This design comes from an exercise in tuning for small area and a short achievable clock period on the open sky130 flow, not from production work.
In this exercise RTL edits were held to simulation tests only and were not proved equivalent to the original.
The series may have gaps, and a smaller design here may also do less where the tests do not look.

**config.mk**
```make
export PLATFORM = sky130hd
export DESIGN_NAME = fullchip
export DESIGN_NICKNAME = fullchip
export VERILOG_FILES = /design/flow/design.v
export SDC_FILE = /design/flow/constraint.sdc
export NUM_CORES = 4
export LEC_CHECK = 0
export ABC_CLOCK_PERIOD_IN_PS = 6000
export CAP_MARGIN = 20
export CORE_MARGIN = 2
export CORE_UTILIZATION = 45
export PLACE_DENSITY = 0.6
export SLEW_MARGIN = 20
```
**constraint.sdc**
```tcl
create_clock -name core_clock -period 12.0 [get_ports {clk}]
set_input_delay 2.4000 -clock core_clock [delete_from_list [all_inputs] [get_ports {clk}]]
set_output_delay 2.4000 -clock core_clock [all_outputs]
set_load 0.01 [all_outputs]
```
**design.v**
```verilog
module fullchip (clk, mem_in, inst, reset, out);
parameter col = 8;
parameter bw = 8;
parameter bw_psum = 2*bw+4;
parameter pr = 8;
input  clk;
input  [pr*bw-1:0] mem_in;
input  [16:0] inst;
input  reset;
output [bw_psum*col-1:0] out;
core core_instance (
      .reset(reset),
      .clk(clk),
      .mem_in(mem_in),
      .inst(inst),
      .out(out)
);
endmodule
module core (clk, mem_in, out, inst, reset);
input  clk;
input  [63:0] mem_in;
input  [16:0] inst;
input  reset;
output [159:0] out;
wire [63:0]  kmem_out;
wire [63:0]  qmem_out;
wire [63:0]  mac_in;
wire [151:0] array_out;
wire [151:0] fifo_out;
wire [151:0] pmem_out;
wire [7:0]   fifo_wr;
wire       ofifo_rd  = inst[16];
wire [2:0] qkmem_add = inst[14:12];
wire [2:0] pmem_add  = inst[10:8];
wire qmem_rd = inst[5];
wire qmem_wr = inst[4];
wire kmem_rd = inst[3];
wire kmem_wr = inst[2];
wire pmem_rd = inst[1];
wire pmem_wr = inst[0];
assign mac_in = inst[6] ? kmem_out : qmem_out;
genvar c;
for (c = 0; c < 8; c = c + 1) begin : out_idx
  assign out[20*c+18:20*c] = pmem_out[19*c+18:19*c];
  assign out[20*c+19]      = pmem_out[19*c+18];
end
mac_array mac_array_instance (
        .clk(clk),
        .reset(reset),
        .in(mac_in),
        .inst(inst[7:6]),
        .fifo_wr(fifo_wr),
        .out(array_out)
);
ofifo ofifo_inst (
        .clk(clk),
        .reset(reset),
        .in(array_out),
        .wr(fifo_wr),
        .rd(ofifo_rd),
        .out(fifo_out)
);
sram_w16 #(.sram_bit(64)) qmem_instance (
        .CLK(clk), .D(mem_in), .Q(qmem_out),
        .RD(qmem_rd), .WR(qmem_wr), .A(qkmem_add)
);
sram_w16 #(.sram_bit(64)) kmem_instance (
        .CLK(clk), .D(mem_in), .Q(kmem_out),
        .RD(kmem_rd), .WR(kmem_wr), .A(qkmem_add)
);
sram_w16 #(.sram_bit(152)) psum_mem_instance (
        .CLK(clk), .D(fifo_out), .Q(pmem_out),
        .RD(pmem_rd), .WR(pmem_wr), .A(pmem_add)
);
endmodule
module mac_array (clk, reset, in, out, fifo_wr, inst);
input  clk, reset;
input  [63:0] in;
input  [1:0] inst;
output [151:0] out;
output [7:0] fifo_wr;
reg [1:0] inst_d [1:9];
wire [63:0] q [0:8];
assign q[0] = in;
always @ (posedge clk or posedge reset) begin
  if (reset) begin
    inst_d[1] <= 2'b00; inst_d[2] <= 2'b00; inst_d[3] <= 2'b00;
    inst_d[4] <= 2'b00; inst_d[5] <= 2'b00; inst_d[6] <= 2'b00;
    inst_d[7] <= 2'b00; inst_d[8] <= 2'b00; inst_d[9] <= 2'b00;
  end
  else begin
    inst_d[1] <= inst;
    inst_d[2] <= inst_d[1]; inst_d[3] <= inst_d[2]; inst_d[4] <= inst_d[3];
    inst_d[5] <= inst_d[4]; inst_d[6] <= inst_d[5]; inst_d[7] <= inst_d[6];
    inst_d[8] <= inst_d[7]; inst_d[9] <= inst_d[8];
  end
end
genvar i;
for (i = 1; i <= 8; i = i + 1) begin : col_idx
  assign fifo_wr[i-1] = inst_d[i+1][1];
  mac_col #(.col_id(i)) mac_col_inst (
        .clk(clk),
        .reset(reset),
        .q_in(q[i-1]),
        .q_out(q[i]),
        .load(inst_d[i][0]),
        .out(out[19*i-1:19*(i-1)])
  );
end
endmodule
module mac_col (clk, reset, q_in, q_out, load, out);
parameter col_id = 1;
input  clk, reset;
input  [63:0] q_in;
output [63:0] q_out;
input  load;
output [18:0] out;
reg  [3:0]  cnt_q;
reg         load_ready_q;
reg  [63:0] key_q;
reg  [63:0] query_q;
assign q_out = query_q;
mac_16in mac_16in_instance (.a(query_q), .b(key_q), .out(out));
always @ (posedge clk)
  query_q <= q_in;
wire capture = load && (cnt_q == 9 - col_id);
always @ (posedge clk or posedge reset) begin
  if (reset) begin
    cnt_q <= 4'd0;
    load_ready_q <= 1'b1;
    key_q <= 64'd0;
  end
  else if (load) begin
    if (capture) begin
      cnt_q <= 4'd0;
      key_q <= q_in;
      load_ready_q <= 1'b0;
    end
    else if (load_ready_q)
      cnt_q <= cnt_q + 4'd1;
  end
end
endmodule
module mac_16in (out, a, b);
  input  [63:0] a;
  input  [63:0] b;
  output [18:0] out;
  wire p1 = a[0] & b[0];
  wire p2 = a[0] & b[1];
  wire p3 = a[0] & b[2];
  wire p4 = a[0] & b[3];
  wire p5 = a[0] & b[4];
  wire p6 = a[0] & b[5];
  wire p7 = a[0] & b[6];
  wire p8 = ~(a[0] & b[7]);
  wire p9 = a[1] & b[0];
  wire p10 = a[1] & b[1];
  wire p11 = a[1] & b[2];
  wire p12 = a[1] & b[3];
  wire p13 = a[1] & b[4];
  wire p14 = a[1] & b[5];
  wire p15 = a[1] & b[6];
  wire p16 = ~(a[1] & b[7]);
  wire p17 = a[2] & b[0];
  wire p18 = a[2] & b[1];
  wire p19 = a[2] & b[2];
  wire p20 = a[2] & b[3];
  wire p21 = a[2] & b[4];
  wire p22 = a[2] & b[5];
  wire p23 = a[2] & b[6];
  wire p24 = ~(a[2] & b[7]);
  wire p25 = a[3] & b[0];
  wire p26 = a[3] & b[1];
  wire p27 = a[3] & b[2];
  wire p28 = a[3] & b[3];
  wire p29 = a[3] & b[4];
  wire p30 = a[3] & b[5];
  wire p31 = a[3] & b[6];
  wire p32 = ~(a[3] & b[7]);
  wire p33 = a[4] & b[0];
  wire p34 = a[4] & b[1];
  wire p35 = a[4] & b[2];
  wire p36 = a[4] & b[3];
  wire p37 = a[4] & b[4];
  wire p38 = a[4] & b[5];
  wire p39 = a[4] & b[6];
  wire p40 = ~(a[4] & b[7]);
  wire p41 = a[5] & b[0];
  wire p42 = a[5] & b[1];
  wire p43 = a[5] & b[2];
  wire p44 = a[5] & b[3];
  wire p45 = a[5] & b[4];
  wire p46 = a[5] & b[5];
  wire p47 = a[5] & b[6];
  wire p48 = ~(a[5] & b[7]);
  wire p49 = a[6] & b[0];
  wire p50 = a[6] & b[1];
  wire p51 = a[6] & b[2];
  wire p52 = a[6] & b[3];
  wire p53 = a[6] & b[4];
  wire p54 = a[6] & b[5];
  wire p55 = a[6] & b[6];
  wire p56 = ~(a[6] & b[7]);
  wire p57 = ~(a[7] & b[0]);
  wire p58 = ~(a[7] & b[1]);
  wire p59 = ~(a[7] & b[2]);
  wire p60 = ~(a[7] & b[3]);
  wire p61 = ~(a[7] & b[4]);
  wire p62 = ~(a[7] & b[5]);
  wire p63 = ~(a[7] & b[6]);
  wire p64 = a[7] & b[7];
  wire p65 = a[8] & b[8];
  wire p66 = a[8] & b[9];
  wire p67 = a[8] & b[10];
  wire p68 = a[8] & b[11];
  wire p69 = a[8] & b[12];
  wire p70 = a[8] & b[13];
  wire p71 = a[8] & b[14];
  wire p72 = ~(a[8] & b[15]);
  wire p73 = a[9] & b[8];
  wire p74 = a[9] & b[9];
  wire p75 = a[9] & b[10];
  wire p76 = a[9] & b[11];
  wire p77 = a[9] & b[12];
  wire p78 = a[9] & b[13];
  wire p79 = a[9] & b[14];
  wire p80 = ~(a[9] & b[15]);
  wire p81 = a[10] & b[8];
  wire p82 = a[10] & b[9];
  wire p83 = a[10] & b[10];
  wire p84 = a[10] & b[11];
  wire p85 = a[10] & b[12];
  wire p86 = a[10] & b[13];
  wire p87 = a[10] & b[14];
  wire p88 = ~(a[10] & b[15]);
  wire p89 = a[11] & b[8];
  wire p90 = a[11] & b[9];
  wire p91 = a[11] & b[10];
  wire p92 = a[11] & b[11];
  wire p93 = a[11] & b[12];
  wire p94 = a[11] & b[13];
  wire p95 = a[11] & b[14];
  wire p96 = ~(a[11] & b[15]);
  wire p97 = a[12] & b[8];
  wire p98 = a[12] & b[9];
  wire p99 = a[12] & b[10];
  wire p100 = a[12] & b[11];
  wire p101 = a[12] & b[12];
  wire p102 = a[12] & b[13];
  wire p103 = a[12] & b[14];
  wire p104 = ~(a[12] & b[15]);
  wire p105 = a[13] & b[8];
  wire p106 = a[13] & b[9];
  wire p107 = a[13] & b[10];
  wire p108 = a[13] & b[11];
  wire p109 = a[13] & b[12];
  wire p110 = a[13] & b[13];
  wire p111 = a[13] & b[14];
  wire p112 = ~(a[13] & b[15]);
  wire p113 = a[14] & b[8];
  wire p114 = a[14] & b[9];
  wire p115 = a[14] & b[10];
  wire p116 = a[14] & b[11];
  wire p117 = a[14] & b[12];
  wire p118 = a[14] & b[13];
  wire p119 = a[14] & b[14];
  wire p120 = ~(a[14] & b[15]);
  wire p121 = ~(a[15] & b[8]);
  wire p122 = ~(a[15] & b[9]);
  wire p123 = ~(a[15] & b[10]);
  wire p124 = ~(a[15] & b[11]);
  wire p125 = ~(a[15] & b[12]);
  wire p126 = ~(a[15] & b[13]);
  wire p127 = ~(a[15] & b[14]);
  wire p128 = a[15] & b[15];
  wire p129 = a[16] & b[16];
  wire p130 = a[16] & b[17];
  wire p131 = a[16] & b[18];
  wire p132 = a[16] & b[19];
  wire p133 = a[16] & b[20];
  wire p134 = a[16] & b[21];
  wire p135 = a[16] & b[22];
  wire p136 = ~(a[16] & b[23]);
  wire p137 = a[17] & b[16];
  wire p138 = a[17] & b[17];
  wire p139 = a[17] & b[18];
  wire p140 = a[17] & b[19];
  wire p141 = a[17] & b[20];
  wire p142 = a[17] & b[21];
  wire p143 = a[17] & b[22];
  wire p144 = ~(a[17] & b[23]);
  wire p145 = a[18] & b[16];
  wire p146 = a[18] & b[17];
  wire p147 = a[18] & b[18];
  wire p148 = a[18] & b[19];
  wire p149 = a[18] & b[20];
  wire p150 = a[18] & b[21];
  wire p151 = a[18] & b[22];
  wire p152 = ~(a[18] & b[23]);
  wire p153 = a[19] & b[16];
  wire p154 = a[19] & b[17];
  wire p155 = a[19] & b[18];
  wire p156 = a[19] & b[19];
  wire p157 = a[19] & b[20];
  wire p158 = a[19] & b[21];
  wire p159 = a[19] & b[22];
  wire p160 = ~(a[19] & b[23]);
  wire p161 = a[20] & b[16];
  wire p162 = a[20] & b[17];
  wire p163 = a[20] & b[18];
  wire p164 = a[20] & b[19];
  wire p165 = a[20] & b[20];
  wire p166 = a[20] & b[21];
  wire p167 = a[20] & b[22];
  wire p168 = ~(a[20] & b[23]);
  wire p169 = a[21] & b[16];
  wire p170 = a[21] & b[17];
  wire p171 = a[21] & b[18];
  wire p172 = a[21] & b[19];
  wire p173 = a[21] & b[20];
  wire p174 = a[21] & b[21];
  wire p175 = a[21] & b[22];
  wire p176 = ~(a[21] & b[23]);
  wire p177 = a[22] & b[16];
  wire p178 = a[22] & b[17];
  wire p179 = a[22] & b[18];
  wire p180 = a[22] & b[19];
  wire p181 = a[22] & b[20];
  wire p182 = a[22] & b[21];
  wire p183 = a[22] & b[22];
  wire p184 = ~(a[22] & b[23]);
  wire p185 = ~(a[23] & b[16]);
  wire p186 = ~(a[23] & b[17]);
  wire p187 = ~(a[23] & b[18]);
  wire p188 = ~(a[23] & b[19]);
  wire p189 = ~(a[23] & b[20]);
  wire p190 = ~(a[23] & b[21]);
  wire p191 = ~(a[23] & b[22]);
  wire p192 = a[23] & b[23];
  wire p193 = a[24] & b[24];
  wire p194 = a[24] & b[25];
  wire p195 = a[24] & b[26];
  wire p196 = a[24] & b[27];
  wire p197 = a[24] & b[28];
  wire p198 = a[24] & b[29];
  wire p199 = a[24] & b[30];
  wire p200 = ~(a[24] & b[31]);
  wire p201 = a[25] & b[24];
  wire p202 = a[25] & b[25];
  wire p203 = a[25] & b[26];
  wire p204 = a[25] & b[27];
  wire p205 = a[25] & b[28];
  wire p206 = a[25] & b[29];
  wire p207 = a[25] & b[30];
  wire p208 = ~(a[25] & b[31]);
  wire p209 = a[26] & b[24];
  wire p210 = a[26] & b[25];
  wire p211 = a[26] & b[26];
  wire p212 = a[26] & b[27];
  wire p213 = a[26] & b[28];
  wire p214 = a[26] & b[29];
  wire p215 = a[26] & b[30];
  wire p216 = ~(a[26] & b[31]);
  wire p217 = a[27] & b[24];
  wire p218 = a[27] & b[25];
  wire p219 = a[27] & b[26];
  wire p220 = a[27] & b[27];
  wire p221 = a[27] & b[28];
  wire p222 = a[27] & b[29];
  wire p223 = a[27] & b[30];
  wire p224 = ~(a[27] & b[31]);
  wire p225 = a[28] & b[24];
  wire p226 = a[28] & b[25];
  wire p227 = a[28] & b[26];
  wire p228 = a[28] & b[27];
  wire p229 = a[28] & b[28];
  wire p230 = a[28] & b[29];
  wire p231 = a[28] & b[30];
  wire p232 = ~(a[28] & b[31]);
  wire p233 = a[29] & b[24];
  wire p234 = a[29] & b[25];
  wire p235 = a[29] & b[26];
  wire p236 = a[29] & b[27];
  wire p237 = a[29] & b[28];
  wire p238 = a[29] & b[29];
  wire p239 = a[29] & b[30];
  wire p240 = ~(a[29] & b[31]);
  wire p241 = a[30] & b[24];
  wire p242 = a[30] & b[25];
  wire p243 = a[30] & b[26];
  wire p244 = a[30] & b[27];
  wire p245 = a[30] & b[28];
  wire p246 = a[30] & b[29];
  wire p247 = a[30] & b[30];
  wire p248 = ~(a[30] & b[31]);
  wire p249 = ~(a[31] & b[24]);
  wire p250 = ~(a[31] & b[25]);
  wire p251 = ~(a[31] & b[26]);
  wire p252 = ~(a[31] & b[27]);
  wire p253 = ~(a[31] & b[28]);
  wire p254 = ~(a[31] & b[29]);
  wire p255 = ~(a[31] & b[30]);
  wire p256 = a[31] & b[31];
  wire p257 = a[32] & b[32];
  wire p258 = a[32] & b[33];
  wire p259 = a[32] & b[34];
  wire p260 = a[32] & b[35];
  wire p261 = a[32] & b[36];
  wire p262 = a[32] & b[37];
  wire p263 = a[32] & b[38];
  wire p264 = ~(a[32] & b[39]);
  wire p265 = a[33] & b[32];
  wire p266 = a[33] & b[33];
  wire p267 = a[33] & b[34];
  wire p268 = a[33] & b[35];
  wire p269 = a[33] & b[36];
  wire p270 = a[33] & b[37];
  wire p271 = a[33] & b[38];
  wire p272 = ~(a[33] & b[39]);
  wire p273 = a[34] & b[32];
  wire p274 = a[34] & b[33];
  wire p275 = a[34] & b[34];
  wire p276 = a[34] & b[35];
  wire p277 = a[34] & b[36];
  wire p278 = a[34] & b[37];
  wire p279 = a[34] & b[38];
  wire p280 = ~(a[34] & b[39]);
  wire p281 = a[35] & b[32];
  wire p282 = a[35] & b[33];
  wire p283 = a[35] & b[34];
  wire p284 = a[35] & b[35];
  wire p285 = a[35] & b[36];
  wire p286 = a[35] & b[37];
  wire p287 = a[35] & b[38];
  wire p288 = ~(a[35] & b[39]);
  wire p289 = a[36] & b[32];
  wire p290 = a[36] & b[33];
  wire p291 = a[36] & b[34];
  wire p292 = a[36] & b[35];
  wire p293 = a[36] & b[36];
  wire p294 = a[36] & b[37];
  wire p295 = a[36] & b[38];
  wire p296 = ~(a[36] & b[39]);
  wire p297 = a[37] & b[32];
  wire p298 = a[37] & b[33];
  wire p299 = a[37] & b[34];
  wire p300 = a[37] & b[35];
  wire p301 = a[37] & b[36];
  wire p302 = a[37] & b[37];
  wire p303 = a[37] & b[38];
  wire p304 = ~(a[37] & b[39]);
  wire p305 = a[38] & b[32];
  wire p306 = a[38] & b[33];
  wire p307 = a[38] & b[34];
  wire p308 = a[38] & b[35];
  wire p309 = a[38] & b[36];
  wire p310 = a[38] & b[37];
  wire p311 = a[38] & b[38];
  wire p312 = ~(a[38] & b[39]);
  wire p313 = ~(a[39] & b[32]);
  wire p314 = ~(a[39] & b[33]);
  wire p315 = ~(a[39] & b[34]);
  wire p316 = ~(a[39] & b[35]);
  wire p317 = ~(a[39] & b[36]);
  wire p318 = ~(a[39] & b[37]);
  wire p319 = ~(a[39] & b[38]);
  wire p320 = a[39] & b[39];
  wire p321 = a[40] & b[40];
  wire p322 = a[40] & b[41];
  wire p323 = a[40] & b[42];
  wire p324 = a[40] & b[43];
  wire p325 = a[40] & b[44];
  wire p326 = a[40] & b[45];
  wire p327 = a[40] & b[46];
  wire p328 = ~(a[40] & b[47]);
  wire p329 = a[41] & b[40];
  wire p330 = a[41] & b[41];
  wire p331 = a[41] & b[42];
  wire p332 = a[41] & b[43];
  wire p333 = a[41] & b[44];
  wire p334 = a[41] & b[45];
  wire p335 = a[41] & b[46];
  wire p336 = ~(a[41] & b[47]);
  wire p337 = a[42] & b[40];
  wire p338 = a[42] & b[41];
  wire p339 = a[42] & b[42];
  wire p340 = a[42] & b[43];
  wire p341 = a[42] & b[44];
  wire p342 = a[42] & b[45];
  wire p343 = a[42] & b[46];
  wire p344 = ~(a[42] & b[47]);
  wire p345 = a[43] & b[40];
  wire p346 = a[43] & b[41];
  wire p347 = a[43] & b[42];
  wire p348 = a[43] & b[43];
  wire p349 = a[43] & b[44];
  wire p350 = a[43] & b[45];
  wire p351 = a[43] & b[46];
  wire p352 = ~(a[43] & b[47]);
  wire p353 = a[44] & b[40];
  wire p354 = a[44] & b[41];
  wire p355 = a[44] & b[42];
  wire p356 = a[44] & b[43];
  wire p357 = a[44] & b[44];
  wire p358 = a[44] & b[45];
  wire p359 = a[44] & b[46];
  wire p360 = ~(a[44] & b[47]);
  wire p361 = a[45] & b[40];
  wire p362 = a[45] & b[41];
  wire p363 = a[45] & b[42];
  wire p364 = a[45] & b[43];
  wire p365 = a[45] & b[44];
  wire p366 = a[45] & b[45];
  wire p367 = a[45] & b[46];
  wire p368 = ~(a[45] & b[47]);
  wire p369 = a[46] & b[40];
  wire p370 = a[46] & b[41];
  wire p371 = a[46] & b[42];
  wire p372 = a[46] & b[43];
  wire p373 = a[46] & b[44];
  wire p374 = a[46] & b[45];
  wire p375 = a[46] & b[46];
  wire p376 = ~(a[46] & b[47]);
  wire p377 = ~(a[47] & b[40]);
  wire p378 = ~(a[47] & b[41]);
  wire p379 = ~(a[47] & b[42]);
  wire p380 = ~(a[47] & b[43]);
  wire p381 = ~(a[47] & b[44]);
  wire p382 = ~(a[47] & b[45]);
  wire p383 = ~(a[47] & b[46]);
  wire p384 = a[47] & b[47];
  wire p385 = a[48] & b[48];
  wire p386 = a[48] & b[49];
  wire p387 = a[48] & b[50];
  wire p388 = a[48] & b[51];
  wire p389 = a[48] & b[52];
  wire p390 = a[48] & b[53];
  wire p391 = a[48] & b[54];
  wire p392 = ~(a[48] & b[55]);
  wire p393 = a[49] & b[48];
  wire p394 = a[49] & b[49];
  wire p395 = a[49] & b[50];
  wire p396 = a[49] & b[51];
  wire p397 = a[49] & b[52];
  wire p398 = a[49] & b[53];
  wire p399 = a[49] & b[54];
  wire p400 = ~(a[49] & b[55]);
  wire p401 = a[50] & b[48];
  wire p402 = a[50] & b[49];
  wire p403 = a[50] & b[50];
  wire p404 = a[50] & b[51];
  wire p405 = a[50] & b[52];
  wire p406 = a[50] & b[53];
  wire p407 = a[50] & b[54];
  wire p408 = ~(a[50] & b[55]);
  wire p409 = a[51] & b[48];
  wire p410 = a[51] & b[49];
  wire p411 = a[51] & b[50];
  wire p412 = a[51] & b[51];
  wire p413 = a[51] & b[52];
  wire p414 = a[51] & b[53];
  wire p415 = a[51] & b[54];
  wire p416 = ~(a[51] & b[55]);
  wire p417 = a[52] & b[48];
  wire p418 = a[52] & b[49];
  wire p419 = a[52] & b[50];
  wire p420 = a[52] & b[51];
  wire p421 = a[52] & b[52];
  wire p422 = a[52] & b[53];
  wire p423 = a[52] & b[54];
  wire p424 = ~(a[52] & b[55]);
  wire p425 = a[53] & b[48];
  wire p426 = a[53] & b[49];
  wire p427 = a[53] & b[50];
  wire p428 = a[53] & b[51];
  wire p429 = a[53] & b[52];
  wire p430 = a[53] & b[53];
  wire p431 = a[53] & b[54];
  wire p432 = ~(a[53] & b[55]);
  wire p433 = a[54] & b[48];
  wire p434 = a[54] & b[49];
  wire p435 = a[54] & b[50];
  wire p436 = a[54] & b[51];
  wire p437 = a[54] & b[52];
  wire p438 = a[54] & b[53];
  wire p439 = a[54] & b[54];
  wire p440 = ~(a[54] & b[55]);
  wire p441 = ~(a[55] & b[48]);
  wire p442 = ~(a[55] & b[49]);
  wire p443 = ~(a[55] & b[50]);
  wire p444 = ~(a[55] & b[51]);
  wire p445 = ~(a[55] & b[52]);
  wire p446 = ~(a[55] & b[53]);
  wire p447 = ~(a[55] & b[54]);
  wire p448 = a[55] & b[55];
  wire p449 = a[56] & b[56];
  wire p450 = a[56] & b[57];
  wire p451 = a[56] & b[58];
  wire p452 = a[56] & b[59];
  wire p453 = a[56] & b[60];
  wire p454 = a[56] & b[61];
  wire p455 = a[56] & b[62];
  wire p456 = ~(a[56] & b[63]);
  wire p457 = a[57] & b[56];
  wire p458 = a[57] & b[57];
  wire p459 = a[57] & b[58];
  wire p460 = a[57] & b[59];
  wire p461 = a[57] & b[60];
  wire p462 = a[57] & b[61];
  wire p463 = a[57] & b[62];
  wire p464 = ~(a[57] & b[63]);
  wire p465 = a[58] & b[56];
  wire p466 = a[58] & b[57];
  wire p467 = a[58] & b[58];
  wire p468 = a[58] & b[59];
  wire p469 = a[58] & b[60];
  wire p470 = a[58] & b[61];
  wire p471 = a[58] & b[62];
  wire p472 = ~(a[58] & b[63]);
  wire p473 = a[59] & b[56];
  wire p474 = a[59] & b[57];
  wire p475 = a[59] & b[58];
  wire p476 = a[59] & b[59];
  wire p477 = a[59] & b[60];
  wire p478 = a[59] & b[61];
  wire p479 = a[59] & b[62];
  wire p480 = ~(a[59] & b[63]);
  wire p481 = a[60] & b[56];
  wire p482 = a[60] & b[57];
  wire p483 = a[60] & b[58];
  wire p484 = a[60] & b[59];
  wire p485 = a[60] & b[60];
  wire p486 = a[60] & b[61];
  wire p487 = a[60] & b[62];
  wire p488 = ~(a[60] & b[63]);
  wire p489 = a[61] & b[56];
  wire p490 = a[61] & b[57];
  wire p491 = a[61] & b[58];
  wire p492 = a[61] & b[59];
  wire p493 = a[61] & b[60];
  wire p494 = a[61] & b[61];
  wire p495 = a[61] & b[62];
  wire p496 = ~(a[61] & b[63]);
  wire p497 = a[62] & b[56];
  wire p498 = a[62] & b[57];
  wire p499 = a[62] & b[58];
  wire p500 = a[62] & b[59];
  wire p501 = a[62] & b[60];
  wire p502 = a[62] & b[61];
  wire p503 = a[62] & b[62];
  wire p504 = ~(a[62] & b[63]);
  wire p505 = ~(a[63] & b[56]);
  wire p506 = ~(a[63] & b[57]);
  wire p507 = ~(a[63] & b[58]);
  wire p508 = ~(a[63] & b[59]);
  wire p509 = ~(a[63] & b[60]);
  wire p510 = ~(a[63] & b[61]);
  wire p511 = ~(a[63] & b[62]);
  wire p512 = a[63] & b[63];
  wire s513 = p8 ^ p15;
  wire c514 = p8 & p15;
  wire s515 = p6 ^ p13 ^ p20;
  wire c516 = (p6 & p13) | (p6 & p20) | (p13 & p20);
  wire s517 = p27 ^ p34 ^ p41;
  wire c518 = (p27 & p34) | (p27 & p41) | (p34 & p41);
  wire s519 = p70 ^ p77 ^ p84;
  wire c520 = (p70 & p77) | (p70 & p84) | (p77 & p84);
  wire s521 = p7 ^ p14 ^ p21;
  wire c522 = (p7 & p14) | (p7 & p21) | (p14 & p21);
  wire s523 = p28 ^ p35 ^ p42;
  wire c524 = (p28 & p35) | (p28 & p42) | (p35 & p42);
  wire s525 = p49 ^ p71 ^ p78;
  wire c526 = (p49 & p71) | (p49 & p78) | (p71 & p78);
  wire s527 = p85 ^ p92 ^ p99;
  wire c528 = (p85 & p92) | (p85 & p99) | (p92 & p99);
  wire s529 = p106 ^ p113 ^ p135;
  wire c530 = (p106 & p113) | (p106 & p135) | (p113 & p135);
  wire s531 = p142 ^ p149 ^ p156;
  wire c532 = (p142 & p149) | (p142 & p156) | (p149 & p156);
  wire s533 = p163 ^ p170 ^ p177;
  wire c534 = (p163 & p170) | (p163 & p177) | (p170 & p177);
  wire s535 = p199 ^ p206 ^ p213;
  wire c536 = (p199 & p206) | (p199 & p213) | (p206 & p213);
  wire s537 = p220 ^ p227;
  wire c538 = p220 & p227;
  wire s539 = p22 ^ p29 ^ p36;
  wire c540 = (p22 & p29) | (p22 & p36) | (p29 & p36);
  wire s541 = p43 ^ p50 ^ p57;
  wire c542 = (p43 & p50) | (p43 & p57) | (p50 & p57);
  wire s543 = p72 ^ p79 ^ p86;
  wire c544 = (p72 & p79) | (p72 & p86) | (p79 & p86);
  wire s545 = p93 ^ p100 ^ p107;
  wire c546 = (p93 & p100) | (p93 & p107) | (p100 & p107);
  wire s547 = p114 ^ p121 ^ p136;
  wire c548 = (p114 & p121) | (p114 & p136) | (p121 & p136);
  wire s549 = p143 ^ p150 ^ p157;
  wire c550 = (p143 & p150) | (p143 & p157) | (p150 & p157);
  wire s551 = p164 ^ p171 ^ p178;
  wire c552 = (p164 & p171) | (p164 & p178) | (p171 & p178);
  wire s553 = p185 ^ p200 ^ p207;
  wire c554 = (p185 & p200) | (p185 & p207) | (p200 & p207);
  wire s555 = p214 ^ p221 ^ p228;
  wire c556 = (p214 & p221) | (p214 & p228) | (p221 & p228);
  wire s557 = p235 ^ p242 ^ p249;
  wire c558 = (p235 & p242) | (p235 & p249) | (p242 & p249);
  wire s559 = p264 ^ p271 ^ p278;
  wire c560 = (p264 & p271) | (p264 & p278) | (p271 & p278);
  wire s561 = p285 ^ p292 ^ p299;
  wire c562 = (p285 & p292) | (p285 & p299) | (p292 & p299);
  wire s563 = p306 ^ p313 ^ p328;
  wire c564 = (p306 & p313) | (p306 & p328) | (p313 & p328);
  wire s565 = p335 ^ p342 ^ p349;
  wire c566 = (p335 & p342) | (p335 & p349) | (p342 & p349);
  wire s567 = p356 ^ p363 ^ p370;
  wire c568 = (p356 & p363) | (p356 & p370) | (p363 & p370);
  wire s569 = p16 ^ p23 ^ p30;
  wire c570 = (p16 & p23) | (p16 & p30) | (p23 & p30);
  wire s571 = p37 ^ p44 ^ p51;
  wire c572 = (p37 & p44) | (p37 & p51) | (p44 & p51);
  wire s573 = p58 ^ p80 ^ p87;
  wire c574 = (p58 & p80) | (p58 & p87) | (p80 & p87);
  wire s575 = p94 ^ p101 ^ p108;
  wire c576 = (p94 & p101) | (p94 & p108) | (p101 & p108);
  wire s577 = p115 ^ p122 ^ p144;
  wire c578 = (p115 & p122) | (p115 & p144) | (p122 & p144);
  wire s579 = p151 ^ p158 ^ p165;
  wire c580 = (p151 & p158) | (p151 & p165) | (p158 & p165);
  wire s581 = p172 ^ p179 ^ p186;
  wire c582 = (p172 & p179) | (p172 & p186) | (p179 & p186);
  wire s583 = p208 ^ p215 ^ p222;
  wire c584 = (p208 & p215) | (p208 & p222) | (p215 & p222);
  wire s585 = p229 ^ p236 ^ p243;
  wire c586 = (p229 & p236) | (p229 & p243) | (p236 & p243);
  wire s587 = p250 ^ p272 ^ p279;
  wire c588 = (p250 & p272) | (p250 & p279) | (p272 & p279);
  wire s589 = p286 ^ p293 ^ p300;
  wire c590 = (p286 & p293) | (p286 & p300) | (p293 & p300);
  wire s591 = p307 ^ p314 ^ p336;
  wire c592 = (p307 & p314) | (p307 & p336) | (p314 & p336);
  wire s593 = p343 ^ p350 ^ p357;
  wire c594 = (p343 & p350) | (p343 & p357) | (p350 & p357);
  wire s595 = p364 ^ p371 ^ p378;
  wire c596 = (p364 & p371) | (p364 & p378) | (p371 & p378);
  wire s597 = p400 ^ p407 ^ p414;
  wire c598 = (p400 & p407) | (p400 & p414) | (p407 & p414);
  wire s599 = p24 ^ p31 ^ p38;
  wire c600 = (p24 & p31) | (p24 & p38) | (p31 & p38);
  wire s601 = p45 ^ p52 ^ p59;
  wire c602 = (p45 & p52) | (p45 & p59) | (p52 & p59);
  wire s603 = p88 ^ p95 ^ p102;
  wire c604 = (p88 & p95) | (p88 & p102) | (p95 & p102);
  wire s605 = p109 ^ p116 ^ p123;
  wire c606 = (p109 & p116) | (p109 & p123) | (p116 & p123);
  wire s607 = p152 ^ p159 ^ p166;
  wire c608 = (p152 & p159) | (p152 & p166) | (p159 & p166);
  wire s609 = p173 ^ p180 ^ p187;
  wire c610 = (p173 & p180) | (p173 & p187) | (p180 & p187);
  wire s611 = p216 ^ p223 ^ p230;
  wire c612 = (p216 & p223) | (p216 & p230) | (p223 & p230);
  wire s613 = p237 ^ p244 ^ p251;
  wire c614 = (p237 & p244) | (p237 & p251) | (p244 & p251);
  wire s615 = p280 ^ p287 ^ p294;
  wire c616 = (p280 & p287) | (p280 & p294) | (p287 & p294);
  wire s617 = p301 ^ p308 ^ p315;
  wire c618 = (p301 & p308) | (p301 & p315) | (p308 & p315);
  wire s619 = p344 ^ p351;
  wire c620 = p344 & p351;
  wire s621 = p32 ^ p39 ^ p46;
  wire c622 = (p32 & p39) | (p32 & p46) | (p39 & p46);
  wire s623 = p53 ^ p60 ^ p96;
  wire c624 = (p53 & p60) | (p53 & p96) | (p60 & p96);
  wire s625 = p103 ^ p110 ^ p117;
  wire c626 = (p103 & p110) | (p103 & p117) | (p110 & p117);
  wire s627 = p124 ^ p160 ^ p167;
  wire c628 = (p124 & p160) | (p124 & p167) | (p160 & p167);
  wire s629 = p174 ^ p181;
  wire c630 = p174 & p181;
  wire s631 = p4 ^ p11 ^ p18;
  wire c632 = (p4 & p11) | (p4 & p18) | (p11 & p18);
  wire s633 = p25 ^ p68 ^ p75;
  wire c634 = (p25 & p68) | (p25 & p75) | (p68 & p75);
  wire s635 = p5 ^ p12 ^ p19;
  wire c636 = (p5 & p12) | (p5 & p19) | (p12 & p19);
  wire s637 = p26 ^ p33 ^ p69;
  wire c638 = (p26 & p33) | (p26 & p69) | (p33 & p69);
  wire s639 = p76 ^ p83 ^ p90;
  wire c640 = (p76 & p83) | (p76 & p90) | (p83 & p90);
  wire s641 = p97 ^ p133 ^ p140;
  wire c642 = (p97 & p133) | (p97 & p140) | (p133 & p140);
  wire s643 = p147 ^ p154 ^ p161;
  wire c644 = (p147 & p154) | (p147 & p161) | (p154 & p161);
  wire s645 = p197 ^ p204 ^ p211;
  wire c646 = (p197 & p204) | (p197 & p211) | (p204 & p211);
  wire s647 = p218 ^ p225 ^ p261;
  wire c648 = (p218 & p225) | (p218 & p261) | (p225 & p261);
  wire s649 = p91 ^ p98 ^ p105;
  wire c650 = (p91 & p98) | (p91 & p105) | (p98 & p105);
  wire s651 = p134 ^ p141 ^ p148;
  wire c652 = (p134 & p141) | (p134 & p148) | (p141 & p148);
  wire s653 = p155 ^ p162 ^ p169;
  wire c654 = (p155 & p162) | (p155 & p169) | (p162 & p169);
  wire s655 = p198 ^ p205 ^ p212;
  wire c656 = (p198 & p205) | (p198 & p212) | (p205 & p212);
  wire s657 = p219 ^ p226 ^ p233;
  wire c658 = (p219 & p226) | (p219 & p233) | (p226 & p233);
  wire s659 = p262 ^ p269 ^ p276;
  wire c660 = (p262 & p269) | (p262 & p276) | (p269 & p276);
  wire s661 = p283 ^ p290 ^ p297;
  wire c662 = (p283 & p290) | (p283 & p297) | (p290 & p297);
  wire s663 = p326 ^ p333 ^ p340;
  wire c664 = (p326 & p333) | (p326 & p340) | (p333 & p340);
  wire s665 = p347 ^ p354 ^ p361;
  wire c666 = (p347 & p354) | (p347 & p361) | (p354 & p361);
  wire s667 = p390 ^ p397 ^ p404;
  wire c668 = (p390 & p397) | (p390 & p404) | (p397 & p404);
  wire s669 = p411 ^ p418;
  wire c670 = p411 & p418;
  wire s671 = p234 ^ p241 ^ p263;
  wire c672 = (p234 & p241) | (p234 & p263) | (p241 & p263);
  wire s673 = p270 ^ p277 ^ p284;
  wire c674 = (p270 & p277) | (p270 & p284) | (p277 & p284);
  wire s675 = p291 ^ p298 ^ p305;
  wire c676 = (p291 & p298) | (p291 & p305) | (p298 & p305);
  wire s677 = p327 ^ p334 ^ p341;
  wire c678 = (p327 & p334) | (p327 & p341) | (p334 & p341);
  wire s679 = p348 ^ p355 ^ p362;
  wire c680 = (p348 & p355) | (p348 & p362) | (p355 & p362);
  wire s681 = p369 ^ p391 ^ p398;
  wire c682 = (p369 & p391) | (p369 & p398) | (p391 & p398);
  wire s683 = p405 ^ p412 ^ p419;
  wire c684 = (p405 & p412) | (p405 & p419) | (p412 & p419);
  wire s685 = p426 ^ p433 ^ p455;
  wire c686 = (p426 & p433) | (p426 & p455) | (p433 & p455);
  wire s687 = p462 ^ p469 ^ p476;
  wire c688 = (p462 & p469) | (p462 & p476) | (p469 & p476);
  wire s689 = p483 ^ p490 ^ p497;
  wire c690 = (p483 & p490) | (p483 & p497) | (p490 & p497);
  wire s691 = s521 ^ s523 ^ s525;
  wire c692 = (s521 & s523) | (s521 & s525) | (s523 & s525);
  wire s693 = s527 ^ s529 ^ s531;
  wire c694 = (s527 & s529) | (s527 & s531) | (s529 & s531);
  wire s695 = s533 ^ s535;
  wire c696 = s533 & s535;
  wire s697 = p377 ^ p392 ^ p399;
  wire c698 = (p377 & p392) | (p377 & p399) | (p392 & p399);
  wire s699 = p406 ^ p413 ^ p420;
  wire c700 = (p406 & p413) | (p406 & p420) | (p413 & p420);
  wire s701 = p427 ^ p434 ^ p441;
  wire c702 = (p427 & p434) | (p427 & p441) | (p434 & p441);
  wire s703 = p456 ^ p463 ^ p470;
  wire c704 = (p456 & p463) | (p456 & p470) | (p463 & p470);
  wire s705 = p477 ^ p484 ^ p491;
  wire c706 = (p477 & p484) | (p477 & p491) | (p484 & p491);
  wire s707 = p498 ^ p505 ^ s539;
  wire c708 = (p498 & p505) | (p498 & s539) | (p505 & s539);
  wire s709 = s541 ^ s543 ^ s545;
  wire c710 = (s541 & s543) | (s541 & s545) | (s543 & s545);
  wire s711 = s547 ^ s549 ^ s551;
  wire c712 = (s547 & s549) | (s547 & s551) | (s549 & s551);
  wire s713 = s553 ^ s555 ^ s557;
  wire c714 = (s553 & s555) | (s553 & s557) | (s555 & s557);
  wire s715 = s559 ^ s561 ^ s563;
  wire c716 = (s559 & s561) | (s559 & s563) | (s561 & s563);
  wire s717 = s565 ^ s567 ^ s513;
  wire c718 = (s565 & s567) | (s565 & s513) | (s567 & s513);
  wire s719 = c522 ^ c524 ^ c526;
  wire c720 = (c522 & c524) | (c522 & c526) | (c524 & c526);
  wire s721 = c528 ^ c530 ^ c532;
  wire c722 = (c528 & c530) | (c528 & c532) | (c530 & c532);
  wire s723 = c534 ^ c536;
  wire c724 = c534 & c536;
  wire s725 = p421 ^ p428 ^ p435;
  wire c726 = (p421 & p428) | (p421 & p435) | (p428 & p435);
  wire s727 = p442 ^ p464 ^ p471;
  wire c728 = (p442 & p464) | (p442 & p471) | (p464 & p471);
  wire s729 = p478 ^ p485 ^ p492;
  wire c730 = (p478 & p485) | (p478 & p492) | (p485 & p492);
  wire s731 = p499 ^ p506 ^ s569;
  wire c732 = (p499 & p506) | (p499 & s569) | (p506 & s569);
  wire s733 = s571 ^ s573 ^ s575;
  wire c734 = (s571 & s573) | (s571 & s575) | (s573 & s575);
  wire s735 = s577 ^ s579 ^ s581;
  wire c736 = (s577 & s579) | (s577 & s581) | (s579 & s581);
  wire s737 = s583 ^ s585 ^ s587;
  wire c738 = (s583 & s585) | (s583 & s587) | (s585 & s587);
  wire s739 = s589 ^ s591 ^ s593;
  wire c740 = (s589 & s591) | (s589 & s593) | (s591 & s593);
  wire s741 = s595 ^ s597 ^ c514;
  wire c742 = (s595 & s597) | (s595 & c514) | (s597 & c514);
  wire s743 = c540 ^ c542 ^ c544;
  wire c744 = (c540 & c542) | (c540 & c544) | (c542 & c544);
  wire s745 = c546 ^ c548 ^ c550;
  wire c746 = (c546 & c548) | (c546 & c550) | (c548 & c550);
  wire s747 = c552 ^ c554 ^ c556;
  wire c748 = (c552 & c554) | (c552 & c556) | (c554 & c556);
  wire s749 = c558 ^ c560 ^ c562;
  wire c750 = (c558 & c560) | (c558 & c562) | (c560 & c562);
  wire s751 = c564 ^ c566 ^ c568;
  wire c752 = (c564 & c566) | (c564 & c568) | (c566 & c568);
  wire s753 = p358 ^ p365 ^ p372;
  wire c754 = (p358 & p365) | (p358 & p372) | (p365 & p372);
  wire s755 = p379 ^ p408 ^ p415;
  wire c756 = (p379 & p408) | (p379 & p415) | (p408 & p415);
  wire s757 = p422 ^ p429 ^ p436;
  wire c758 = (p422 & p429) | (p422 & p436) | (p429 & p436);
  wire s759 = p443 ^ p472 ^ p479;
  wire c760 = (p443 & p472) | (p443 & p479) | (p472 & p479);
  wire s761 = p486 ^ p493 ^ p500;
  wire c762 = (p486 & p493) | (p486 & p500) | (p493 & p500);
  wire s763 = p507 ^ s599 ^ s601;
  wire c764 = (p507 & s599) | (p507 & s601) | (s599 & s601);
  wire s765 = s603 ^ s605 ^ s607;
  wire c766 = (s603 & s605) | (s603 & s607) | (s605 & s607);
  wire s767 = s609 ^ s611 ^ s613;
  wire c768 = (s609 & s611) | (s609 & s613) | (s611 & s613);
  wire s769 = s615 ^ s617 ^ s619;
  wire c770 = (s615 & s617) | (s615 & s619) | (s617 & s619);
  wire s771 = c570 ^ c572 ^ c574;
  wire c772 = (c570 & c572) | (c570 & c574) | (c572 & c574);
  wire s773 = c576 ^ c578 ^ c580;
  wire c774 = (c576 & c578) | (c576 & c580) | (c578 & c580);
  wire s775 = c582 ^ c584 ^ c586;
  wire c776 = (c582 & c584) | (c582 & c586) | (c584 & c586);
  wire s777 = c588 ^ c590 ^ c592;
  wire c778 = (c588 & c590) | (c588 & c592) | (c590 & c592);
  wire s779 = c594 ^ c596 ^ c598;
  wire c780 = (c594 & c596) | (c594 & c598) | (c596 & c598);
  wire s781 = p188 ^ p224 ^ p231;
  wire c782 = (p188 & p224) | (p188 & p231) | (p224 & p231);
  wire s783 = p238 ^ p245 ^ p252;
  wire c784 = (p238 & p245) | (p238 & p252) | (p245 & p252);
  wire s785 = p288 ^ p295 ^ p302;
  wire c786 = (p288 & p295) | (p288 & p302) | (p295 & p302);
  wire s787 = p309 ^ p316 ^ p352;
  wire c788 = (p309 & p316) | (p309 & p352) | (p316 & p352);
  wire s789 = p359 ^ p366 ^ p373;
  wire c790 = (p359 & p366) | (p359 & p373) | (p366 & p373);
  wire s791 = p380 ^ p416 ^ p423;
  wire c792 = (p380 & p416) | (p380 & p423) | (p416 & p423);
  wire s793 = p430 ^ p437 ^ p444;
  wire c794 = (p430 & p437) | (p430 & p444) | (p437 & p444);
  wire s795 = p480 ^ p487 ^ p494;
  wire c796 = (p480 & p487) | (p480 & p494) | (p487 & p494);
  wire s797 = p501 ^ p508 ^ s621;
  wire c798 = (p501 & p508) | (p501 & s621) | (p508 & s621);
  wire s799 = s623 ^ s625 ^ s627;
  wire c800 = (s623 & s625) | (s623 & s627) | (s625 & s627);
  wire s801 = s629 ^ c600 ^ c602;
  wire c802 = (s629 & c600) | (s629 & c602) | (c600 & c602);
  wire s803 = c604 ^ c606 ^ c608;
  wire c804 = (c604 & c606) | (c604 & c608) | (c606 & c608);
  wire s805 = c610 ^ c612 ^ c614;
  wire c806 = (c610 & c612) | (c610 & c614) | (c612 & c614);
  wire s807 = c616 ^ c618 ^ c620;
  wire c808 = (c616 & c618) | (c616 & c620) | (c618 & c620);
  wire s809 = p40 ^ p47 ^ p54;
  wire c810 = (p40 & p47) | (p40 & p54) | (p47 & p54);
  wire s811 = p61 ^ p104 ^ p111;
  wire c812 = (p61 & p104) | (p61 & p111) | (p104 & p111);
  wire s813 = p118 ^ p125 ^ p168;
  wire c814 = (p118 & p125) | (p118 & p168) | (p125 & p168);
  wire s815 = p175 ^ p182 ^ p189;
  wire c816 = (p175 & p182) | (p175 & p189) | (p182 & p189);
  wire s817 = p232 ^ p239 ^ p246;
  wire c818 = (p232 & p239) | (p232 & p246) | (p239 & p246);
  wire s819 = p253 ^ p296 ^ p303;
  wire c820 = (p253 & p296) | (p253 & p303) | (p296 & p303);
  wire s821 = p310 ^ p317 ^ p360;
  wire c822 = (p310 & p317) | (p310 & p360) | (p317 & p360);
  wire s823 = p367 ^ p374 ^ p381;
  wire c824 = (p367 & p374) | (p367 & p381) | (p374 & p381);
  wire s825 = p424 ^ p431 ^ p438;
  wire c826 = (p424 & p431) | (p424 & p438) | (p431 & p438);
  wire s827 = p445 ^ p488 ^ p495;
  wire c828 = (p445 & p488) | (p445 & p495) | (p488 & p495);
  wire s829 = ~(p502 ^ p509);
  wire c830 = p502 | p509;
  wire s831 = c622 ^ c624 ^ c626;
  wire c832 = (c622 & c624) | (c622 & c626) | (c624 & c626);
  wire s833 = p48 ^ p55 ^ p62;
  wire c834 = (p48 & p55) | (p48 & p62) | (p55 & p62);
  wire s835 = p112 ^ p119 ^ p126;
  wire c836 = (p112 & p119) | (p112 & p126) | (p119 & p126);
  wire s837 = p176 ^ p183 ^ p190;
  wire c838 = (p176 & p183) | (p176 & p190) | (p183 & p190);
  wire s839 = p240 ^ p247 ^ p254;
  wire c840 = (p240 & p247) | (p240 & p254) | (p247 & p254);
  wire s841 = p3 ^ p10 ^ p17;
  wire c842 = (p3 & p10) | (p3 & p17) | (p10 & p17);
  wire s843 = p67 ^ p74 ^ p81;
  wire c844 = (p67 & p74) | (p67 & p81) | (p74 & p81);
  wire s845 = p131 ^ p138;
  wire c846 = p131 & p138;
  wire s847 = p82 ^ p89 ^ p132;
  wire c848 = (p82 & p89) | (p82 & p132) | (p89 & p132);
  wire s849 = p139 ^ p146 ^ p153;
  wire c850 = (p139 & p146) | (p139 & p153) | (p146 & p153);
  wire s851 = p196 ^ p203 ^ p210;
  wire c852 = (p196 & p203) | (p196 & p210) | (p203 & p210);
  wire s853 = p217 ^ p260 ^ p267;
  wire c854 = (p217 & p260) | (p217 & p267) | (p260 & p267);
  wire s855 = p274 ^ p281 ^ p324;
  wire c856 = (p274 & p281) | (p274 & p324) | (p281 & p324);
  wire s857 = p331 ^ p338 ^ p345;
  wire c858 = (p331 & p338) | (p331 & p345) | (p338 & p345);
  wire s859 = p268 ^ p275 ^ p282;
  wire c860 = (p268 & p275) | (p268 & p282) | (p275 & p282);
  wire s861 = p289 ^ p325 ^ p332;
  wire c862 = (p289 & p325) | (p289 & p332) | (p325 & p332);
  wire s863 = p339 ^ p346 ^ p353;
  wire c864 = (p339 & p346) | (p339 & p353) | (p346 & p353);
  wire s865 = p389 ^ p396 ^ p403;
  wire c866 = (p389 & p396) | (p389 & p403) | (p396 & p403);
  wire s867 = p410 ^ p417 ^ p453;
  wire c868 = (p410 & p417) | (p410 & p453) | (p417 & p453);
  wire s869 = p460 ^ p467 ^ p474;
  wire c870 = (p460 & p467) | (p460 & p474) | (p467 & p474);
  wire s871 = p481 ^ s635 ^ s637;
  wire c872 = (p481 & s635) | (p481 & s637) | (s635 & s637);
  wire s873 = s639 ^ s641;
  wire c874 = s639 & s641;
  wire s875 = p425 ^ p454 ^ p461;
  wire c876 = (p425 & p454) | (p425 & p461) | (p454 & p461);
  wire s877 = p468 ^ p475 ^ p482;
  wire c878 = (p468 & p475) | (p468 & p482) | (p475 & p482);
  wire s879 = p489 ^ s649 ^ s651;
  wire c880 = (p489 & s649) | (p489 & s651) | (s649 & s651);
  wire s881 = s653 ^ s655 ^ s657;
  wire c882 = (s653 & s655) | (s653 & s657) | (s655 & s657);
  wire s883 = s659 ^ s661 ^ s663;
  wire c884 = (s659 & s661) | (s659 & s663) | (s661 & s663);
  wire s885 = s665 ^ s667 ^ s669;
  wire c886 = (s665 & s667) | (s665 & s669) | (s667 & s669);
  wire s887 = s515 ^ s517 ^ s519;
  wire c888 = (s515 & s517) | (s515 & s519) | (s517 & s519);
  wire s889 = c636 ^ c638 ^ c640;
  wire c890 = (c636 & c638) | (c636 & c640) | (c638 & c640);
  wire s891 = c642 ^ c644;
  wire c892 = c642 & c644;
  wire s893 = s671 ^ s673 ^ s675;
  wire c894 = (s671 & s673) | (s671 & s675) | (s673 & s675);
  wire s895 = s677 ^ s679 ^ s681;
  wire c896 = (s677 & s679) | (s677 & s681) | (s679 & s681);
  wire s897 = s683 ^ s685 ^ s687;
  wire c898 = (s683 & s685) | (s683 & s687) | (s685 & s687);
  wire s899 = s689 ^ s537 ^ c516;
  wire c900 = (s689 & s537) | (s689 & c516) | (s537 & c516);
  wire s901 = c518 ^ c520 ^ c650;
  wire c902 = (c518 & c520) | (c518 & c650) | (c520 & c650);
  wire s903 = c652 ^ c654 ^ c656;
  wire c904 = (c652 & c654) | (c652 & c656) | (c654 & c656);
  wire s905 = c658 ^ c660 ^ c662;
  wire c906 = (c658 & c660) | (c658 & c662) | (c660 & c662);
  wire s907 = c664 ^ c666 ^ c668;
  wire c908 = (c664 & c666) | (c664 & c668) | (c666 & c668);
  wire s909 = c670 ^ s691 ^ s693;
  wire c910 = (c670 & s691) | (c670 & s693) | (s691 & s693);
  wire s911 = s697 ^ s699 ^ s701;
  wire c912 = (s697 & s699) | (s697 & s701) | (s699 & s701);
  wire s913 = s703 ^ s705 ^ c538;
  wire c914 = (s703 & s705) | (s703 & c538) | (s705 & c538);
  wire s915 = c672 ^ c674 ^ c676;
  wire c916 = (c672 & c674) | (c672 & c676) | (c674 & c676);
  wire s917 = c678 ^ c680 ^ c682;
  wire c918 = (c678 & c680) | (c678 & c682) | (c680 & c682);
  wire s919 = c684 ^ c686 ^ c688;
  wire c920 = (c684 & c686) | (c684 & c688) | (c686 & c688);
  wire s921 = c690 ^ s707 ^ s709;
  wire c922 = (c690 & s707) | (c690 & s709) | (s707 & s709);
  wire s923 = s711 ^ s713 ^ s715;
  wire c924 = (s711 & s713) | (s711 & s715) | (s713 & s715);
  wire s925 = s717 ^ s719 ^ s721;
  wire c926 = (s717 & s719) | (s717 & s721) | (s719 & s721);
  wire s927 = s723 ^ c692 ^ c694;
  wire c928 = (s723 & c692) | (s723 & c694) | (c692 & c694);
  wire s929 = s725 ^ s727 ^ s729;
  wire c930 = (s725 & s727) | (s725 & s729) | (s727 & s729);
  wire s931 = c698 ^ c700 ^ c702;
  wire c932 = (c698 & c700) | (c698 & c702) | (c700 & c702);
  wire s933 = c704 ^ c706 ^ s731;
  wire c934 = (c704 & c706) | (c704 & s731) | (c706 & s731);
  wire s935 = s733 ^ s735 ^ s737;
  wire c936 = (s733 & s735) | (s733 & s737) | (s735 & s737);
  wire s937 = s739 ^ s741 ^ s743;
  wire c938 = (s739 & s741) | (s739 & s743) | (s741 & s743);
  wire s939 = s745 ^ s747 ^ s749;
  wire c940 = (s745 & s747) | (s745 & s749) | (s747 & s749);
  wire s941 = s751 ^ c708 ^ c710;
  wire c942 = (s751 & c708) | (s751 & c710) | (c708 & c710);
  wire s943 = c712 ^ c714 ^ c716;
  wire c944 = (c712 & c714) | (c712 & c716) | (c714 & c716);
  wire s945 = c718 ^ c720 ^ c722;
  wire c946 = (c718 & c720) | (c718 & c722) | (c720 & c722);
  wire s947 = s753 ^ s755 ^ s757;
  wire c948 = (s753 & s755) | (s753 & s757) | (s755 & s757);
  wire s949 = s759 ^ s761 ^ c726;
  wire c950 = (s759 & s761) | (s759 & c726) | (s761 & c726);
  wire s951 = c728 ^ c730 ^ s763;
  wire c952 = (c728 & c730) | (c728 & s763) | (c730 & s763);
  wire s953 = s765 ^ s767 ^ s769;
  wire c954 = (s765 & s767) | (s765 & s769) | (s767 & s769);
  wire s955 = s771 ^ s773 ^ s775;
  wire c956 = (s771 & s773) | (s771 & s775) | (s773 & s775);
  wire s957 = s777 ^ s779 ^ c732;
  wire c958 = (s777 & s779) | (s777 & c732) | (s779 & c732);
  wire s959 = c734 ^ c736 ^ c738;
  wire c960 = (c734 & c736) | (c734 & c738) | (c736 & c738);
  wire s961 = c740 ^ c742 ^ c744;
  wire c962 = (c740 & c742) | (c740 & c744) | (c742 & c744);
  wire s963 = c746 ^ c748 ^ c750;
  wire c964 = (c746 & c748) | (c746 & c750) | (c748 & c750);
  wire s965 = s781 ^ s783 ^ s785;
  wire c966 = (s781 & s783) | (s781 & s785) | (s783 & s785);
  wire s967 = s787 ^ s789 ^ s791;
  wire c968 = (s787 & s789) | (s787 & s791) | (s789 & s791);
  wire s969 = s793 ^ s795 ^ c754;
  wire c970 = (s793 & s795) | (s793 & c754) | (s795 & c754);
  wire s971 = c756 ^ c758 ^ c760;
  wire c972 = (c756 & c758) | (c756 & c760) | (c758 & c760);
  wire s973 = c762 ^ s797 ^ s799;
  wire c974 = (c762 & s797) | (c762 & s799) | (s797 & s799);
  wire s975 = s801 ^ s803 ^ s805;
  wire c976 = (s801 & s803) | (s801 & s805) | (s803 & s805);
  wire s977 = s807 ^ c764 ^ c766;
  wire c978 = (s807 & c764) | (s807 & c766) | (c764 & c766);
  wire s979 = c768 ^ c770 ^ c772;
  wire c980 = (c768 & c770) | (c768 & c772) | (c770 & c772);
  wire s981 = c774 ^ c776 ^ c778;
  wire c982 = (c774 & c776) | (c774 & c778) | (c776 & c778);
  wire s983 = s809 ^ s811 ^ s813;
  wire c984 = (s809 & s811) | (s809 & s813) | (s811 & s813);
  wire s985 = s815 ^ s817 ^ s819;
  wire c986 = (s815 & s817) | (s815 & s819) | (s817 & s819);
  wire s987 = s821 ^ s823 ^ s825;
  wire c988 = (s821 & s823) | (s821 & s825) | (s823 & s825);
  wire s989 = s827 ^ s829 ^ c628;
  wire c990 = (s827 & s829) | (s827 & c628) | (s829 & c628);
  wire s991 = c630 ^ c782 ^ c784;
  wire c992 = (c630 & c782) | (c630 & c784) | (c782 & c784);
  wire s993 = c786 ^ c788 ^ c790;
  wire c994 = (c786 & c788) | (c786 & c790) | (c788 & c790);
  wire s995 = c792 ^ c794 ^ c796;
  wire c996 = (c792 & c794) | (c792 & c796) | (c794 & c796);
  wire s997 = s831 ^ c798 ^ c800;
  wire c998 = (s831 & c798) | (s831 & c800) | (c798 & c800);
  wire s999 = c802 ^ c804 ^ c806;
  wire c1000 = (c802 & c804) | (c802 & c806) | (c804 & c806);
  wire s1001 = p304 ^ p311 ^ p318;
  wire c1002 = (p304 & p311) | (p304 & p318) | (p311 & p318);
  wire s1003 = p368 ^ p375 ^ p382;
  wire c1004 = (p368 & p375) | (p368 & p382) | (p375 & p382);
  wire s1005 = p432 ^ p439 ^ p446;
  wire c1006 = (p432 & p439) | (p432 & p446) | (p439 & p446);
  wire s1007 = p496 ^ p503 ^ p510;
  wire c1008 = (p496 & p503) | (p496 & p510) | (p503 & p510);
  wire s1009 = s833 ^ s835 ^ s837;
  wire c1010 = (s833 & s835) | (s833 & s837) | (s835 & s837);
  wire s1011 = s839 ^ c810 ^ c812;
  wire c1012 = (s839 & c810) | (s839 & c812) | (c810 & c812);
  wire s1013 = c814 ^ c816 ^ c818;
  wire c1014 = (c814 & c816) | (c814 & c818) | (c816 & c818);
  wire s1015 = c820 ^ c822 ^ c824;
  wire c1016 = (c820 & c822) | (c820 & c824) | (c822 & c824);
  wire s1017 = c826 ^ c828 ^ c830;
  wire c1018 = (c826 & c828) | (c826 & c830) | (c828 & c830);
  wire s1019 = p56 ^ p63 ^ p120;
  wire c1020 = (p56 & p63) | (p56 & p120) | (p63 & p120);
  wire s1021 = p127 ^ p184 ^ p191;
  wire c1022 = (p127 & p184) | (p127 & p191) | (p184 & p191);
  wire s1023 = p248 ^ p255 ^ p312;
  wire c1024 = (p248 & p255) | (p248 & p312) | (p255 & p312);
  wire s1025 = p319 ^ p376 ^ p383;
  wire c1026 = (p319 & p376) | (p319 & p383) | (p376 & p383);
  wire s1027 = p440 ^ p447 ^ p504;
  wire c1028 = (p440 & p447) | (p440 & p504) | (p447 & p504);
  wire s1029 = p2 ^ p9 ^ p66;
  wire c1030 = (p2 & p9) | (p2 & p66) | (p9 & p66);
  wire s1031 = p73 ^ p130;
  wire c1032 = p73 & p130;
  wire s1033 = p145 ^ p195 ^ p202;
  wire c1034 = (p145 & p195) | (p145 & p202) | (p195 & p202);
  wire s1035 = p209 ^ p259 ^ p266;
  wire c1036 = (p209 & p259) | (p209 & p266) | (p259 & p266);
  wire s1037 = p273 ^ p323 ^ p330;
  wire c1038 = (p273 & p323) | (p273 & p330) | (p323 & p330);
  wire s1039 = p337 ^ p387 ^ p394;
  wire c1040 = (p337 & p387) | (p337 & p394) | (p387 & p394);
  wire s1041 = p388 ^ p395 ^ p402;
  wire c1042 = (p388 & p395) | (p388 & p402) | (p395 & p402);
  wire s1043 = p409 ^ p452 ^ p459;
  wire c1044 = (p409 & p452) | (p409 & p459) | (p452 & p459);
  wire s1045 = p466 ^ p473 ^ s847;
  wire c1046 = (p466 & p473) | (p466 & s847) | (p473 & s847);
  wire s1047 = s849 ^ s851 ^ s853;
  wire c1048 = (s849 & s851) | (s849 & s853) | (s851 & s853);
  wire s1049 = s855 ^ s857 ^ s631;
  wire c1050 = (s855 & s857) | (s855 & s631) | (s857 & s631);
  wire s1051 = s859 ^ s861 ^ s863;
  wire c1052 = (s859 & s861) | (s859 & s863) | (s861 & s863);
  wire s1053 = s865 ^ s867 ^ s869;
  wire c1054 = (s865 & s867) | (s865 & s869) | (s867 & s869);
  wire s1055 = s643 ^ s645 ^ s647;
  wire c1056 = (s643 & s645) | (s643 & s647) | (s645 & s647);
  wire s1057 = c632 ^ c634 ^ c848;
  wire c1058 = (c632 & c634) | (c632 & c848) | (c634 & c848);
  wire s1059 = c850 ^ c852 ^ c854;
  wire c1060 = (c850 & c852) | (c850 & c854) | (c852 & c854);
  wire s1061 = c856 ^ c858;
  wire c1062 = c856 & c858;
  wire s1063 = s875 ^ s877 ^ c646;
  wire c1064 = (s875 & s877) | (s875 & c646) | (s877 & c646);
  wire s1065 = c648 ^ c860 ^ c862;
  wire c1066 = (c648 & c860) | (c648 & c862) | (c860 & c862);
  wire s1067 = c864 ^ c866 ^ c868;
  wire c1068 = (c864 & c866) | (c864 & c868) | (c866 & c868);
  wire s1069 = c870 ^ s879 ^ s881;
  wire c1070 = (c870 & s879) | (c870 & s881) | (s879 & s881);
  wire s1071 = s883 ^ s885 ^ s887;
  wire c1072 = (s883 & s885) | (s883 & s887) | (s885 & s887);
  wire s1073 = s889 ^ s891 ^ c872;
  wire c1074 = (s889 & s891) | (s889 & c872) | (s891 & c872);
  wire s1075 = c876 ^ c878 ^ s893;
  wire c1076 = (c876 & c878) | (c876 & s893) | (c878 & s893);
  wire s1077 = s895 ^ s897 ^ s899;
  wire c1078 = (s895 & s897) | (s895 & s899) | (s897 & s899);
  wire s1079 = s901 ^ s903 ^ s905;
  wire c1080 = (s901 & s903) | (s901 & s905) | (s903 & s905);
  wire s1081 = s907 ^ s695 ^ c880;
  wire c1082 = (s907 & s695) | (s907 & c880) | (s695 & c880);
  wire s1083 = c882 ^ c884 ^ c886;
  wire c1084 = (c882 & c884) | (c882 & c886) | (c884 & c886);
  wire s1085 = c888 ^ c890 ^ c892;
  wire c1086 = (c888 & c890) | (c888 & c892) | (c890 & c892);
  wire s1087 = s911 ^ s913 ^ s915;
  wire c1088 = (s911 & s913) | (s911 & s915) | (s913 & s915);
  wire s1089 = s917 ^ s919 ^ c696;
  wire c1090 = (s917 & s919) | (s917 & c696) | (s919 & c696);
  wire s1091 = c894 ^ c896 ^ c898;
  wire c1092 = (c894 & c896) | (c894 & c898) | (c896 & c898);
  wire s1093 = c900 ^ c902 ^ c904;
  wire c1094 = (c900 & c902) | (c900 & c904) | (c902 & c904);
  wire s1095 = c906 ^ c908 ^ s921;
  wire c1096 = (c906 & c908) | (c906 & s921) | (c908 & s921);
  wire s1097 = s923 ^ s925 ^ s927;
  wire c1098 = (s923 & s925) | (s923 & s927) | (s925 & s927);
  wire s1099 = s929 ^ s931 ^ c724;
  wire c1100 = (s929 & s931) | (s929 & c724) | (s931 & c724);
  wire s1101 = c912 ^ c914 ^ c916;
  wire c1102 = (c912 & c914) | (c912 & c916) | (c914 & c916);
  wire s1103 = c918 ^ c920 ^ s933;
  wire c1104 = (c918 & c920) | (c918 & s933) | (c920 & s933);
  wire s1105 = s935 ^ s937 ^ s939;
  wire c1106 = (s935 & s937) | (s935 & s939) | (s937 & s939);
  wire s1107 = s941 ^ s943 ^ s945;
  wire c1108 = (s941 & s943) | (s941 & s945) | (s943 & s945);
  wire s1109 = c922 ^ c924 ^ c926;
  wire c1110 = (c922 & c924) | (c922 & c926) | (c924 & c926);
  wire s1111 = s947 ^ s949 ^ c752;
  wire c1112 = (s947 & s949) | (s947 & c752) | (s949 & c752);
  wire s1113 = c930 ^ c932 ^ s951;
  wire c1114 = (c930 & c932) | (c930 & s951) | (c932 & s951);
  wire s1115 = s953 ^ s955 ^ s957;
  wire c1116 = (s953 & s955) | (s953 & s957) | (s955 & s957);
  wire s1117 = s959 ^ s961 ^ s963;
  wire c1118 = (s959 & s961) | (s959 & s963) | (s961 & s963);
  wire s1119 = c934 ^ c936 ^ c938;
  wire c1120 = (c934 & c936) | (c934 & c938) | (c936 & c938);
  wire s1121 = c940 ^ c942 ^ c944;
  wire c1122 = (c940 & c942) | (c940 & c944) | (c942 & c944);
  wire s1123 = s965 ^ s967 ^ s969;
  wire c1124 = (s965 & s967) | (s965 & s969) | (s967 & s969);
  wire s1125 = s971 ^ c780 ^ c948;
  wire c1126 = (s971 & c780) | (s971 & c948) | (c780 & c948);
  wire s1127 = c950 ^ s973 ^ s975;
  wire c1128 = (c950 & s973) | (c950 & s975) | (s973 & s975);
  wire s1129 = s977 ^ s979 ^ s981;
  wire c1130 = (s977 & s979) | (s977 & s981) | (s979 & s981);
  wire s1131 = c952 ^ c954 ^ c956;
  wire c1132 = (c952 & c954) | (c952 & c956) | (c954 & c956);
  wire s1133 = c958 ^ c960 ^ c962;
  wire c1134 = (c958 & c960) | (c958 & c962) | (c960 & c962);
  wire s1135 = s983 ^ s985 ^ s987;
  wire c1136 = (s983 & s985) | (s983 & s987) | (s985 & s987);
  wire s1137 = s989 ^ s991 ^ s993;
  wire c1138 = (s989 & s991) | (s989 & s993) | (s991 & s993);
  wire s1139 = s995 ^ c808 ^ c966;
  wire c1140 = (s995 & c808) | (s995 & c966) | (c808 & c966);
  wire s1141 = c968 ^ c970 ^ c972;
  wire c1142 = (c968 & c970) | (c968 & c972) | (c970 & c972);
  wire s1143 = s997 ^ s999 ^ c974;
  wire c1144 = (s997 & s999) | (s997 & c974) | (s999 & c974);
  wire s1145 = c976 ^ c978 ^ c980;
  wire c1146 = (c976 & c978) | (c976 & c980) | (c978 & c980);
  wire s1147 = s1001 ^ s1003 ^ s1005;
  wire c1148 = (s1001 & s1003) | (s1001 & s1005) | (s1003 & s1005);
  wire s1149 = s1007 ^ s1009 ^ s1011;
  wire c1150 = (s1007 & s1009) | (s1007 & s1011) | (s1009 & s1011);
  wire s1151 = s1013 ^ s1015 ^ s1017;
  wire c1152 = (s1013 & s1015) | (s1013 & s1017) | (s1015 & s1017);
  wire s1153 = c832 ^ c984 ^ c986;
  wire c1154 = (c832 & c984) | (c832 & c986) | (c984 & c986);
  wire s1155 = c988 ^ c990 ^ c992;
  wire c1156 = (c988 & c990) | (c988 & c992) | (c990 & c992);
  wire s1157 = c994 ^ c996 ^ c998;
  wire c1158 = (c994 & c996) | (c994 & c998) | (c996 & c998);
  wire s1159 = p511 ^ s1019 ^ s1021;
  wire c1160 = (p511 & s1019) | (p511 & s1021) | (s1019 & s1021);
  wire s1161 = s1023 ^ s1025 ^ s1027;
  wire c1162 = (s1023 & s1025) | (s1023 & s1027) | (s1025 & s1027);
  wire s1163 = c834 ^ c836 ^ c838;
  wire c1164 = (c834 & c836) | (c834 & c838) | (c836 & c838);
  wire s1165 = c840 ^ c1002 ^ c1004;
  wire c1166 = (c840 & c1002) | (c840 & c1004) | (c1002 & c1004);
  wire s1167 = c1006 ^ c1008 ^ c1010;
  wire c1168 = (c1006 & c1008) | (c1006 & c1010) | (c1008 & c1010);
  wire s1169 = c1012 ^ c1014 ^ c1016;
  wire c1170 = (c1012 & c1014) | (c1012 & c1016) | (c1014 & c1016);
  wire s1171 = p64 ^ p128 ^ p192;
  wire c1172 = (p64 & p128) | (p64 & p192) | (p128 & p192);
  wire s1173 = p256 ^ p320 ^ p384;
  wire c1174 = (p256 & p320) | (p256 & p384) | (p320 & p384);
  wire s1175 = p448 ^ p512 ^ c1020;
  wire c1176 = (p448 & p512) | (p448 & c1020) | (p512 & c1020);
  wire s1177 = p137 ^ p194 ^ p201;
  wire c1178 = (p137 & p194) | (p137 & p201) | (p194 & p201);
  wire s1179 = p258 ^ p265 ^ p322;
  wire c1180 = (p258 & p265) | (p258 & p322) | (p265 & p322);
  wire s1181 = p401 ^ p451 ^ p458;
  wire c1182 = (p401 & p451) | (p401 & p458) | (p451 & p458);
  wire s1183 = p465 ^ s1033 ^ s1035;
  wire c1184 = (p465 & s1033) | (p465 & s1035) | (s1033 & s1035);
  wire s1185 = s1037 ^ s1039 ^ s841;
  wire c1186 = (s1037 & s1039) | (s1037 & s841) | (s1039 & s841);
  wire s1187 = s1041 ^ s1043 ^ s633;
  wire c1188 = (s1041 & s1043) | (s1041 & s633) | (s1043 & s633);
  wire s1189 = c842 ^ c844 ^ c846;
  wire c1190 = (c842 & c844) | (c842 & c846) | (c844 & c846);
  wire s1191 = c1034 ^ c1036 ^ c1038;
  wire c1192 = (c1034 & c1036) | (c1034 & c1038) | (c1036 & c1038);
  wire s1193 = c1040 ^ s1045;
  wire c1194 = c1040 & s1045;
  wire s1195 = c1042 ^ c1044 ^ s1051;
  wire c1196 = (c1042 & c1044) | (c1042 & s1051) | (c1044 & s1051);
  wire s1197 = s1053 ^ s1055 ^ s1057;
  wire c1198 = (s1053 & s1055) | (s1053 & s1057) | (s1055 & s1057);
  wire s1199 = s1059 ^ s1061 ^ s871;
  wire c1200 = (s1059 & s1061) | (s1059 & s871) | (s1061 & s871);
  wire s1201 = s873 ^ c1046 ^ c1048;
  wire c1202 = (s873 & c1046) | (s873 & c1048) | (c1046 & c1048);
  wire s1203 = s1063 ^ s1065 ^ s1067;
  wire c1204 = (s1063 & s1065) | (s1063 & s1067) | (s1065 & s1067);
  wire s1205 = c874 ^ c1052 ^ c1054;
  wire c1206 = (c874 & c1052) | (c874 & c1054) | (c1052 & c1054);
  wire s1207 = c1056 ^ c1058 ^ c1060;
  wire c1208 = (c1056 & c1058) | (c1056 & c1060) | (c1058 & c1060);
  wire s1209 = c1062 ^ s1069 ^ s1071;
  wire c1210 = (c1062 & s1069) | (c1062 & s1071) | (s1069 & s1071);
  wire s1211 = c1064 ^ c1066 ^ c1068;
  wire c1212 = (c1064 & c1066) | (c1064 & c1068) | (c1066 & c1068);
  wire s1213 = s1075 ^ s1077 ^ s1079;
  wire c1214 = (s1075 & s1077) | (s1075 & s1079) | (s1077 & s1079);
  wire s1215 = s1081 ^ s1083 ^ s1085;
  wire c1216 = (s1081 & s1083) | (s1081 & s1085) | (s1083 & s1085);
  wire s1217 = s909 ^ c1070 ^ c1072;
  wire c1218 = (s909 & c1070) | (s909 & c1072) | (c1070 & c1072);
  wire s1219 = s1087 ^ s1089 ^ s1091;
  wire c1220 = (s1087 & s1089) | (s1087 & s1091) | (s1089 & s1091);
  wire s1221 = s1093 ^ c910 ^ c1076;
  wire c1222 = (s1093 & c910) | (s1093 & c1076) | (c910 & c1076);
  wire s1223 = c1078 ^ c1080 ^ c1082;
  wire c1224 = (c1078 & c1080) | (c1078 & c1082) | (c1080 & c1082);
  wire s1225 = c1084 ^ c1086 ^ s1095;
  wire c1226 = (c1084 & c1086) | (c1084 & s1095) | (c1086 & s1095);
  wire s1227 = s1099 ^ s1101 ^ c928;
  wire c1228 = (s1099 & s1101) | (s1099 & c928) | (s1101 & c928);
  wire s1229 = c1088 ^ c1090 ^ c1092;
  wire c1230 = (c1088 & c1090) | (c1088 & c1092) | (c1090 & c1092);
  wire s1231 = c1094 ^ s1103 ^ s1105;
  wire c1232 = (c1094 & s1103) | (c1094 & s1105) | (s1103 & s1105);
  wire s1233 = s1107 ^ s1109 ^ c1096;
  wire c1234 = (s1107 & s1109) | (s1107 & c1096) | (s1109 & c1096);
  wire s1235 = s1111 ^ c946 ^ c1100;
  wire c1236 = (s1111 & c946) | (s1111 & c1100) | (c946 & c1100);
  wire s1237 = c1102 ^ s1113 ^ s1115;
  wire c1238 = (c1102 & s1113) | (c1102 & s1115) | (s1113 & s1115);
  wire s1239 = s1117 ^ s1119 ^ s1121;
  wire c1240 = (s1117 & s1119) | (s1117 & s1121) | (s1119 & s1121);
  wire s1241 = c1104 ^ c1106 ^ c1108;
  wire c1242 = (c1104 & c1106) | (c1104 & c1108) | (c1106 & c1108);
  wire s1243 = s1123 ^ s1125 ^ c964;
  wire c1244 = (s1123 & s1125) | (s1123 & c964) | (s1125 & c964);
  wire s1245 = c1112 ^ s1127 ^ s1129;
  wire c1246 = (c1112 & s1127) | (c1112 & s1129) | (s1127 & s1129);
  wire s1247 = s1131 ^ s1133 ^ c1114;
  wire c1248 = (s1131 & s1133) | (s1131 & c1114) | (s1133 & c1114);
  wire s1249 = c1116 ^ c1118 ^ c1120;
  wire c1250 = (c1116 & c1118) | (c1116 & c1120) | (c1118 & c1120);
  wire s1251 = s1135 ^ s1137 ^ s1139;
  wire c1252 = (s1135 & s1137) | (s1135 & s1139) | (s1137 & s1139);
  wire s1253 = s1141 ^ c982 ^ c1124;
  wire c1254 = (s1141 & c982) | (s1141 & c1124) | (c982 & c1124);
  wire s1255 = c1126 ^ s1143 ^ s1145;
  wire c1256 = (c1126 & s1143) | (c1126 & s1145) | (s1143 & s1145);
  wire s1257 = c1128 ^ c1130 ^ c1132;
  wire c1258 = (c1128 & c1130) | (c1128 & c1132) | (c1130 & c1132);
  wire s1259 = s1147 ^ s1149 ^ s1151;
  wire c1260 = (s1147 & s1149) | (s1147 & s1151) | (s1149 & s1151);
  wire s1261 = s1153 ^ s1155 ^ c1000;
  wire c1262 = (s1153 & s1155) | (s1153 & c1000) | (s1155 & c1000);
  wire s1263 = c1136 ^ c1138 ^ c1140;
  wire c1264 = (c1136 & c1138) | (c1136 & c1140) | (c1138 & c1140);
  wire s1265 = c1142 ^ s1157 ^ c1144;
  wire c1266 = (c1142 & s1157) | (c1142 & c1144) | (s1157 & c1144);
  wire s1267 = s1159 ^ s1161 ^ s1163;
  wire c1268 = (s1159 & s1161) | (s1159 & s1163) | (s1161 & s1163);
  wire s1269 = s1165 ^ c1018 ^ c1148;
  wire c1270 = (s1165 & c1018) | (s1165 & c1148) | (c1018 & c1148);
  wire s1271 = s1167 ^ s1169 ^ c1150;
  wire c1272 = (s1167 & s1169) | (s1167 & c1150) | (s1169 & c1150);
  wire s1273 = c1152 ^ c1154 ^ c1156;
  wire c1274 = (c1152 & c1154) | (c1152 & c1156) | (c1154 & c1156);
  wire s1275 = s1171 ^ s1173 ^ c1022;
  wire c1276 = (s1171 & s1173) | (s1171 & c1022) | (s1173 & c1022);
  wire s1277 = c1024 ^ c1026 ^ c1028;
  wire c1278 = (c1024 & c1026) | (c1024 & c1028) | (c1026 & c1028);
  wire s1279 = s1175 ^ c1160 ^ c1162;
  wire c1280 = (s1175 & c1160) | (s1175 & c1162) | (c1160 & c1162);
  wire s1281 = c1164 ^ c1166 ^ c1168;
  wire c1282 = (c1164 & c1166) | (c1164 & c1168) | (c1166 & c1168);
  wire s1283 = p1 ^ p65 ^ p129;
  wire c1284 = (p1 & p65) | (p1 & p129) | (p65 & p129);
  wire s1285 = p329 ^ p386 ^ p393;
  wire c1286 = (p329 & p386) | (p329 & p393) | (p386 & p393);
  wire s1287 = p450 ^ p457 ^ s1177;
  wire c1288 = (p450 & p457) | (p450 & s1177) | (p457 & s1177);
  wire s1289 = s1181 ^ s843 ^ s845;
  wire c1290 = (s1181 & s843) | (s1181 & s845) | (s843 & s845);
  wire s1291 = c1030 ^ c1032 ^ c1178;
  wire c1292 = (c1030 & c1032) | (c1030 & c1178) | (c1032 & c1178);
  wire s1293 = c1180 ^ s1183;
  wire c1294 = c1180 & s1183;
  wire s1295 = c1182 ^ s1187 ^ s1189;
  wire c1296 = (c1182 & s1187) | (c1182 & s1189) | (s1187 & s1189);
  wire s1297 = s1191 ^ s1047 ^ s1049;
  wire c1298 = (s1191 & s1047) | (s1191 & s1049) | (s1047 & s1049);
  wire s1299 = c1184 ^ c1186 ^ s1193;
  wire c1300 = (c1184 & c1186) | (c1184 & s1193) | (c1186 & s1193);
  wire s1301 = c1050 ^ c1188 ^ c1190;
  wire c1302 = (c1050 & c1188) | (c1050 & c1190) | (c1188 & c1190);
  wire s1303 = c1192 ^ s1195 ^ s1197;
  wire c1304 = (c1192 & s1195) | (c1192 & s1197) | (s1195 & s1197);
  wire s1305 = s1199 ^ s1201 ^ c1194;
  wire c1306 = (s1199 & s1201) | (s1199 & c1194) | (s1201 & c1194);
  wire s1307 = s1203 ^ s1205 ^ s1207;
  wire c1308 = (s1203 & s1205) | (s1203 & s1207) | (s1205 & s1207);
  wire s1309 = s1073 ^ c1196 ^ c1198;
  wire c1310 = (s1073 & c1196) | (s1073 & c1198) | (c1196 & c1198);
  wire s1311 = c1200 ^ c1202 ^ s1209;
  wire c1312 = (c1200 & c1202) | (c1200 & s1209) | (c1202 & s1209);
  wire s1313 = s1211 ^ c1074 ^ c1204;
  wire c1314 = (s1211 & c1074) | (s1211 & c1204) | (c1074 & c1204);
  wire s1315 = c1206 ^ c1208 ^ s1213;
  wire c1316 = (c1206 & c1208) | (c1206 & s1213) | (c1208 & s1213);
  wire s1317 = s1215 ^ s1217 ^ c1210;
  wire c1318 = (s1215 & s1217) | (s1215 & c1210) | (s1217 & c1210);
  wire s1319 = c1212 ^ s1219 ^ s1221;
  wire c1320 = (c1212 & s1219) | (c1212 & s1221) | (s1219 & s1221);
  wire s1321 = s1223 ^ s1097 ^ c1214;
  wire c1322 = (s1223 & s1097) | (s1223 & c1214) | (s1097 & c1214);
  wire s1323 = c1216 ^ c1218 ^ s1225;
  wire c1324 = (c1216 & c1218) | (c1216 & s1225) | (c1218 & s1225);
  wire s1325 = s1227 ^ s1229 ^ c1098;
  wire c1326 = (s1227 & s1229) | (s1227 & c1098) | (s1229 & c1098);
  wire s1327 = c1220 ^ c1222 ^ c1224;
  wire c1328 = (c1220 & c1222) | (c1220 & c1224) | (c1222 & c1224);
  wire s1329 = s1231 ^ s1233 ^ c1226;
  wire c1330 = (s1231 & s1233) | (s1231 & c1226) | (s1233 & c1226);
  wire s1331 = s1235 ^ c1110 ^ c1228;
  wire c1332 = (s1235 & c1110) | (s1235 & c1228) | (c1110 & c1228);
  wire s1333 = c1230 ^ s1237 ^ s1239;
  wire c1334 = (c1230 & s1237) | (c1230 & s1239) | (s1237 & s1239);
  wire s1335 = s1241 ^ c1232 ^ c1234;
  wire c1336 = (s1241 & c1232) | (s1241 & c1234) | (c1232 & c1234);
  wire s1337 = s1243 ^ c1122 ^ c1236;
  wire c1338 = (s1243 & c1122) | (s1243 & c1236) | (c1122 & c1236);
  wire s1339 = s1245 ^ s1247 ^ s1249;
  wire c1340 = (s1245 & s1247) | (s1245 & s1249) | (s1247 & s1249);
  wire s1341 = c1238 ^ c1240 ^ c1242;
  wire c1342 = (c1238 & c1240) | (c1238 & c1242) | (c1240 & c1242);
  wire s1343 = s1251 ^ s1253 ^ c1134;
  wire c1344 = (s1251 & s1253) | (s1251 & c1134) | (s1253 & c1134);
  wire s1345 = c1244 ^ s1255 ^ s1257;
  wire c1346 = (c1244 & s1255) | (c1244 & s1257) | (s1255 & s1257);
  wire s1347 = c1246 ^ c1248 ^ c1250;
  wire c1348 = (c1246 & c1248) | (c1246 & c1250) | (c1248 & c1250);
  wire s1349 = s1259 ^ s1261 ^ s1263;
  wire c1350 = (s1259 & s1261) | (s1259 & s1263) | (s1261 & s1263);
  wire s1351 = c1146 ^ c1252 ^ c1254;
  wire c1352 = (c1146 & c1252) | (c1146 & c1254) | (c1252 & c1254);
  wire s1353 = s1265 ^ c1256 ^ c1258;
  wire c1354 = (s1265 & c1256) | (s1265 & c1258) | (c1256 & c1258);
  wire s1355 = s1267 ^ s1269 ^ s1271;
  wire c1356 = (s1267 & s1269) | (s1267 & s1271) | (s1269 & s1271);
  wire s1357 = s1273 ^ c1158 ^ c1260;
  wire c1358 = (s1273 & c1158) | (s1273 & c1260) | (c1158 & c1260);
  wire s1359 = c1262 ^ c1264 ^ c1266;
  wire c1360 = (c1262 & c1264) | (c1262 & c1266) | (c1264 & c1266);
  wire s1361 = s1275 ^ s1277 ^ s1279;
  wire c1362 = (s1275 & s1277) | (s1275 & s1279) | (s1277 & s1279);
  wire s1363 = c1170 ^ c1268 ^ c1270;
  wire c1364 = (c1170 & c1268) | (c1170 & c1270) | (c1268 & c1270);
  wire s1365 = s1281 ^ c1272 ^ c1274;
  wire c1366 = (s1281 & c1272) | (s1281 & c1274) | (c1272 & c1274);
  wire s1367 = c1172 ^ c1174 ^ c1176;
  wire c1368 = (c1172 & c1174) | (c1172 & c1176) | (c1174 & c1176);
  wire s1369 = c1276 ^ c1278 ^ c1280;
  wire c1370 = (c1276 & c1278) | (c1276 & c1280) | (c1278 & c1280);
  wire s1371 = p193 ^ p257 ^ p321;
  wire c1372 = (p193 & p257) | (p193 & p321) | (p257 & p321);
  wire s1373 = s1285 ^ s1179 ^ s1029;
  wire c1374 = (s1285 & s1179) | (s1285 & s1029) | (s1179 & s1029);
  wire s1375 = s1031 ^ c1284;
  wire c1376 = s1031 & c1284;
  wire s1377 = c1286 ^ s1289 ^ s1291;
  wire c1378 = (c1286 & s1289) | (c1286 & s1291) | (s1289 & s1291);
  wire s1379 = s1185 ^ c1288 ^ s1293;
  wire c1380 = (s1185 & c1288) | (s1185 & s1293) | (c1288 & s1293);
  wire s1381 = c1290 ^ c1292 ^ s1295;
  wire c1382 = (c1290 & c1292) | (c1290 & s1295) | (c1292 & s1295);
  wire s1383 = s1297 ^ c1294 ^ s1299;
  wire c1384 = (s1297 & c1294) | (s1297 & s1299) | (c1294 & s1299);
  wire s1385 = s1301 ^ c1296 ^ c1298;
  wire c1386 = (s1301 & c1296) | (s1301 & c1298) | (c1296 & c1298);
  wire s1387 = s1303 ^ s1305 ^ c1300;
  wire c1388 = (s1303 & s1305) | (s1303 & c1300) | (s1305 & c1300);
  wire s1389 = c1302 ^ s1307 ^ s1309;
  wire c1390 = (c1302 & s1307) | (c1302 & s1309) | (s1307 & s1309);
  wire s1391 = c1304 ^ c1306 ^ s1311;
  wire c1392 = (c1304 & c1306) | (c1304 & s1311) | (c1306 & s1311);
  wire s1393 = s1313 ^ c1308 ^ c1310;
  wire c1394 = (s1313 & c1308) | (s1313 & c1310) | (c1308 & c1310);
  wire s1395 = s1315 ^ s1317 ^ c1312;
  wire c1396 = (s1315 & s1317) | (s1315 & c1312) | (s1317 & c1312);
  wire s1397 = c1314 ^ s1319 ^ s1321;
  wire c1398 = (c1314 & s1319) | (c1314 & s1321) | (s1319 & s1321);
  wire s1399 = c1316 ^ c1318 ^ s1323;
  wire c1400 = (c1316 & c1318) | (c1316 & s1323) | (c1318 & s1323);
  wire s1401 = s1325 ^ s1327 ^ c1320;
  wire c1402 = (s1325 & s1327) | (s1325 & c1320) | (s1327 & c1320);
  wire s1403 = c1322 ^ s1329 ^ c1324;
  wire c1404 = (c1322 & s1329) | (c1322 & c1324) | (s1329 & c1324);
  wire s1405 = s1331 ^ c1326 ^ c1328;
  wire c1406 = (s1331 & c1326) | (s1331 & c1328) | (c1326 & c1328);
  wire s1407 = s1333 ^ s1335 ^ c1330;
  wire c1408 = (s1333 & s1335) | (s1333 & c1330) | (s1335 & c1330);
  wire s1409 = s1337 ^ c1332 ^ s1339;
  wire c1410 = (s1337 & c1332) | (s1337 & s1339) | (c1332 & s1339);
  wire s1411 = s1341 ^ c1334 ^ c1336;
  wire c1412 = (s1341 & c1334) | (s1341 & c1336) | (c1334 & c1336);
  wire s1413 = s1343 ^ c1338 ^ s1345;
  wire c1414 = (s1343 & c1338) | (s1343 & s1345) | (c1338 & s1345);
  wire s1415 = s1347 ^ c1340 ^ c1342;
  wire c1416 = (s1347 & c1340) | (s1347 & c1342) | (c1340 & c1342);
  wire s1417 = s1349 ^ s1351 ^ c1344;
  wire c1418 = (s1349 & s1351) | (s1349 & c1344) | (s1351 & c1344);
  wire s1419 = s1353 ^ c1346 ^ c1348;
  wire c1420 = (s1353 & c1346) | (s1353 & c1348) | (c1346 & c1348);
  wire s1421 = s1355 ^ s1357 ^ c1350;
  wire c1422 = (s1355 & s1357) | (s1355 & c1350) | (s1357 & c1350);
  wire s1423 = c1352 ^ s1359 ^ c1354;
  wire c1424 = (c1352 & s1359) | (c1352 & c1354) | (s1359 & c1354);
  wire s1425 = s1361 ^ s1363 ^ s1365;
  wire c1426 = (s1361 & s1363) | (s1361 & s1365) | (s1363 & s1365);
  wire s1427 = c1356 ^ c1358 ^ c1360;
  wire c1428 = (c1356 & c1358) | (c1356 & c1360) | (c1358 & c1360);
  wire s1429 = s1367 ^ s1369 ^ c1282;
  wire c1430 = (s1367 & s1369) | (s1367 & c1282) | (s1369 & c1282);
  wire s1431 = c1362 ^ c1364 ^ c1366;
  wire c1432 = (c1362 & c1364) | (c1362 & c1366) | (c1364 & c1366);
  wire s1433 = p385 ^ p449;
  wire c1434 = p385 & p449;
  wire s1435 = c1372 ^ s1373 ^ s1375;
  wire c1436 = (c1372 & s1373) | (c1372 & s1375) | (s1373 & s1375);
  wire s1437 = c1374 ^ c1376 ^ s1377;
  wire c1438 = (c1374 & c1376) | (c1374 & s1377) | (c1376 & s1377);
  wire s1439 = c1378 ^ s1381 ^ c1380;
  wire c1440 = (c1378 & s1381) | (c1378 & c1380) | (s1381 & c1380);
  wire s1441 = s1385 ^ c1382 ^ s1387;
  wire c1442 = (s1385 & c1382) | (s1385 & s1387) | (c1382 & s1387);
  wire s1443 = c1386 ^ s1389 ^ c1388;
  wire c1444 = (c1386 & s1389) | (c1386 & c1388) | (s1389 & c1388);
  wire s1445 = s1393 ^ c1390 ^ s1395;
  wire c1446 = (s1393 & c1390) | (s1393 & s1395) | (c1390 & s1395);
  wire s1447 = c1394 ^ s1397 ^ c1396;
  wire c1448 = (c1394 & s1397) | (c1394 & c1396) | (s1397 & c1396);
  wire s1449 = s1401 ^ c1398 ^ s1403;
  wire c1450 = (s1401 & c1398) | (s1401 & s1403) | (c1398 & s1403);
  wire s1451 = s1405 ^ c1402 ^ s1407;
  wire c1452 = (s1405 & c1402) | (s1405 & s1407) | (c1402 & s1407);
  wire s1453 = c1406 ^ s1409 ^ s1411;
  wire c1454 = (c1406 & s1409) | (c1406 & s1411) | (s1409 & s1411);
  wire s1455 = s1413 ^ s1415 ^ c1410;
  wire c1456 = (s1413 & s1415) | (s1413 & c1410) | (s1415 & c1410);
  wire s1457 = s1417 ^ s1419 ^ c1414;
  wire c1458 = (s1417 & s1419) | (s1417 & c1414) | (s1419 & c1414);
  wire s1459 = s1421 ^ c1418 ^ s1423;
  wire c1460 = (s1421 & c1418) | (s1421 & s1423) | (c1418 & s1423);
  wire s1461 = s1425 ^ c1422 ^ s1427;
  wire c1462 = (s1425 & c1422) | (s1425 & s1427) | (c1422 & s1427);
  wire s1463 = s1429 ^ s1431 ^ c1426;
  wire c1464 = (s1429 & s1431) | (s1429 & c1426) | (s1431 & c1426);
  wire s1465 = c1368 ^ c1370 ^ c1430;
  wire c1466 = (c1368 & c1370) | (c1368 & c1430) | (c1370 & c1430);
  wire s1467 = s1433 ^ s1371;
  wire c1468 = s1433 & s1371;
  wire s1469 = c1434 ^ s1287 ^ s1435;
  wire c1470 = (c1434 & s1287) | (c1434 & s1435) | (s1287 & s1435);
  wire s1471 = c1436 ^ s1437 ^ s1379;
  wire c1472 = (c1436 & s1437) | (c1436 & s1379) | (s1437 & s1379);
  wire s1473 = c1438 ^ s1439 ^ s1383;
  wire c1474 = (c1438 & s1439) | (c1438 & s1383) | (s1439 & s1383);
  wire s1475 = c1384 ^ c1440 ^ s1441;
  wire c1476 = (c1384 & c1440) | (c1384 & s1441) | (c1440 & s1441);
  wire s1477 = s1443 ^ s1391 ^ c1442;
  wire c1478 = (s1443 & s1391) | (s1443 & c1442) | (s1391 & c1442);
  wire s1479 = c1392 ^ c1444 ^ s1445;
  wire c1480 = (c1392 & c1444) | (c1392 & s1445) | (c1444 & s1445);
  wire s1481 = s1447 ^ s1399 ^ c1446;
  wire c1482 = (s1447 & s1399) | (s1447 & c1446) | (s1399 & c1446);
  wire s1483 = c1400 ^ c1448 ^ s1449;
  wire c1484 = (c1400 & c1448) | (c1400 & s1449) | (c1448 & s1449);
  wire s1485 = c1404 ^ s1451 ^ c1450;
  wire c1486 = (c1404 & s1451) | (c1404 & c1450) | (s1451 & c1450);
  wire s1487 = c1408 ^ s1453 ^ c1452;
  wire c1488 = (c1408 & s1453) | (c1408 & c1452) | (s1453 & c1452);
  wire s1489 = c1412 ^ s1455 ^ c1454;
  wire c1490 = (c1412 & s1455) | (c1412 & c1454) | (s1455 & c1454);
  wire s1491 = c1416 ^ s1457 ^ c1456;
  wire c1492 = (c1416 & s1457) | (c1416 & c1456) | (s1457 & c1456);
  wire s1493 = c1420 ^ s1459 ^ c1458;
  wire c1494 = (c1420 & s1459) | (c1420 & c1458) | (s1459 & c1458);
  wire s1495 = c1424 ^ s1461 ^ c1460;
  wire c1496 = (c1424 & s1461) | (c1424 & c1460) | (s1461 & c1460);
  wire s1497 = s1463 ^ c1428 ^ c1462;
  wire c1498 = (s1463 & c1428) | (s1463 & c1462) | (c1428 & c1462);
  wire s1499 = s1465 ^ c1432 ^ c1464;
  wire c1500 = (s1465 & c1432) | (s1465 & c1464) | (c1432 & c1464);
  wire [18:0] ra = {1'b1, c1466, s1499, s1497, s1495, s1493, s1491, s1489, s1487, s1485, s1483, s1481, s1479, s1477, s1475, s1473, s1471, s1469, s1467};
  wire [18:0] rb = {1'b0, c1500, c1498, c1496, c1494, c1492, c1490, c1488, c1486, c1484, c1482, c1480, c1478, c1476, c1474, c1472, c1470, c1468, s1283};
  assign out = ra + rb;
endmodule
module ofifo (clk, reset, in, out, rd, wr);
  input  clk;
  input  reset;
  input  [7:0] wr;
  input  rd;
  input  [151:0] in;
  output [151:0] out;
  genvar i;
  for (i = 0; i < 8; i = i + 1) begin : col_idx
    fifo_depth16 #(.bw(19)) fifo_instance (
      .clk(clk),
      .reset(reset),
      .rd(rd),
      .wr(wr[i]),
      .in(in[19*(i+1)-1:19*i]),
      .out(out[19*(i+1)-1:19*i])
    );
  end
endmodule
module fifo_depth16 (clk, reset, in, out, rd, wr);
  parameter bw = 19;
  input  clk;
  input  reset;
  input  rd;
  input  wr;
  input  [bw-1:0] in;
  output [bw-1:0] out;
  reg [3:0] rd_ptr;
  reg [3:0] wr_ptr;
  wire [bw-1:0] q [0:7];
  wire empty = (wr_ptr == rd_ptr);
  wire full  = (wr_ptr[2:0] == rd_ptr[2:0]) && (wr_ptr[3] != rd_ptr[3]);
  fifo_mux_8_1 #(.bw(bw)) fifo_mux_8_1a (
    .in0(q[0]), .in1(q[1]), .in2(q[2]), .in3(q[3]),
    .in4(q[4]), .in5(q[5]), .in6(q[6]), .in7(q[7]),
    .sel(rd_ptr[2:0]), .out(out));
  always @ (posedge clk or posedge reset) begin
    if (reset)
      rd_ptr <= 4'b0000;
    else if (rd && !empty)
      rd_ptr <= rd_ptr + 4'd1;
  end
  always @ (posedge clk or posedge reset) begin
    if (reset)
      wr_ptr <= 4'b0000;
    else if (wr && !full)
      wr_ptr <= wr_ptr + 4'd1;
  end
  genvar e;
  for (e = 0; e < 8; e = e + 1) begin : entry
    reg [bw-1:0] data;
    assign q[e] = data;
    always @ (posedge clk)
      if (!reset && wr && wr_ptr[2:0] == e) data <= in;
  end
endmodule
module fifo_mux_8_1 (out, sel, in0, in1, in2, in3, in4, in5, in6, in7);
  parameter bw = 19;
  input  [2:0] sel;
  input  [bw-1:0] in0, in1, in2, in3, in4, in5, in6, in7;
  output [bw-1:0] out;
  wire [bw-1:0] m0, m1;
  fifo_mux_2_1 #(.bw(bw)) mux_lo (.in0(sel[1] ? in2 : in0), .in1(sel[1] ? in3 : in1), .sel(sel[0]), .out(m0));
  fifo_mux_2_1 #(.bw(bw)) mux_hi (.in0(sel[1] ? in6 : in4), .in1(sel[1] ? in7 : in5), .sel(sel[0]), .out(m1));
  fifo_mux_2_1 #(.bw(bw)) mux_out (.in0(m0), .in1(m1), .sel(sel[2]), .out(out));
endmodule
module fifo_mux_2_1 (in0, in1, sel, out);
  parameter bw = 19;
  input  [bw-1:0] in0;
  input  [bw-1:0] in1;
  input  sel;
  output [bw-1:0] out;
  assign out = sel ? in1 : in0;
endmodule
module sram_w16 (CLK, D, Q, RD, WR, A);
  parameter sram_bit = 64;
  input  CLK;
  input  RD;
  input  WR;
  input  [sram_bit-1:0] D;
  input  [2:0] A;
  output reg [sram_bit-1:0] Q;
  wire [sram_bit-1:0] rdata [0:7];
  genvar w;
  for (w = 0; w < 8; w = w + 1) begin : word
    reg [sram_bit-1:0] memory;
    assign rdata[w] = memory;
    always @ (posedge CLK)
      if (WR && A == w) memory <= D;
  end
  always @ (posedge CLK)
    if (RD && !WR) Q <= rdata[A];
endmodule
```
**flow/run.sh**
```bash
#!/bin/bash
set -euo pipefail
sed '1s/-noshare/-noshare -noabc/' synth_recipe.tcl > my_synth.tcl
MARGIN=$(cat flow/margin.txt)
bash standard.sh SYNTH_SCRIPT=$PWD/my_synth.tcl SETUP_SLACK_MARGIN=$MARGIN finish > flow_make.log 2>&1
```
**flow/margin.txt**
```
5.5
```
**standard.sh**
```bash
#!/bin/bash
# synth_recipe.tcl (not shown) runs the flow's synth.tcl, then flattens the netlist and writes it again
# the make line also repeats each setting of config.mk as NAME=value (left out here)
make -C /OpenROAD-flow-scripts/flow DESIGN_CONFIG=/design/flow/config.mk WORK_HOME=/design/flow/orfs CLKGATE_MAP_FILE= SYNTH_SCRIPT=/design/flow/synth_recipe.tcl "${@:-finish}"
```
==> impl_summary.txt, run 1 <==
----------------------------------------------------
[Floorplan]
  Starting Density ... 0.451
  Chip width ... 802 µm
  Number of rows in the core area ... 293
  Chip Height ... 802 µm
  Taps Inserted ... 8407
  Core Box Area ... 0.635 mm²
  I/O pin count ... 243
  Die Outline Area ... 0.643 mm²

[Layout]
  Count of multi-input gates ... 13000
  Clock tree cell share of total cell area ... 0.0522
  Number of non-filler instances in the completed layout ... 29600
  Most common library cell in the layout ignoring fill and taps ... sky130_fd_sc_hd__edfxtp_1
  Commonest cells after routing, fill and taps aside ... sky130_fd_sc_hd__edfxtp_1, sky130_fd_sc_hd__fa_1, sky130_fd_sc_hd__and2_1, sky130_fd_sc_hd__nand2_1, sky130_fd_sc_hd__inv_1
  Final nets ... 24900
  Non-clock buffers, area share ... 0.0334
  Register area ... 0.140 mm²
  Nonclk inv count ... 997
  Seq area share ... 0.425
  Combined area of the multi-input logic cells ... 0.146 mm²
  Number of antenna repair diodes ... 56
  Finished layout cell area ... 0.329 mm²
  Cell class with the largest area share ... multi-input combinational cells
  Final Util ... 0.518

[STA]
  Share of the cycle needed by the critical path after routing ... 0.618
  Min Hold Slack ... 0.349 ns
  Worst-case setup margin in the final layout ... 4.58 ns
  Max Clock Skew ... 0.0895 ns
  Slew at the pin with the worst max-slew slack ... 1.22 ns
  Max frequency ... 0.135 GHz
  Slew Limit Headroom ... 0.189
  Tmin final ... 7.42 ns
  Pins over their slew limit ... 0
  TNS Setup ... 0 ns
  Unrepaired setup endpoints after global routing ... true

[Synthesis]
  Commonest register cell after synthesis ... sky130_fd_sc_hd__edfxtp_1
  Yosys warning count ... 14
  Top post-synthesis cells by count ... sky130_fd_sc_hd__fa_1, sky130_fd_sc_hd__edfxtp_1, sky130_fd_sc_hd__and2_1, sky130_fd_sc_hd__nand2_1, sky130_fd_sc_hd__inv_1
  Number of storage elements in the synthesis netlist ... 4881
  Per-instance average area after synthesis ... 14.7 µm²
  Most instantiated library cell after synthesis ... sky130_fd_sc_hd__fa_1
  Area share of the largest cell type after synthesis ... 0.392
  Count of cell types in the netlist ... 82
  Number of nets in the synthesized netlist ... 23800
  Cell type with the highest aggregate area in the netlist ... sky130_fd_sc_hd__edfxtp_1
  Post-synthesis instance total ... 19500
  Count of flip-flops with a built-in enable after synthesis ... 3736
  Netlist area before placement ... 0.286 mm²

[Worst setup path]
  Required time of the worst setup path ... 12.86 ns
  Worst EP arrival ... 8.28 ns
  Worst Reg2Reg Path Length in Cells ... 21
  Element type at the critical path end ... register
  Largest driver fanout on the critical path ... 8

[CTS]
  Sink Count ... 4881
  CTS tree ... yes
  Skew-Pair Late Insertion Delay ... 1.13 ns
  Buffer depth of the longest clock path ... 4
  Post-CTS setup buffer count ... 480
  Worst-path clk slew ... 0.06 ns
  Quantity of gates resized following cts ... 1549
  Number of H-tree levels ... 6
  Clock root buffer ... sky130_fd_sc_hd__clkbuf_16

[Global route]
  Total routing usage reported by global routing ... 0.278
  Number of global-route vias before repair ... 178000
  First-pass GRT wire length ... 1290 mm
  Residual overflow from global routing ... 0

[Drt]
  Number of routed nets with antenna violations ... 0
  Vias/cell ... 5.71
  DRC violation total after the first TritonRoute iteration ... 16000
  Number of search-and-repair iterations in the first detailed-routing pass ... 7
  Sum of routed wire length over all layers ... 901 mm
  Routed length per placed instance ... 30.5 µm
  Total DRC errors in the routed layout ... 0
  Via Count ... 169000

[Placed design]
  Weighted congestion reported at the end of routability-driven placement ... 0.966
  Pre-CTS setup slack ... 3.49 ns
  Placed Instance Area ... 0.300 mm²
  Placed insts ... 27900

[Status]
  Run status ... timing/DRC/antenna clean

[Hold path]
  Worst hold path cell count ... 0
  Hold/Removal Path Class ... register to register

[Run]
  Number of violations of the max-capacitance limit ... 0

----------------------------------------------------
-- run 1: worst paths after layout --
check | from | to | slack (ns)
setup / recovery | register | register | 4.58
hold / removal | core_instance.mac_array_instance.inst_d[1][1]$_DFF_PP0_ | core_instance.mac_array_instance.inst_d[2][1]$_DFF_PP0_ | 0.35
setup reg to reg | register | register | 4.58
hold reg to reg | core_instance.mac_array_instance.inst_d[1][1]$_DFF_PP0_ | core_instance.mac_array_instance.inst_d[2][1]$_DFF_PP0_ | 0.35
max in group asynchronous | reset | async pin | 7.69
min in group asynchronous | reset | async pin | 1.38
-- run 1: cells by family after synthesis --
kind of cell	after synthesis	synth area share
simple gates	6145	0.113
flops	4881	0.483
fa+ha+maj	4168	0.282
buf+inv	1593	0.0212
compound gates	1367	0.0327
mux	1141	0.0617
xor+xnor	214	0.00655
-- run 1: critical path, cell delays in order (launching register included) --
cell	delay, ns
sky130_fd_sc_hd__dfrtp_2	0.47
sky130_fd_sc_hd__buf_6	0.14
sky130_fd_sc_hd__and2_4	0.14
sky130_fd_sc_hd__fa_1	0.50
sky130_fd_sc_hd__inv_2	0.04
sky130_fd_sc_hd__fa_2	0.53
sky130_fd_sc_hd__fa_2	0.49
sky130_fd_sc_hd__fa_2	0.59
sky130_fd_sc_hd__fa_1	0.44
sky130_fd_sc_hd__fa_2	0.39
sky130_fd_sc_hd__fa_1	0.58
sky130_fd_sc_hd__fa_2	0.46
sky130_fd_sc_hd__fa_1	0.58
sky130_fd_sc_hd__ha_4	0.25
sky130_fd_sc_hd__nand4_1	0.14
sky130_fd_sc_hd__nand3_2	0.13
sky130_fd_sc_hd__a21o_1	0.21
sky130_fd_sc_hd__o21bai_4	0.19
sky130_fd_sc_hd__a21oi_4	0.19
sky130_fd_sc_hd__nor2_4	0.06
sky130_fd_sc_hd__a2111o_1	0.38
sky130_fd_sc_hd__a21oi_4	0.28
-- run 1: metal layers --
layer	share of wire	routed length, µm	GRT usage	vias up
met5	0.000087	78	0	-
met1	0.40	357000	0.375	90700
met3	0.078	70000	0.0509	1836
met2	0.47	424000	0.443	7394
li1	-	-	-	68900
met4	0.055	49500	0.127	10
==> run_1/final_clocks.png <==
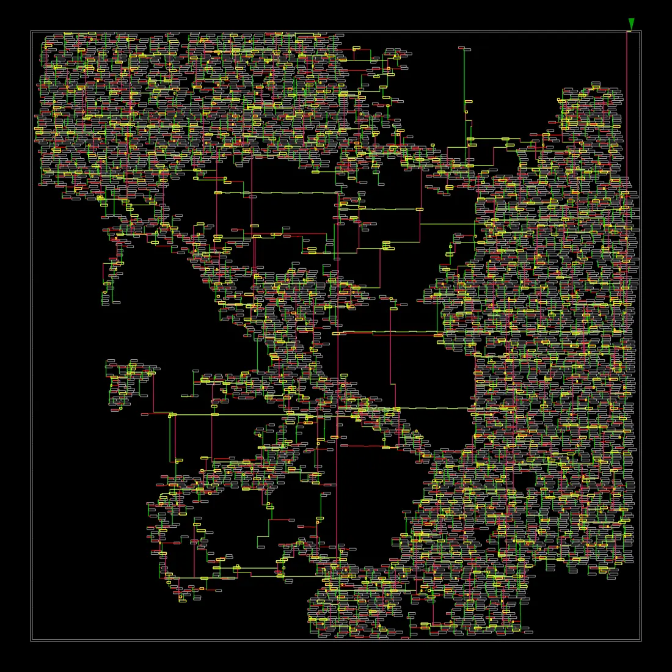
FF+latch count: 4881
clock buffer count: 709

==> run_1/met3.png <==
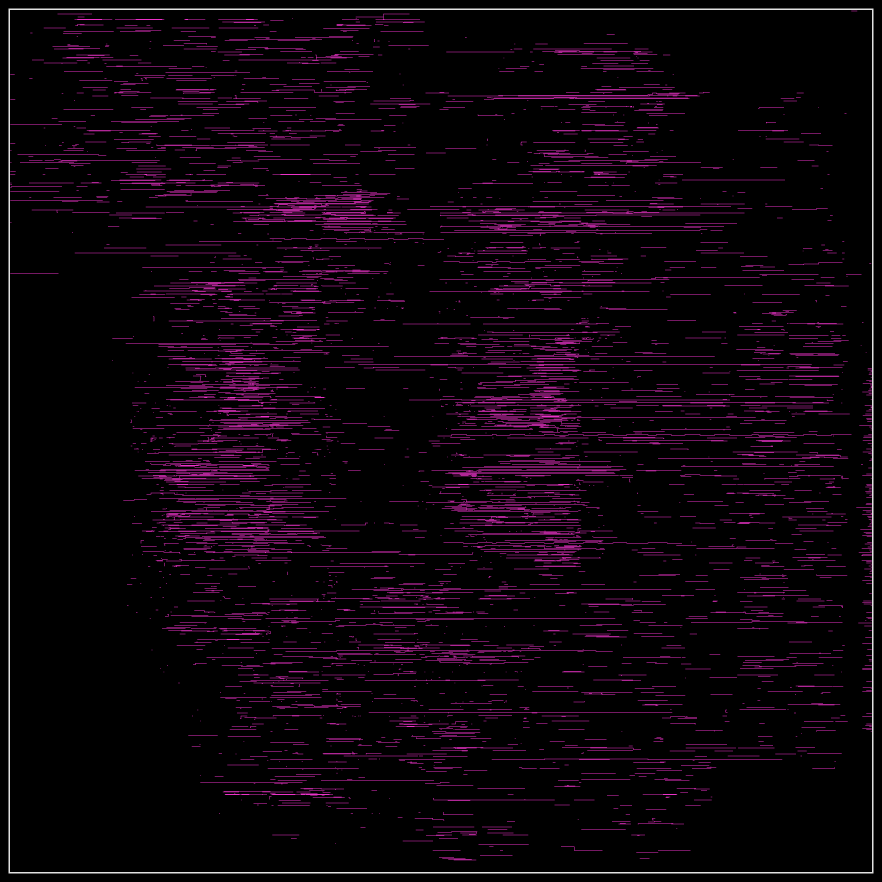
longest straight run: 421 µm
main direction: horizontal

==> run_1/cell_classes.png <==
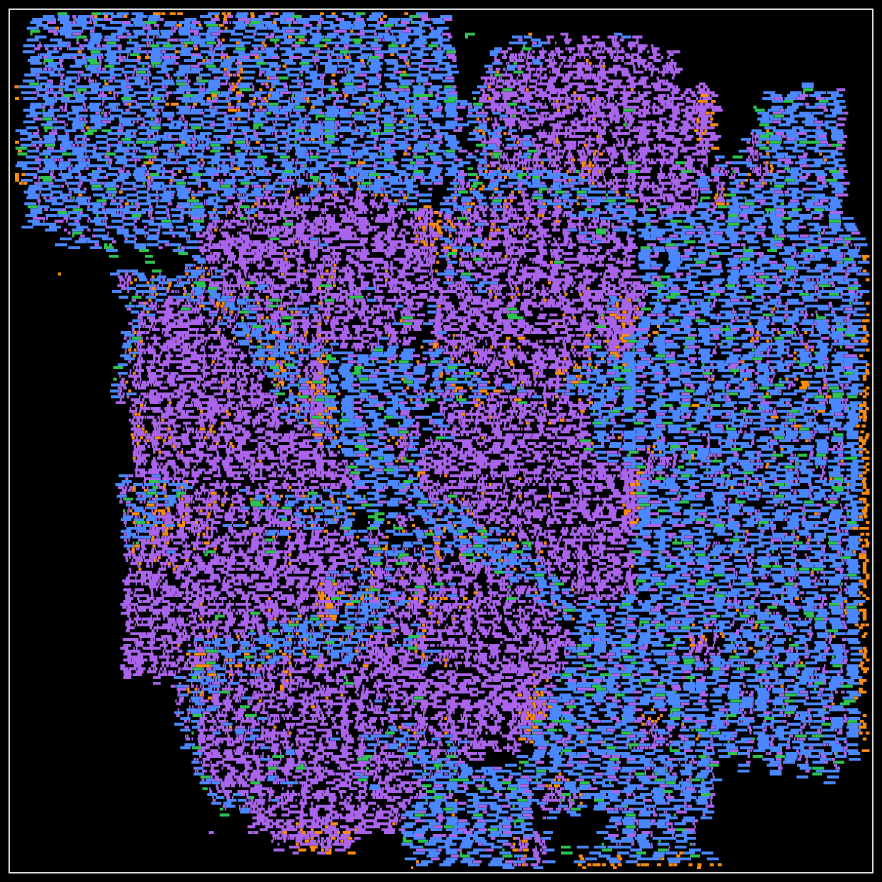
| class | colour | cells | share of their area |
|---|---|---|---|
| flip-flops | blue | 4881 | 44% |
| other buffers and delay cells | orange | 1242 | 3.5% |
| all other logic | purple | 14032 | 47% |
| clock drivers and dummy loads | green | 966 | 5.4% |

==> run 1 -> run 2 <==
--- a/design.v
+++ b/design.v
@@ -25,5 +25,4 @@
 wire [63:0]  kmem_out;
 wire [63:0]  qmem_out;
-wire [63:0]  mac_in;
 wire [151:0] array_out;
 wire [151:0] fifo_out;
@@ -39,5 +38,4 @@
 wire pmem_rd = inst[1];
 wire pmem_wr = inst[0];
-assign mac_in = inst[6] ? kmem_out : qmem_out;
 genvar c;
 for (c = 0; c < 8; c = c + 1) begin : out_idx
@@ -48,5 +46,7 @@
         .clk(clk),
         .reset(reset),
-        .in(mac_in),
+        .in_a(kmem_out),
+        .in_b(qmem_out),
+        .sel(inst[6]),
         .inst(inst[7:6]),
         .fifo_wr(fifo_wr),
@@ -74,7 +74,9 @@
 );
 endmodule
-module mac_array (clk, reset, in, out, fifo_wr, inst);
+module mac_array (clk, reset, in_a, in_b, sel, out, fifo_wr, inst);
 input  clk, reset;
-input  [63:0] in;
+input  [63:0] in_a;    
+input  [63:0] in_b;    
+input  sel;
 input  [1:0] inst;
 output [151:0] out;
@@ -82,5 +84,7 @@
 reg [1:0] inst_d [1:9];
 wire [63:0] q [0:8];
-assign q[0] = in;
+assign q[0] = in_a;
+wire [8:0] ld = {inst_d[8][0], inst_d[7][0], inst_d[6][0], inst_d[5][0],
+                 inst_d[4][0], inst_d[3][0], inst_d[2][0], inst_d[1][0], inst[0]};
 always @ (posedge clk or posedge reset) begin
   if (reset) begin
@@ -99,51 +103,96 @@
 for (i = 1; i <= 8; i = i + 1) begin : col_idx
   assign fifo_wr[i-1] = inst_d[i+1][1];
-  mac_col #(.col_id(i)) mac_col_inst (
+  mac_col #(.col_id(i), .DUAL(i == 1), .LAST(i == 8)) mac_col_inst (
         .clk(clk),
         .reset(reset),
-        .q_in(q[i-1]),
+        .q_a(q[i-1]),
+        .q_b(in_b),
+        .sel(sel),
         .q_out(q[i]),
         .load(inst_d[i][0]),
+        .load_next(ld[i-1]),
         .out(out[19*i-1:19*(i-1)])
   );
 end
 endmodule
-module mac_col (clk, reset, q_in, q_out, load, out);
+module mac_col (clk, reset, q_a, q_b, sel, q_out, load, load_next, out);
 parameter col_id = 1;
+parameter DUAL = 0;
+parameter LAST = 0;
 input  clk, reset;
-input  [63:0] q_in;
+input  [63:0] q_a;
+input  [63:0] q_b;
+input  sel;
 output [63:0] q_out;
-input  load;
+input  load;         
+input  load_next;    
 output [18:0] out;
-reg  [3:0]  cnt_q;
-reg         load_ready_q;
-reg  [63:0] key_q;
-reg  [63:0] query_q;
-assign q_out = query_q;
-mac_16in mac_16in_instance (.a(query_q), .b(key_q), .out(out));
-always @ (posedge clk)
-  query_q <= q_in;
-wire capture = load && (cnt_q == 9 - col_id);
+reg  [3:0]   cnt_q;
+reg          load_ready_q;
+reg  [63:0]  key_q;
+reg  [97:0] prod_q;
+reg          cap_q;      
+reg  [3:0]   cnt_n;
+reg          load_ready_n;
+wire [63:0]  q_in = (DUAL && !sel) ? q_b : q_a;
+wire         capture = load && (cnt_q == 9 - col_id);
+wire [97:0] prod_a;
+mac_s1 mac_s1_a (.a(q_a), .b(key_q | ({64{cap_q}} & q_a)), .r(prod_a));
+generate
+  if (DUAL) begin : dual
+    wire [97:0] prod_b;
+    mac_s1 mac_s1_b (.a(q_b), .b(key_q | ({64{cap_q}} & q_b)), .r(prod_b));
+    always @ (posedge clk)
+      prod_q <= sel ? prod_a : prod_b;
+  end
+  else begin : single
+    always @ (posedge clk)
+      prod_q <= prod_a;
+  end
+endgenerate
+mac_s2 mac_s2_instance (.r(prod_q), .out(out));
+generate
+  if (LAST) begin : no_query
+    assign q_out = 64'd0;
+  end
+  else begin : query
+    reg [63:0] query_q;
+    always @ (posedge clk)
+      query_q <= q_in;
+    assign q_out = query_q;
+  end
+endgenerate
+always @ (*) begin
+  cnt_n = cnt_q;
+  load_ready_n = load_ready_q;
+  if (load) begin
+    if (capture) begin
+      cnt_n = 4'd0;
+      load_ready_n = 1'b0;
+    end
+    else if (load_ready_q)
+      cnt_n = cnt_q + 4'd1;
+  end
+end
 always @ (posedge clk or posedge reset) begin
   if (reset) begin
     cnt_q <= 4'd0;
     load_ready_q <= 1'b1;
+    cap_q <= 1'b0;
     key_q <= 64'd0;
   end
-  else if (load) begin
-    if (capture) begin
-      cnt_q <= 4'd0;
+  else begin
+    cnt_q <= cnt_n;
+    load_ready_q <= load_ready_n;
+    cap_q <= load_next && (cnt_n == 9 - col_id);
+    if (capture)
       key_q <= q_in;
-      load_ready_q <= 1'b0;
-    end
-    else if (load_ready_q)
-      cnt_q <= cnt_q + 4'd1;
   end
 end
 endmodule
-module mac_16in (out, a, b);
+module mac_s1 (r, a, b);
   input  [63:0] a;
   input  [63:0] b;
-  output [18:0] out;
+  output [97:0] r;
   wire p1 = a[0] & b[0];
   wire p2 = a[0] & b[1];
@@ -1516,118 +1565,123 @@
   wire s1369 = c1276 ^ c1278 ^ c1280;
   wire c1370 = (c1276 & c1278) | (c1276 & c1280) | (c1278 & c1280);
-  wire s1371 = p193 ^ p257 ^ p321;
-  wire c1372 = (p193 & p257) | (p193 & p321) | (p257 & p321);
-  wire s1373 = s1285 ^ s1179 ^ s1029;
-  wire c1374 = (s1285 & s1179) | (s1285 & s1029) | (s1179 & s1029);
-  wire s1375 = s1031 ^ c1284;
-  wire c1376 = s1031 & c1284;
-  wire s1377 = c1286 ^ s1289 ^ s1291;
-  wire c1378 = (c1286 & s1289) | (c1286 & s1291) | (s1289 & s1291);
-  wire s1379 = s1185 ^ c1288 ^ s1293;
-  wire c1380 = (s1185 & c1288) | (s1185 & s1293) | (c1288 & s1293);
-  wire s1381 = c1290 ^ c1292 ^ s1295;
-  wire c1382 = (c1290 & c1292) | (c1290 & s1295) | (c1292 & s1295);
-  wire s1383 = s1297 ^ c1294 ^ s1299;
-  wire c1384 = (s1297 & c1294) | (s1297 & s1299) | (c1294 & s1299);
-  wire s1385 = s1301 ^ c1296 ^ c1298;
-  wire c1386 = (s1301 & c1296) | (s1301 & c1298) | (c1296 & c1298);
-  wire s1387 = s1303 ^ s1305 ^ c1300;
-  wire c1388 = (s1303 & s1305) | (s1303 & c1300) | (s1305 & c1300);
-  wire s1389 = c1302 ^ s1307 ^ s1309;
-  wire c1390 = (c1302 & s1307) | (c1302 & s1309) | (s1307 & s1309);
-  wire s1391 = c1304 ^ c1306 ^ s1311;
-  wire c1392 = (c1304 & c1306) | (c1304 & s1311) | (c1306 & s1311);
-  wire s1393 = s1313 ^ c1308 ^ c1310;
-  wire c1394 = (s1313 & c1308) | (s1313 & c1310) | (c1308 & c1310);
-  wire s1395 = s1315 ^ s1317 ^ c1312;
-  wire c1396 = (s1315 & s1317) | (s1315 & c1312) | (s1317 & c1312);
-  wire s1397 = c1314 ^ s1319 ^ s1321;
-  wire c1398 = (c1314 & s1319) | (c1314 & s1321) | (s1319 & s1321);
-  wire s1399 = c1316 ^ c1318 ^ s1323;
-  wire c1400 = (c1316 & c1318) | (c1316 & s1323) | (c1318 & s1323);
-  wire s1401 = s1325 ^ s1327 ^ c1320;
-  wire c1402 = (s1325 & s1327) | (s1325 & c1320) | (s1327 & c1320);
-  wire s1403 = c1322 ^ s1329 ^ c1324;
-  wire c1404 = (c1322 & s1329) | (c1322 & c1324) | (s1329 & c1324);
-  wire s1405 = s1331 ^ c1326 ^ c1328;
-  wire c1406 = (s1331 & c1326) | (s1331 & c1328) | (c1326 & c1328);
-  wire s1407 = s1333 ^ s1335 ^ c1330;
-  wire c1408 = (s1333 & s1335) | (s1333 & c1330) | (s1335 & c1330);
-  wire s1409 = s1337 ^ c1332 ^ s1339;
-  wire c1410 = (s1337 & c1332) | (s1337 & s1339) | (c1332 & s1339);
-  wire s1411 = s1341 ^ c1334 ^ c1336;
-  wire c1412 = (s1341 & c1334) | (s1341 & c1336) | (c1334 & c1336);
-  wire s1413 = s1343 ^ c1338 ^ s1345;
-  wire c1414 = (s1343 & c1338) | (s1343 & s1345) | (c1338 & s1345);
-  wire s1415 = s1347 ^ c1340 ^ c1342;
-  wire c1416 = (s1347 & c1340) | (s1347 & c1342) | (c1340 & c1342);
-  wire s1417 = s1349 ^ s1351 ^ c1344;
-  wire c1418 = (s1349 & s1351) | (s1349 & c1344) | (s1351 & c1344);
-  wire s1419 = s1353 ^ c1346 ^ c1348;
-  wire c1420 = (s1353 & c1346) | (s1353 & c1348) | (c1346 & c1348);
-  wire s1421 = s1355 ^ s1357 ^ c1350;
-  wire c1422 = (s1355 & s1357) | (s1355 & c1350) | (s1357 & c1350);
-  wire s1423 = c1352 ^ s1359 ^ c1354;
-  wire c1424 = (c1352 & s1359) | (c1352 & c1354) | (s1359 & c1354);
-  wire s1425 = s1361 ^ s1363 ^ s1365;
-  wire c1426 = (s1361 & s1363) | (s1361 & s1365) | (s1363 & s1365);
-  wire s1427 = c1356 ^ c1358 ^ c1360;
-  wire c1428 = (c1356 & c1358) | (c1356 & c1360) | (c1358 & c1360);
-  wire s1429 = s1367 ^ s1369 ^ c1282;
-  wire c1430 = (s1367 & s1369) | (s1367 & c1282) | (s1369 & c1282);
-  wire s1431 = c1362 ^ c1364 ^ c1366;
-  wire c1432 = (c1362 & c1364) | (c1362 & c1366) | (c1364 & c1366);
-  wire s1433 = p385 ^ p449;
-  wire c1434 = p385 & p449;
-  wire s1435 = c1372 ^ s1373 ^ s1375;
-  wire c1436 = (c1372 & s1373) | (c1372 & s1375) | (s1373 & s1375);
-  wire s1437 = c1374 ^ c1376 ^ s1377;
-  wire c1438 = (c1374 & c1376) | (c1374 & s1377) | (c1376 & s1377);
-  wire s1439 = c1378 ^ s1381 ^ c1380;
-  wire c1440 = (c1378 & s1381) | (c1378 & c1380) | (s1381 & c1380);
-  wire s1441 = s1385 ^ c1382 ^ s1387;
-  wire c1442 = (s1385 & c1382) | (s1385 & s1387) | (c1382 & s1387);
-  wire s1443 = c1386 ^ s1389 ^ c1388;
-  wire c1444 = (c1386 & s1389) | (c1386 & c1388) | (s1389 & c1388);
-  wire s1445 = s1393 ^ c1390 ^ s1395;
-  wire c1446 = (s1393 & c1390) | (s1393 & s1395) | (c1390 & s1395);
-  wire s1447 = c1394 ^ s1397 ^ c1396;
-  wire c1448 = (c1394 & s1397) | (c1394 & c1396) | (s1397 & c1396);
-  wire s1449 = s1401 ^ c1398 ^ s1403;
-  wire c1450 = (s1401 & c1398) | (s1401 & s1403) | (c1398 & s1403);
-  wire s1451 = s1405 ^ c1402 ^ s1407;
-  wire c1452 = (s1405 & c1402) | (s1405 & s1407) | (c1402 & s1407);
-  wire s1453 = c1406 ^ s1409 ^ s1411;
-  wire c1454 = (c1406 & s1409) | (c1406 & s1411) | (s1409 & s1411);
+  assign r = {c1370, c1368, c1366, c1364, c1362, c1282, s1369, s1367, c1360, c1358, c1356, s1365, s1363, s1361, c1354, c1352, c1350, s1359, s1357, s1355, c1348, c1346, c1344, s1353, s1351, s1349, c1342, c1340, c1338, s1347, s1345, s1343, c1336, c1334, c1332, s1341, s1339, s1337, c1330, c1328, c1326, s1335, s1333, s1331, c1324, c1322, c1320, s1329, s1327, s1325, c1318, c1316, c1314, s1323, s1321, s1319, c1312, c1310, c1308, s1317, s1315, s1313, c1306, c1304, c1302, s1311, s1309, s1307, c1300, c1298, c1296, s1305, s1303, s1301, c1294, c1292, c1290, s1299, s1297, s1295, c1288, c1286, s1185, s1293, s1291, s1289, c1284, s1031, s1029, s1179, s1287, s1285, p449, p385, p321, p257, p193, s1283};
+endmodule
+module mac_s2 (out, r);
+  input  [97:0] r;
+  output [18:0] out;
+  wire s1371 = r[0] ^ r[1] ^ r[2];
+  wire c1372 = (r[0] & r[1]) | (r[0] & r[2]) | (r[1] & r[2]);
+  wire s1373 = r[6] ^ r[7] ^ r[8];
+  wire c1374 = (r[6] & r[7]) | (r[6] & r[8]) | (r[7] & r[8]);
+  wire s1375 = r[9] ^ r[10];
+  wire c1376 = r[9] & r[10];
+  wire s1377 = r[12] ^ r[13] ^ r[14];
+  wire c1378 = (r[12] & r[13]) | (r[12] & r[14]) | (r[13] & r[14]);
+  wire s1379 = r[15] ^ r[16] ^ r[17];
+  wire c1380 = (r[15] & r[16]) | (r[15] & r[17]) | (r[16] & r[17]);
+  wire s1381 = r[18] ^ r[19] ^ r[20];
+  wire c1382 = (r[18] & r[19]) | (r[18] & r[20]) | (r[19] & r[20]);
+  wire s1383 = r[21] ^ r[22] ^ r[23];
+  wire c1384 = (r[21] & r[22]) | (r[21] & r[23]) | (r[22] & r[23]);
+  wire s1385 = r[24] ^ r[25] ^ r[26];
+  wire c1386 = (r[24] & r[25]) | (r[24] & r[26]) | (r[25] & r[26]);
+  wire s1387 = r[27] ^ r[28] ^ r[29];
+  wire c1388 = (r[27] & r[28]) | (r[27] & r[29]) | (r[28] & r[29]);
+  wire s1389 = r[30] ^ r[31] ^ r[32];
+  wire c1390 = (r[30] & r[31]) | (r[30] & r[32]) | (r[31] & r[32]);
+  wire s1391 = r[33] ^ r[34] ^ r[35];
+  wire c1392 = (r[33] & r[34]) | (r[33] & r[35]) | (r[34] & r[35]);
+  wire s1393 = r[36] ^ r[37] ^ r[38];
+  wire c1394 = (r[36] & r[37]) | (r[36] & r[38]) | (r[37] & r[38]);
+  wire s1395 = r[39] ^ r[40] ^ r[41];
+  wire c1396 = (r[39] & r[40]) | (r[39] & r[41]) | (r[40] & r[41]);
+  wire s1397 = r[42] ^ r[43] ^ r[44];
+  wire c1398 = (r[42] & r[43]) | (r[42] & r[44]) | (r[43] & r[44]);
+  wire s1399 = r[45] ^ r[46] ^ r[47];
+  wire c1400 = (r[45] & r[46]) | (r[45] & r[47]) | (r[46] & r[47]);
+  wire s1401 = r[48] ^ r[49] ^ r[50];
+  wire c1402 = (r[48] & r[49]) | (r[48] & r[50]) | (r[49] & r[50]);
+  wire s1403 = r[51] ^ r[52] ^ r[53];
+  wire c1404 = (r[51] & r[52]) | (r[51] & r[53]) | (r[52] & r[53]);
+  wire s1405 = r[54] ^ r[55] ^ r[56];
+  wire c1406 = (r[54] & r[55]) | (r[54] & r[56]) | (r[55] & r[56]);
+  wire s1407 = r[57] ^ r[58] ^ r[59];
+  wire c1408 = (r[57] & r[58]) | (r[57] & r[59]) | (r[58] & r[59]);
+  wire s1409 = r[60] ^ r[61] ^ r[62];
+  wire c1410 = (r[60] & r[61]) | (r[60] & r[62]) | (r[61] & r[62]);
+  wire s1411 = r[63] ^ r[64] ^ r[65];
+  wire c1412 = (r[63] & r[64]) | (r[63] & r[65]) | (r[64] & r[65]);
+  wire s1413 = r[66] ^ r[67] ^ r[68];
+  wire c1414 = (r[66] & r[67]) | (r[66] & r[68]) | (r[67] & r[68]);
+  wire s1415 = r[69] ^ r[70] ^ r[71];
+  wire c1416 = (r[69] & r[70]) | (r[69] & r[71]) | (r[70] & r[71]);
+  wire s1417 = r[72] ^ r[73] ^ r[74];
+  wire c1418 = (r[72] & r[73]) | (r[72] & r[74]) | (r[73] & r[74]);
+  wire s1419 = r[75] ^ r[76] ^ r[77];
+  wire c1420 = (r[75] & r[76]) | (r[75] & r[77]) | (r[76] & r[77]);
+  wire s1421 = r[78] ^ r[79] ^ r[80];
+  wire c1422 = (r[78] & r[79]) | (r[78] & r[80]) | (r[79] & r[80]);
+  wire s1423 = r[81] ^ r[82] ^ r[83];
+  wire c1424 = (r[81] & r[82]) | (r[81] & r[83]) | (r[82] & r[83]);
+  wire s1425 = r[84] ^ r[85] ^ r[86];
+  wire c1426 = (r[84] & r[85]) | (r[84] & r[86]) | (r[85] & r[86]);
+  wire s1427 = r[87] ^ r[88] ^ r[89];
+  wire c1428 = (r[87] & r[88]) | (r[87] & r[89]) | (r[88] & r[89]);
+  wire s1429 = r[90] ^ r[91] ^ r[92];
+  wire c1430 = (r[90] & r[91]) | (r[90] & r[92]) | (r[91] & r[92]);
+  wire s1431 = r[93] ^ r[94] ^ r[95];
+  wire c1432 = (r[93] & r[94]) | (r[93] & r[95]) | (r[94] & r[95]);
+  wire s1433 = r[3] ^ r[4];
+  wire c1434 = r[3] & r[4];
+  wire s1435 = r[11] ^ s1373 ^ s1375;
+  wire c1436 = (r[11] & s1373) | (r[11] & s1375) | (s1373 & s1375);
+  wire s1437 = s1377 ^ s1379 ^ c1374;
+  wire c1438 = (s1377 & s1379) | (s1377 & c1374) | (s1379 & c1374);
+  wire s1439 = s1381 ^ s1383 ^ c1378;
+  wire c1440 = (s1381 & s1383) | (s1381 & c1378) | (s1383 & c1378);
+  wire s1441 = s1385 ^ s1387 ^ c1382;
+  wire c1442 = (s1385 & s1387) | (s1385 & c1382) | (s1387 & c1382);
+  wire s1443 = s1389 ^ s1391 ^ c1386;
+  wire c1444 = (s1389 & s1391) | (s1389 & c1386) | (s1391 & c1386);
+  wire s1445 = s1393 ^ s1395 ^ c1390;
+  wire c1446 = (s1393 & s1395) | (s1393 & c1390) | (s1395 & c1390);
+  wire s1447 = s1397 ^ s1399 ^ c1394;
+  wire c1448 = (s1397 & s1399) | (s1397 & c1394) | (s1399 & c1394);
+  wire s1449 = s1401 ^ s1403 ^ c1398;
+  wire c1450 = (s1401 & s1403) | (s1401 & c1398) | (s1403 & c1398);
+  wire s1451 = s1405 ^ s1407 ^ c1402;
+  wire c1452 = (s1405 & s1407) | (s1405 & c1402) | (s1407 & c1402);
+  wire s1453 = s1409 ^ s1411 ^ c1406;
+  wire c1454 = (s1409 & s1411) | (s1409 & c1406) | (s1411 & c1406);
   wire s1455 = s1413 ^ s1415 ^ c1410;
   wire c1456 = (s1413 & s1415) | (s1413 & c1410) | (s1415 & c1410);
   wire s1457 = s1417 ^ s1419 ^ c1414;
   wire c1458 = (s1417 & s1419) | (s1417 & c1414) | (s1419 & c1414);
-  wire s1459 = s1421 ^ c1418 ^ s1423;
-  wire c1460 = (s1421 & c1418) | (s1421 & s1423) | (c1418 & s1423);
-  wire s1461 = s1425 ^ c1422 ^ s1427;
-  wire c1462 = (s1425 & c1422) | (s1425 & s1427) | (c1422 & s1427);
+  wire s1459 = s1421 ^ s1423 ^ c1418;
+  wire c1460 = (s1421 & s1423) | (s1421 & c1418) | (s1423 & c1418);
+  wire s1461 = s1425 ^ s1427 ^ c1422;
+  wire c1462 = (s1425 & s1427) | (s1425 & c1422) | (s1427 & c1422);
   wire s1463 = s1429 ^ s1431 ^ c1426;
   wire c1464 = (s1429 & s1431) | (s1429 & c1426) | (s1431 & c1426);
-  wire s1465 = c1368 ^ c1370 ^ c1430;
-  wire c1466 = (c1368 & c1370) | (c1368 & c1430) | (c1370 & c1430);
-  wire s1467 = s1433 ^ s1371;
-  wire c1468 = s1433 & s1371;
-  wire s1469 = c1434 ^ s1287 ^ s1435;
-  wire c1470 = (c1434 & s1287) | (c1434 & s1435) | (s1287 & s1435);
-  wire s1471 = c1436 ^ s1437 ^ s1379;
-  wire c1472 = (c1436 & s1437) | (c1436 & s1379) | (s1437 & s1379);
-  wire s1473 = c1438 ^ s1439 ^ s1383;
-  wire c1474 = (c1438 & s1439) | (c1438 & s1383) | (s1439 & s1383);
-  wire s1475 = c1384 ^ c1440 ^ s1441;
-  wire c1476 = (c1384 & c1440) | (c1384 & s1441) | (c1440 & s1441);
-  wire s1477 = s1443 ^ s1391 ^ c1442;
-  wire c1478 = (s1443 & s1391) | (s1443 & c1442) | (s1391 & c1442);
-  wire s1479 = c1392 ^ c1444 ^ s1445;
-  wire c1480 = (c1392 & c1444) | (c1392 & s1445) | (c1444 & s1445);
-  wire s1481 = s1447 ^ s1399 ^ c1446;
-  wire c1482 = (s1447 & s1399) | (s1447 & c1446) | (s1399 & c1446);
-  wire s1483 = c1400 ^ c1448 ^ s1449;
-  wire c1484 = (c1400 & c1448) | (c1400 & s1449) | (c1448 & s1449);
+  wire s1465 = r[96] ^ r[97] ^ c1430;
+  wire c1466 = (r[96] & r[97]) | (r[96] & c1430) | (r[97] & c1430);
+  wire s1467 = r[5] ^ s1433;
+  wire c1468 = r[5] & s1433;
+  wire s1469 = c1372 ^ c1434 ^ s1435;
+  wire c1470 = (c1372 & c1434) | (c1372 & s1435) | (c1434 & s1435);
+  wire s1471 = c1376 ^ s1437 ^ c1436;
+  wire c1472 = (c1376 & s1437) | (c1376 & c1436) | (s1437 & c1436);
+  wire s1473 = c1380 ^ s1439 ^ c1438;
+  wire c1474 = (c1380 & s1439) | (c1380 & c1438) | (s1439 & c1438);
+  wire s1475 = c1384 ^ s1441 ^ c1440;
+  wire c1476 = (c1384 & s1441) | (c1384 & c1440) | (s1441 & c1440);
+  wire s1477 = c1388 ^ s1443 ^ c1442;
+  wire c1478 = (c1388 & s1443) | (c1388 & c1442) | (s1443 & c1442);
+  wire s1479 = c1392 ^ s1445 ^ c1444;
+  wire c1480 = (c1392 & s1445) | (c1392 & c1444) | (s1445 & c1444);
+  wire s1481 = c1396 ^ s1447 ^ c1446;
+  wire c1482 = (c1396 & s1447) | (c1396 & c1446) | (s1447 & c1446);
+  wire s1483 = c1400 ^ s1449 ^ c1448;
+  wire c1484 = (c1400 & s1449) | (c1400 & c1448) | (s1449 & c1448);
   wire s1485 = c1404 ^ s1451 ^ c1450;
   wire c1486 = (c1404 & s1451) | (c1404 & c1450) | (s1451 & c1450);
@@ -1642,10 +1696,10 @@
   wire s1495 = c1424 ^ s1461 ^ c1460;
   wire c1496 = (c1424 & s1461) | (c1424 & c1460) | (s1461 & c1460);
-  wire s1497 = s1463 ^ c1428 ^ c1462;
-  wire c1498 = (s1463 & c1428) | (s1463 & c1462) | (c1428 & c1462);
-  wire s1499 = s1465 ^ c1432 ^ c1464;
-  wire c1500 = (s1465 & c1432) | (s1465 & c1464) | (c1432 & c1464);
+  wire s1497 = c1428 ^ s1463 ^ c1462;
+  wire c1498 = (c1428 & s1463) | (c1428 & c1462) | (s1463 & c1462);
+  wire s1499 = c1432 ^ s1465 ^ c1464;
+  wire c1500 = (c1432 & s1465) | (c1432 & c1464) | (s1465 & c1464);
   wire [18:0] ra = {1'b1, c1466, s1499, s1497, s1495, s1493, s1491, s1489, s1487, s1485, s1483, s1481, s1479, s1477, s1475, s1473, s1471, s1469, s1467};
-  wire [18:0] rb = {1'b0, c1500, c1498, c1496, c1494, c1492, c1490, c1488, c1486, c1484, c1482, c1480, c1478, c1476, c1474, c1472, c1470, c1468, s1283};
+  wire [18:0] rb = {1'b0, c1500, c1498, c1496, c1494, c1492, c1490, c1488, c1486, c1484, c1482, c1480, c1478, c1476, c1474, c1472, c1470, c1468, s1371};
   assign out = ra + rb;
 endmodule
==> flow/margin.txt (replaced) <==
7.6
--- a/config.mk
+++ b/config.mk
@@ -6,5 +6,5 @@
 export NUM_CORES = 4
 export LEC_CHECK = 0
-export ABC_CLOCK_PERIOD_IN_PS = 6000
+export ABC_CLOCK_PERIOD_IN_PS = 4000
 export CAP_MARGIN = 20
 export CORE_MARGIN = 2
==> run_2/final_clocks.png <==
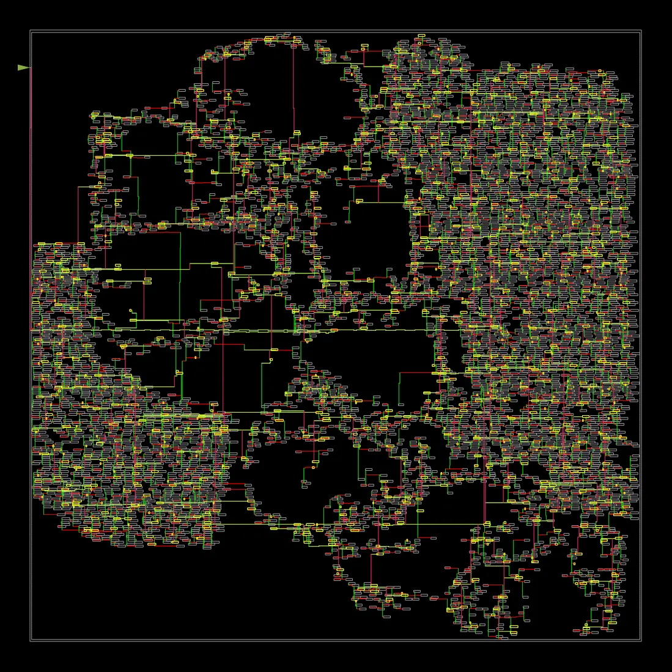
FF+latch count: 5609
clock buffer count: 804
Max Clock Skew: 0.0833 ns
Sink Count: 5609
Skew-Pair Late Insertion Delay: 1.13 ns

==> run_2/met3.png <==
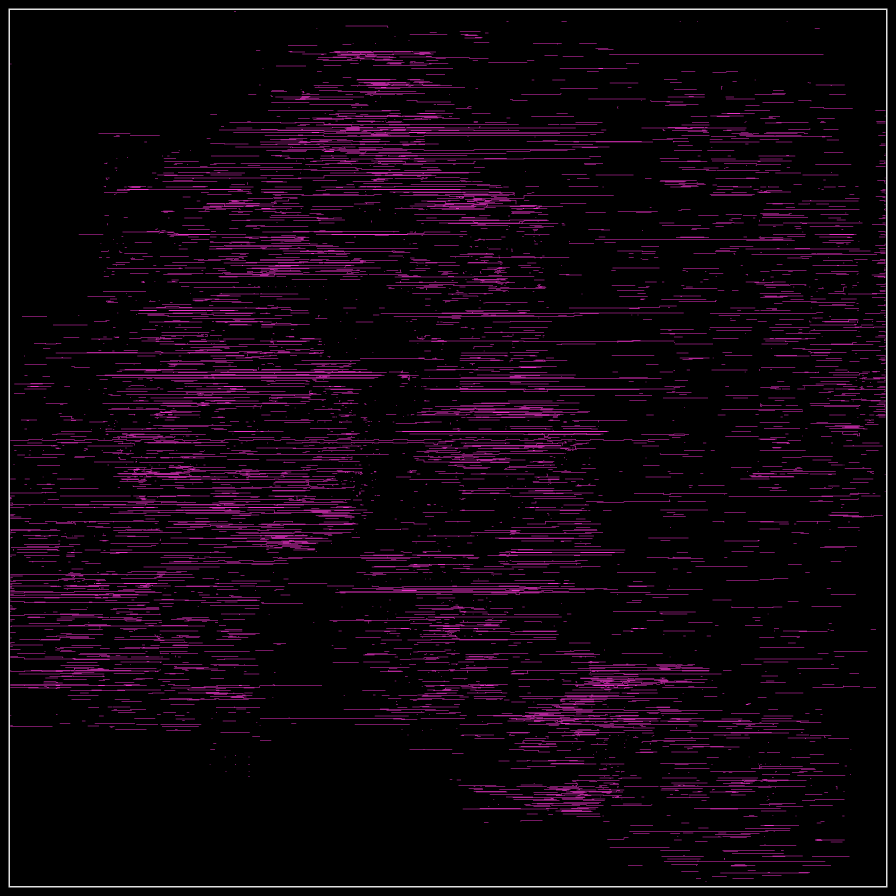
main direction: horizontal
longest straight run: 278 µm
wire length on this layer: 91.6 mm
sum of routed wire length over all layers: 1030 mm
Via Count: 192000
met3 routing resource usage after global routing: 0.0614

==> run_2/cell_classes.png <==
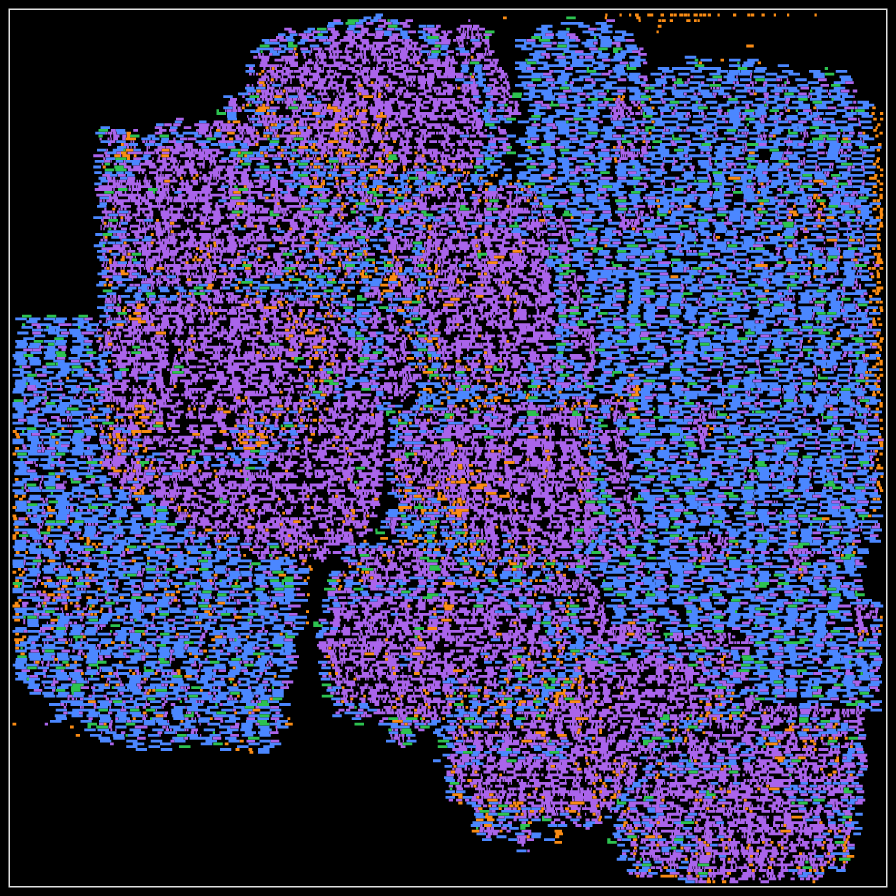
| class | colour | cells | share of their area |
|---|---|---|---|
| all other logic | purple | 15784 | 47% |
| clock drivers and dummy loads | green | 1114 | 5.6% |
| other buffers and delay cells | orange | 1896 | 5.0% |
| flip-flops | blue | 5609 | 43% |

==> impl_summary.txt, run 2 <==
----------------------------------------------------
[Status]
  Run status ... timing/DRC/antenna clean

[STA]
  Slew Limit Headroom ... 0.238
  Share of the cycle needed by the critical path after routing ... 0.411
  Slew at the pin with the worst max-slew slack ... 1.14 ns
  Unrepaired setup endpoints after global routing ... true
  Min Hold Slack ... 0.354 ns
  Number of setup violations in the final report ... 0
  TNS Setup ... 0 ns
  Pins over their slew limit ... 0
  Max frequency ... 0.203 GHz
  Tmin final ... 4.94 ns
  Worst-case setup margin in the final layout ... 7.06 ns
  Final hold vios ... 0

[Synthesis]
  Share of the synthesized area in compound gates (AO/OA/AOI/OAI) ... 0.0396
  Number of storage elements in the synthesis netlist ... 5609
  Count of cell types in the netlist ... 91
  Top post-synthesis cells by count ... sky130_fd_sc_hd__fa_1, sky130_fd_sc_hd__edfxtp_1, sky130_fd_sc_hd__nor2b_1, sky130_fd_sc_hd__nand2_1, sky130_fd_sc_hd__dfxtp_1
  Netlist area before placement ... 0.320 mm²
  Yosys warning count ... 14
  Synth top area cells ... sky130_fd_sc_hd__edfxtp_1, sky130_fd_sc_hd__fa_1, sky130_fd_sc_hd__dfxtp_1
  Post-synthesis mux area share ... 0.0582
  Commonest register cell after synthesis ... sky130_fd_sc_hd__edfxtp_1
  Simple logic cell fraction of the synthesized area ... 0.113
  Per-instance average area after synthesis ... 14.3 µm²
  Cell type with the highest aggregate area in the netlist ... sky130_fd_sc_hd__edfxtp_1
  Area share of the largest cell type after synthesis ... 0.351
  Number of nets in the synthesized netlist ... 27000
  Dominant combinational cell family by area after synthesis ... adder cells
  Async set or reset register ratio after synthesis ... 0.114
  Most instantiated library cell after synthesis ... sky130_fd_sc_hd__fa_1
  Post-synthesis instance total ... 22400
  Adder-Cell Fraction of Synth Area ... 0.279
  Count of flip-flops with a built-in enable after synthesis ... 3736
  Post-synthesis share of cell area spent on xor and xnor gates ... 0.00584
  Sequential area share after synthesis ... 0.478

[Drt]
  Total DRC errors in the routed layout ... 0
  DRC violation total after the first TritonRoute iteration ... 19500
  Detailed route wirelength on metal2 ... 475 mm
  Number of search-and-repair iterations in the first detailed-routing pass ... 8
  Wire length on met1 ... 410 mm
  Number of routed nets with antenna violations ... 0
  Routed length per placed instance ... 30.4 µm
  Vias/cell ... 5.66
  Detail Route met3 WL ... 91.6 mm
  Top Layer Used ... met5

[Layout]
  Number of non-filler instances in the completed layout ... 33900
  Commonest cells after routing, fill and taps aside ... sky130_fd_sc_hd__fa_1, sky130_fd_sc_hd__edfxtp_1, sky130_fd_sc_hd__nor2b_1, sky130_fd_sc_hd__nand2_1, sky130_fd_sc_hd__buf_4
  Combined area of the multi-input logic cells ... 0.165 mm²
  Layout cell share with drive strength beyond 1 ... 0.201
  Number of inserted filler cells in the final layout ... 58800
  Final nets ... 28600
  Register area ... 0.153 mm²
  Finished layout cell area ... 0.372 mm²
  Most common library cell in the layout ignoring fill and taps ... sky130_fd_sc_hd__fa_1
  Area growth from synthesis to final layout ... 16.3%
  Registers with the highest flip-flop counts ... core_instance.ofifo_inst.col_idx.fifo_instance.entry.data (1216), core_instance.psum_mem_instance.word.memory (1216), core_instance.mac_array_instance.col_idx.mac_col_inst.prod_q (784)

[Floorplan]
  Number of rows in the core area ... 309
  I/O pin count ... 243
  Die Outline Area ... 0.717 mm²
  Chip Height ... 847 µm
  Chip width ... 847 µm
  Starting Density ... 0.451
  Core Box Area ... 0.708 mm²

[Global route]
  Initial antenna violation count ... 86
  Total routing usage reported by global routing ... 0.287
  Pin count of the biggest net entering global routing ... 122
  Residual overflow from global routing ... 0
  First-pass GRT wire length ... 1480 mm
  Number of global-route vias before repair ... 204000

[Worst setup path]
  Crit-path cells ... buf_12 -> buf_12 -> a21oi_1 -> buf_4 -> nor2b_1 -> fa_1 -> fa_1 -> fa_1 -> fa_2 -> fa_2 -> fa_2 -> mux2_4
  Element type at the critical path end ... register
  Required time of the worst setup path ... 12.98 ns
  Worst Reg2Reg Path Length in Cells ... 12
  Worst EP arrival ... 5.91 ns
  Critical path's largest stage delay ... 0.60 ns
  Largest driver fanout on the critical path ... 16
  Kind of start point of the critical path ... register
  Slowest CP cell ... sky130_fd_sc_hd__fa_2
  Setup Crit Path Kind ... register to register

[CTS]
  Worst-path clk slew ... 0.06 ns
  CTS tree ... yes
  Number of buffers inserted by hold repair at cts ... 0
  Buffer depth of the longest clock path ... 4
  Number of buffers added by the clock tree synthesis step ... 607
  Number of H-tree levels ... 6
  Clock root buffer ... sky130_fd_sc_hd__clkbuf_16

[Placed design]
  Placed Instance Area ... 0.337 mm²
  Port Buffer Count ... 240
  Pre-CTS setup slack ... 5.70 ns
  Placed insts ... 32000
  Weighted congestion reported at the end of routability-driven placement ... 0.984
  HPWL after detailed placement ... 707 mm

[Run]
  Number of violations of the max-capacitance limit ... 0

[Hold path]
  Worst hold path cell count ... 0
  Start point of the worst hold path ... core_instance.mac_array_instance.inst_d[1][1]$_DFF_PP0_
  Hold/Removal Path Class ... register to register

----------------------------------------------------
[run 2: area by class of cell]
class	count	share of cell area
Antenna cell	48	0.000323
Clock buffer	804	0.0446
Clock inverter	310	0.00940
Inverter	1077	0.0110
Multi-Input combinational cell	14700	0.443
Sequential cell	5609	0.412
Tap cell	9485	0.0319
Timing Repair Buffer	1896	0.0481
[run 2: stage by stage]
stage	util
after floorplan	-
after global placement	0.476
after detailed placement	0.476
after CTS	0.519
after global routing	0.525
final	0.525
[run 2: kinds of logic (layout without fill, tap and decap cells)]
family	after synthesis	after routing
AO/OA/AOI/OAI	1987	1987
flip-flops	5609	5609
multiplexers	1204	1204
adder cells (fa/ha/maj)	4597	4597
buffers and inverters	2047	4087
other	0	48
AND/OR/NAND/NOR	6705	6706
XOR/XNOR	213	213
[run 2: worst paths after layout]
path                                                                      endpoint  slack, ns
max                                                                       register       7.06
min in group asynchronous                                                async pin       1.65
max in group asynchronous                                                async pin       7.80
max reg2reg                                                               register       7.06
min                        core_instance.mac_array_instance.inst_d[2][1]$_DFF_PP0_       0.35
min reg2reg                core_instance.mac_array_instance.inst_d[2][1]$_DFF_PP0_       0.35
[run 2: timing repair]
item                                     CTS  global route
resized for setup                       1391           597
buffers inserted                         554           218
cloned                                    37            13
endpoints found under the setup margin  1803           875
pin swaps                                428           426
[run 2: critical path: cells and delay by family (launching register included)]
family,cells,cell delay (ns)
flops,1,0.51
fa+ha+maj,6,3.11
mux,1,0.29
simple gates,1,0.10
compound gates,1,0.16
buf+inv,3,0.60
[run 2: metal layers]
metal / up-vias / track usage
met5: - / 0
met4: 42 / 0.123
met3: 2203 / 0.0614
met2: 9208 / 0.453
met1: 102000 / 0.386
li1: 78600 / -
==> run 2 -> run 3 <==
--- a/design.v
+++ b/design.v
@@ -138,18 +138,26 @@
 wire         capture = load && (cnt_q == 9 - col_id);
 wire [97:0] prod_a;
-mac_s1 mac_s1_a (.a(q_a), .b(key_q | ({64{cap_q}} & q_a)), .r(prod_a));
+wire [63:0] key_in_force_a = ({64{!load_ready_q}} & key_q) | ({64{cap_q}} & q_a);
+wire [63:0] key_in_force_b = ({64{!load_ready_q}} & key_q) | ({64{cap_q}} & q_b);
+mac_s1 mac_s1_a (.a(q_a), .b(key_in_force_a), .r(prod_a));
 generate
   if (DUAL) begin : dual
     wire [97:0] prod_b;
-    mac_s1 mac_s1_b (.a(q_b), .b(key_q | ({64{cap_q}} & q_b)), .r(prod_b));
-    always @ (posedge clk)
-      prod_q <= sel ? prod_a : prod_b;
+    reg  [97:0] prod_b_q;
+    reg         sel_q;
+    mac_s1 mac_s1_b (.a(q_b), .b(key_in_force_b), .r(prod_b));
+    always @ (posedge clk) begin
+      prod_q <= prod_a;
+      prod_b_q <= prod_b;
+      sel_q <= sel;
+    end
+    mac_s2 mac_s2_instance (.r(sel_q ? prod_q : prod_b_q), .out(out));
   end
   else begin : single
     always @ (posedge clk)
       prod_q <= prod_a;
+    mac_s2 mac_s2_instance (.r(prod_q), .out(out));
   end
 endgenerate
-mac_s2 mac_s2_instance (.r(prod_q), .out(out));
 generate
   if (LAST) begin : no_query
@@ -180,5 +188,4 @@
     load_ready_q <= 1'b1;
     cap_q <= 1'b0;
-    key_q <= 64'd0;
   end
   else begin
@@ -186,8 +193,9 @@
     load_ready_q <= load_ready_n;
     cap_q <= load_next && (cnt_n == 9 - col_id);
-    if (capture)
-      key_q <= q_in;
   end
 end
+always @ (posedge clk)
+  if (capture)
+    key_q <= q_in;
 endmodule
 module mac_s1 (r, a, b);
==> run_3/cell_classes.png <==
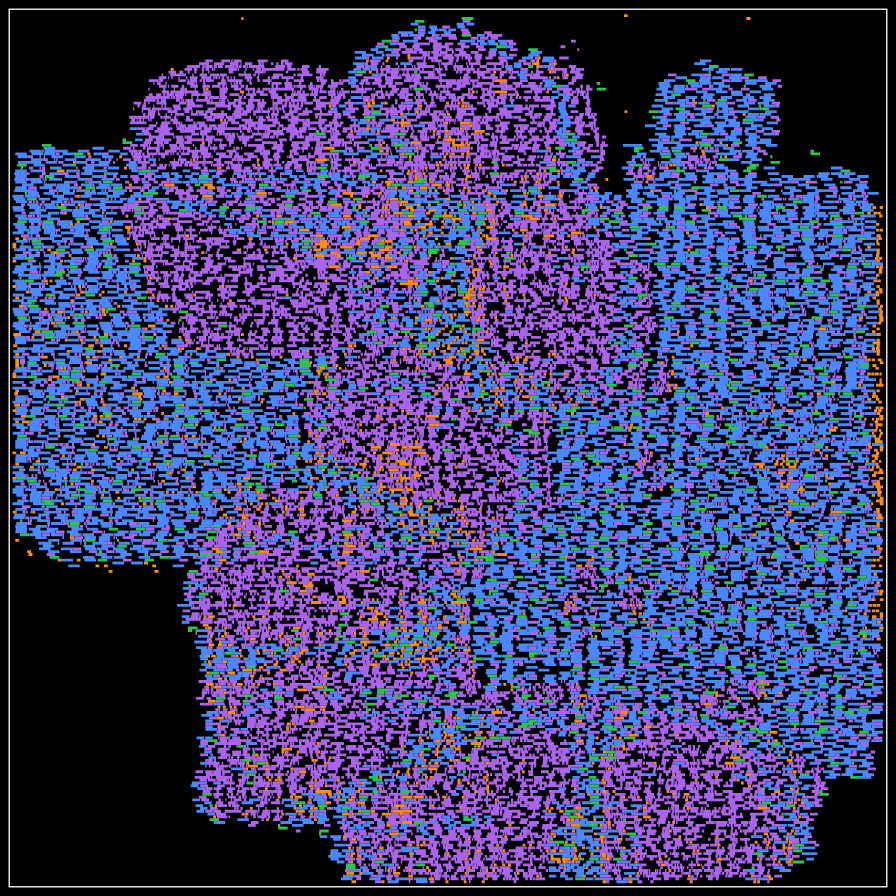
| class | colour | cells | share of their area |
|---|---|---|---|
| clock drivers and dummy loads | green | 1118 | 5.5% |
| all other logic | purple | 14899 | 46% |
| flip-flops | blue | 5708 | 43% |
| other buffers and delay cells | orange | 1983 | 5.3% |
number of rows in the core area: 308
finished layout cell area: 0.374 mm²
Core Box Area: 0.704 mm²
Final Util: 0.532

==> run_3/met3.png <==
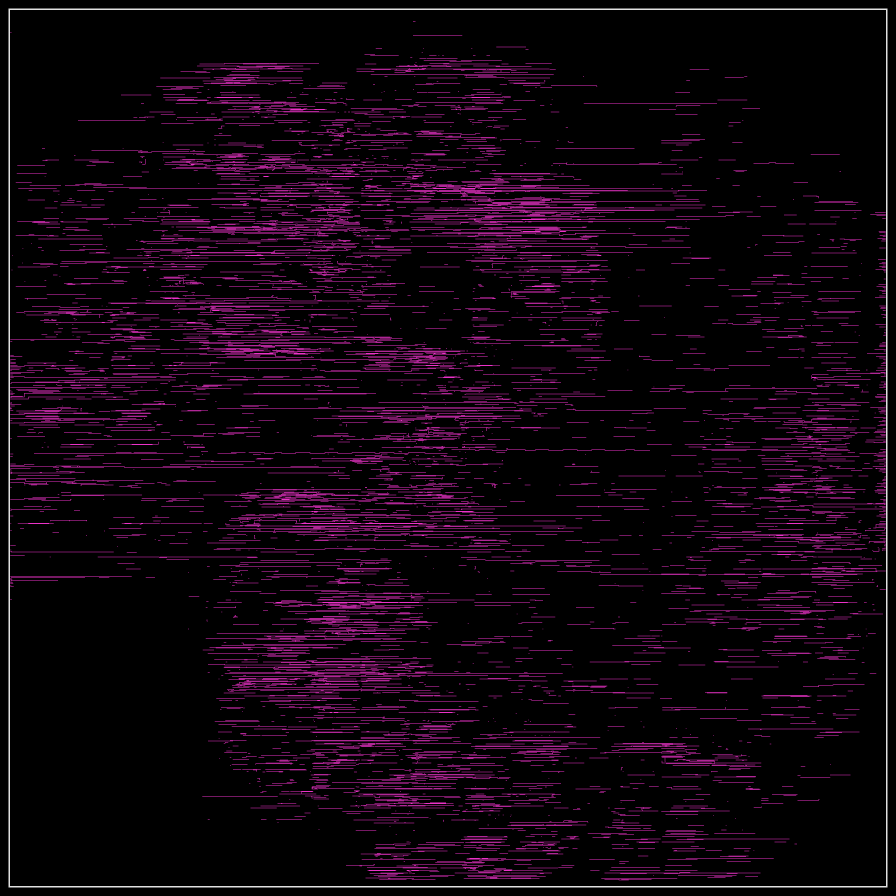
nets with wire on the layer: 2557
main direction: horizontal
wire length on this layer: 97.5 mm

==> impl_summary.txt, run 3 <==
----------------------------------------------------
[Synthesis]
  Per-instance average area after synthesis ... 15.0 µm²
  Most instantiated library cell after synthesis ... sky130_fd_sc_hd__edfxtp_1
  Number of storage elements in the synthesis netlist ... 5708
  Synth top area cells ... sky130_fd_sc_hd__edfxtp_1, sky130_fd_sc_hd__fa_1, sky130_fd_sc_hd__dfxtp_1
  Sequential area share after synthesis ... 0.495
  Number of nets in the synthesized netlist ... 25900
  Count of flip-flops with a built-in enable after synthesis ... 4248
  Netlist area before placement ... 0.318 mm²
  Yosys warning count ... 14
  Count of cell types in the netlist ... 83
  Post-synthesis instance total ... 21200
  Top post-synthesis cells by count ... sky130_fd_sc_hd__edfxtp_1, sky130_fd_sc_hd__fa_1, sky130_fd_sc_hd__nor2b_1, sky130_fd_sc_hd__dfxtp_1, sky130_fd_sc_hd__and2_1
  Async set or reset register ratio after synthesis ... 0.0226
  Cell type with the highest aggregate area in the netlist ... sky130_fd_sc_hd__edfxtp_1
  Commonest register cell after synthesis ... sky130_fd_sc_hd__edfxtp_1
  Area share of the largest cell type after synthesis ... 0.401

[Global route]
  Pin count of the biggest net entering global routing ... 153
  Met3 routing resource usage after global routing ... 0.0627
  Met1 Use GR ... 0.396
  Residual overflow from global routing ... 0
  First-pass GRT wire length ... 1470 mm
  Total routing usage reported by global routing ... 0.287
  Met2 demand-to-capacity share in global routing ... 0.444
  Busiest grt layer ... met2
  Number of global-route vias before repair ... 201000
  Initial antenna violation count ... 108

[Placed design]
  Port Buffer Count ... 240
  Placed insts ... 31000
  HPWL after detailed placement ... 695 mm
  Placed Instance Area ... 0.337 mm²
  Weighted congestion reported at the end of routability-driven placement ... 0.960
  Pre-CTS setup slack ... 5.27 ns

[Floorplan]
  Starting Density ... 0.452
  Chip width ... 845 µm
  I/O pin count ... 243
  Chip Height ... 845 µm
  Die Outline Area ... 0.713 mm²

[CTS]
  Skew-Pair Late Insertion Delay ... 1.15 ns
  Number of H-tree levels ... 6
  Sink Count ... 5708
  Number of buffers inserted by hold repair at cts ... 0
  Number of buffers added by the clock tree synthesis step ... 610
  Clock root buffer ... sky130_fd_sc_hd__clkbuf_16
  Buffer depth of the longest clock path ... 4
  Worst-path clk slew ... 0.06 ns
  CTS tree ... yes

[Layout]
  Number of non-filler instances in the completed layout ... 33100
  Commonest cells after routing, fill and taps aside ... sky130_fd_sc_hd__edfxtp_1, sky130_fd_sc_hd__fa_1, sky130_fd_sc_hd__nor2b_1, sky130_fd_sc_hd__buf_4, sky130_fd_sc_hd__dfxtp_1
  Layout cell share with drive strength beyond 1 ... 0.216
  Register area ... 0.158 mm²
  Number of inserted filler cells in the final layout ... 57300
  Most common library cell in the layout ignoring fill and taps ... sky130_fd_sc_hd__edfxtp_1
  Final nets ... 27900
  Registers with the highest flip-flop counts ... core_instance.ofifo_inst.col_idx.fifo_instance.entry.data (1216), core_instance.psum_mem_instance.word.memory (1216), core_instance.mac_array_instance.col_idx.mac_col_inst.prod_q (784)
  Combined area of the multi-input logic cells ... 0.161 mm²
  Area growth from synthesis to final layout ... 17.6%

[Worst setup path]
  Required time of the worst setup path ... 12.97 ns
  Largest driver fanout on the critical path ... 7
  Kind of start point of the critical path ... register
  Element type at the critical path end ... register
  Setup Crit Path Kind ... register to register
  Worst EP arrival ... 5.79 ns

[Drt]
  Routed length per placed instance ... 31.1 µm
  Detailed route wirelength on metal2 ... 467 mm
  Top Layer Used ... met5
  Total DRC errors in the routed layout ... 0
  Via Count ... 190000
  Number of routed nets with antenna violations ... 0
  Detail Route met3 WL ... 97.5 mm
  Number of search-and-repair iterations in the first detailed-routing pass ... 6
  DRC violation total after the first TritonRoute iteration ... 19900
  Wire length on met1 ... 414 mm
  Sum of routed wire length over all layers ... 1030 mm
  Vias/cell ... 5.75

[STA]
  Slew at the pin with the worst max-slew slack ... 1.17 ns
  Number of setup violations in the final report ... 0
  Worst-case setup margin in the final layout ... 7.18 ns
  Unrepaired setup endpoints after global routing ... true
  Pins over their slew limit ... 0
  Min Hold Slack ... 0.351 ns
  Max frequency ... 0.208 GHz
  Max Clock Skew ... 0.116 ns
  Tmin final ... 4.82 ns
  Final hold vios ... 0
  TNS Setup ... 0 ns
  Slew Limit Headroom ... 0.219
  Share of the cycle needed by the critical path after routing ... 0.401

[Hold path]
  Start point of the worst hold path ... core_instance.mac_array_instance.inst_d[1][1]$_DFF_PP0_
  Hold/Removal Path Class ... register to register

[Status]
  Run status ... timing/DRC/antenna clean

[Run]
  Number of violations of the max-capacitance limit ... 0

----------------------------------------------------
==> run_3/final_clocks.png <==
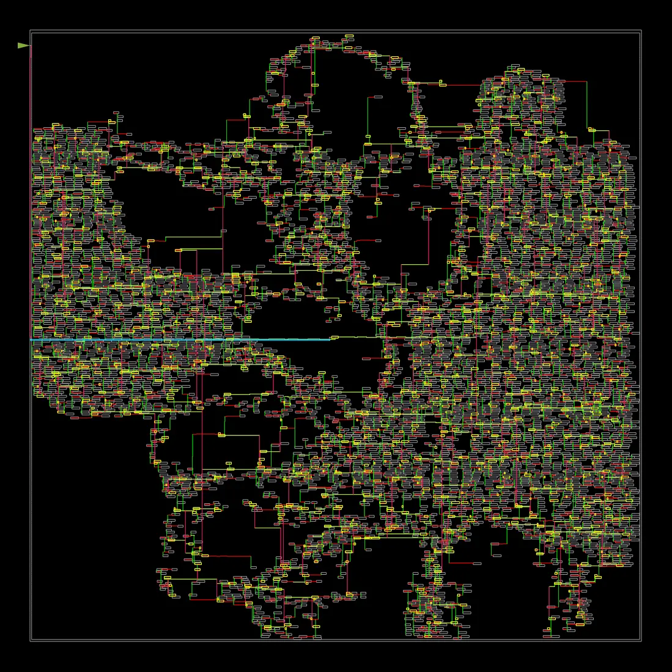
FF+latch count: 5708
clock buffer count: 808

[run 3: final timing paths]
path	end	slack (ns)	depth (start not counted)
worst max-delay path	register	7.18	13
worst min-delay path	core_instance.mac_array_instance.inst_d[2][1]$_DFF_PP0_	0.35	0
worst max register to register	register	7.18	13
worst min register to register	core_instance.mac_array_instance.inst_d[2][1]$_DFF_PP0_	0.35	0
max in group asynchronous	async pin	9.16	3
min in group asynchronous	core_instance.mac_array_instance.inst_d[9][1]$_DFF_PP0_	1.51	2
[run 3: worst max-delay path, cell delays in order, from the launching register on]
cell and delay (ns):
sky130_fd_sc_hd__dfstp_2 0.63, sky130_fd_sc_hd__buf_6 0.17, sky130_fd_sc_hd__buf_6 0.12, sky130_fd_sc_hd__buf_16 0.12, sky130_fd_sc_hd__nand2b_4 0.15, sky130_fd_sc_hd__buf_12 0.13
sky130_fd_sc_hd__nand2_8 0.07, sky130_fd_sc_hd__and2_4 0.17, sky130_fd_sc_hd__fa_2 0.58, sky130_fd_sc_hd__fa_2 0.47, sky130_fd_sc_hd__fa_2 0.58, sky130_fd_sc_hd__fa_2 0.44
sky130_fd_sc_hd__fa_2 0.56, sky130_fd_sc_hd__fa_2 0.46
[run 3: what timing repair did]
| item | 4_1_cts | 5_1_grt |
|---|---|---|
| cloned | 73 | 14 |
| setup buffers | 689 | 141 |
| pin swaps | 605 | 471 |
| setup endpoints to repair | 2926 | 1030 |
| resized for setup | 1952 | 510 |
[run 3: logic make-up (layout without fill, tap and decap cells)]
kind of cell,after synthesis,after routing,synth area share
fa+ha+maj,4597,4597,0.281
other cells,0,64,0
simple gates,6010,6015,0.105
compound gates,1923,1923,0.0416
flops,5708,5708,0.495
buf+inv,1707,4216,0.0204
xor+xnor,213,213,0.00587
mux,1036,1036,0.0513
[run 3: cell type report]
class,count,area share
diodes,64,0.000428
inverters,1110,0.0114
repair inverters,5,0.000140
clock buffers,808,0.0449
flip-flops and latches,5708,0.421
repair buffers,1983,0.0510
well taps,9300,0.0311
multi-input cells,13800,0.431
clock inverters,310,0.00856
==> run 3 -> run 4 <==
--- a/config.mk
+++ b/config.mk
@@ -9,5 +9,6 @@
 export CAP_MARGIN = 20
 export CORE_MARGIN = 2
-export CORE_UTILIZATION = 45
-export PLACE_DENSITY = 0.6
+export CORE_UTILIZATION = 60
+export CTS_CLUSTER_SIZE = 30
+export PLACE_DENSITY = 0.72
 export SLEW_MARGIN = 20
==> impl_summary.txt, run 4 <==
----------------------------------------------------
[Hold path]
  Hold/Removal Path Class ... register to register

[Layout]
  Commonest cells after routing, fill and taps aside ... sky130_fd_sc_hd__edfxtp_1, sky130_fd_sc_hd__fa_1, sky130_fd_sc_hd__nor2b_1, sky130_fd_sc_hd__buf_4, sky130_fd_sc_hd__dfxtp_1
  Registers with the highest flip-flop counts ... core_instance.ofifo_inst.col_idx.fifo_instance.entry.data (1216), core_instance.psum_mem_instance.word.memory (1216), core_instance.mac_array_instance.col_idx.mac_col_inst.prod_q (784)
  Most common library cell in the layout ignoring fill and taps ... sky130_fd_sc_hd__edfxtp_1
  Number of non-filler instances in the completed layout ... 30900
  Layout cell share with drive strength beyond 1 ... 0.229
  Final Util ... 0.705
  Final nets ... 28000
  Area growth from synthesis to final layout ... 17.1%

[Floorplan]
  Starting Density ... 0.602
  Chip Height ... 732 µm
  Chip width ... 732 µm

[STA]
  Unrepaired setup endpoints after global routing ... true
  Slew Limit Headroom ... 0.162
  Max frequency ... 0.206 GHz
  Final hold vios ... 0
  Number of setup violations in the final report ... 0
  TNS Setup ... 0 ns
  Share of the cycle needed by the critical path after routing ... 0.404
  Slew at the pin with the worst max-slew slack ... 1.25 ns
  Pins over their slew limit ... 0
  Min Hold Slack ... 0.346 ns
  Tmin final ... 4.84 ns

[CTS]
  Clock root buffer ... sky130_fd_sc_hd__clkbuf_16
  Number of buffers inserted by hold repair at cts ... 0
  CTS tree ... yes
  Buffer depth of the longest clock path ... 4

[Drt]
  Number of search-and-repair iterations in the first detailed-routing pass ... 8
  Detail Route met3 WL ... 126 mm
  Top Layer Used ... met5
  Wire length on met1 ... 365 mm
  Via Count ... 196000
  DRC violation total after the first TritonRoute iteration ... 24100
  Routed length per placed instance ... 32.5 µm
  Sum of routed wire length over all layers ... 1010 mm
  Number of routed nets with antenna violations ... 0
  Detailed route wirelength on metal2 ... 447 mm
  Vias/cell ... 6.36

[Synthesis]
  Commonest register cell after synthesis ... sky130_fd_sc_hd__edfxtp_1
  Post-synthesis instance total ... 21200
  Number of storage elements in the synthesis netlist ... 5708
  Number of nets in the synthesized netlist ... 25900
  Count of cell types in the netlist ... 83
  Per-instance average area after synthesis ... 15.0 µm²
  Yosys warning count ... 14
  Synth top area cells ... sky130_fd_sc_hd__edfxtp_1, sky130_fd_sc_hd__fa_1, sky130_fd_sc_hd__dfxtp_1
  Top post-synthesis cells by count ... sky130_fd_sc_hd__edfxtp_1, sky130_fd_sc_hd__fa_1, sky130_fd_sc_hd__nor2b_1, sky130_fd_sc_hd__dfxtp_1, sky130_fd_sc_hd__and2_1
  Cell type with the highest aggregate area in the netlist ... sky130_fd_sc_hd__edfxtp_1
  Most instantiated library cell after synthesis ... sky130_fd_sc_hd__edfxtp_1
  Netlist area before placement ... 0.318 mm²
  Sequential area share after synthesis ... 0.495

[Worst setup path]
  Setup Crit Path Kind ... register to register
  Element type at the critical path end ... register
  Largest driver fanout on the critical path ... 7
  Worst EP arrival ... 5.83 ns
  Required time of the worst setup path ... 12.99 ns
  Kind of start point of the critical path ... register

[Global route]
  Pin count of the biggest net entering global routing ... 112
  Residual overflow from global routing ... 0
  Met2 demand-to-capacity share in global routing ... 0.561
  Met3 routing resource usage after global routing ... 0.108
  Total routing usage reported by global routing ... 0.377
  First-pass GRT wire length ... 1440 mm
  Initial antenna violation count ... 107
  Met1 Use GR ... 0.510
  Busiest grt layer ... met2

[Placed design]
  Port Buffer Count ... 240
  Placed Instance Area ... 0.334 mm²
  Placed insts ... 28600
  Weighted congestion reported at the end of routability-driven placement ... 1.00

[Status]
  Run status ... timing/DRC/antenna clean

[Run]
  Number of violations of the max-capacitance limit ... 0

----------------------------------------------------
==> run 4: cell counts after synthesis <==
No cell type changed its count.
==> run 4: worst max-delay path, cell delays in order (launching register included) <==
cell and delay, ns:
sky130_fd_sc_hd__dfstp_4 0.65, sky130_fd_sc_hd__buf_12 0.14, sky130_fd_sc_hd__buf_8 0.12, sky130_fd_sc_hd__buf_16 0.13
sky130_fd_sc_hd__nand2b_4 0.25, sky130_fd_sc_hd__nand2_8 0.13, sky130_fd_sc_hd__and2_4 0.19, sky130_fd_sc_hd__fa_1 0.54
sky130_fd_sc_hd__fa_2 0.47, sky130_fd_sc_hd__fa_2 0.59, sky130_fd_sc_hd__fa_2 0.47, sky130_fd_sc_hd__fa_2 0.55
sky130_fd_sc_hd__fa_2 0.44
==> run 4: kinds of logic (layout without fill, tap and decap cells) <==
family                   after synthesis  in the layout  share of synthesized area
XOR/XNOR                             213            213                    0.00587
multiplexers                        1036           1036                     0.0513
flip-flops                          5708           5708                      0.495
buffers and inverters               1707           4323                     0.0204
adder cells (fa/ha/maj)             4597           4597                      0.281
AO/OA/AOI/OAI                       1923           1923                     0.0416
other                                  0             90                          0
AND/OR/NAND/NOR                     6010           6016                      0.105
==> run 4: path summary, 6_finish.rpt <==
check	startpoint	endpoint	slack, ns	cells past startpoint
hold reg to reg	core_instance.mac_array_instance.inst_d[1][1]$_DFF_PP0_	core_instance.mac_array_instance.inst_d[2][1]$_DFF_PP0_	0.35	0
hold / removal	core_instance.mac_array_instance.inst_d[1][1]$_DFF_PP0_	core_instance.mac_array_instance.inst_d[2][1]$_DFF_PP0_	0.35	0
setup reg to reg	register	register	7.16	12
setup / recovery	register	register	7.16	12
min in group asynchronous	reset	async pin	1.63	3
max in group asynchronous	reset	async pin	9.39	4
==> run 4: layout make-up <==
class / instances / area (µm²)
timing repair inverter: 7 / 98.8
antenna: 90 / 225
multi-input combinational: 13800 / 162000
clock inverter: 332 / 3580
sequential: 5708 / 158000
timing repair buffer: 2127 / 20200
clock buffer: 747 / 15700
fill: 33900 / 156000
inverter: 1110 / 4270
tap: 6994 / 8750
==> run 4: repair_timing <==
item	in CTS	in global routing
setup buffers	780	230
pin swaps	801	631
setup endpoints to repair	2233	1132
gates cloned	78	6
resized for setup	2037	692
==> run_4/final_clocks.png <==
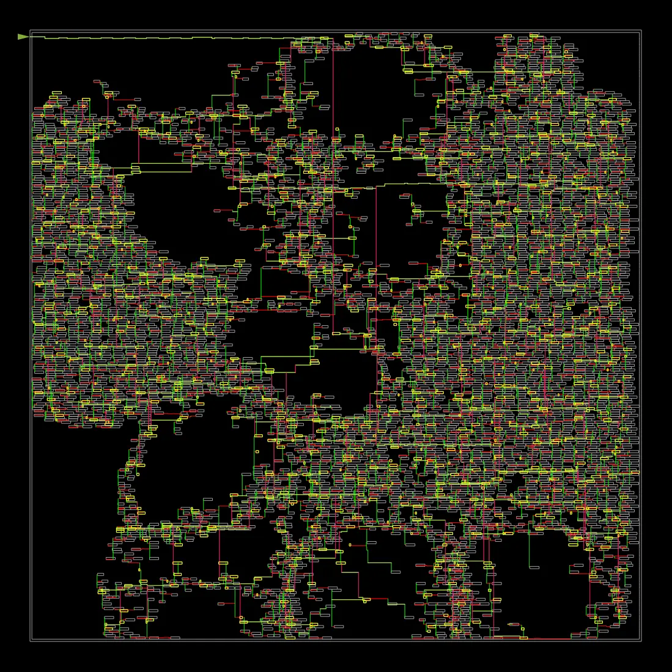
clock buffer count: 747
Sink Count: 5708
Max Clock Skew: 0.0874 ns
Skew-Pair Late Insertion Delay: 1.17 ns

==> run_4/met3.png <==
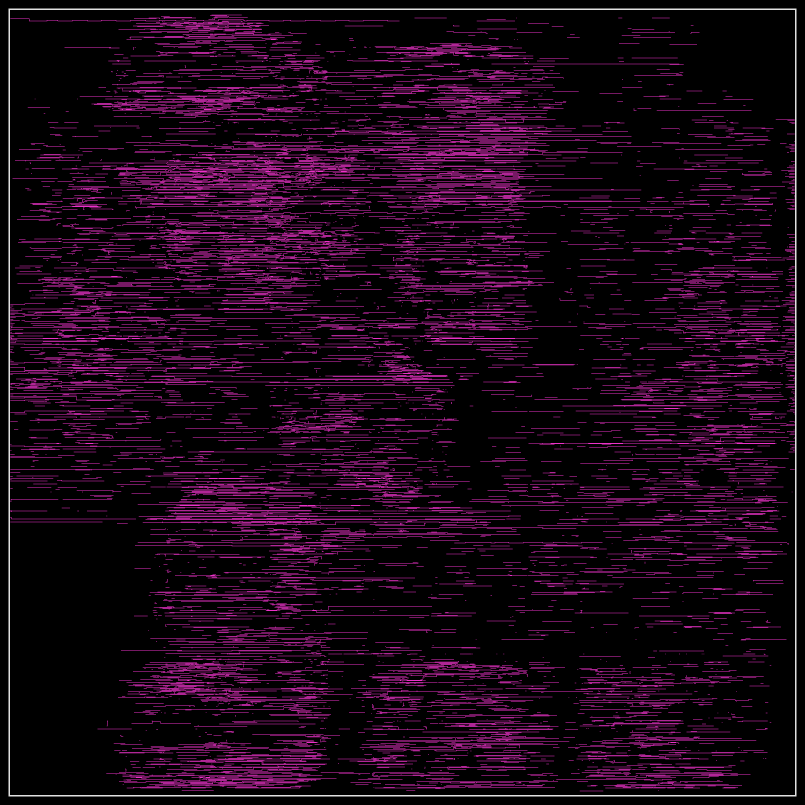
main direction: horizontal
wire length on this layer: 126 mm
nets with wire on the layer: 3310

==> run_4/cell_classes.png <==
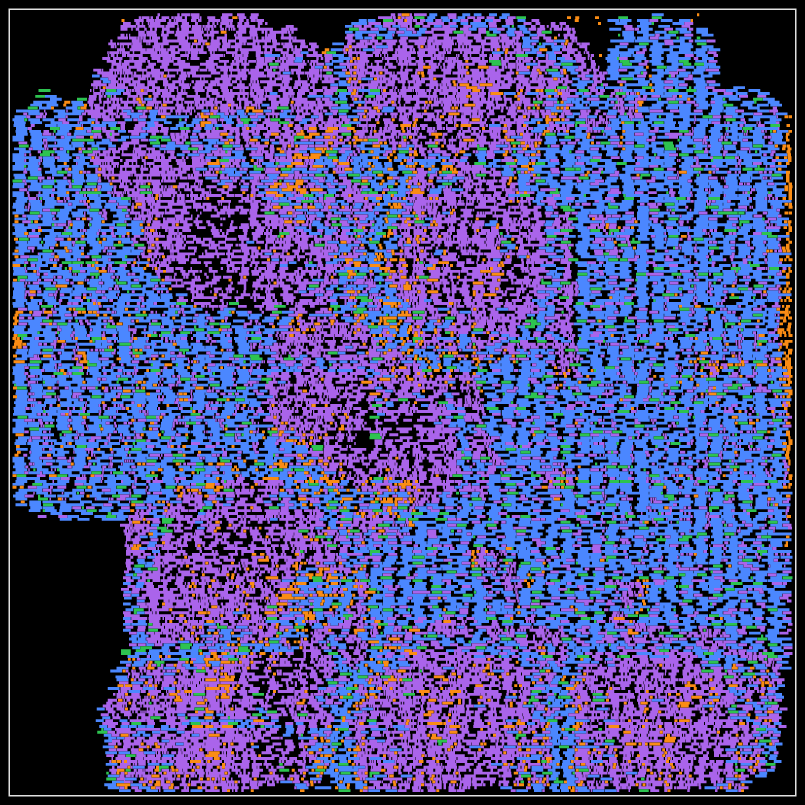
| class | colour | cells | share of their area |
|---|---|---|---|
| clock drivers and dummy loads | green | 1079 | 5.3% |
| all other logic | purple | 14902 | 46% |
| flip-flops | blue | 5708 | 43% |
| other buffers and delay cells | orange | 2127 | 5.6% |
number of rows in the core area: 267
finished layout cell area: 0.372 mm²

--- run 5: outline of the changes from run 4 ---
design.v: 1806 -> 1806 lines; modules unchanged: 9
  mac_s1: edited, 1376 -> 1376 lines
  mac_s2: edited, 137 -> 137 lines
==> module mac_s2 as of run 5 <==
module mac_s2 (out, r);
  input  [97:0] r;
  output [18:0] out;
  wire s1371 = r[0] ^ r[1] ^ r[2];
  wire c1372 = (r[0] & r[1]) | (r[0] & r[2]) | (r[1] & r[2]);
  wire s1373 = r[6] ^ r[7] ^ r[8];
  wire c1374 = (r[6] & r[7]) | (r[6] & r[8]) | (r[7] & r[8]);
  wire s1375 = r[9] ^ r[10];
  wire c1376 = r[9] & r[10];
  wire s1377 = r[12] ^ r[13] ^ r[14];
  wire c1378 = (r[12] & r[13]) | (r[12] & r[14]) | (r[13] & r[14]);
  wire s1379 = r[15] ^ r[16] ^ r[17];
  wire c1380 = (r[15] & r[16]) | (r[15] & r[17]) | (r[16] & r[17]);
  wire s1381 = r[18] ^ r[19] ^ r[20];
  wire c1382 = (r[18] & r[19]) | (r[18] & r[20]) | (r[19] & r[20]);
  wire s1383 = r[21] ^ r[22] ^ r[23];
  wire c1384 = (r[21] & r[22]) | (r[21] & r[23]) | (r[22] & r[23]);
  wire s1385 = r[24] ^ r[25] ^ r[26];
  wire c1386 = (r[24] & r[25]) | (r[24] & r[26]) | (r[25] & r[26]);
  wire s1387 = r[27] ^ r[28] ^ r[29];
  wire c1388 = (r[27] & r[28]) | (r[27] & r[29]) | (r[28] & r[29]);
  wire s1389 = r[30] ^ r[31] ^ r[32];
  wire c1390 = (r[30] & r[31]) | (r[30] & r[32]) | (r[31] & r[32]);
  wire s1391 = r[33] ^ r[34] ^ r[35];
  wire c1392 = (r[33] & r[34]) | (r[33] & r[35]) | (r[34] & r[35]);
  wire s1393 = r[36] ^ r[37] ^ r[38];
  wire c1394 = (r[36] & r[37]) | (r[36] & r[38]) | (r[37] & r[38]);
  wire s1395 = r[39] ^ r[40] ^ r[41];
  wire c1396 = (r[39] & r[40]) | (r[39] & r[41]) | (r[40] & r[41]);
  wire s1397 = r[42] ^ r[43] ^ r[44];
  wire c1398 = (r[42] & r[43]) | (r[42] & r[44]) | (r[43] & r[44]);
  wire s1399 = r[45] ^ r[46] ^ r[47];
  wire c1400 = (r[45] & r[46]) | (r[45] & r[47]) | (r[46] & r[47]);
  wire s1401 = r[48] ^ r[49] ^ r[50];
  wire c1402 = (r[48] & r[49]) | (r[48] & r[50]) | (r[49] & r[50]);
  wire s1403 = r[51] ^ r[52] ^ r[53];
  wire c1404 = (r[51] & r[52]) | (r[51] & r[53]) | (r[52] & r[53]);
  wire s1405 = r[54] ^ r[55] ^ r[56];
  wire c1406 = (r[54] & r[55]) | (r[54] & r[56]) | (r[55] & r[56]);
  wire s1407 = r[57] ^ r[58] ^ r[59];
  wire c1408 = (r[57] & r[58]) | (r[57] & r[59]) | (r[58] & r[59]);
  wire s1409 = r[60] ^ r[61] ^ r[62];
  wire c1410 = (r[60] & r[61]) | (r[60] & r[62]) | (r[61] & r[62]);
  wire s1411 = r[63] ^ r[64] ^ r[65];
  wire c1412 = (r[63] & r[64]) | (r[63] & r[65]) | (r[64] & r[65]);
  wire s1413 = r[66] ^ r[67] ^ r[68];
  wire c1414 = (r[66] & r[67]) | (r[66] & r[68]) | (r[67] & r[68]);
  wire s1415 = r[69] ^ r[70] ^ r[71];
  wire c1416 = (r[69] & r[70]) | (r[69] & r[71]) | (r[70] & r[71]);
  wire s1417 = r[72] ^ r[73] ^ r[74];
  wire c1418 = (r[72] & r[73]) | (r[72] & r[74]) | (r[73] & r[74]);
  wire s1419 = r[75] ^ r[76] ^ r[77];
  wire c1420 = (r[75] & r[76]) | (r[75] & r[77]) | (r[76] & r[77]);
  wire s1421 = r[78] ^ r[79] ^ r[80];
  wire c1422 = (r[78] & r[79]) | (r[78] & r[80]) | (r[79] & r[80]);
  wire s1423 = r[81] ^ r[82] ^ r[83];
  wire c1424 = (r[81] & r[82]) | (r[81] & r[83]) | (r[82] & r[83]);
  wire s1425 = r[84] ^ r[85] ^ r[86];
  wire c1426 = (r[84] & r[85]) | (r[84] & r[86]) | (r[85] & r[86]);
  wire s1427 = r[87] ^ r[88] ^ r[89];
  wire c1428 = (r[87] & r[88]) | (r[87] & r[89]) | (r[88] & r[89]);
  wire s1429 = r[90] ^ r[91] ^ r[92];
  wire c1430 = (r[90] & r[91]) | (r[90] & r[92]) | (r[91] & r[92]);
  wire s1431 = r[93] ^ r[94] ^ r[95];
  wire c1432 = (r[93] & r[94]) | (r[93] & r[95]) | (r[94] & r[95]);
  wire s1433 = r[3] ^ r[4];
  wire c1434 = r[3] & r[4];
  wire s1435 = r[11] ^ s1375 ^ c1372;
  wire c1436 = (r[11] & s1375) | (r[11] & c1372) | (s1375 & c1372);
  wire s1437 = c1376 ^ c1374 ^ s1377;
  wire c1438 = (c1376 & c1374) | (c1376 & s1377) | (c1374 & s1377);
  wire s1439 = c1378 ^ c1380 ^ s1381;
  wire c1440 = (c1378 & c1380) | (c1378 & s1381) | (c1380 & s1381);
  wire s1441 = c1382 ^ c1384 ^ s1385;
  wire c1442 = (c1382 & c1384) | (c1382 & s1385) | (c1384 & s1385);
  wire s1443 = c1386 ^ c1388 ^ s1389;
  wire c1444 = (c1386 & c1388) | (c1386 & s1389) | (c1388 & s1389);
  wire s1445 = c1390 ^ c1392 ^ s1393;
  wire c1446 = (c1390 & c1392) | (c1390 & s1393) | (c1392 & s1393);
  wire s1447 = c1394 ^ c1396 ^ s1397;
  wire c1448 = (c1394 & c1396) | (c1394 & s1397) | (c1396 & s1397);
  wire s1449 = c1398 ^ c1400 ^ s1401;
  wire c1450 = (c1398 & c1400) | (c1398 & s1401) | (c1400 & s1401);
  wire s1451 = c1402 ^ c1404 ^ s1405;
  wire c1452 = (c1402 & c1404) | (c1402 & s1405) | (c1404 & s1405);
  wire s1453 = c1406 ^ c1408 ^ s1409;
  wire c1454 = (c1406 & c1408) | (c1406 & s1409) | (c1408 & s1409);
  wire s1455 = c1410 ^ c1412 ^ s1413;
  wire c1456 = (c1410 & c1412) | (c1410 & s1413) | (c1412 & s1413);
  wire s1457 = c1414 ^ c1416 ^ s1417;
  wire c1458 = (c1414 & c1416) | (c1414 & s1417) | (c1416 & s1417);
  wire s1459 = c1418 ^ c1420 ^ s1421;
  wire c1460 = (c1418 & c1420) | (c1418 & s1421) | (c1420 & s1421);
  wire s1461 = c1422 ^ c1424 ^ s1425;
  wire c1462 = (c1422 & c1424) | (c1422 & s1425) | (c1424 & s1425);
  wire s1463 = c1426 ^ c1428 ^ s1429;
  wire c1464 = (c1426 & c1428) | (c1426 & s1429) | (c1428 & s1429);
  wire s1465 = r[96] ^ r[97] ^ c1430;
  wire c1466 = (r[96] & r[97]) | (r[96] & c1430) | (r[97] & c1430);
  wire s1467 = r[5] ^ s1433;
  wire c1468 = r[5] & s1433;
  wire s1469 = c1434 ^ s1373 ^ s1435;
  wire c1470 = (c1434 & s1373) | (c1434 & s1435) | (s1373 & s1435);
  wire s1471 = s1379 ^ c1436 ^ s1437;
  wire c1472 = (s1379 & c1436) | (s1379 & s1437) | (c1436 & s1437);
  wire s1473 = s1383 ^ c1438 ^ s1439;
  wire c1474 = (s1383 & c1438) | (s1383 & s1439) | (c1438 & s1439);
  wire s1475 = s1387 ^ c1440 ^ s1441;
  wire c1476 = (s1387 & c1440) | (s1387 & s1441) | (c1440 & s1441);
  wire s1477 = s1391 ^ c1442 ^ s1443;
  wire c1478 = (s1391 & c1442) | (s1391 & s1443) | (c1442 & s1443);
  wire s1479 = s1395 ^ c1444 ^ s1445;
  wire c1480 = (s1395 & c1444) | (s1395 & s1445) | (c1444 & s1445);
  wire s1481 = s1399 ^ c1446 ^ s1447;
  wire c1482 = (s1399 & c1446) | (s1399 & s1447) | (c1446 & s1447);
  wire s1483 = s1403 ^ c1448 ^ s1449;
  wire c1484 = (s1403 & c1448) | (s1403 & s1449) | (c1448 & s1449);
  wire s1485 = s1407 ^ c1450 ^ s1451;
  wire c1486 = (s1407 & c1450) | (s1407 & s1451) | (c1450 & s1451);
  wire s1487 = s1411 ^ c1452 ^ s1453;
  wire c1488 = (s1411 & c1452) | (s1411 & s1453) | (c1452 & s1453);
  wire s1489 = s1415 ^ c1454 ^ s1455;
  wire c1490 = (s1415 & c1454) | (s1415 & s1455) | (c1454 & s1455);
  wire s1491 = s1419 ^ c1456 ^ s1457;
  wire c1492 = (s1419 & c1456) | (s1419 & s1457) | (c1456 & s1457);
  wire s1493 = s1423 ^ c1458 ^ s1459;
  wire c1494 = (s1423 & c1458) | (s1423 & s1459) | (c1458 & s1459);
  wire s1495 = s1427 ^ c1460 ^ s1461;
  wire c1496 = (s1427 & c1460) | (s1427 & s1461) | (c1460 & s1461);
  wire s1497 = s1431 ^ c1462 ^ s1463;
  wire c1498 = (s1431 & c1462) | (s1431 & s1463) | (c1462 & s1463);
  wire s1499 = c1432 ^ s1465 ^ c1464;
  wire c1500 = (c1432 & s1465) | (c1432 & c1464) | (s1465 & c1464);
  wire [18:0] ra = {1'b1, c1466, s1499, s1497, s1495, s1493, s1491, s1489, s1487, s1485, s1483, s1481, s1479, s1477, s1475, s1473, s1471, s1469, s1467};
  wire [18:0] rb = {1'b0, c1500, c1498, c1496, c1494, c1492, c1490, c1488, c1486, c1484, c1482, c1480, c1478, c1476, c1474, c1472, c1470, c1468, s1371};
  assign out = ra + rb;
endmodule
==> flow/margin.txt (replaced) <==
7.4
--- a/config.mk
+++ b/config.mk
@@ -6,5 +6,5 @@
 export NUM_CORES = 4
 export LEC_CHECK = 0
-export ABC_CLOCK_PERIOD_IN_PS = 4000
+export ABC_AREA = 1
 export CAP_MARGIN = 20
 export CORE_MARGIN = 2
==> run_5/cell_classes.png <==
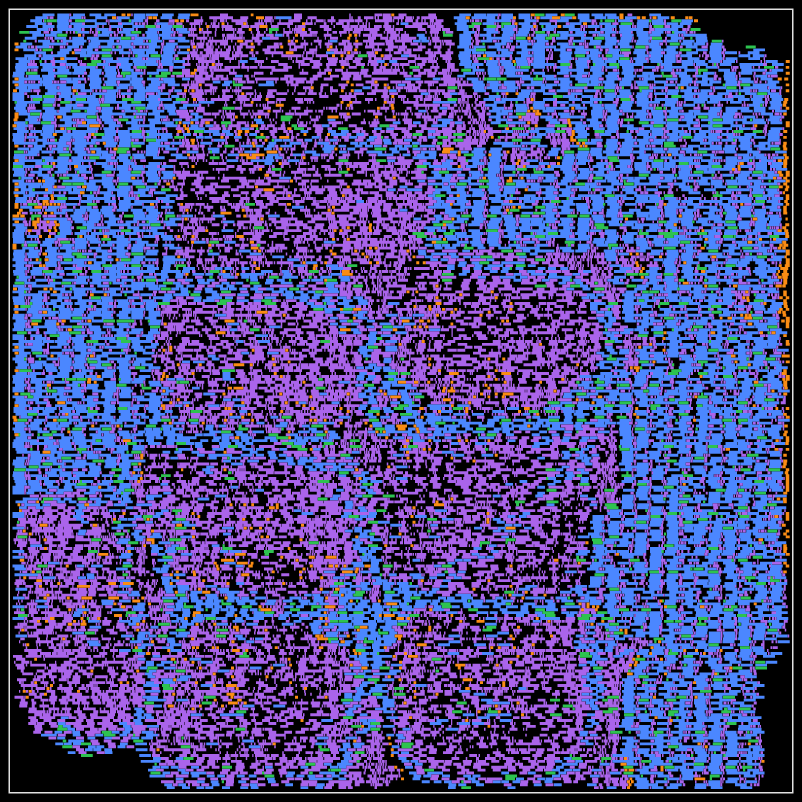
| class | colour | cells | share of their area |
|---|---|---|---|
| flip-flops | blue | 5708 | 46% |
| clock drivers and dummy loads | green | 1084 | 5.6% |
| other buffers and delay cells | orange | 1167 | 3.1% |
| all other logic | purple | 20057 | 46% |

==> run_5/met3.png <==
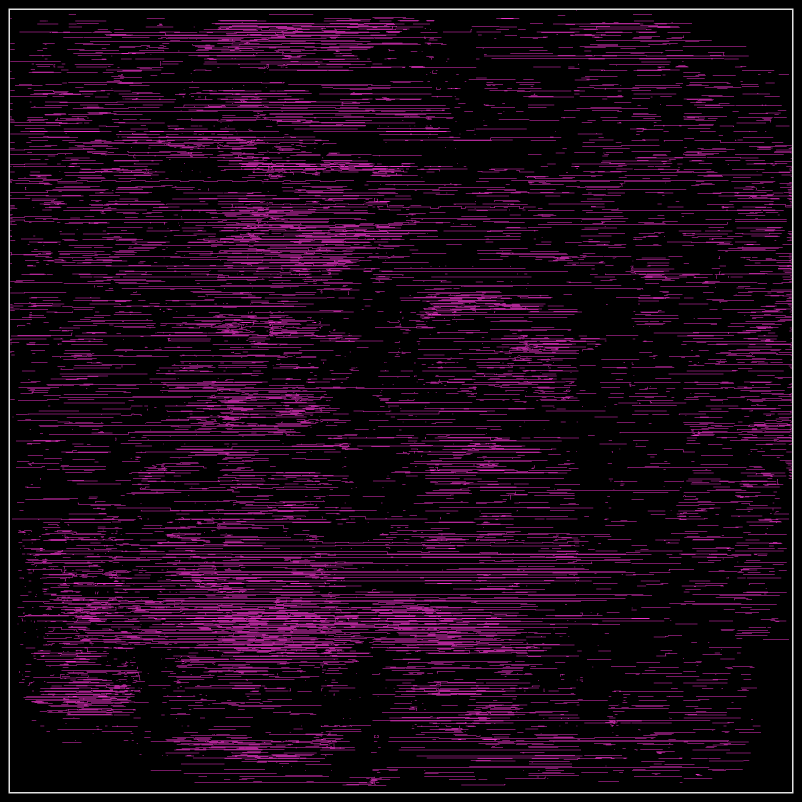
main direction: horizontal
share of all routed wire: 13%
wire length on this layer: 134 mm

==> impl_summary.txt, run 5 <==
----------------------------------------------------
[Status]
  Run status ... timing/DRC/antenna clean

[Layout]
  Register area ... 0.157 mm²
  Final nets ... 32200
  Number of inserted filler cells in the final layout ... 38600
  Finished layout cell area ... 0.355 mm²
  Combined area of the multi-input logic cells ... 0.146 mm²
  Most common library cell in the layout ignoring fill and taps ... sky130_fd_sc_hd__nor2_1
  Commonest cells after routing, fill and taps aside ... sky130_fd_sc_hd__nor2_1, sky130_fd_sc_hd__edfxtp_1, sky130_fd_sc_hd__fa_1, sky130_fd_sc_hd__inv_1, sky130_fd_sc_hd__nand2_1
  Final Util ... 0.677
  Registers with the highest flip-flop counts ... core_instance.ofifo_inst.col_idx.fifo_instance.entry.data (1216), core_instance.psum_mem_instance.word.memory (1216), core_instance.mac_array_instance.col_idx.mac_col_inst.prod_q (784)
  Layout cell share with drive strength beyond 1 ... 0.0984
  Area growth from synthesis to final layout ... 12.4%

[Worst setup path]
  Register-to-Register Setup Slack ... 7.29 ns
  Most frequent cell on the critical path ... sky130_fd_sc_hd__fa_1
  Worst EP arrival ... 5.69 ns
  Crit-path cells ... buf_12 -> buf_4 -> nand2_1 -> nand2_1 -> clkinvlp_4 -> buf_4 -> buf_4 -> nor2_1 -> fa_1 -> fa_1 -> fa_1 -> fa_1 -> fa_1
  Slowest CP cell ... sky130_fd_sc_hd__fa_1
  Required time of the worst setup path ... 12.98 ns
  Kind of start point of the critical path ... register
  Largest driver fanout on the critical path ... 11
  Setup Crit Path Kind ... register to register
  Element type at the critical path end ... register
  Worst Reg2Reg Path Length in Cells ... 13
  Critical path's largest stage delay ... 0.65 ns

[Hold path]
  Sink of the worst hold path ... core_instance.mac_array_instance.inst_d[2][1]$_DFF_PP0_
  Worst hold path cell count ... 0
  Hold/Removal Path Class ... register to register
  Start point of the worst hold path ... core_instance.mac_array_instance.inst_d[1][1]$_DFF_PP0_

[Synthesis]
  Adder-Cell Fraction of Synth Area ... 0.283
  Post-synthesis mux area share ... 0.00350
  Yosys warning count ... 14
  Top post-synthesis cells by count ... sky130_fd_sc_hd__nor2_1, sky130_fd_sc_hd__edfxtp_1, sky130_fd_sc_hd__fa_1, sky130_fd_sc_hd__inv_1, sky130_fd_sc_hd__nand2_1
  Async set or reset register ratio after synthesis ... 0.0226
  Share of the synthesized area in compound gates (AO/OA/AOI/OAI) ... 0.0455
  Most instantiated library cell after synthesis ... sky130_fd_sc_hd__nor2_1
  Per-instance average area after synthesis ... 11.9 µm²
  Count of flip-flops with a built-in enable after synthesis ... 4248
  Area share of the largest cell type after synthesis ... 0.404
  Post-synthesis share of cell area spent on xor and xnor gates ... 0.00408
  Sequential area share after synthesis ... 0.499
  Cell type with the highest aggregate area in the netlist ... sky130_fd_sc_hd__edfxtp_1
  Dominant combinational cell family by area after synthesis ... adder cells
  Simple logic cell fraction of the synthesized area ... 0.118
  Count of cell types in the netlist ... 42
  Synth top area cells ... sky130_fd_sc_hd__edfxtp_1, sky130_fd_sc_hd__fa_1, sky130_fd_sc_hd__dfxtp_1
  Netlist area before placement ... 0.316 mm²
  Post-synthesis instance total ... 26500
  Commonest register cell after synthesis ... sky130_fd_sc_hd__edfxtp_1
  Number of nets in the synthesized netlist ... 31100
  Number of storage elements in the synthesis netlist ... 5708

[Drt]
  Vias/cell ... 5.99
  Routed length per placed instance ... 29.9 µm
  Sum of routed wire length over all layers ... 1050 mm
  DRC violation total after the first TritonRoute iteration ... 26000
  Number of search-and-repair iterations in the first detailed-routing pass ... 7
  Total DRC errors in the routed layout ... 0
  Via Count ... 210000
  Number of routed nets with antenna violations ... 0

[STA]
  Tmin final ... 4.71 ns
  Final hold vios ... 0
  Max frequency ... 0.212 GHz
  Pins over their slew limit ... 0
  TNS Setup ... 0 ns
  Slew at the pin with the worst max-slew slack ... 1.22 ns
  Number of setup violations in the final report ... 0
  Share of the cycle needed by the critical path after routing ... 0.393
  Slew Limit Headroom ... 0.182
  Unrepaired setup endpoints after global routing ... true
  Max Clock Skew ... 0.0834 ns

[Floorplan]
  Number of rows in the core area ... 266
  Chip Height ... 729 µm
  Core Box Area ... 0.525 mm²
  Chip width ... 729 µm
  Die Outline Area ... 0.532 mm²
  Starting Density ... 0.602
  I/O pin count ... 243

[Global route]
  Busiest grt layer ... met2
  Pin count of the biggest net entering global routing ... 187
  Initial antenna violation count ... 60
  Total routing usage reported by global routing ... 0.393
  Met1 Use GR ... 0.530
  Met2 demand-to-capacity share in global routing ... 0.582
  Residual overflow from global routing ... 0
  First-pass GRT wire length ... 1480 mm
  Met3 routing resource usage after global routing ... 0.124
  Number of global-route vias before repair ... 211000

[CTS]
  Buffer depth of the longest clock path ... 4
  Clock root buffer ... sky130_fd_sc_hd__clkbuf_16
  Sink Count ... 5708
  Worst-path clk slew ... 0.06 ns
  CTS tree ... yes
  Number of buffers inserted by hold repair at cts ... 0
  Number of buffers added by the clock tree synthesis step ... 587
  Number of H-tree levels ... 6

[Placed design]
  Port Buffer Count ... 240
  Weighted congestion reported at the end of routability-driven placement ... 1.04
  HPWL after detailed placement ... 767 mm
  Placed Instance Area ... 0.328 mm²

[Run]
  Number of violations of the max-capacitance limit ... 0

----------------------------------------------------
==> run_5/final_clocks.png <==
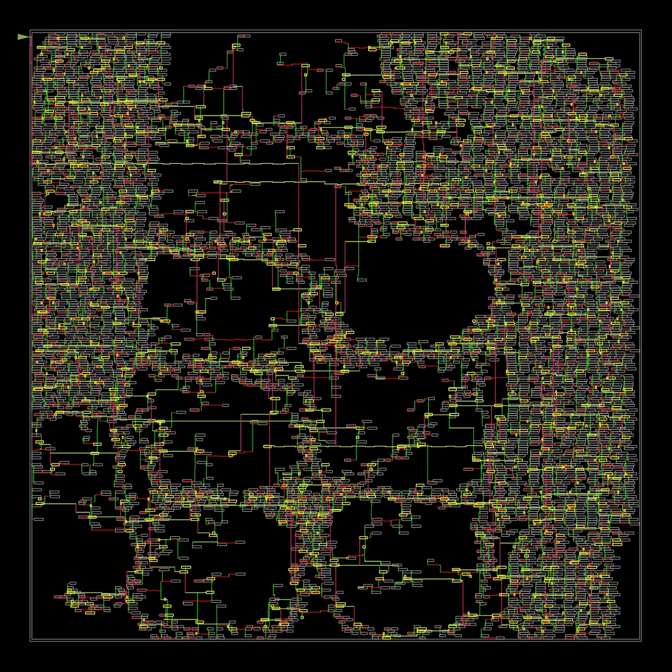
Skew-Pair Late Insertion Delay: 1.15 ns
clock buffer count: 790

run 5: logic make-up after synthesis:
kind of cell | Yosys count
buffers and inverters | 3872
xor gates and xnor gates | 147
and+or+nand+nor | 9497
adders and majority gates | 4597
AOI/OAI and AO/OA | 2547
muxes | 98
DFF | 5708
run 5: timing repair:
| action | in CTS | in global routing |
|---|---|---|
| gates resized for setup | 558 | 494 |
| gates cloned | 19 | 22 |
| endpoints found under the setup margin | 1519 | 551 |
| pin swaps | 94 | 113 |
| setup buffers | 275 | 220 |
run 5: layer usage:
| metal | vias up | share of wire |
|---|---|---|
| met5 | - | 0.0011 |
| met4 | 46 | 0.062 |
| met3 | 2530 | 0.13 |
| met2 | 13200 | 0.44 |
| met1 | 106000 | 0.37 |
| li1 | 87900 | - |
run 5: how the worst max path moves through the flow:
stage	slack (ns)	startpoint	endpoint
2_1_floorplan	3.97	inst[10]	core_instance.psum_mem_instance.word[0].memory[0]$_DFFE_PP_
3_3_place_gp	5.05	inst[14]	core_instance.kmem_instance.word[3].memory[31]$_DFFE_PP_
3_5_place_dp	4.97	inst[14]	core_instance.kmem_instance.word[3].memory[36]$_DFFE_PP_
4_1_cts	7.36	register	register
5_1_grt	7.27	register	register
6_report	7.29	register	register
run 5: final cells by class:
cell class | instances | share of cell area
Sequential cell | 5708 | 0.444
Clock buffer | 790 | 0.0452
Timing Repair inverter | 3 | 0.0000740
Inverter | 3163 | 0.0350
Multi-Input combinational cell | 16900 | 0.411
Antenna cell | 48 | 0.000338
Timing Repair Buffer | 1167 | 0.0304
Clock inverter | 294 | 0.00969
Tap cell | 6968 | 0.0246
run 5: critical path: cells and delay by family (launching register included):
kind	cells	cell delay, ns
and+or+nand+nor	3	0.35
buffers and inverters	5	0.95
adders and majority gates	5	2.69
DFF	1	0.56
run 5: metrics by stage:
stage / std cells / hold WS (ns) / setup slack [ns]
6_report: 35000 / 0.356 / 7.29
5_1_grt: 35000 / 0.367 / 7.27
4_1_cts: 34700 / 0.357 / 7.36
3_5_place_dp: 33400 / 0.343 / 4.97
3_3_place_gp: 33400 / 0.338 / 5.05
2_1_floorplan: 26500 / 0.331 / 3.97
==> run 5 -> run 6 <==
==> flow/margin.txt (replaced) <==
7.5
--- a/config.mk
+++ b/config.mk
@@ -13,2 +13,3 @@
 export PLACE_DENSITY = 0.72
 export SLEW_MARGIN = 20
+export TNS_END_PERCENT = 5
==> run_6/final_clocks.png <==
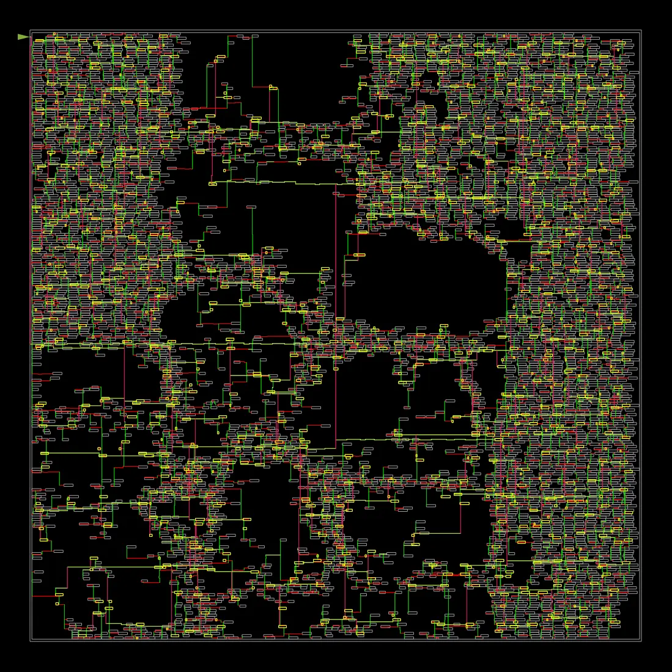
number of buffers added by the clock tree synthesis step: 595

==> run_6/cell_classes.png <==
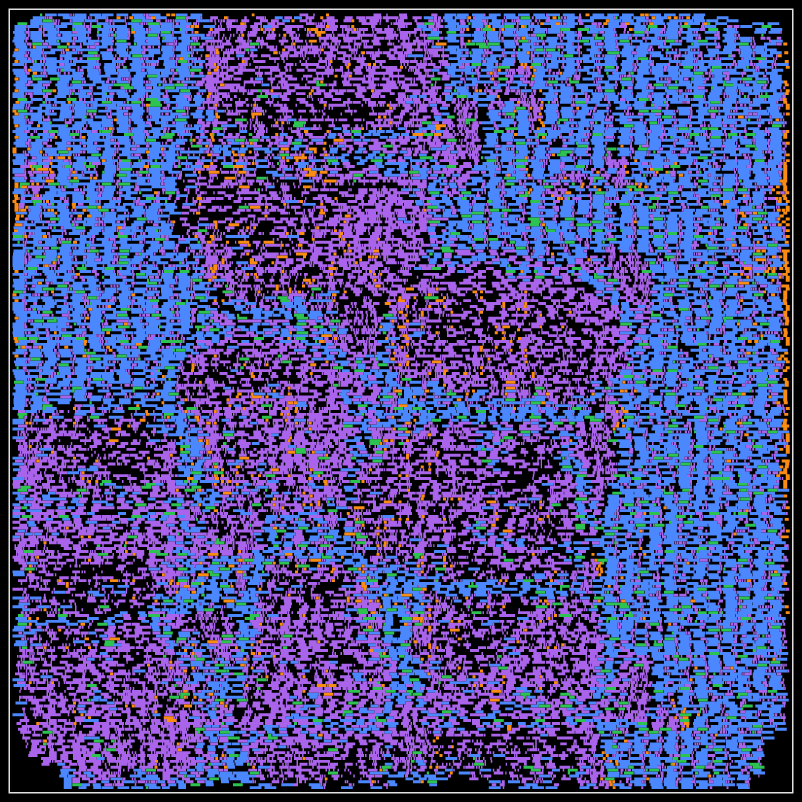
| class | colour | cells | share of their area |
|---|---|---|---|
| clock drivers and dummy loads | green | 1084 | 5.6% |
| flip-flops | blue | 5708 | 45% |
| all other logic | purple | 20056 | 46% |
| other buffers and delay cells | orange | 1190 | 3.2% |

==> run_6/met3.png <==
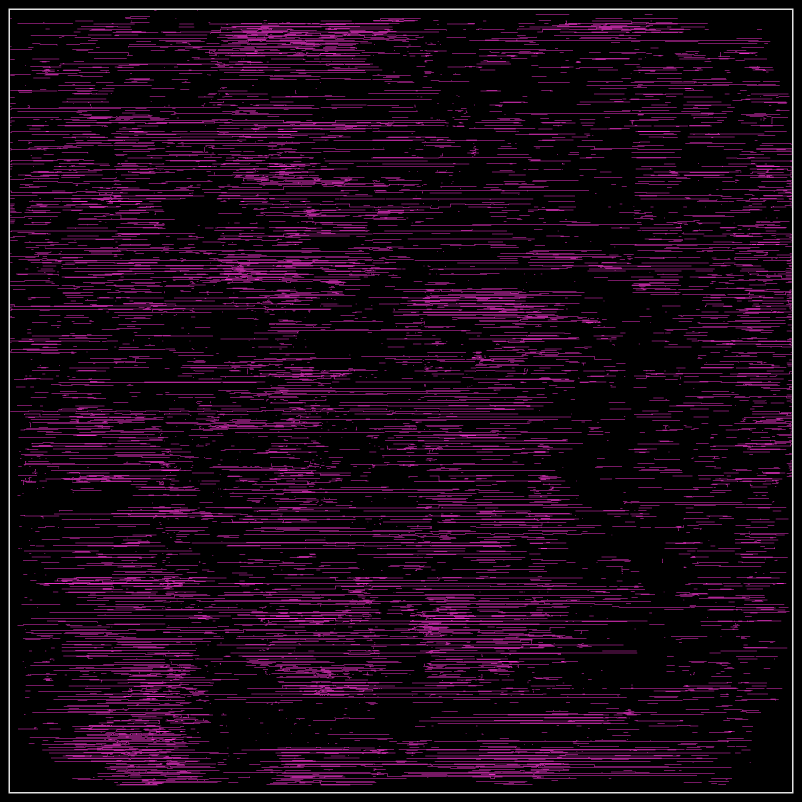
share of all routed wire: 12%
longest straight run: 421 µm
Via Count: 210000
sum of routed wire length over all layers: 1060 mm
met3 routing resource usage after global routing: 0.117

==> impl_summary.txt, run 6 <==
----------------------------------------------------
[Status]
  Run status ... timing/DRC/antenna clean

[STA]
  Share of the cycle needed by the critical path after routing ... 0.406
  Slew Limit Headroom ... 0.115
  Slew at the pin with the worst max-slew slack ... 1.31 ns
  Unrepaired setup endpoints after global routing ... true
  Number of setup violations in the final report ... 0
  Max frequency ... 0.205 GHz
  Tmin final ... 4.87 ns
  Pins over their slew limit ... 0
  Max Clock Skew ... 0.108 ns
  Final hold vios ... 0
  TNS Setup ... 0 ns
  Worst-case setup margin in the final layout ... 7.13 ns

[Worst setup path]
  Kind of start point of the critical path ... register
  Element type at the critical path end ... primary output
  Setup Crit Path Kind ... register to primary output
  Worst EP arrival ... 2.47 ns
  Critical path origin ... core_instance.psum_mem_instance.Q[112]$_DFFE_PP_
  End of the critical path ... out[117]
  Largest driver fanout on the critical path ... 1
  Worst Reg2Reg Path Length in Cells ... 15
  Crit-path cells ... clkdlybuf4s50_1
  Crit-path leading delay family ... flip-flops
  Register-to-Register Setup Slack ... 7.24 ns
  Critical path's largest stage delay ... 0.72 ns
  Required time of the worst setup path ... 9.60 ns
  Number of buffers and inverters on the critical path ... 1
  Slowest CP cell ... sky130_fd_sc_hd__edfxtp_1
  Worst path depth ... 1

[Synthesis]
  Count of cell types in the netlist ... 42
  Adder-Cell Fraction of Synth Area ... 0.283
  Async set or reset register ratio after synthesis ... 0.0226
  Post-synthesis instance total ... 26500
  Post-synthesis mux area share ... 0.00350
  Yosys warning count ... 14
  Commonest register cell after synthesis ... sky130_fd_sc_hd__edfxtp_1
  Most instantiated library cell after synthesis ... sky130_fd_sc_hd__nor2_1
  Sequential area share after synthesis ... 0.499
  Post-synthesis share of cell area spent on xor and xnor gates ... 0.00408
  Simple logic cell fraction of the synthesized area ... 0.118
  Area share of the largest cell type after synthesis ... 0.404
  Cell type with the highest aggregate area in the netlist ... sky130_fd_sc_hd__edfxtp_1
  Number of storage elements in the synthesis netlist ... 5708
  Count of flip-flops with a built-in enable after synthesis ... 4248
  Number of nets in the synthesized netlist ... 31100
  Share of the synthesized area in compound gates (AO/OA/AOI/OAI) ... 0.0455
  Netlist area before placement ... 0.316 mm²
  Synth top area cells ... sky130_fd_sc_hd__edfxtp_1, sky130_fd_sc_hd__fa_1, sky130_fd_sc_hd__dfxtp_1
  Dominant combinational cell family by area after synthesis ... adder cells
  Per-instance average area after synthesis ... 11.9 µm²
  Top post-synthesis cells by count ... sky130_fd_sc_hd__nor2_1, sky130_fd_sc_hd__edfxtp_1, sky130_fd_sc_hd__fa_1, sky130_fd_sc_hd__inv_1, sky130_fd_sc_hd__nand2_1

[Layout]
  Commonest cells after routing, fill and taps aside ... sky130_fd_sc_hd__nor2_1, sky130_fd_sc_hd__edfxtp_1, sky130_fd_sc_hd__fa_1, sky130_fd_sc_hd__inv_1, sky130_fd_sc_hd__nand2_1
  Registers with the highest flip-flop counts ... core_instance.ofifo_inst.col_idx.fifo_instance.entry.data (1216), core_instance.psum_mem_instance.word.memory (1216), core_instance.mac_array_instance.col_idx.mac_col_inst.prod_q (784)
  Final nets ... 32200
  Area growth from synthesis to final layout ... 12.8%
  Layout cell share with drive strength beyond 1 ... 0.105
  Final Util ... 0.679
  Most common library cell in the layout ignoring fill and taps ... sky130_fd_sc_hd__nor2_1
  Number of inserted filler cells in the final layout ... 38200

[Drt]
  DRC violation total after the first TritonRoute iteration ... 24700
  Number of search-and-repair iterations in the first detailed-routing pass ... 8
  Vias/cell ... 5.98
  Detailed route wirelength on metal2 ... 462 mm
  Wire length on met1 ... 394 mm
  Detail Route met3 WL ... 129 mm
  Routed length per placed instance ... 30.2 µm
  Total DRC errors in the routed layout ... 0
  Number of routed nets with antenna violations ... 0
  Top Layer Used ... met5

[CTS]
  Number of H-tree levels ... 6
  Clock root buffer ... sky130_fd_sc_hd__clkbuf_16
  Buffer depth of the longest clock path ... 4
  Skew-Pair Late Insertion Delay ... 1.15 ns
  Number of buffers inserted by hold repair at cts ... 0
  Worst-path clk slew ... 0.06 ns
  Sink Count ... 5708
  CTS tree ... yes

[Global route]
  Initial antenna violation count ... 56
  Pin count of the biggest net entering global routing ... 181
  Total routing usage reported by global routing ... 0.394
  First-pass GRT wire length ... 1480 mm
  Residual overflow from global routing ... 0
  Met2 demand-to-capacity share in global routing ... 0.580
  Busiest grt layer ... met2
  Met1 Use GR ... 0.533
  Number of global-route vias before repair ... 211000

[Placed design]
  Weighted congestion reported at the end of routability-driven placement ... 1.05
  Port Buffer Count ... 240
  Pre-CTS setup slack ... 4.96 ns
  HPWL after detailed placement ... 776 mm

[Run]
  Number of violations of the max-capacitance limit ... 0

[Floorplan]
  Starting Density ... 0.602
  Chip width ... 729 µm
  Chip Height ... 729 µm
  Core Box Area ... 0.525 mm²
  I/O pin count ... 243
  Die Outline Area ... 0.532 mm²
  Number of rows in the core area ... 266

[Hold path]
  Hold/Removal Path Class ... register to register

----------------------------------------------------
[run 6: cell counts after synthesis]
Identical to the previous run, type by type.
[run 6: per-stage QoR]
stage / hold slack [ns] / area, µm² / std cells
floorplan: 0.331 / 316000 / 26500
global placement: 0.335 / 327000 / 33300
detailed placement: 0.340 / 328000 / 33300
CTS: 0.355 / 350000 / 34600
global route: 0.353 / 356000 / 35000
finish: 0.351 / 356000 / 35100
[run 6: final cells by class]
cell class | count | area, µm² | share of cell area
Antenna cell | 58 | 145 | 0.000408
Clock inverter | 306 | 3210 | 0.00903
Sequential cell | 5708 | 157000 | 0.442
Clock buffer | 778 | 16400 | 0.0460
Multi-Input combinational cell | 16900 | 147000 | 0.412
Tap cell | 6968 | 8720 | 0.0245
Inverter | 3163 | 12300 | 0.0345
Timing Repair Buffer | 1190 | 11300 | 0.0316
Timing Repair inverter | 2 | 17.5 | 0.0000492
[run 6: worst min path at each step]
stage                                                                       start                                                      end  slack [ns]  cells past startpoint
after floorplan           core_instance.mac_array_instance.inst_d[1][1]$_DFF_PP0_  core_instance.mac_array_instance.inst_d[2][1]$_DFF_PP0_        0.33                      0
after global placement    core_instance.mac_array_instance.inst_d[1][1]$_DFF_PP0_  core_instance.mac_array_instance.inst_d[2][1]$_DFF_PP0_        0.34                      0
after detailed placement  core_instance.mac_array_instance.inst_d[1][1]$_DFF_PP0_  core_instance.mac_array_instance.inst_d[2][1]$_DFF_PP0_        0.34                      0
after CTS                 core_instance.mac_array_instance.inst_d[1][1]$_DFF_PP0_  core_instance.mac_array_instance.inst_d[2][1]$_DFF_PP0_        0.36                      0
after global routing      core_instance.mac_array_instance.inst_d[1][1]$_DFF_PP0_  core_instance.mac_array_instance.inst_d[2][1]$_DFF_PP0_        0.35                      0
final                     core_instance.mac_array_instance.inst_d[1][1]$_DFF_PP0_  core_instance.mac_array_instance.inst_d[2][1]$_DFF_PP0_        0.35                      0
[run 6: timing repair]
item,4_1_cts,5_1_grt
setup buffers,154,379
gates resized for setup,474,649
pin swaps,84,170
cloned,14,33
setup endpoints to repair,2055,1799
==> run 6 -> run 7 <==
==> flow/margin.txt (replaced) <==
7.4
--- a/config.mk
+++ b/config.mk
@@ -10,6 +10,6 @@
 export CORE_MARGIN = 2
 export CORE_UTILIZATION = 60
+export CTS_BUF_LIST = sky130_fd_sc_hd__clkbuf_8 sky130_fd_sc_hd__clkbuf_16
 export CTS_CLUSTER_SIZE = 30
 export PLACE_DENSITY = 0.72
 export SLEW_MARGIN = 20
-export TNS_END_PERCENT = 5
==> run_7/cell_classes.png <==
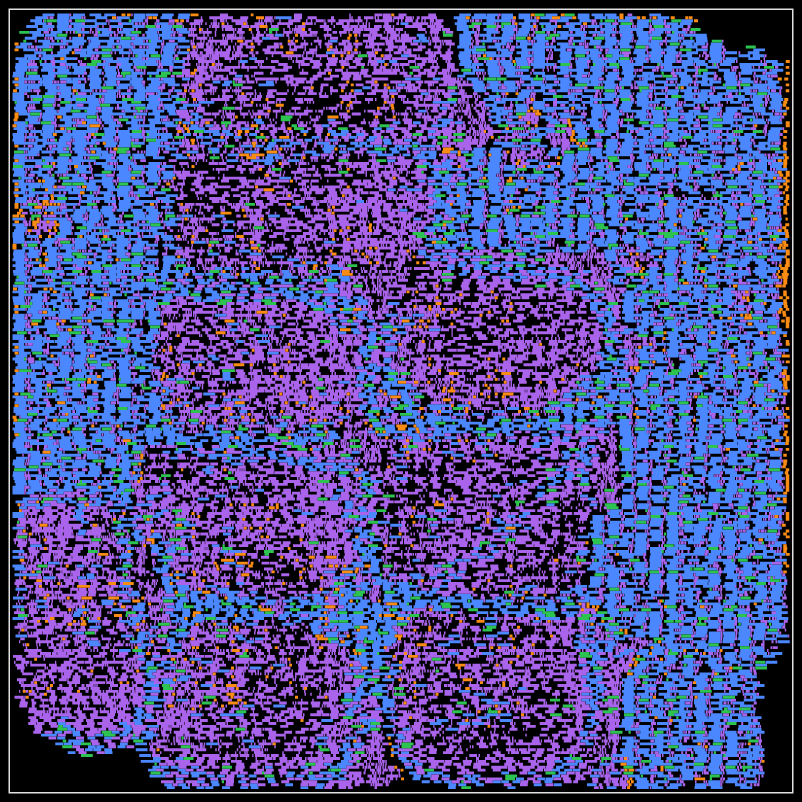
| class | colour | cells | share of their area |
|---|---|---|---|
| clock drivers and dummy loads | green | 1084 | 5.6% |
| flip-flops | blue | 5708 | 46% |
| all other logic | purple | 20057 | 46% |
| other buffers and delay cells | orange | 1165 | 3.1% |
Seq area share: 0.444
Final Util: 0.677
Core Box Area: 0.525 mm²

==> run_7/final_clocks.png <==
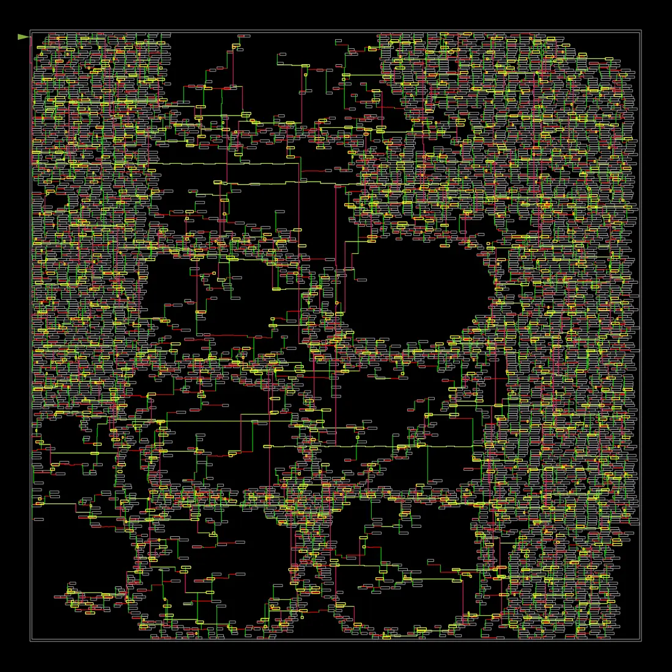
Max Clock Skew: 0.0854 ns
number of buffers added by the clock tree synthesis step: 587
clock buffer count: 629

==> run_7/met3.png <==
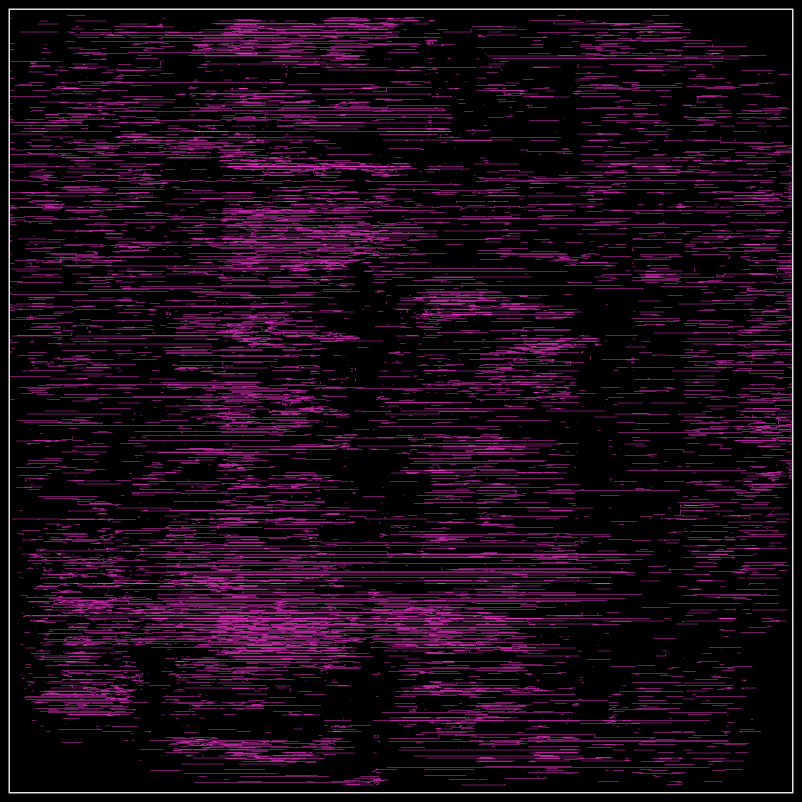
wire length on this layer: 133 mm
main direction: horizontal

==> impl_summary.txt, run 7 <==
----------------------------------------------------
[STA]
  TNS Setup ... 0 ns
  Slew Limit Headroom ... 0.181
  Max frequency ... 0.213 GHz
  Worst-case setup margin in the final layout ... 7.31 ns
  Final hold vios ... 0
  Slew at the pin with the worst max-slew slack ... 1.23 ns
  Min Hold Slack ... 0.359 ns
  Share of the cycle needed by the critical path after routing ... 0.391
  Number of setup violations in the final report ... 0
  Tmin final ... 4.69 ns
  Unrepaired setup endpoints after global routing ... true
  Pins over their slew limit ... 0

[Drt]
  Routed length per placed instance ... 29.9 µm
  Vias/cell ... 5.99
  Number of search-and-repair iterations in the first detailed-routing pass ... 6
  Total DRC errors in the routed layout ... 0
  Number of routed nets with antenna violations ... 0
  DRC violation total after the first TritonRoute iteration ... 25900
  Sum of routed wire length over all layers ... 1050 mm
  Via Count ... 210000

[Global route]
  Initial antenna violation count ... 59
  Pin count of the biggest net entering global routing ... 187
  First-pass GRT wire length ... 1480 mm
  Residual overflow from global routing ... 0
  Number of global-route vias before repair ... 211000
  Total routing usage reported by global routing ... 0.393

[Synthesis]
  Count of cell types in the netlist ... 42
  Cell type with the highest aggregate area in the netlist ... sky130_fd_sc_hd__edfxtp_1
  Async set or reset register ratio after synthesis ... 0.0226
  Most instantiated library cell after synthesis ... sky130_fd_sc_hd__nor2_1
  Yosys warning count ... 14
  Synth top area cells ... sky130_fd_sc_hd__edfxtp_1, sky130_fd_sc_hd__fa_1, sky130_fd_sc_hd__dfxtp_1
  Per-instance average area after synthesis ... 11.9 µm²
  Number of nets in the synthesized netlist ... 31100
  Sequential area share after synthesis ... 0.499
  Top post-synthesis cells by count ... sky130_fd_sc_hd__nor2_1, sky130_fd_sc_hd__edfxtp_1, sky130_fd_sc_hd__fa_1, sky130_fd_sc_hd__inv_1, sky130_fd_sc_hd__nand2_1
  Count of flip-flops with a built-in enable after synthesis ... 4248
  Post-synthesis instance total ... 26500
  Number of storage elements in the synthesis netlist ... 5708
  Commonest register cell after synthesis ... sky130_fd_sc_hd__edfxtp_1
  Area share of the largest cell type after synthesis ... 0.404
  Netlist area before placement ... 0.316 mm²

[Layout]
  Final nets ... 32200
  Number of antenna repair diodes ... 50
  FF+latch count ... 5708
  Layout cell share with drive strength beyond 1 ... 0.0984
  Non-clock buffers, area share ... 0.0304
  Signal buffers ... 1165
  Count of multi-input gates ... 16900
  Register area ... 0.157 mm²
  Area growth from synthesis to final layout ... 12.4%
  Finished layout cell area ... 0.355 mm²
  Commonest cells after routing, fill and taps aside ... sky130_fd_sc_hd__nor2_1, sky130_fd_sc_hd__edfxtp_1, sky130_fd_sc_hd__fa_1, sky130_fd_sc_hd__inv_1, sky130_fd_sc_hd__nand2_1
  Nonclk inv count ... 3166
  Most common library cell in the layout ignoring fill and taps ... sky130_fd_sc_hd__nor2_1
  Proportion of cell area occupied by multi-input gates ... 0.411
  Registers with the highest flip-flop counts ... core_instance.ofifo_inst.col_idx.fifo_instance.entry.data (1216), core_instance.psum_mem_instance.word.memory (1216), core_instance.mac_array_instance.col_idx.mac_col_inst.prod_q (784)
  Combined area of the multi-input logic cells ... 0.146 mm²
  Clock tree cell share of total cell area ... 0.0548
  Number of inserted filler cells in the final layout ... 38600
  Cell class with the largest area share ... registers
  Number of non-filler instances in the completed layout ... 35000

[Worst setup path]
  Slowest CP cell ... sky130_fd_sc_hd__fa_1
  Worst Reg2Reg Path Length in Cells ... 13
  Element type at the critical path end ... register
  Most frequent cell on the critical path ... sky130_fd_sc_hd__fa_1
  Required time of the worst setup path ... 12.99 ns
  Crit-path leading delay family ... adder cells
  Critical path's largest stage delay ... 0.65 ns
  Number of buffers and inverters on the critical path ... 5
  Setup Crit Path Kind ... register to register
  Register-to-Register Setup Slack ... 7.31 ns
  Kind of start point of the critical path ... register
  Largest driver fanout on the critical path ... 11
  Worst EP arrival ... 5.68 ns
  Crit-path cells ... buf_12 -> buf_4 -> nand2_1 -> nand2_1 -> clkinvlp_4 -> buf_4 -> buf_4 -> nor2_1 -> fa_1 -> fa_1 -> fa_1 -> fa_1 -> fa_1

[Placed design]
  Port Buffer Count ... 240
  HPWL after detailed placement ... 767 mm
  Placed insts ... 33400
  Weighted congestion reported at the end of routability-driven placement ... 1.04
  Placed Instance Area ... 0.328 mm²
  Pre-CTS setup slack ... 4.97 ns

[Floorplan]
  Die Outline Area ... 0.532 mm²
  Starting Density ... 0.602
  I/O pin count ... 243
  Chip Height ... 729 µm
  Chip width ... 729 µm
  Number of rows in the core area ... 266
  Taps Inserted ... 6968

[CTS]
  Number of H-tree levels ... 6
  Sink Count ... 5708
  Number of buffers inserted by hold repair at cts ... 0
  Post-CTS setup buffer count ... 275
  Skew-Pair Late Insertion Delay ... 1.15 ns
  Quantity of gates resized following cts ... 558
  CTS tree ... yes
  Worst-path clk slew ... 0.07 ns
  Buffer depth of the longest clock path ... 4
  Clock root buffer ... sky130_fd_sc_hd__clkbuf_16

[Run]
  Number of violations of the max-capacitance limit ... 0

[Status]
  Run status ... timing/DRC/antenna clean

[Hold path]
  Worst hold path cell count ... 0
  Hold/Removal Path Class ... register to register

----------------------------------------------------
[run 7: changes by cell type in the layout (fill, tap and decap cells not counted), sizes merged, moves of 2 or more]
cell / previous run / this run
clkinv: 244 / 241
clkdlybuf4s50: 231 / 143
nand3: 989 / 991
nor2: 5432 / 5430
clkbuf: 798 / 648
clkinvlp: 58 / 85
bufinv: 25 / 32
buf: 932 / 912
diode: 58 / 50
inv: 3144 / 3263
dlygate4sd2: 4 / 82
clkdlybuf4s15: 0 / 3
dlymetal6s2s: 1 / 3
[run 7: metal layers]
layer	up-vias	wire length, µm	global-route usage
met5	-	969	0.00281
met4	42	63600	0.196
met3	2461	133000	0.125
met2	13200	461000	0.582
met1	106000	387000	0.530
li1	87900	-	-
[run 7: how the worst max path moves through the flow]
| stage | to | depth (start not counted) |
|---|---|---|
| after floorplan | core_instance.psum_mem_instance.word[0].memory[0]$_DFFE_PP_ | 4 |
| after global placement | core_instance.kmem_instance.word[3].memory[31]$_DFFE_PP_ | 6 |
| after detailed placement | core_instance.kmem_instance.word[3].memory[36]$_DFFE_PP_ | 6 |
| after CTS | register | 13 |
| after global routing | register | 12 |
| final | register | 13 |
[run 7: cell families after synthesis]
family / share of synthesized area
XOR/XNOR: 0.00408
adder cells (fa/ha/maj): 0.283
buffers and inverters: 0.0474
AO/OA/AOI/OAI: 0.0455
flip-flops: 0.499
multiplexers: 0.00350
AND/OR/NAND/NOR: 0.118
[run 7: worst register-to-register path: stages, from the launching register on]
cell and delay [ns]:
sky130_fd_sc_hd__dfrtp_2 0.55, sky130_fd_sc_hd__buf_12 0.21, sky130_fd_sc_hd__buf_4 0.18, sky130_fd_sc_hd__nand2_1 0.05
sky130_fd_sc_hd__nand2_1 0.16, sky130_fd_sc_hd__clkinvlp_4 0.23, sky130_fd_sc_hd__buf_4 0.20, sky130_fd_sc_hd__buf_4 0.16
sky130_fd_sc_hd__nor2_1 0.14, sky130_fd_sc_hd__fa_1 0.44, sky130_fd_sc_hd__fa_1 0.54, sky130_fd_sc_hd__fa_1 0.53
sky130_fd_sc_hd__fa_1 0.65, sky130_fd_sc_hd__fa_1 0.52
==> run 7 -> run 8 <==
==> flow/margin.txt (replaced) <==
7.2
--- a/config.mk
+++ b/config.mk
@@ -9,7 +9,5 @@
 export CAP_MARGIN = 20
 export CORE_MARGIN = 2
-export CORE_UTILIZATION = 60
-export CTS_BUF_LIST = sky130_fd_sc_hd__clkbuf_8 sky130_fd_sc_hd__clkbuf_16
-export CTS_CLUSTER_SIZE = 30
-export PLACE_DENSITY = 0.72
+export CORE_UTILIZATION = 45
+export PLACE_DENSITY = 0.6
 export SLEW_MARGIN = 20
==> run_8/met3.png <==
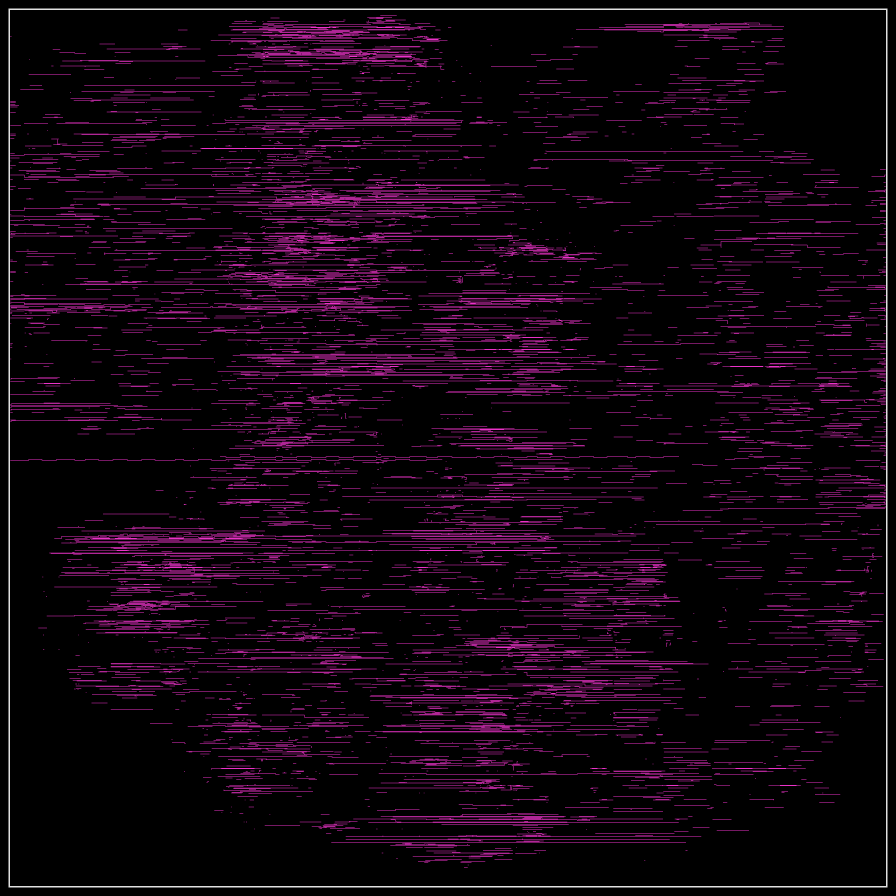
share of all routed wire: 9.7%
wire length on this layer: 103 mm
nets with wire on the layer: 2887
Via Count: 204000
sum of routed wire length over all layers: 1060 mm

==> run_8/final_clocks.png <==
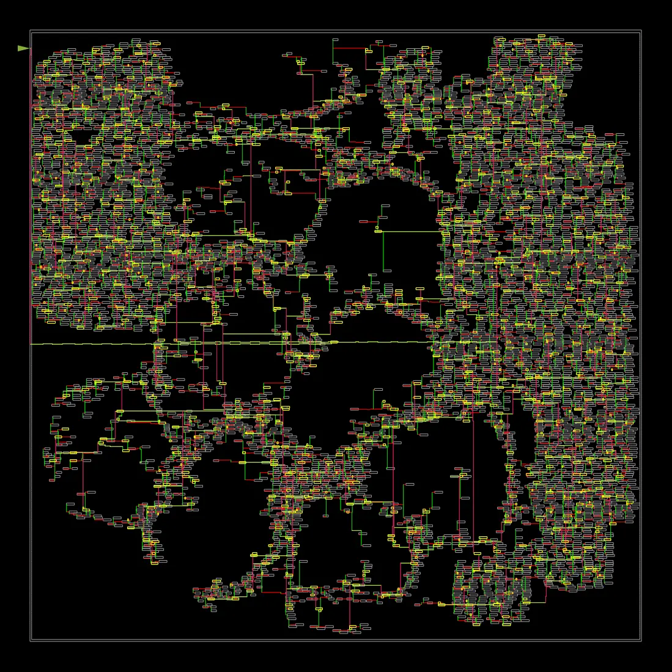
clock buffer count: 821
number of buffers added by the clock tree synthesis step: 612
Skew-Pair Late Insertion Delay: 1.13 ns
Max Clock Skew: 0.0801 ns

==> run_8/cell_classes.png <==
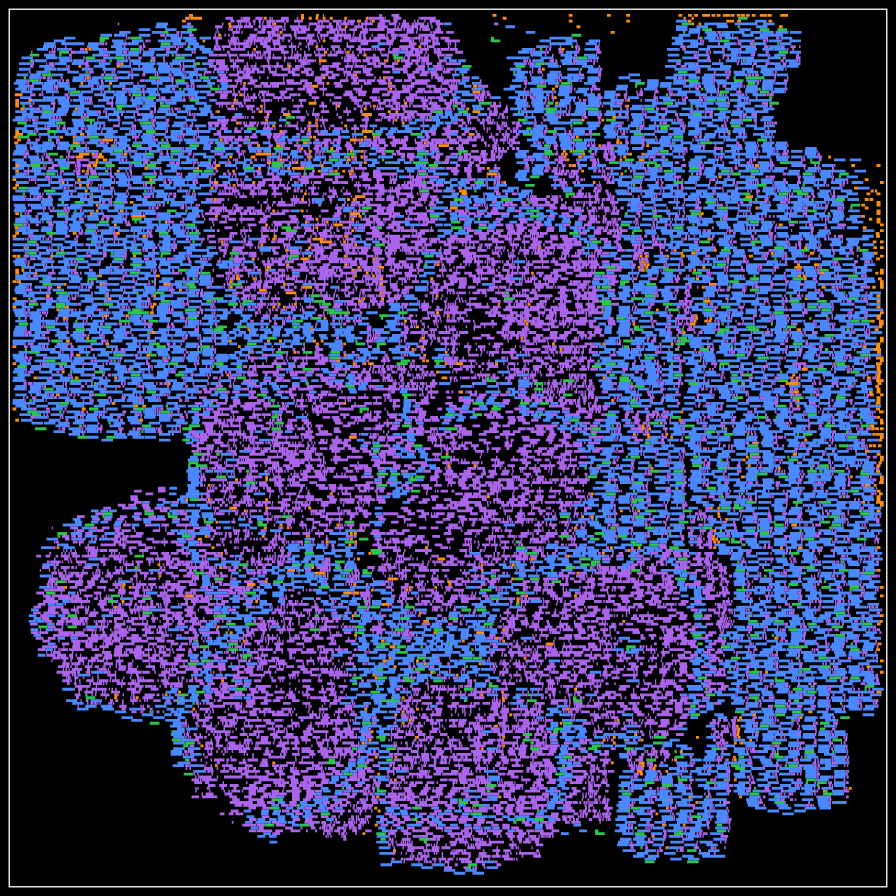
| class | colour | cells | share of their area |
|---|---|---|---|
| all other logic | purple | 20056 | 46% |
| clock drivers and dummy loads | green | 1130 | 5.8% |
| other buffers and delay cells | orange | 883 | 2.4% |
| flip-flops | blue | 5708 | 46% |

==> impl_summary.txt, run 8 <==
----------------------------------------------------
[Run]
  Number of violations of the max-capacitance limit ... 0

[Synthesis]
  Top post-synthesis cells by count ... sky130_fd_sc_hd__nor2_1, sky130_fd_sc_hd__edfxtp_1, sky130_fd_sc_hd__fa_1, sky130_fd_sc_hd__inv_1, sky130_fd_sc_hd__nand2_1
  Cell type with the highest aggregate area in the netlist ... sky130_fd_sc_hd__edfxtp_1
  Post-synthesis share of cell area spent on xor and xnor gates ... 0.00408
  Yosys warning count ... 14
  Netlist area before placement ... 0.316 mm²
  Sequential area share after synthesis ... 0.499
  Simple logic cell fraction of the synthesized area ... 0.118
  Per-instance average area after synthesis ... 11.9 µm²
  Number of storage elements in the synthesis netlist ... 5708
  Post-synthesis mux area share ... 0.00350
  Async set or reset register ratio after synthesis ... 0.0226
  Commonest register cell after synthesis ... sky130_fd_sc_hd__edfxtp_1
  Most instantiated library cell after synthesis ... sky130_fd_sc_hd__nor2_1
  Dominant combinational cell family by area after synthesis ... adder cells
  Adder-Cell Fraction of Synth Area ... 0.283
  Area share of the largest cell type after synthesis ... 0.404
  Number of nets in the synthesized netlist ... 31100
  Post-synthesis instance total ... 26500
  Synth top area cells ... sky130_fd_sc_hd__edfxtp_1, sky130_fd_sc_hd__fa_1, sky130_fd_sc_hd__dfxtp_1
  Count of flip-flops with a built-in enable after synthesis ... 4248
  Count of cell types in the netlist ... 42
  Share of the synthesized area in compound gates (AO/OA/AOI/OAI) ... 0.0455

[CTS]
  Number of H-tree levels ... 6
  Buffer depth of the longest clock path ... 4
  Number of buffers inserted by hold repair at cts ... 0
  CTS tree ... yes
  Clock root buffer ... sky130_fd_sc_hd__clkbuf_16
  Worst-path clk slew ... 0.07 ns
  Sink Count ... 5708

[Placed design]
  Placed Instance Area ... 0.331 mm²
  Weighted congestion reported at the end of routability-driven placement ... 1.04
  Port Buffer Count ... 240
  Placed insts ... 35700
  Pre-CTS setup slack ... 4.67 ns
  HPWL after detailed placement ... 792 mm

[Worst setup path]
  Most frequent cell on the critical path ... sky130_fd_sc_hd__fa_1
  Crit-path leading delay family ... adder cells
  Slowest CP cell ... sky130_fd_sc_hd__dfrtp_4
  Required time of the worst setup path ... 12.92 ns
  Largest driver fanout on the critical path ... 29
  Kind of start point of the critical path ... register
  Number of buffers and inverters on the critical path ... 3
  Worst EP arrival ... 5.75 ns
  Critical path's largest stage delay ... 0.54 ns
  Element type at the critical path end ... register
  Setup Crit Path Kind ... register to register
  Crit-path cells ... buf_16 -> buf_16 -> nand2_1 -> nand2_4 -> clkinvlp_4 -> nor2_2 -> fa_2 -> fa_2 -> fa_1 -> fa_1 -> fa_1 -> fa_1

[Floorplan]
  Number of rows in the core area ... 307
  Starting Density ... 0.452
  Chip width ... 842 µm
  Core Box Area ... 0.699 mm²
  Die Outline Area ... 0.708 mm²
  Chip Height ... 842 µm
  I/O pin count ... 243

[Drt]
  DRC violation total after the first TritonRoute iteration ... 22900
  Vias/cell ... 5.51
  Routed length per placed instance ... 28.6 µm
  Number of search-and-repair iterations in the first detailed-routing pass ... 8
  Total DRC errors in the routed layout ... 0
  Number of routed nets with antenna violations ... 0

[Layout]
  Commonest cells after routing, fill and taps aside ... sky130_fd_sc_hd__nor2_1, sky130_fd_sc_hd__edfxtp_1, sky130_fd_sc_hd__fa_1, sky130_fd_sc_hd__inv_1, sky130_fd_sc_hd__nand2_1
  Registers with the highest flip-flop counts ... core_instance.ofifo_inst.col_idx.fifo_instance.entry.data (1216), core_instance.psum_mem_instance.word.memory (1216), core_instance.mac_array_instance.col_idx.mac_col_inst.prod_q (784)
  Layout cell share with drive strength beyond 1 ... 0.0792
  Finished layout cell area ... 0.355 mm²
  Area growth from synthesis to final layout ... 12.4%
  Number of non-filler instances in the completed layout ... 37100
  Final Util ... 0.508
  Most common library cell in the layout ignoring fill and taps ... sky130_fd_sc_hd__nor2_1
  Final nets ... 31900

[STA]
  Unrepaired setup endpoints after global routing ... true
  Slew Limit Headroom ... 0.124
  Worst-case setup margin in the final layout ... 7.18 ns
  Number of setup violations in the final report ... 0
  Share of the cycle needed by the critical path after routing ... 0.402
  Pins over their slew limit ... 0
  Max frequency ... 0.207 GHz
  Slew at the pin with the worst max-slew slack ... 1.31 ns
  Min Hold Slack ... 0.377 ns
  Tmin final ... 4.82 ns
  TNS Setup ... 0 ns
  Final hold vios ... 0

[Hold path]
  Hold/Removal Path Class ... register to register

[Global route]
  Residual overflow from global routing ... 0
  First-pass GRT wire length ... 1510 mm
  Pin count of the biggest net entering global routing ... 136
  Total routing usage reported by global routing ... 0.298
  Initial antenna violation count ... 60
  Number of global-route vias before repair ... 208000

[Status]
  Run status ... timing/DRC/antenna clean

----------------------------------------------------
[run 8: worst paths after layout]
check / slack (ns) / cells after the start / end / from
setup / recovery: 7.18 / 12 / register / register
hold / removal: 0.38 / 0 / core_instance.mac_array_instance.inst_d[2][1]$_DFF_PP0_ / core_instance.mac_array_instance.inst_d[1][1]$_DFF_PP0_
setup reg to reg: 7.18 / 12 / register / register
hold reg to reg: 0.38 / 0 / core_instance.mac_array_instance.inst_d[2][1]$_DFF_PP0_ / core_instance.mac_array_instance.inst_d[1][1]$_DFF_PP0_
max in group asynchronous: 8.86 / 3 / async pin / reset
min in group asynchronous: 1.64 / 2 / core_instance.mac_array_instance.inst_d[1][1]$_DFF_PP0_ / reset
[run 8: routing by layer]
metal,global-route usage,share of wire
met1,0.410,0.41
met5,0,0.00026
met2,0.453,0.44
met3,0.0734,0.097
met4,0.128,0.053
[run 8: cell type report]
| cell class | instances | area, µm² |
|---|---|---|
| Tap cell | 9270 | 11600 |
| Fill cell | 61100 | 344000 |
| Timing Repair inverter | 5 | 61.3 |
| Multi-Input combinational cell | 16900 | 145000 |
| Timing Repair Buffer | 883 | 8100 |
| Clock buffer | 821 | 16900 |
| Inverter | 3163 | 12200 |
| Antenna cell | 49 | 123 |
| Clock inverter | 309 | 3130 |
| Sequential cell | 5708 | 157000 |
[run 8: logic make-up after synthesis]
group	Yosys count
compound gates	2547
xor+xnor	147
fa+ha+maj	4597
buf+inv	3872
flops	5708
mux	98
simple gates	9497
[run 8: timing repair]
item                                     CTS  global route
pin swaps                                 35            70
setup buffers                             95           125
cloned                                    10             5
gates resized for setup                  337           216
endpoints found under the setup margin  1022           459

-- port drivers added, routing unchanged --
No port has a modelled driver above. Below, the same layouts with a new extraction and two added sets of constraints. Step 1 sets driving cells, clkbuf_16 on the clock port and buf_2 on the other inputs (assumed; they add their load-dependent delay and slew). Step 2 adds t to the input delays and takes it off the output delays; t is the mean of the earliest and latest rising clock arrival at the registers after step 1. Input paths then give back, and output paths get back, about the clock's delay inside the block. a / b / c = no drivers / after step 1 / after step 2; a / b = the first two.
run	shift t [ns]	setup WS [ns]	worst setup path after step 2	cell pins on the clock port's net
run 1	1.228	4.583 / 4.583 / 4.583	register to register	1
run 2	1.228	7.063 / 7.063 / 6.511	input to register	1
run 3	1.235	7.185 / 7.185 / 6.453	input to register	1
run 4	1.254	7.156 / 7.156 / 6.473	input to register	1
run 5	1.259	7.289 / 7.219 / 6.208	input to register	1
run 6	1.235	7.130 / 6.989 / 6.010	input to register	1
run 7	1.264	7.307 / 7.223 / 6.223	input to register	1
run 8	1.217	7.175 / 7.115 / 6.095	input to register	1
After both steps setup and hold are still met in every run listed. The setup slack of run 6, which loses most, moves by -0.141 ns with the drivers and by -1.120 ns with both steps.
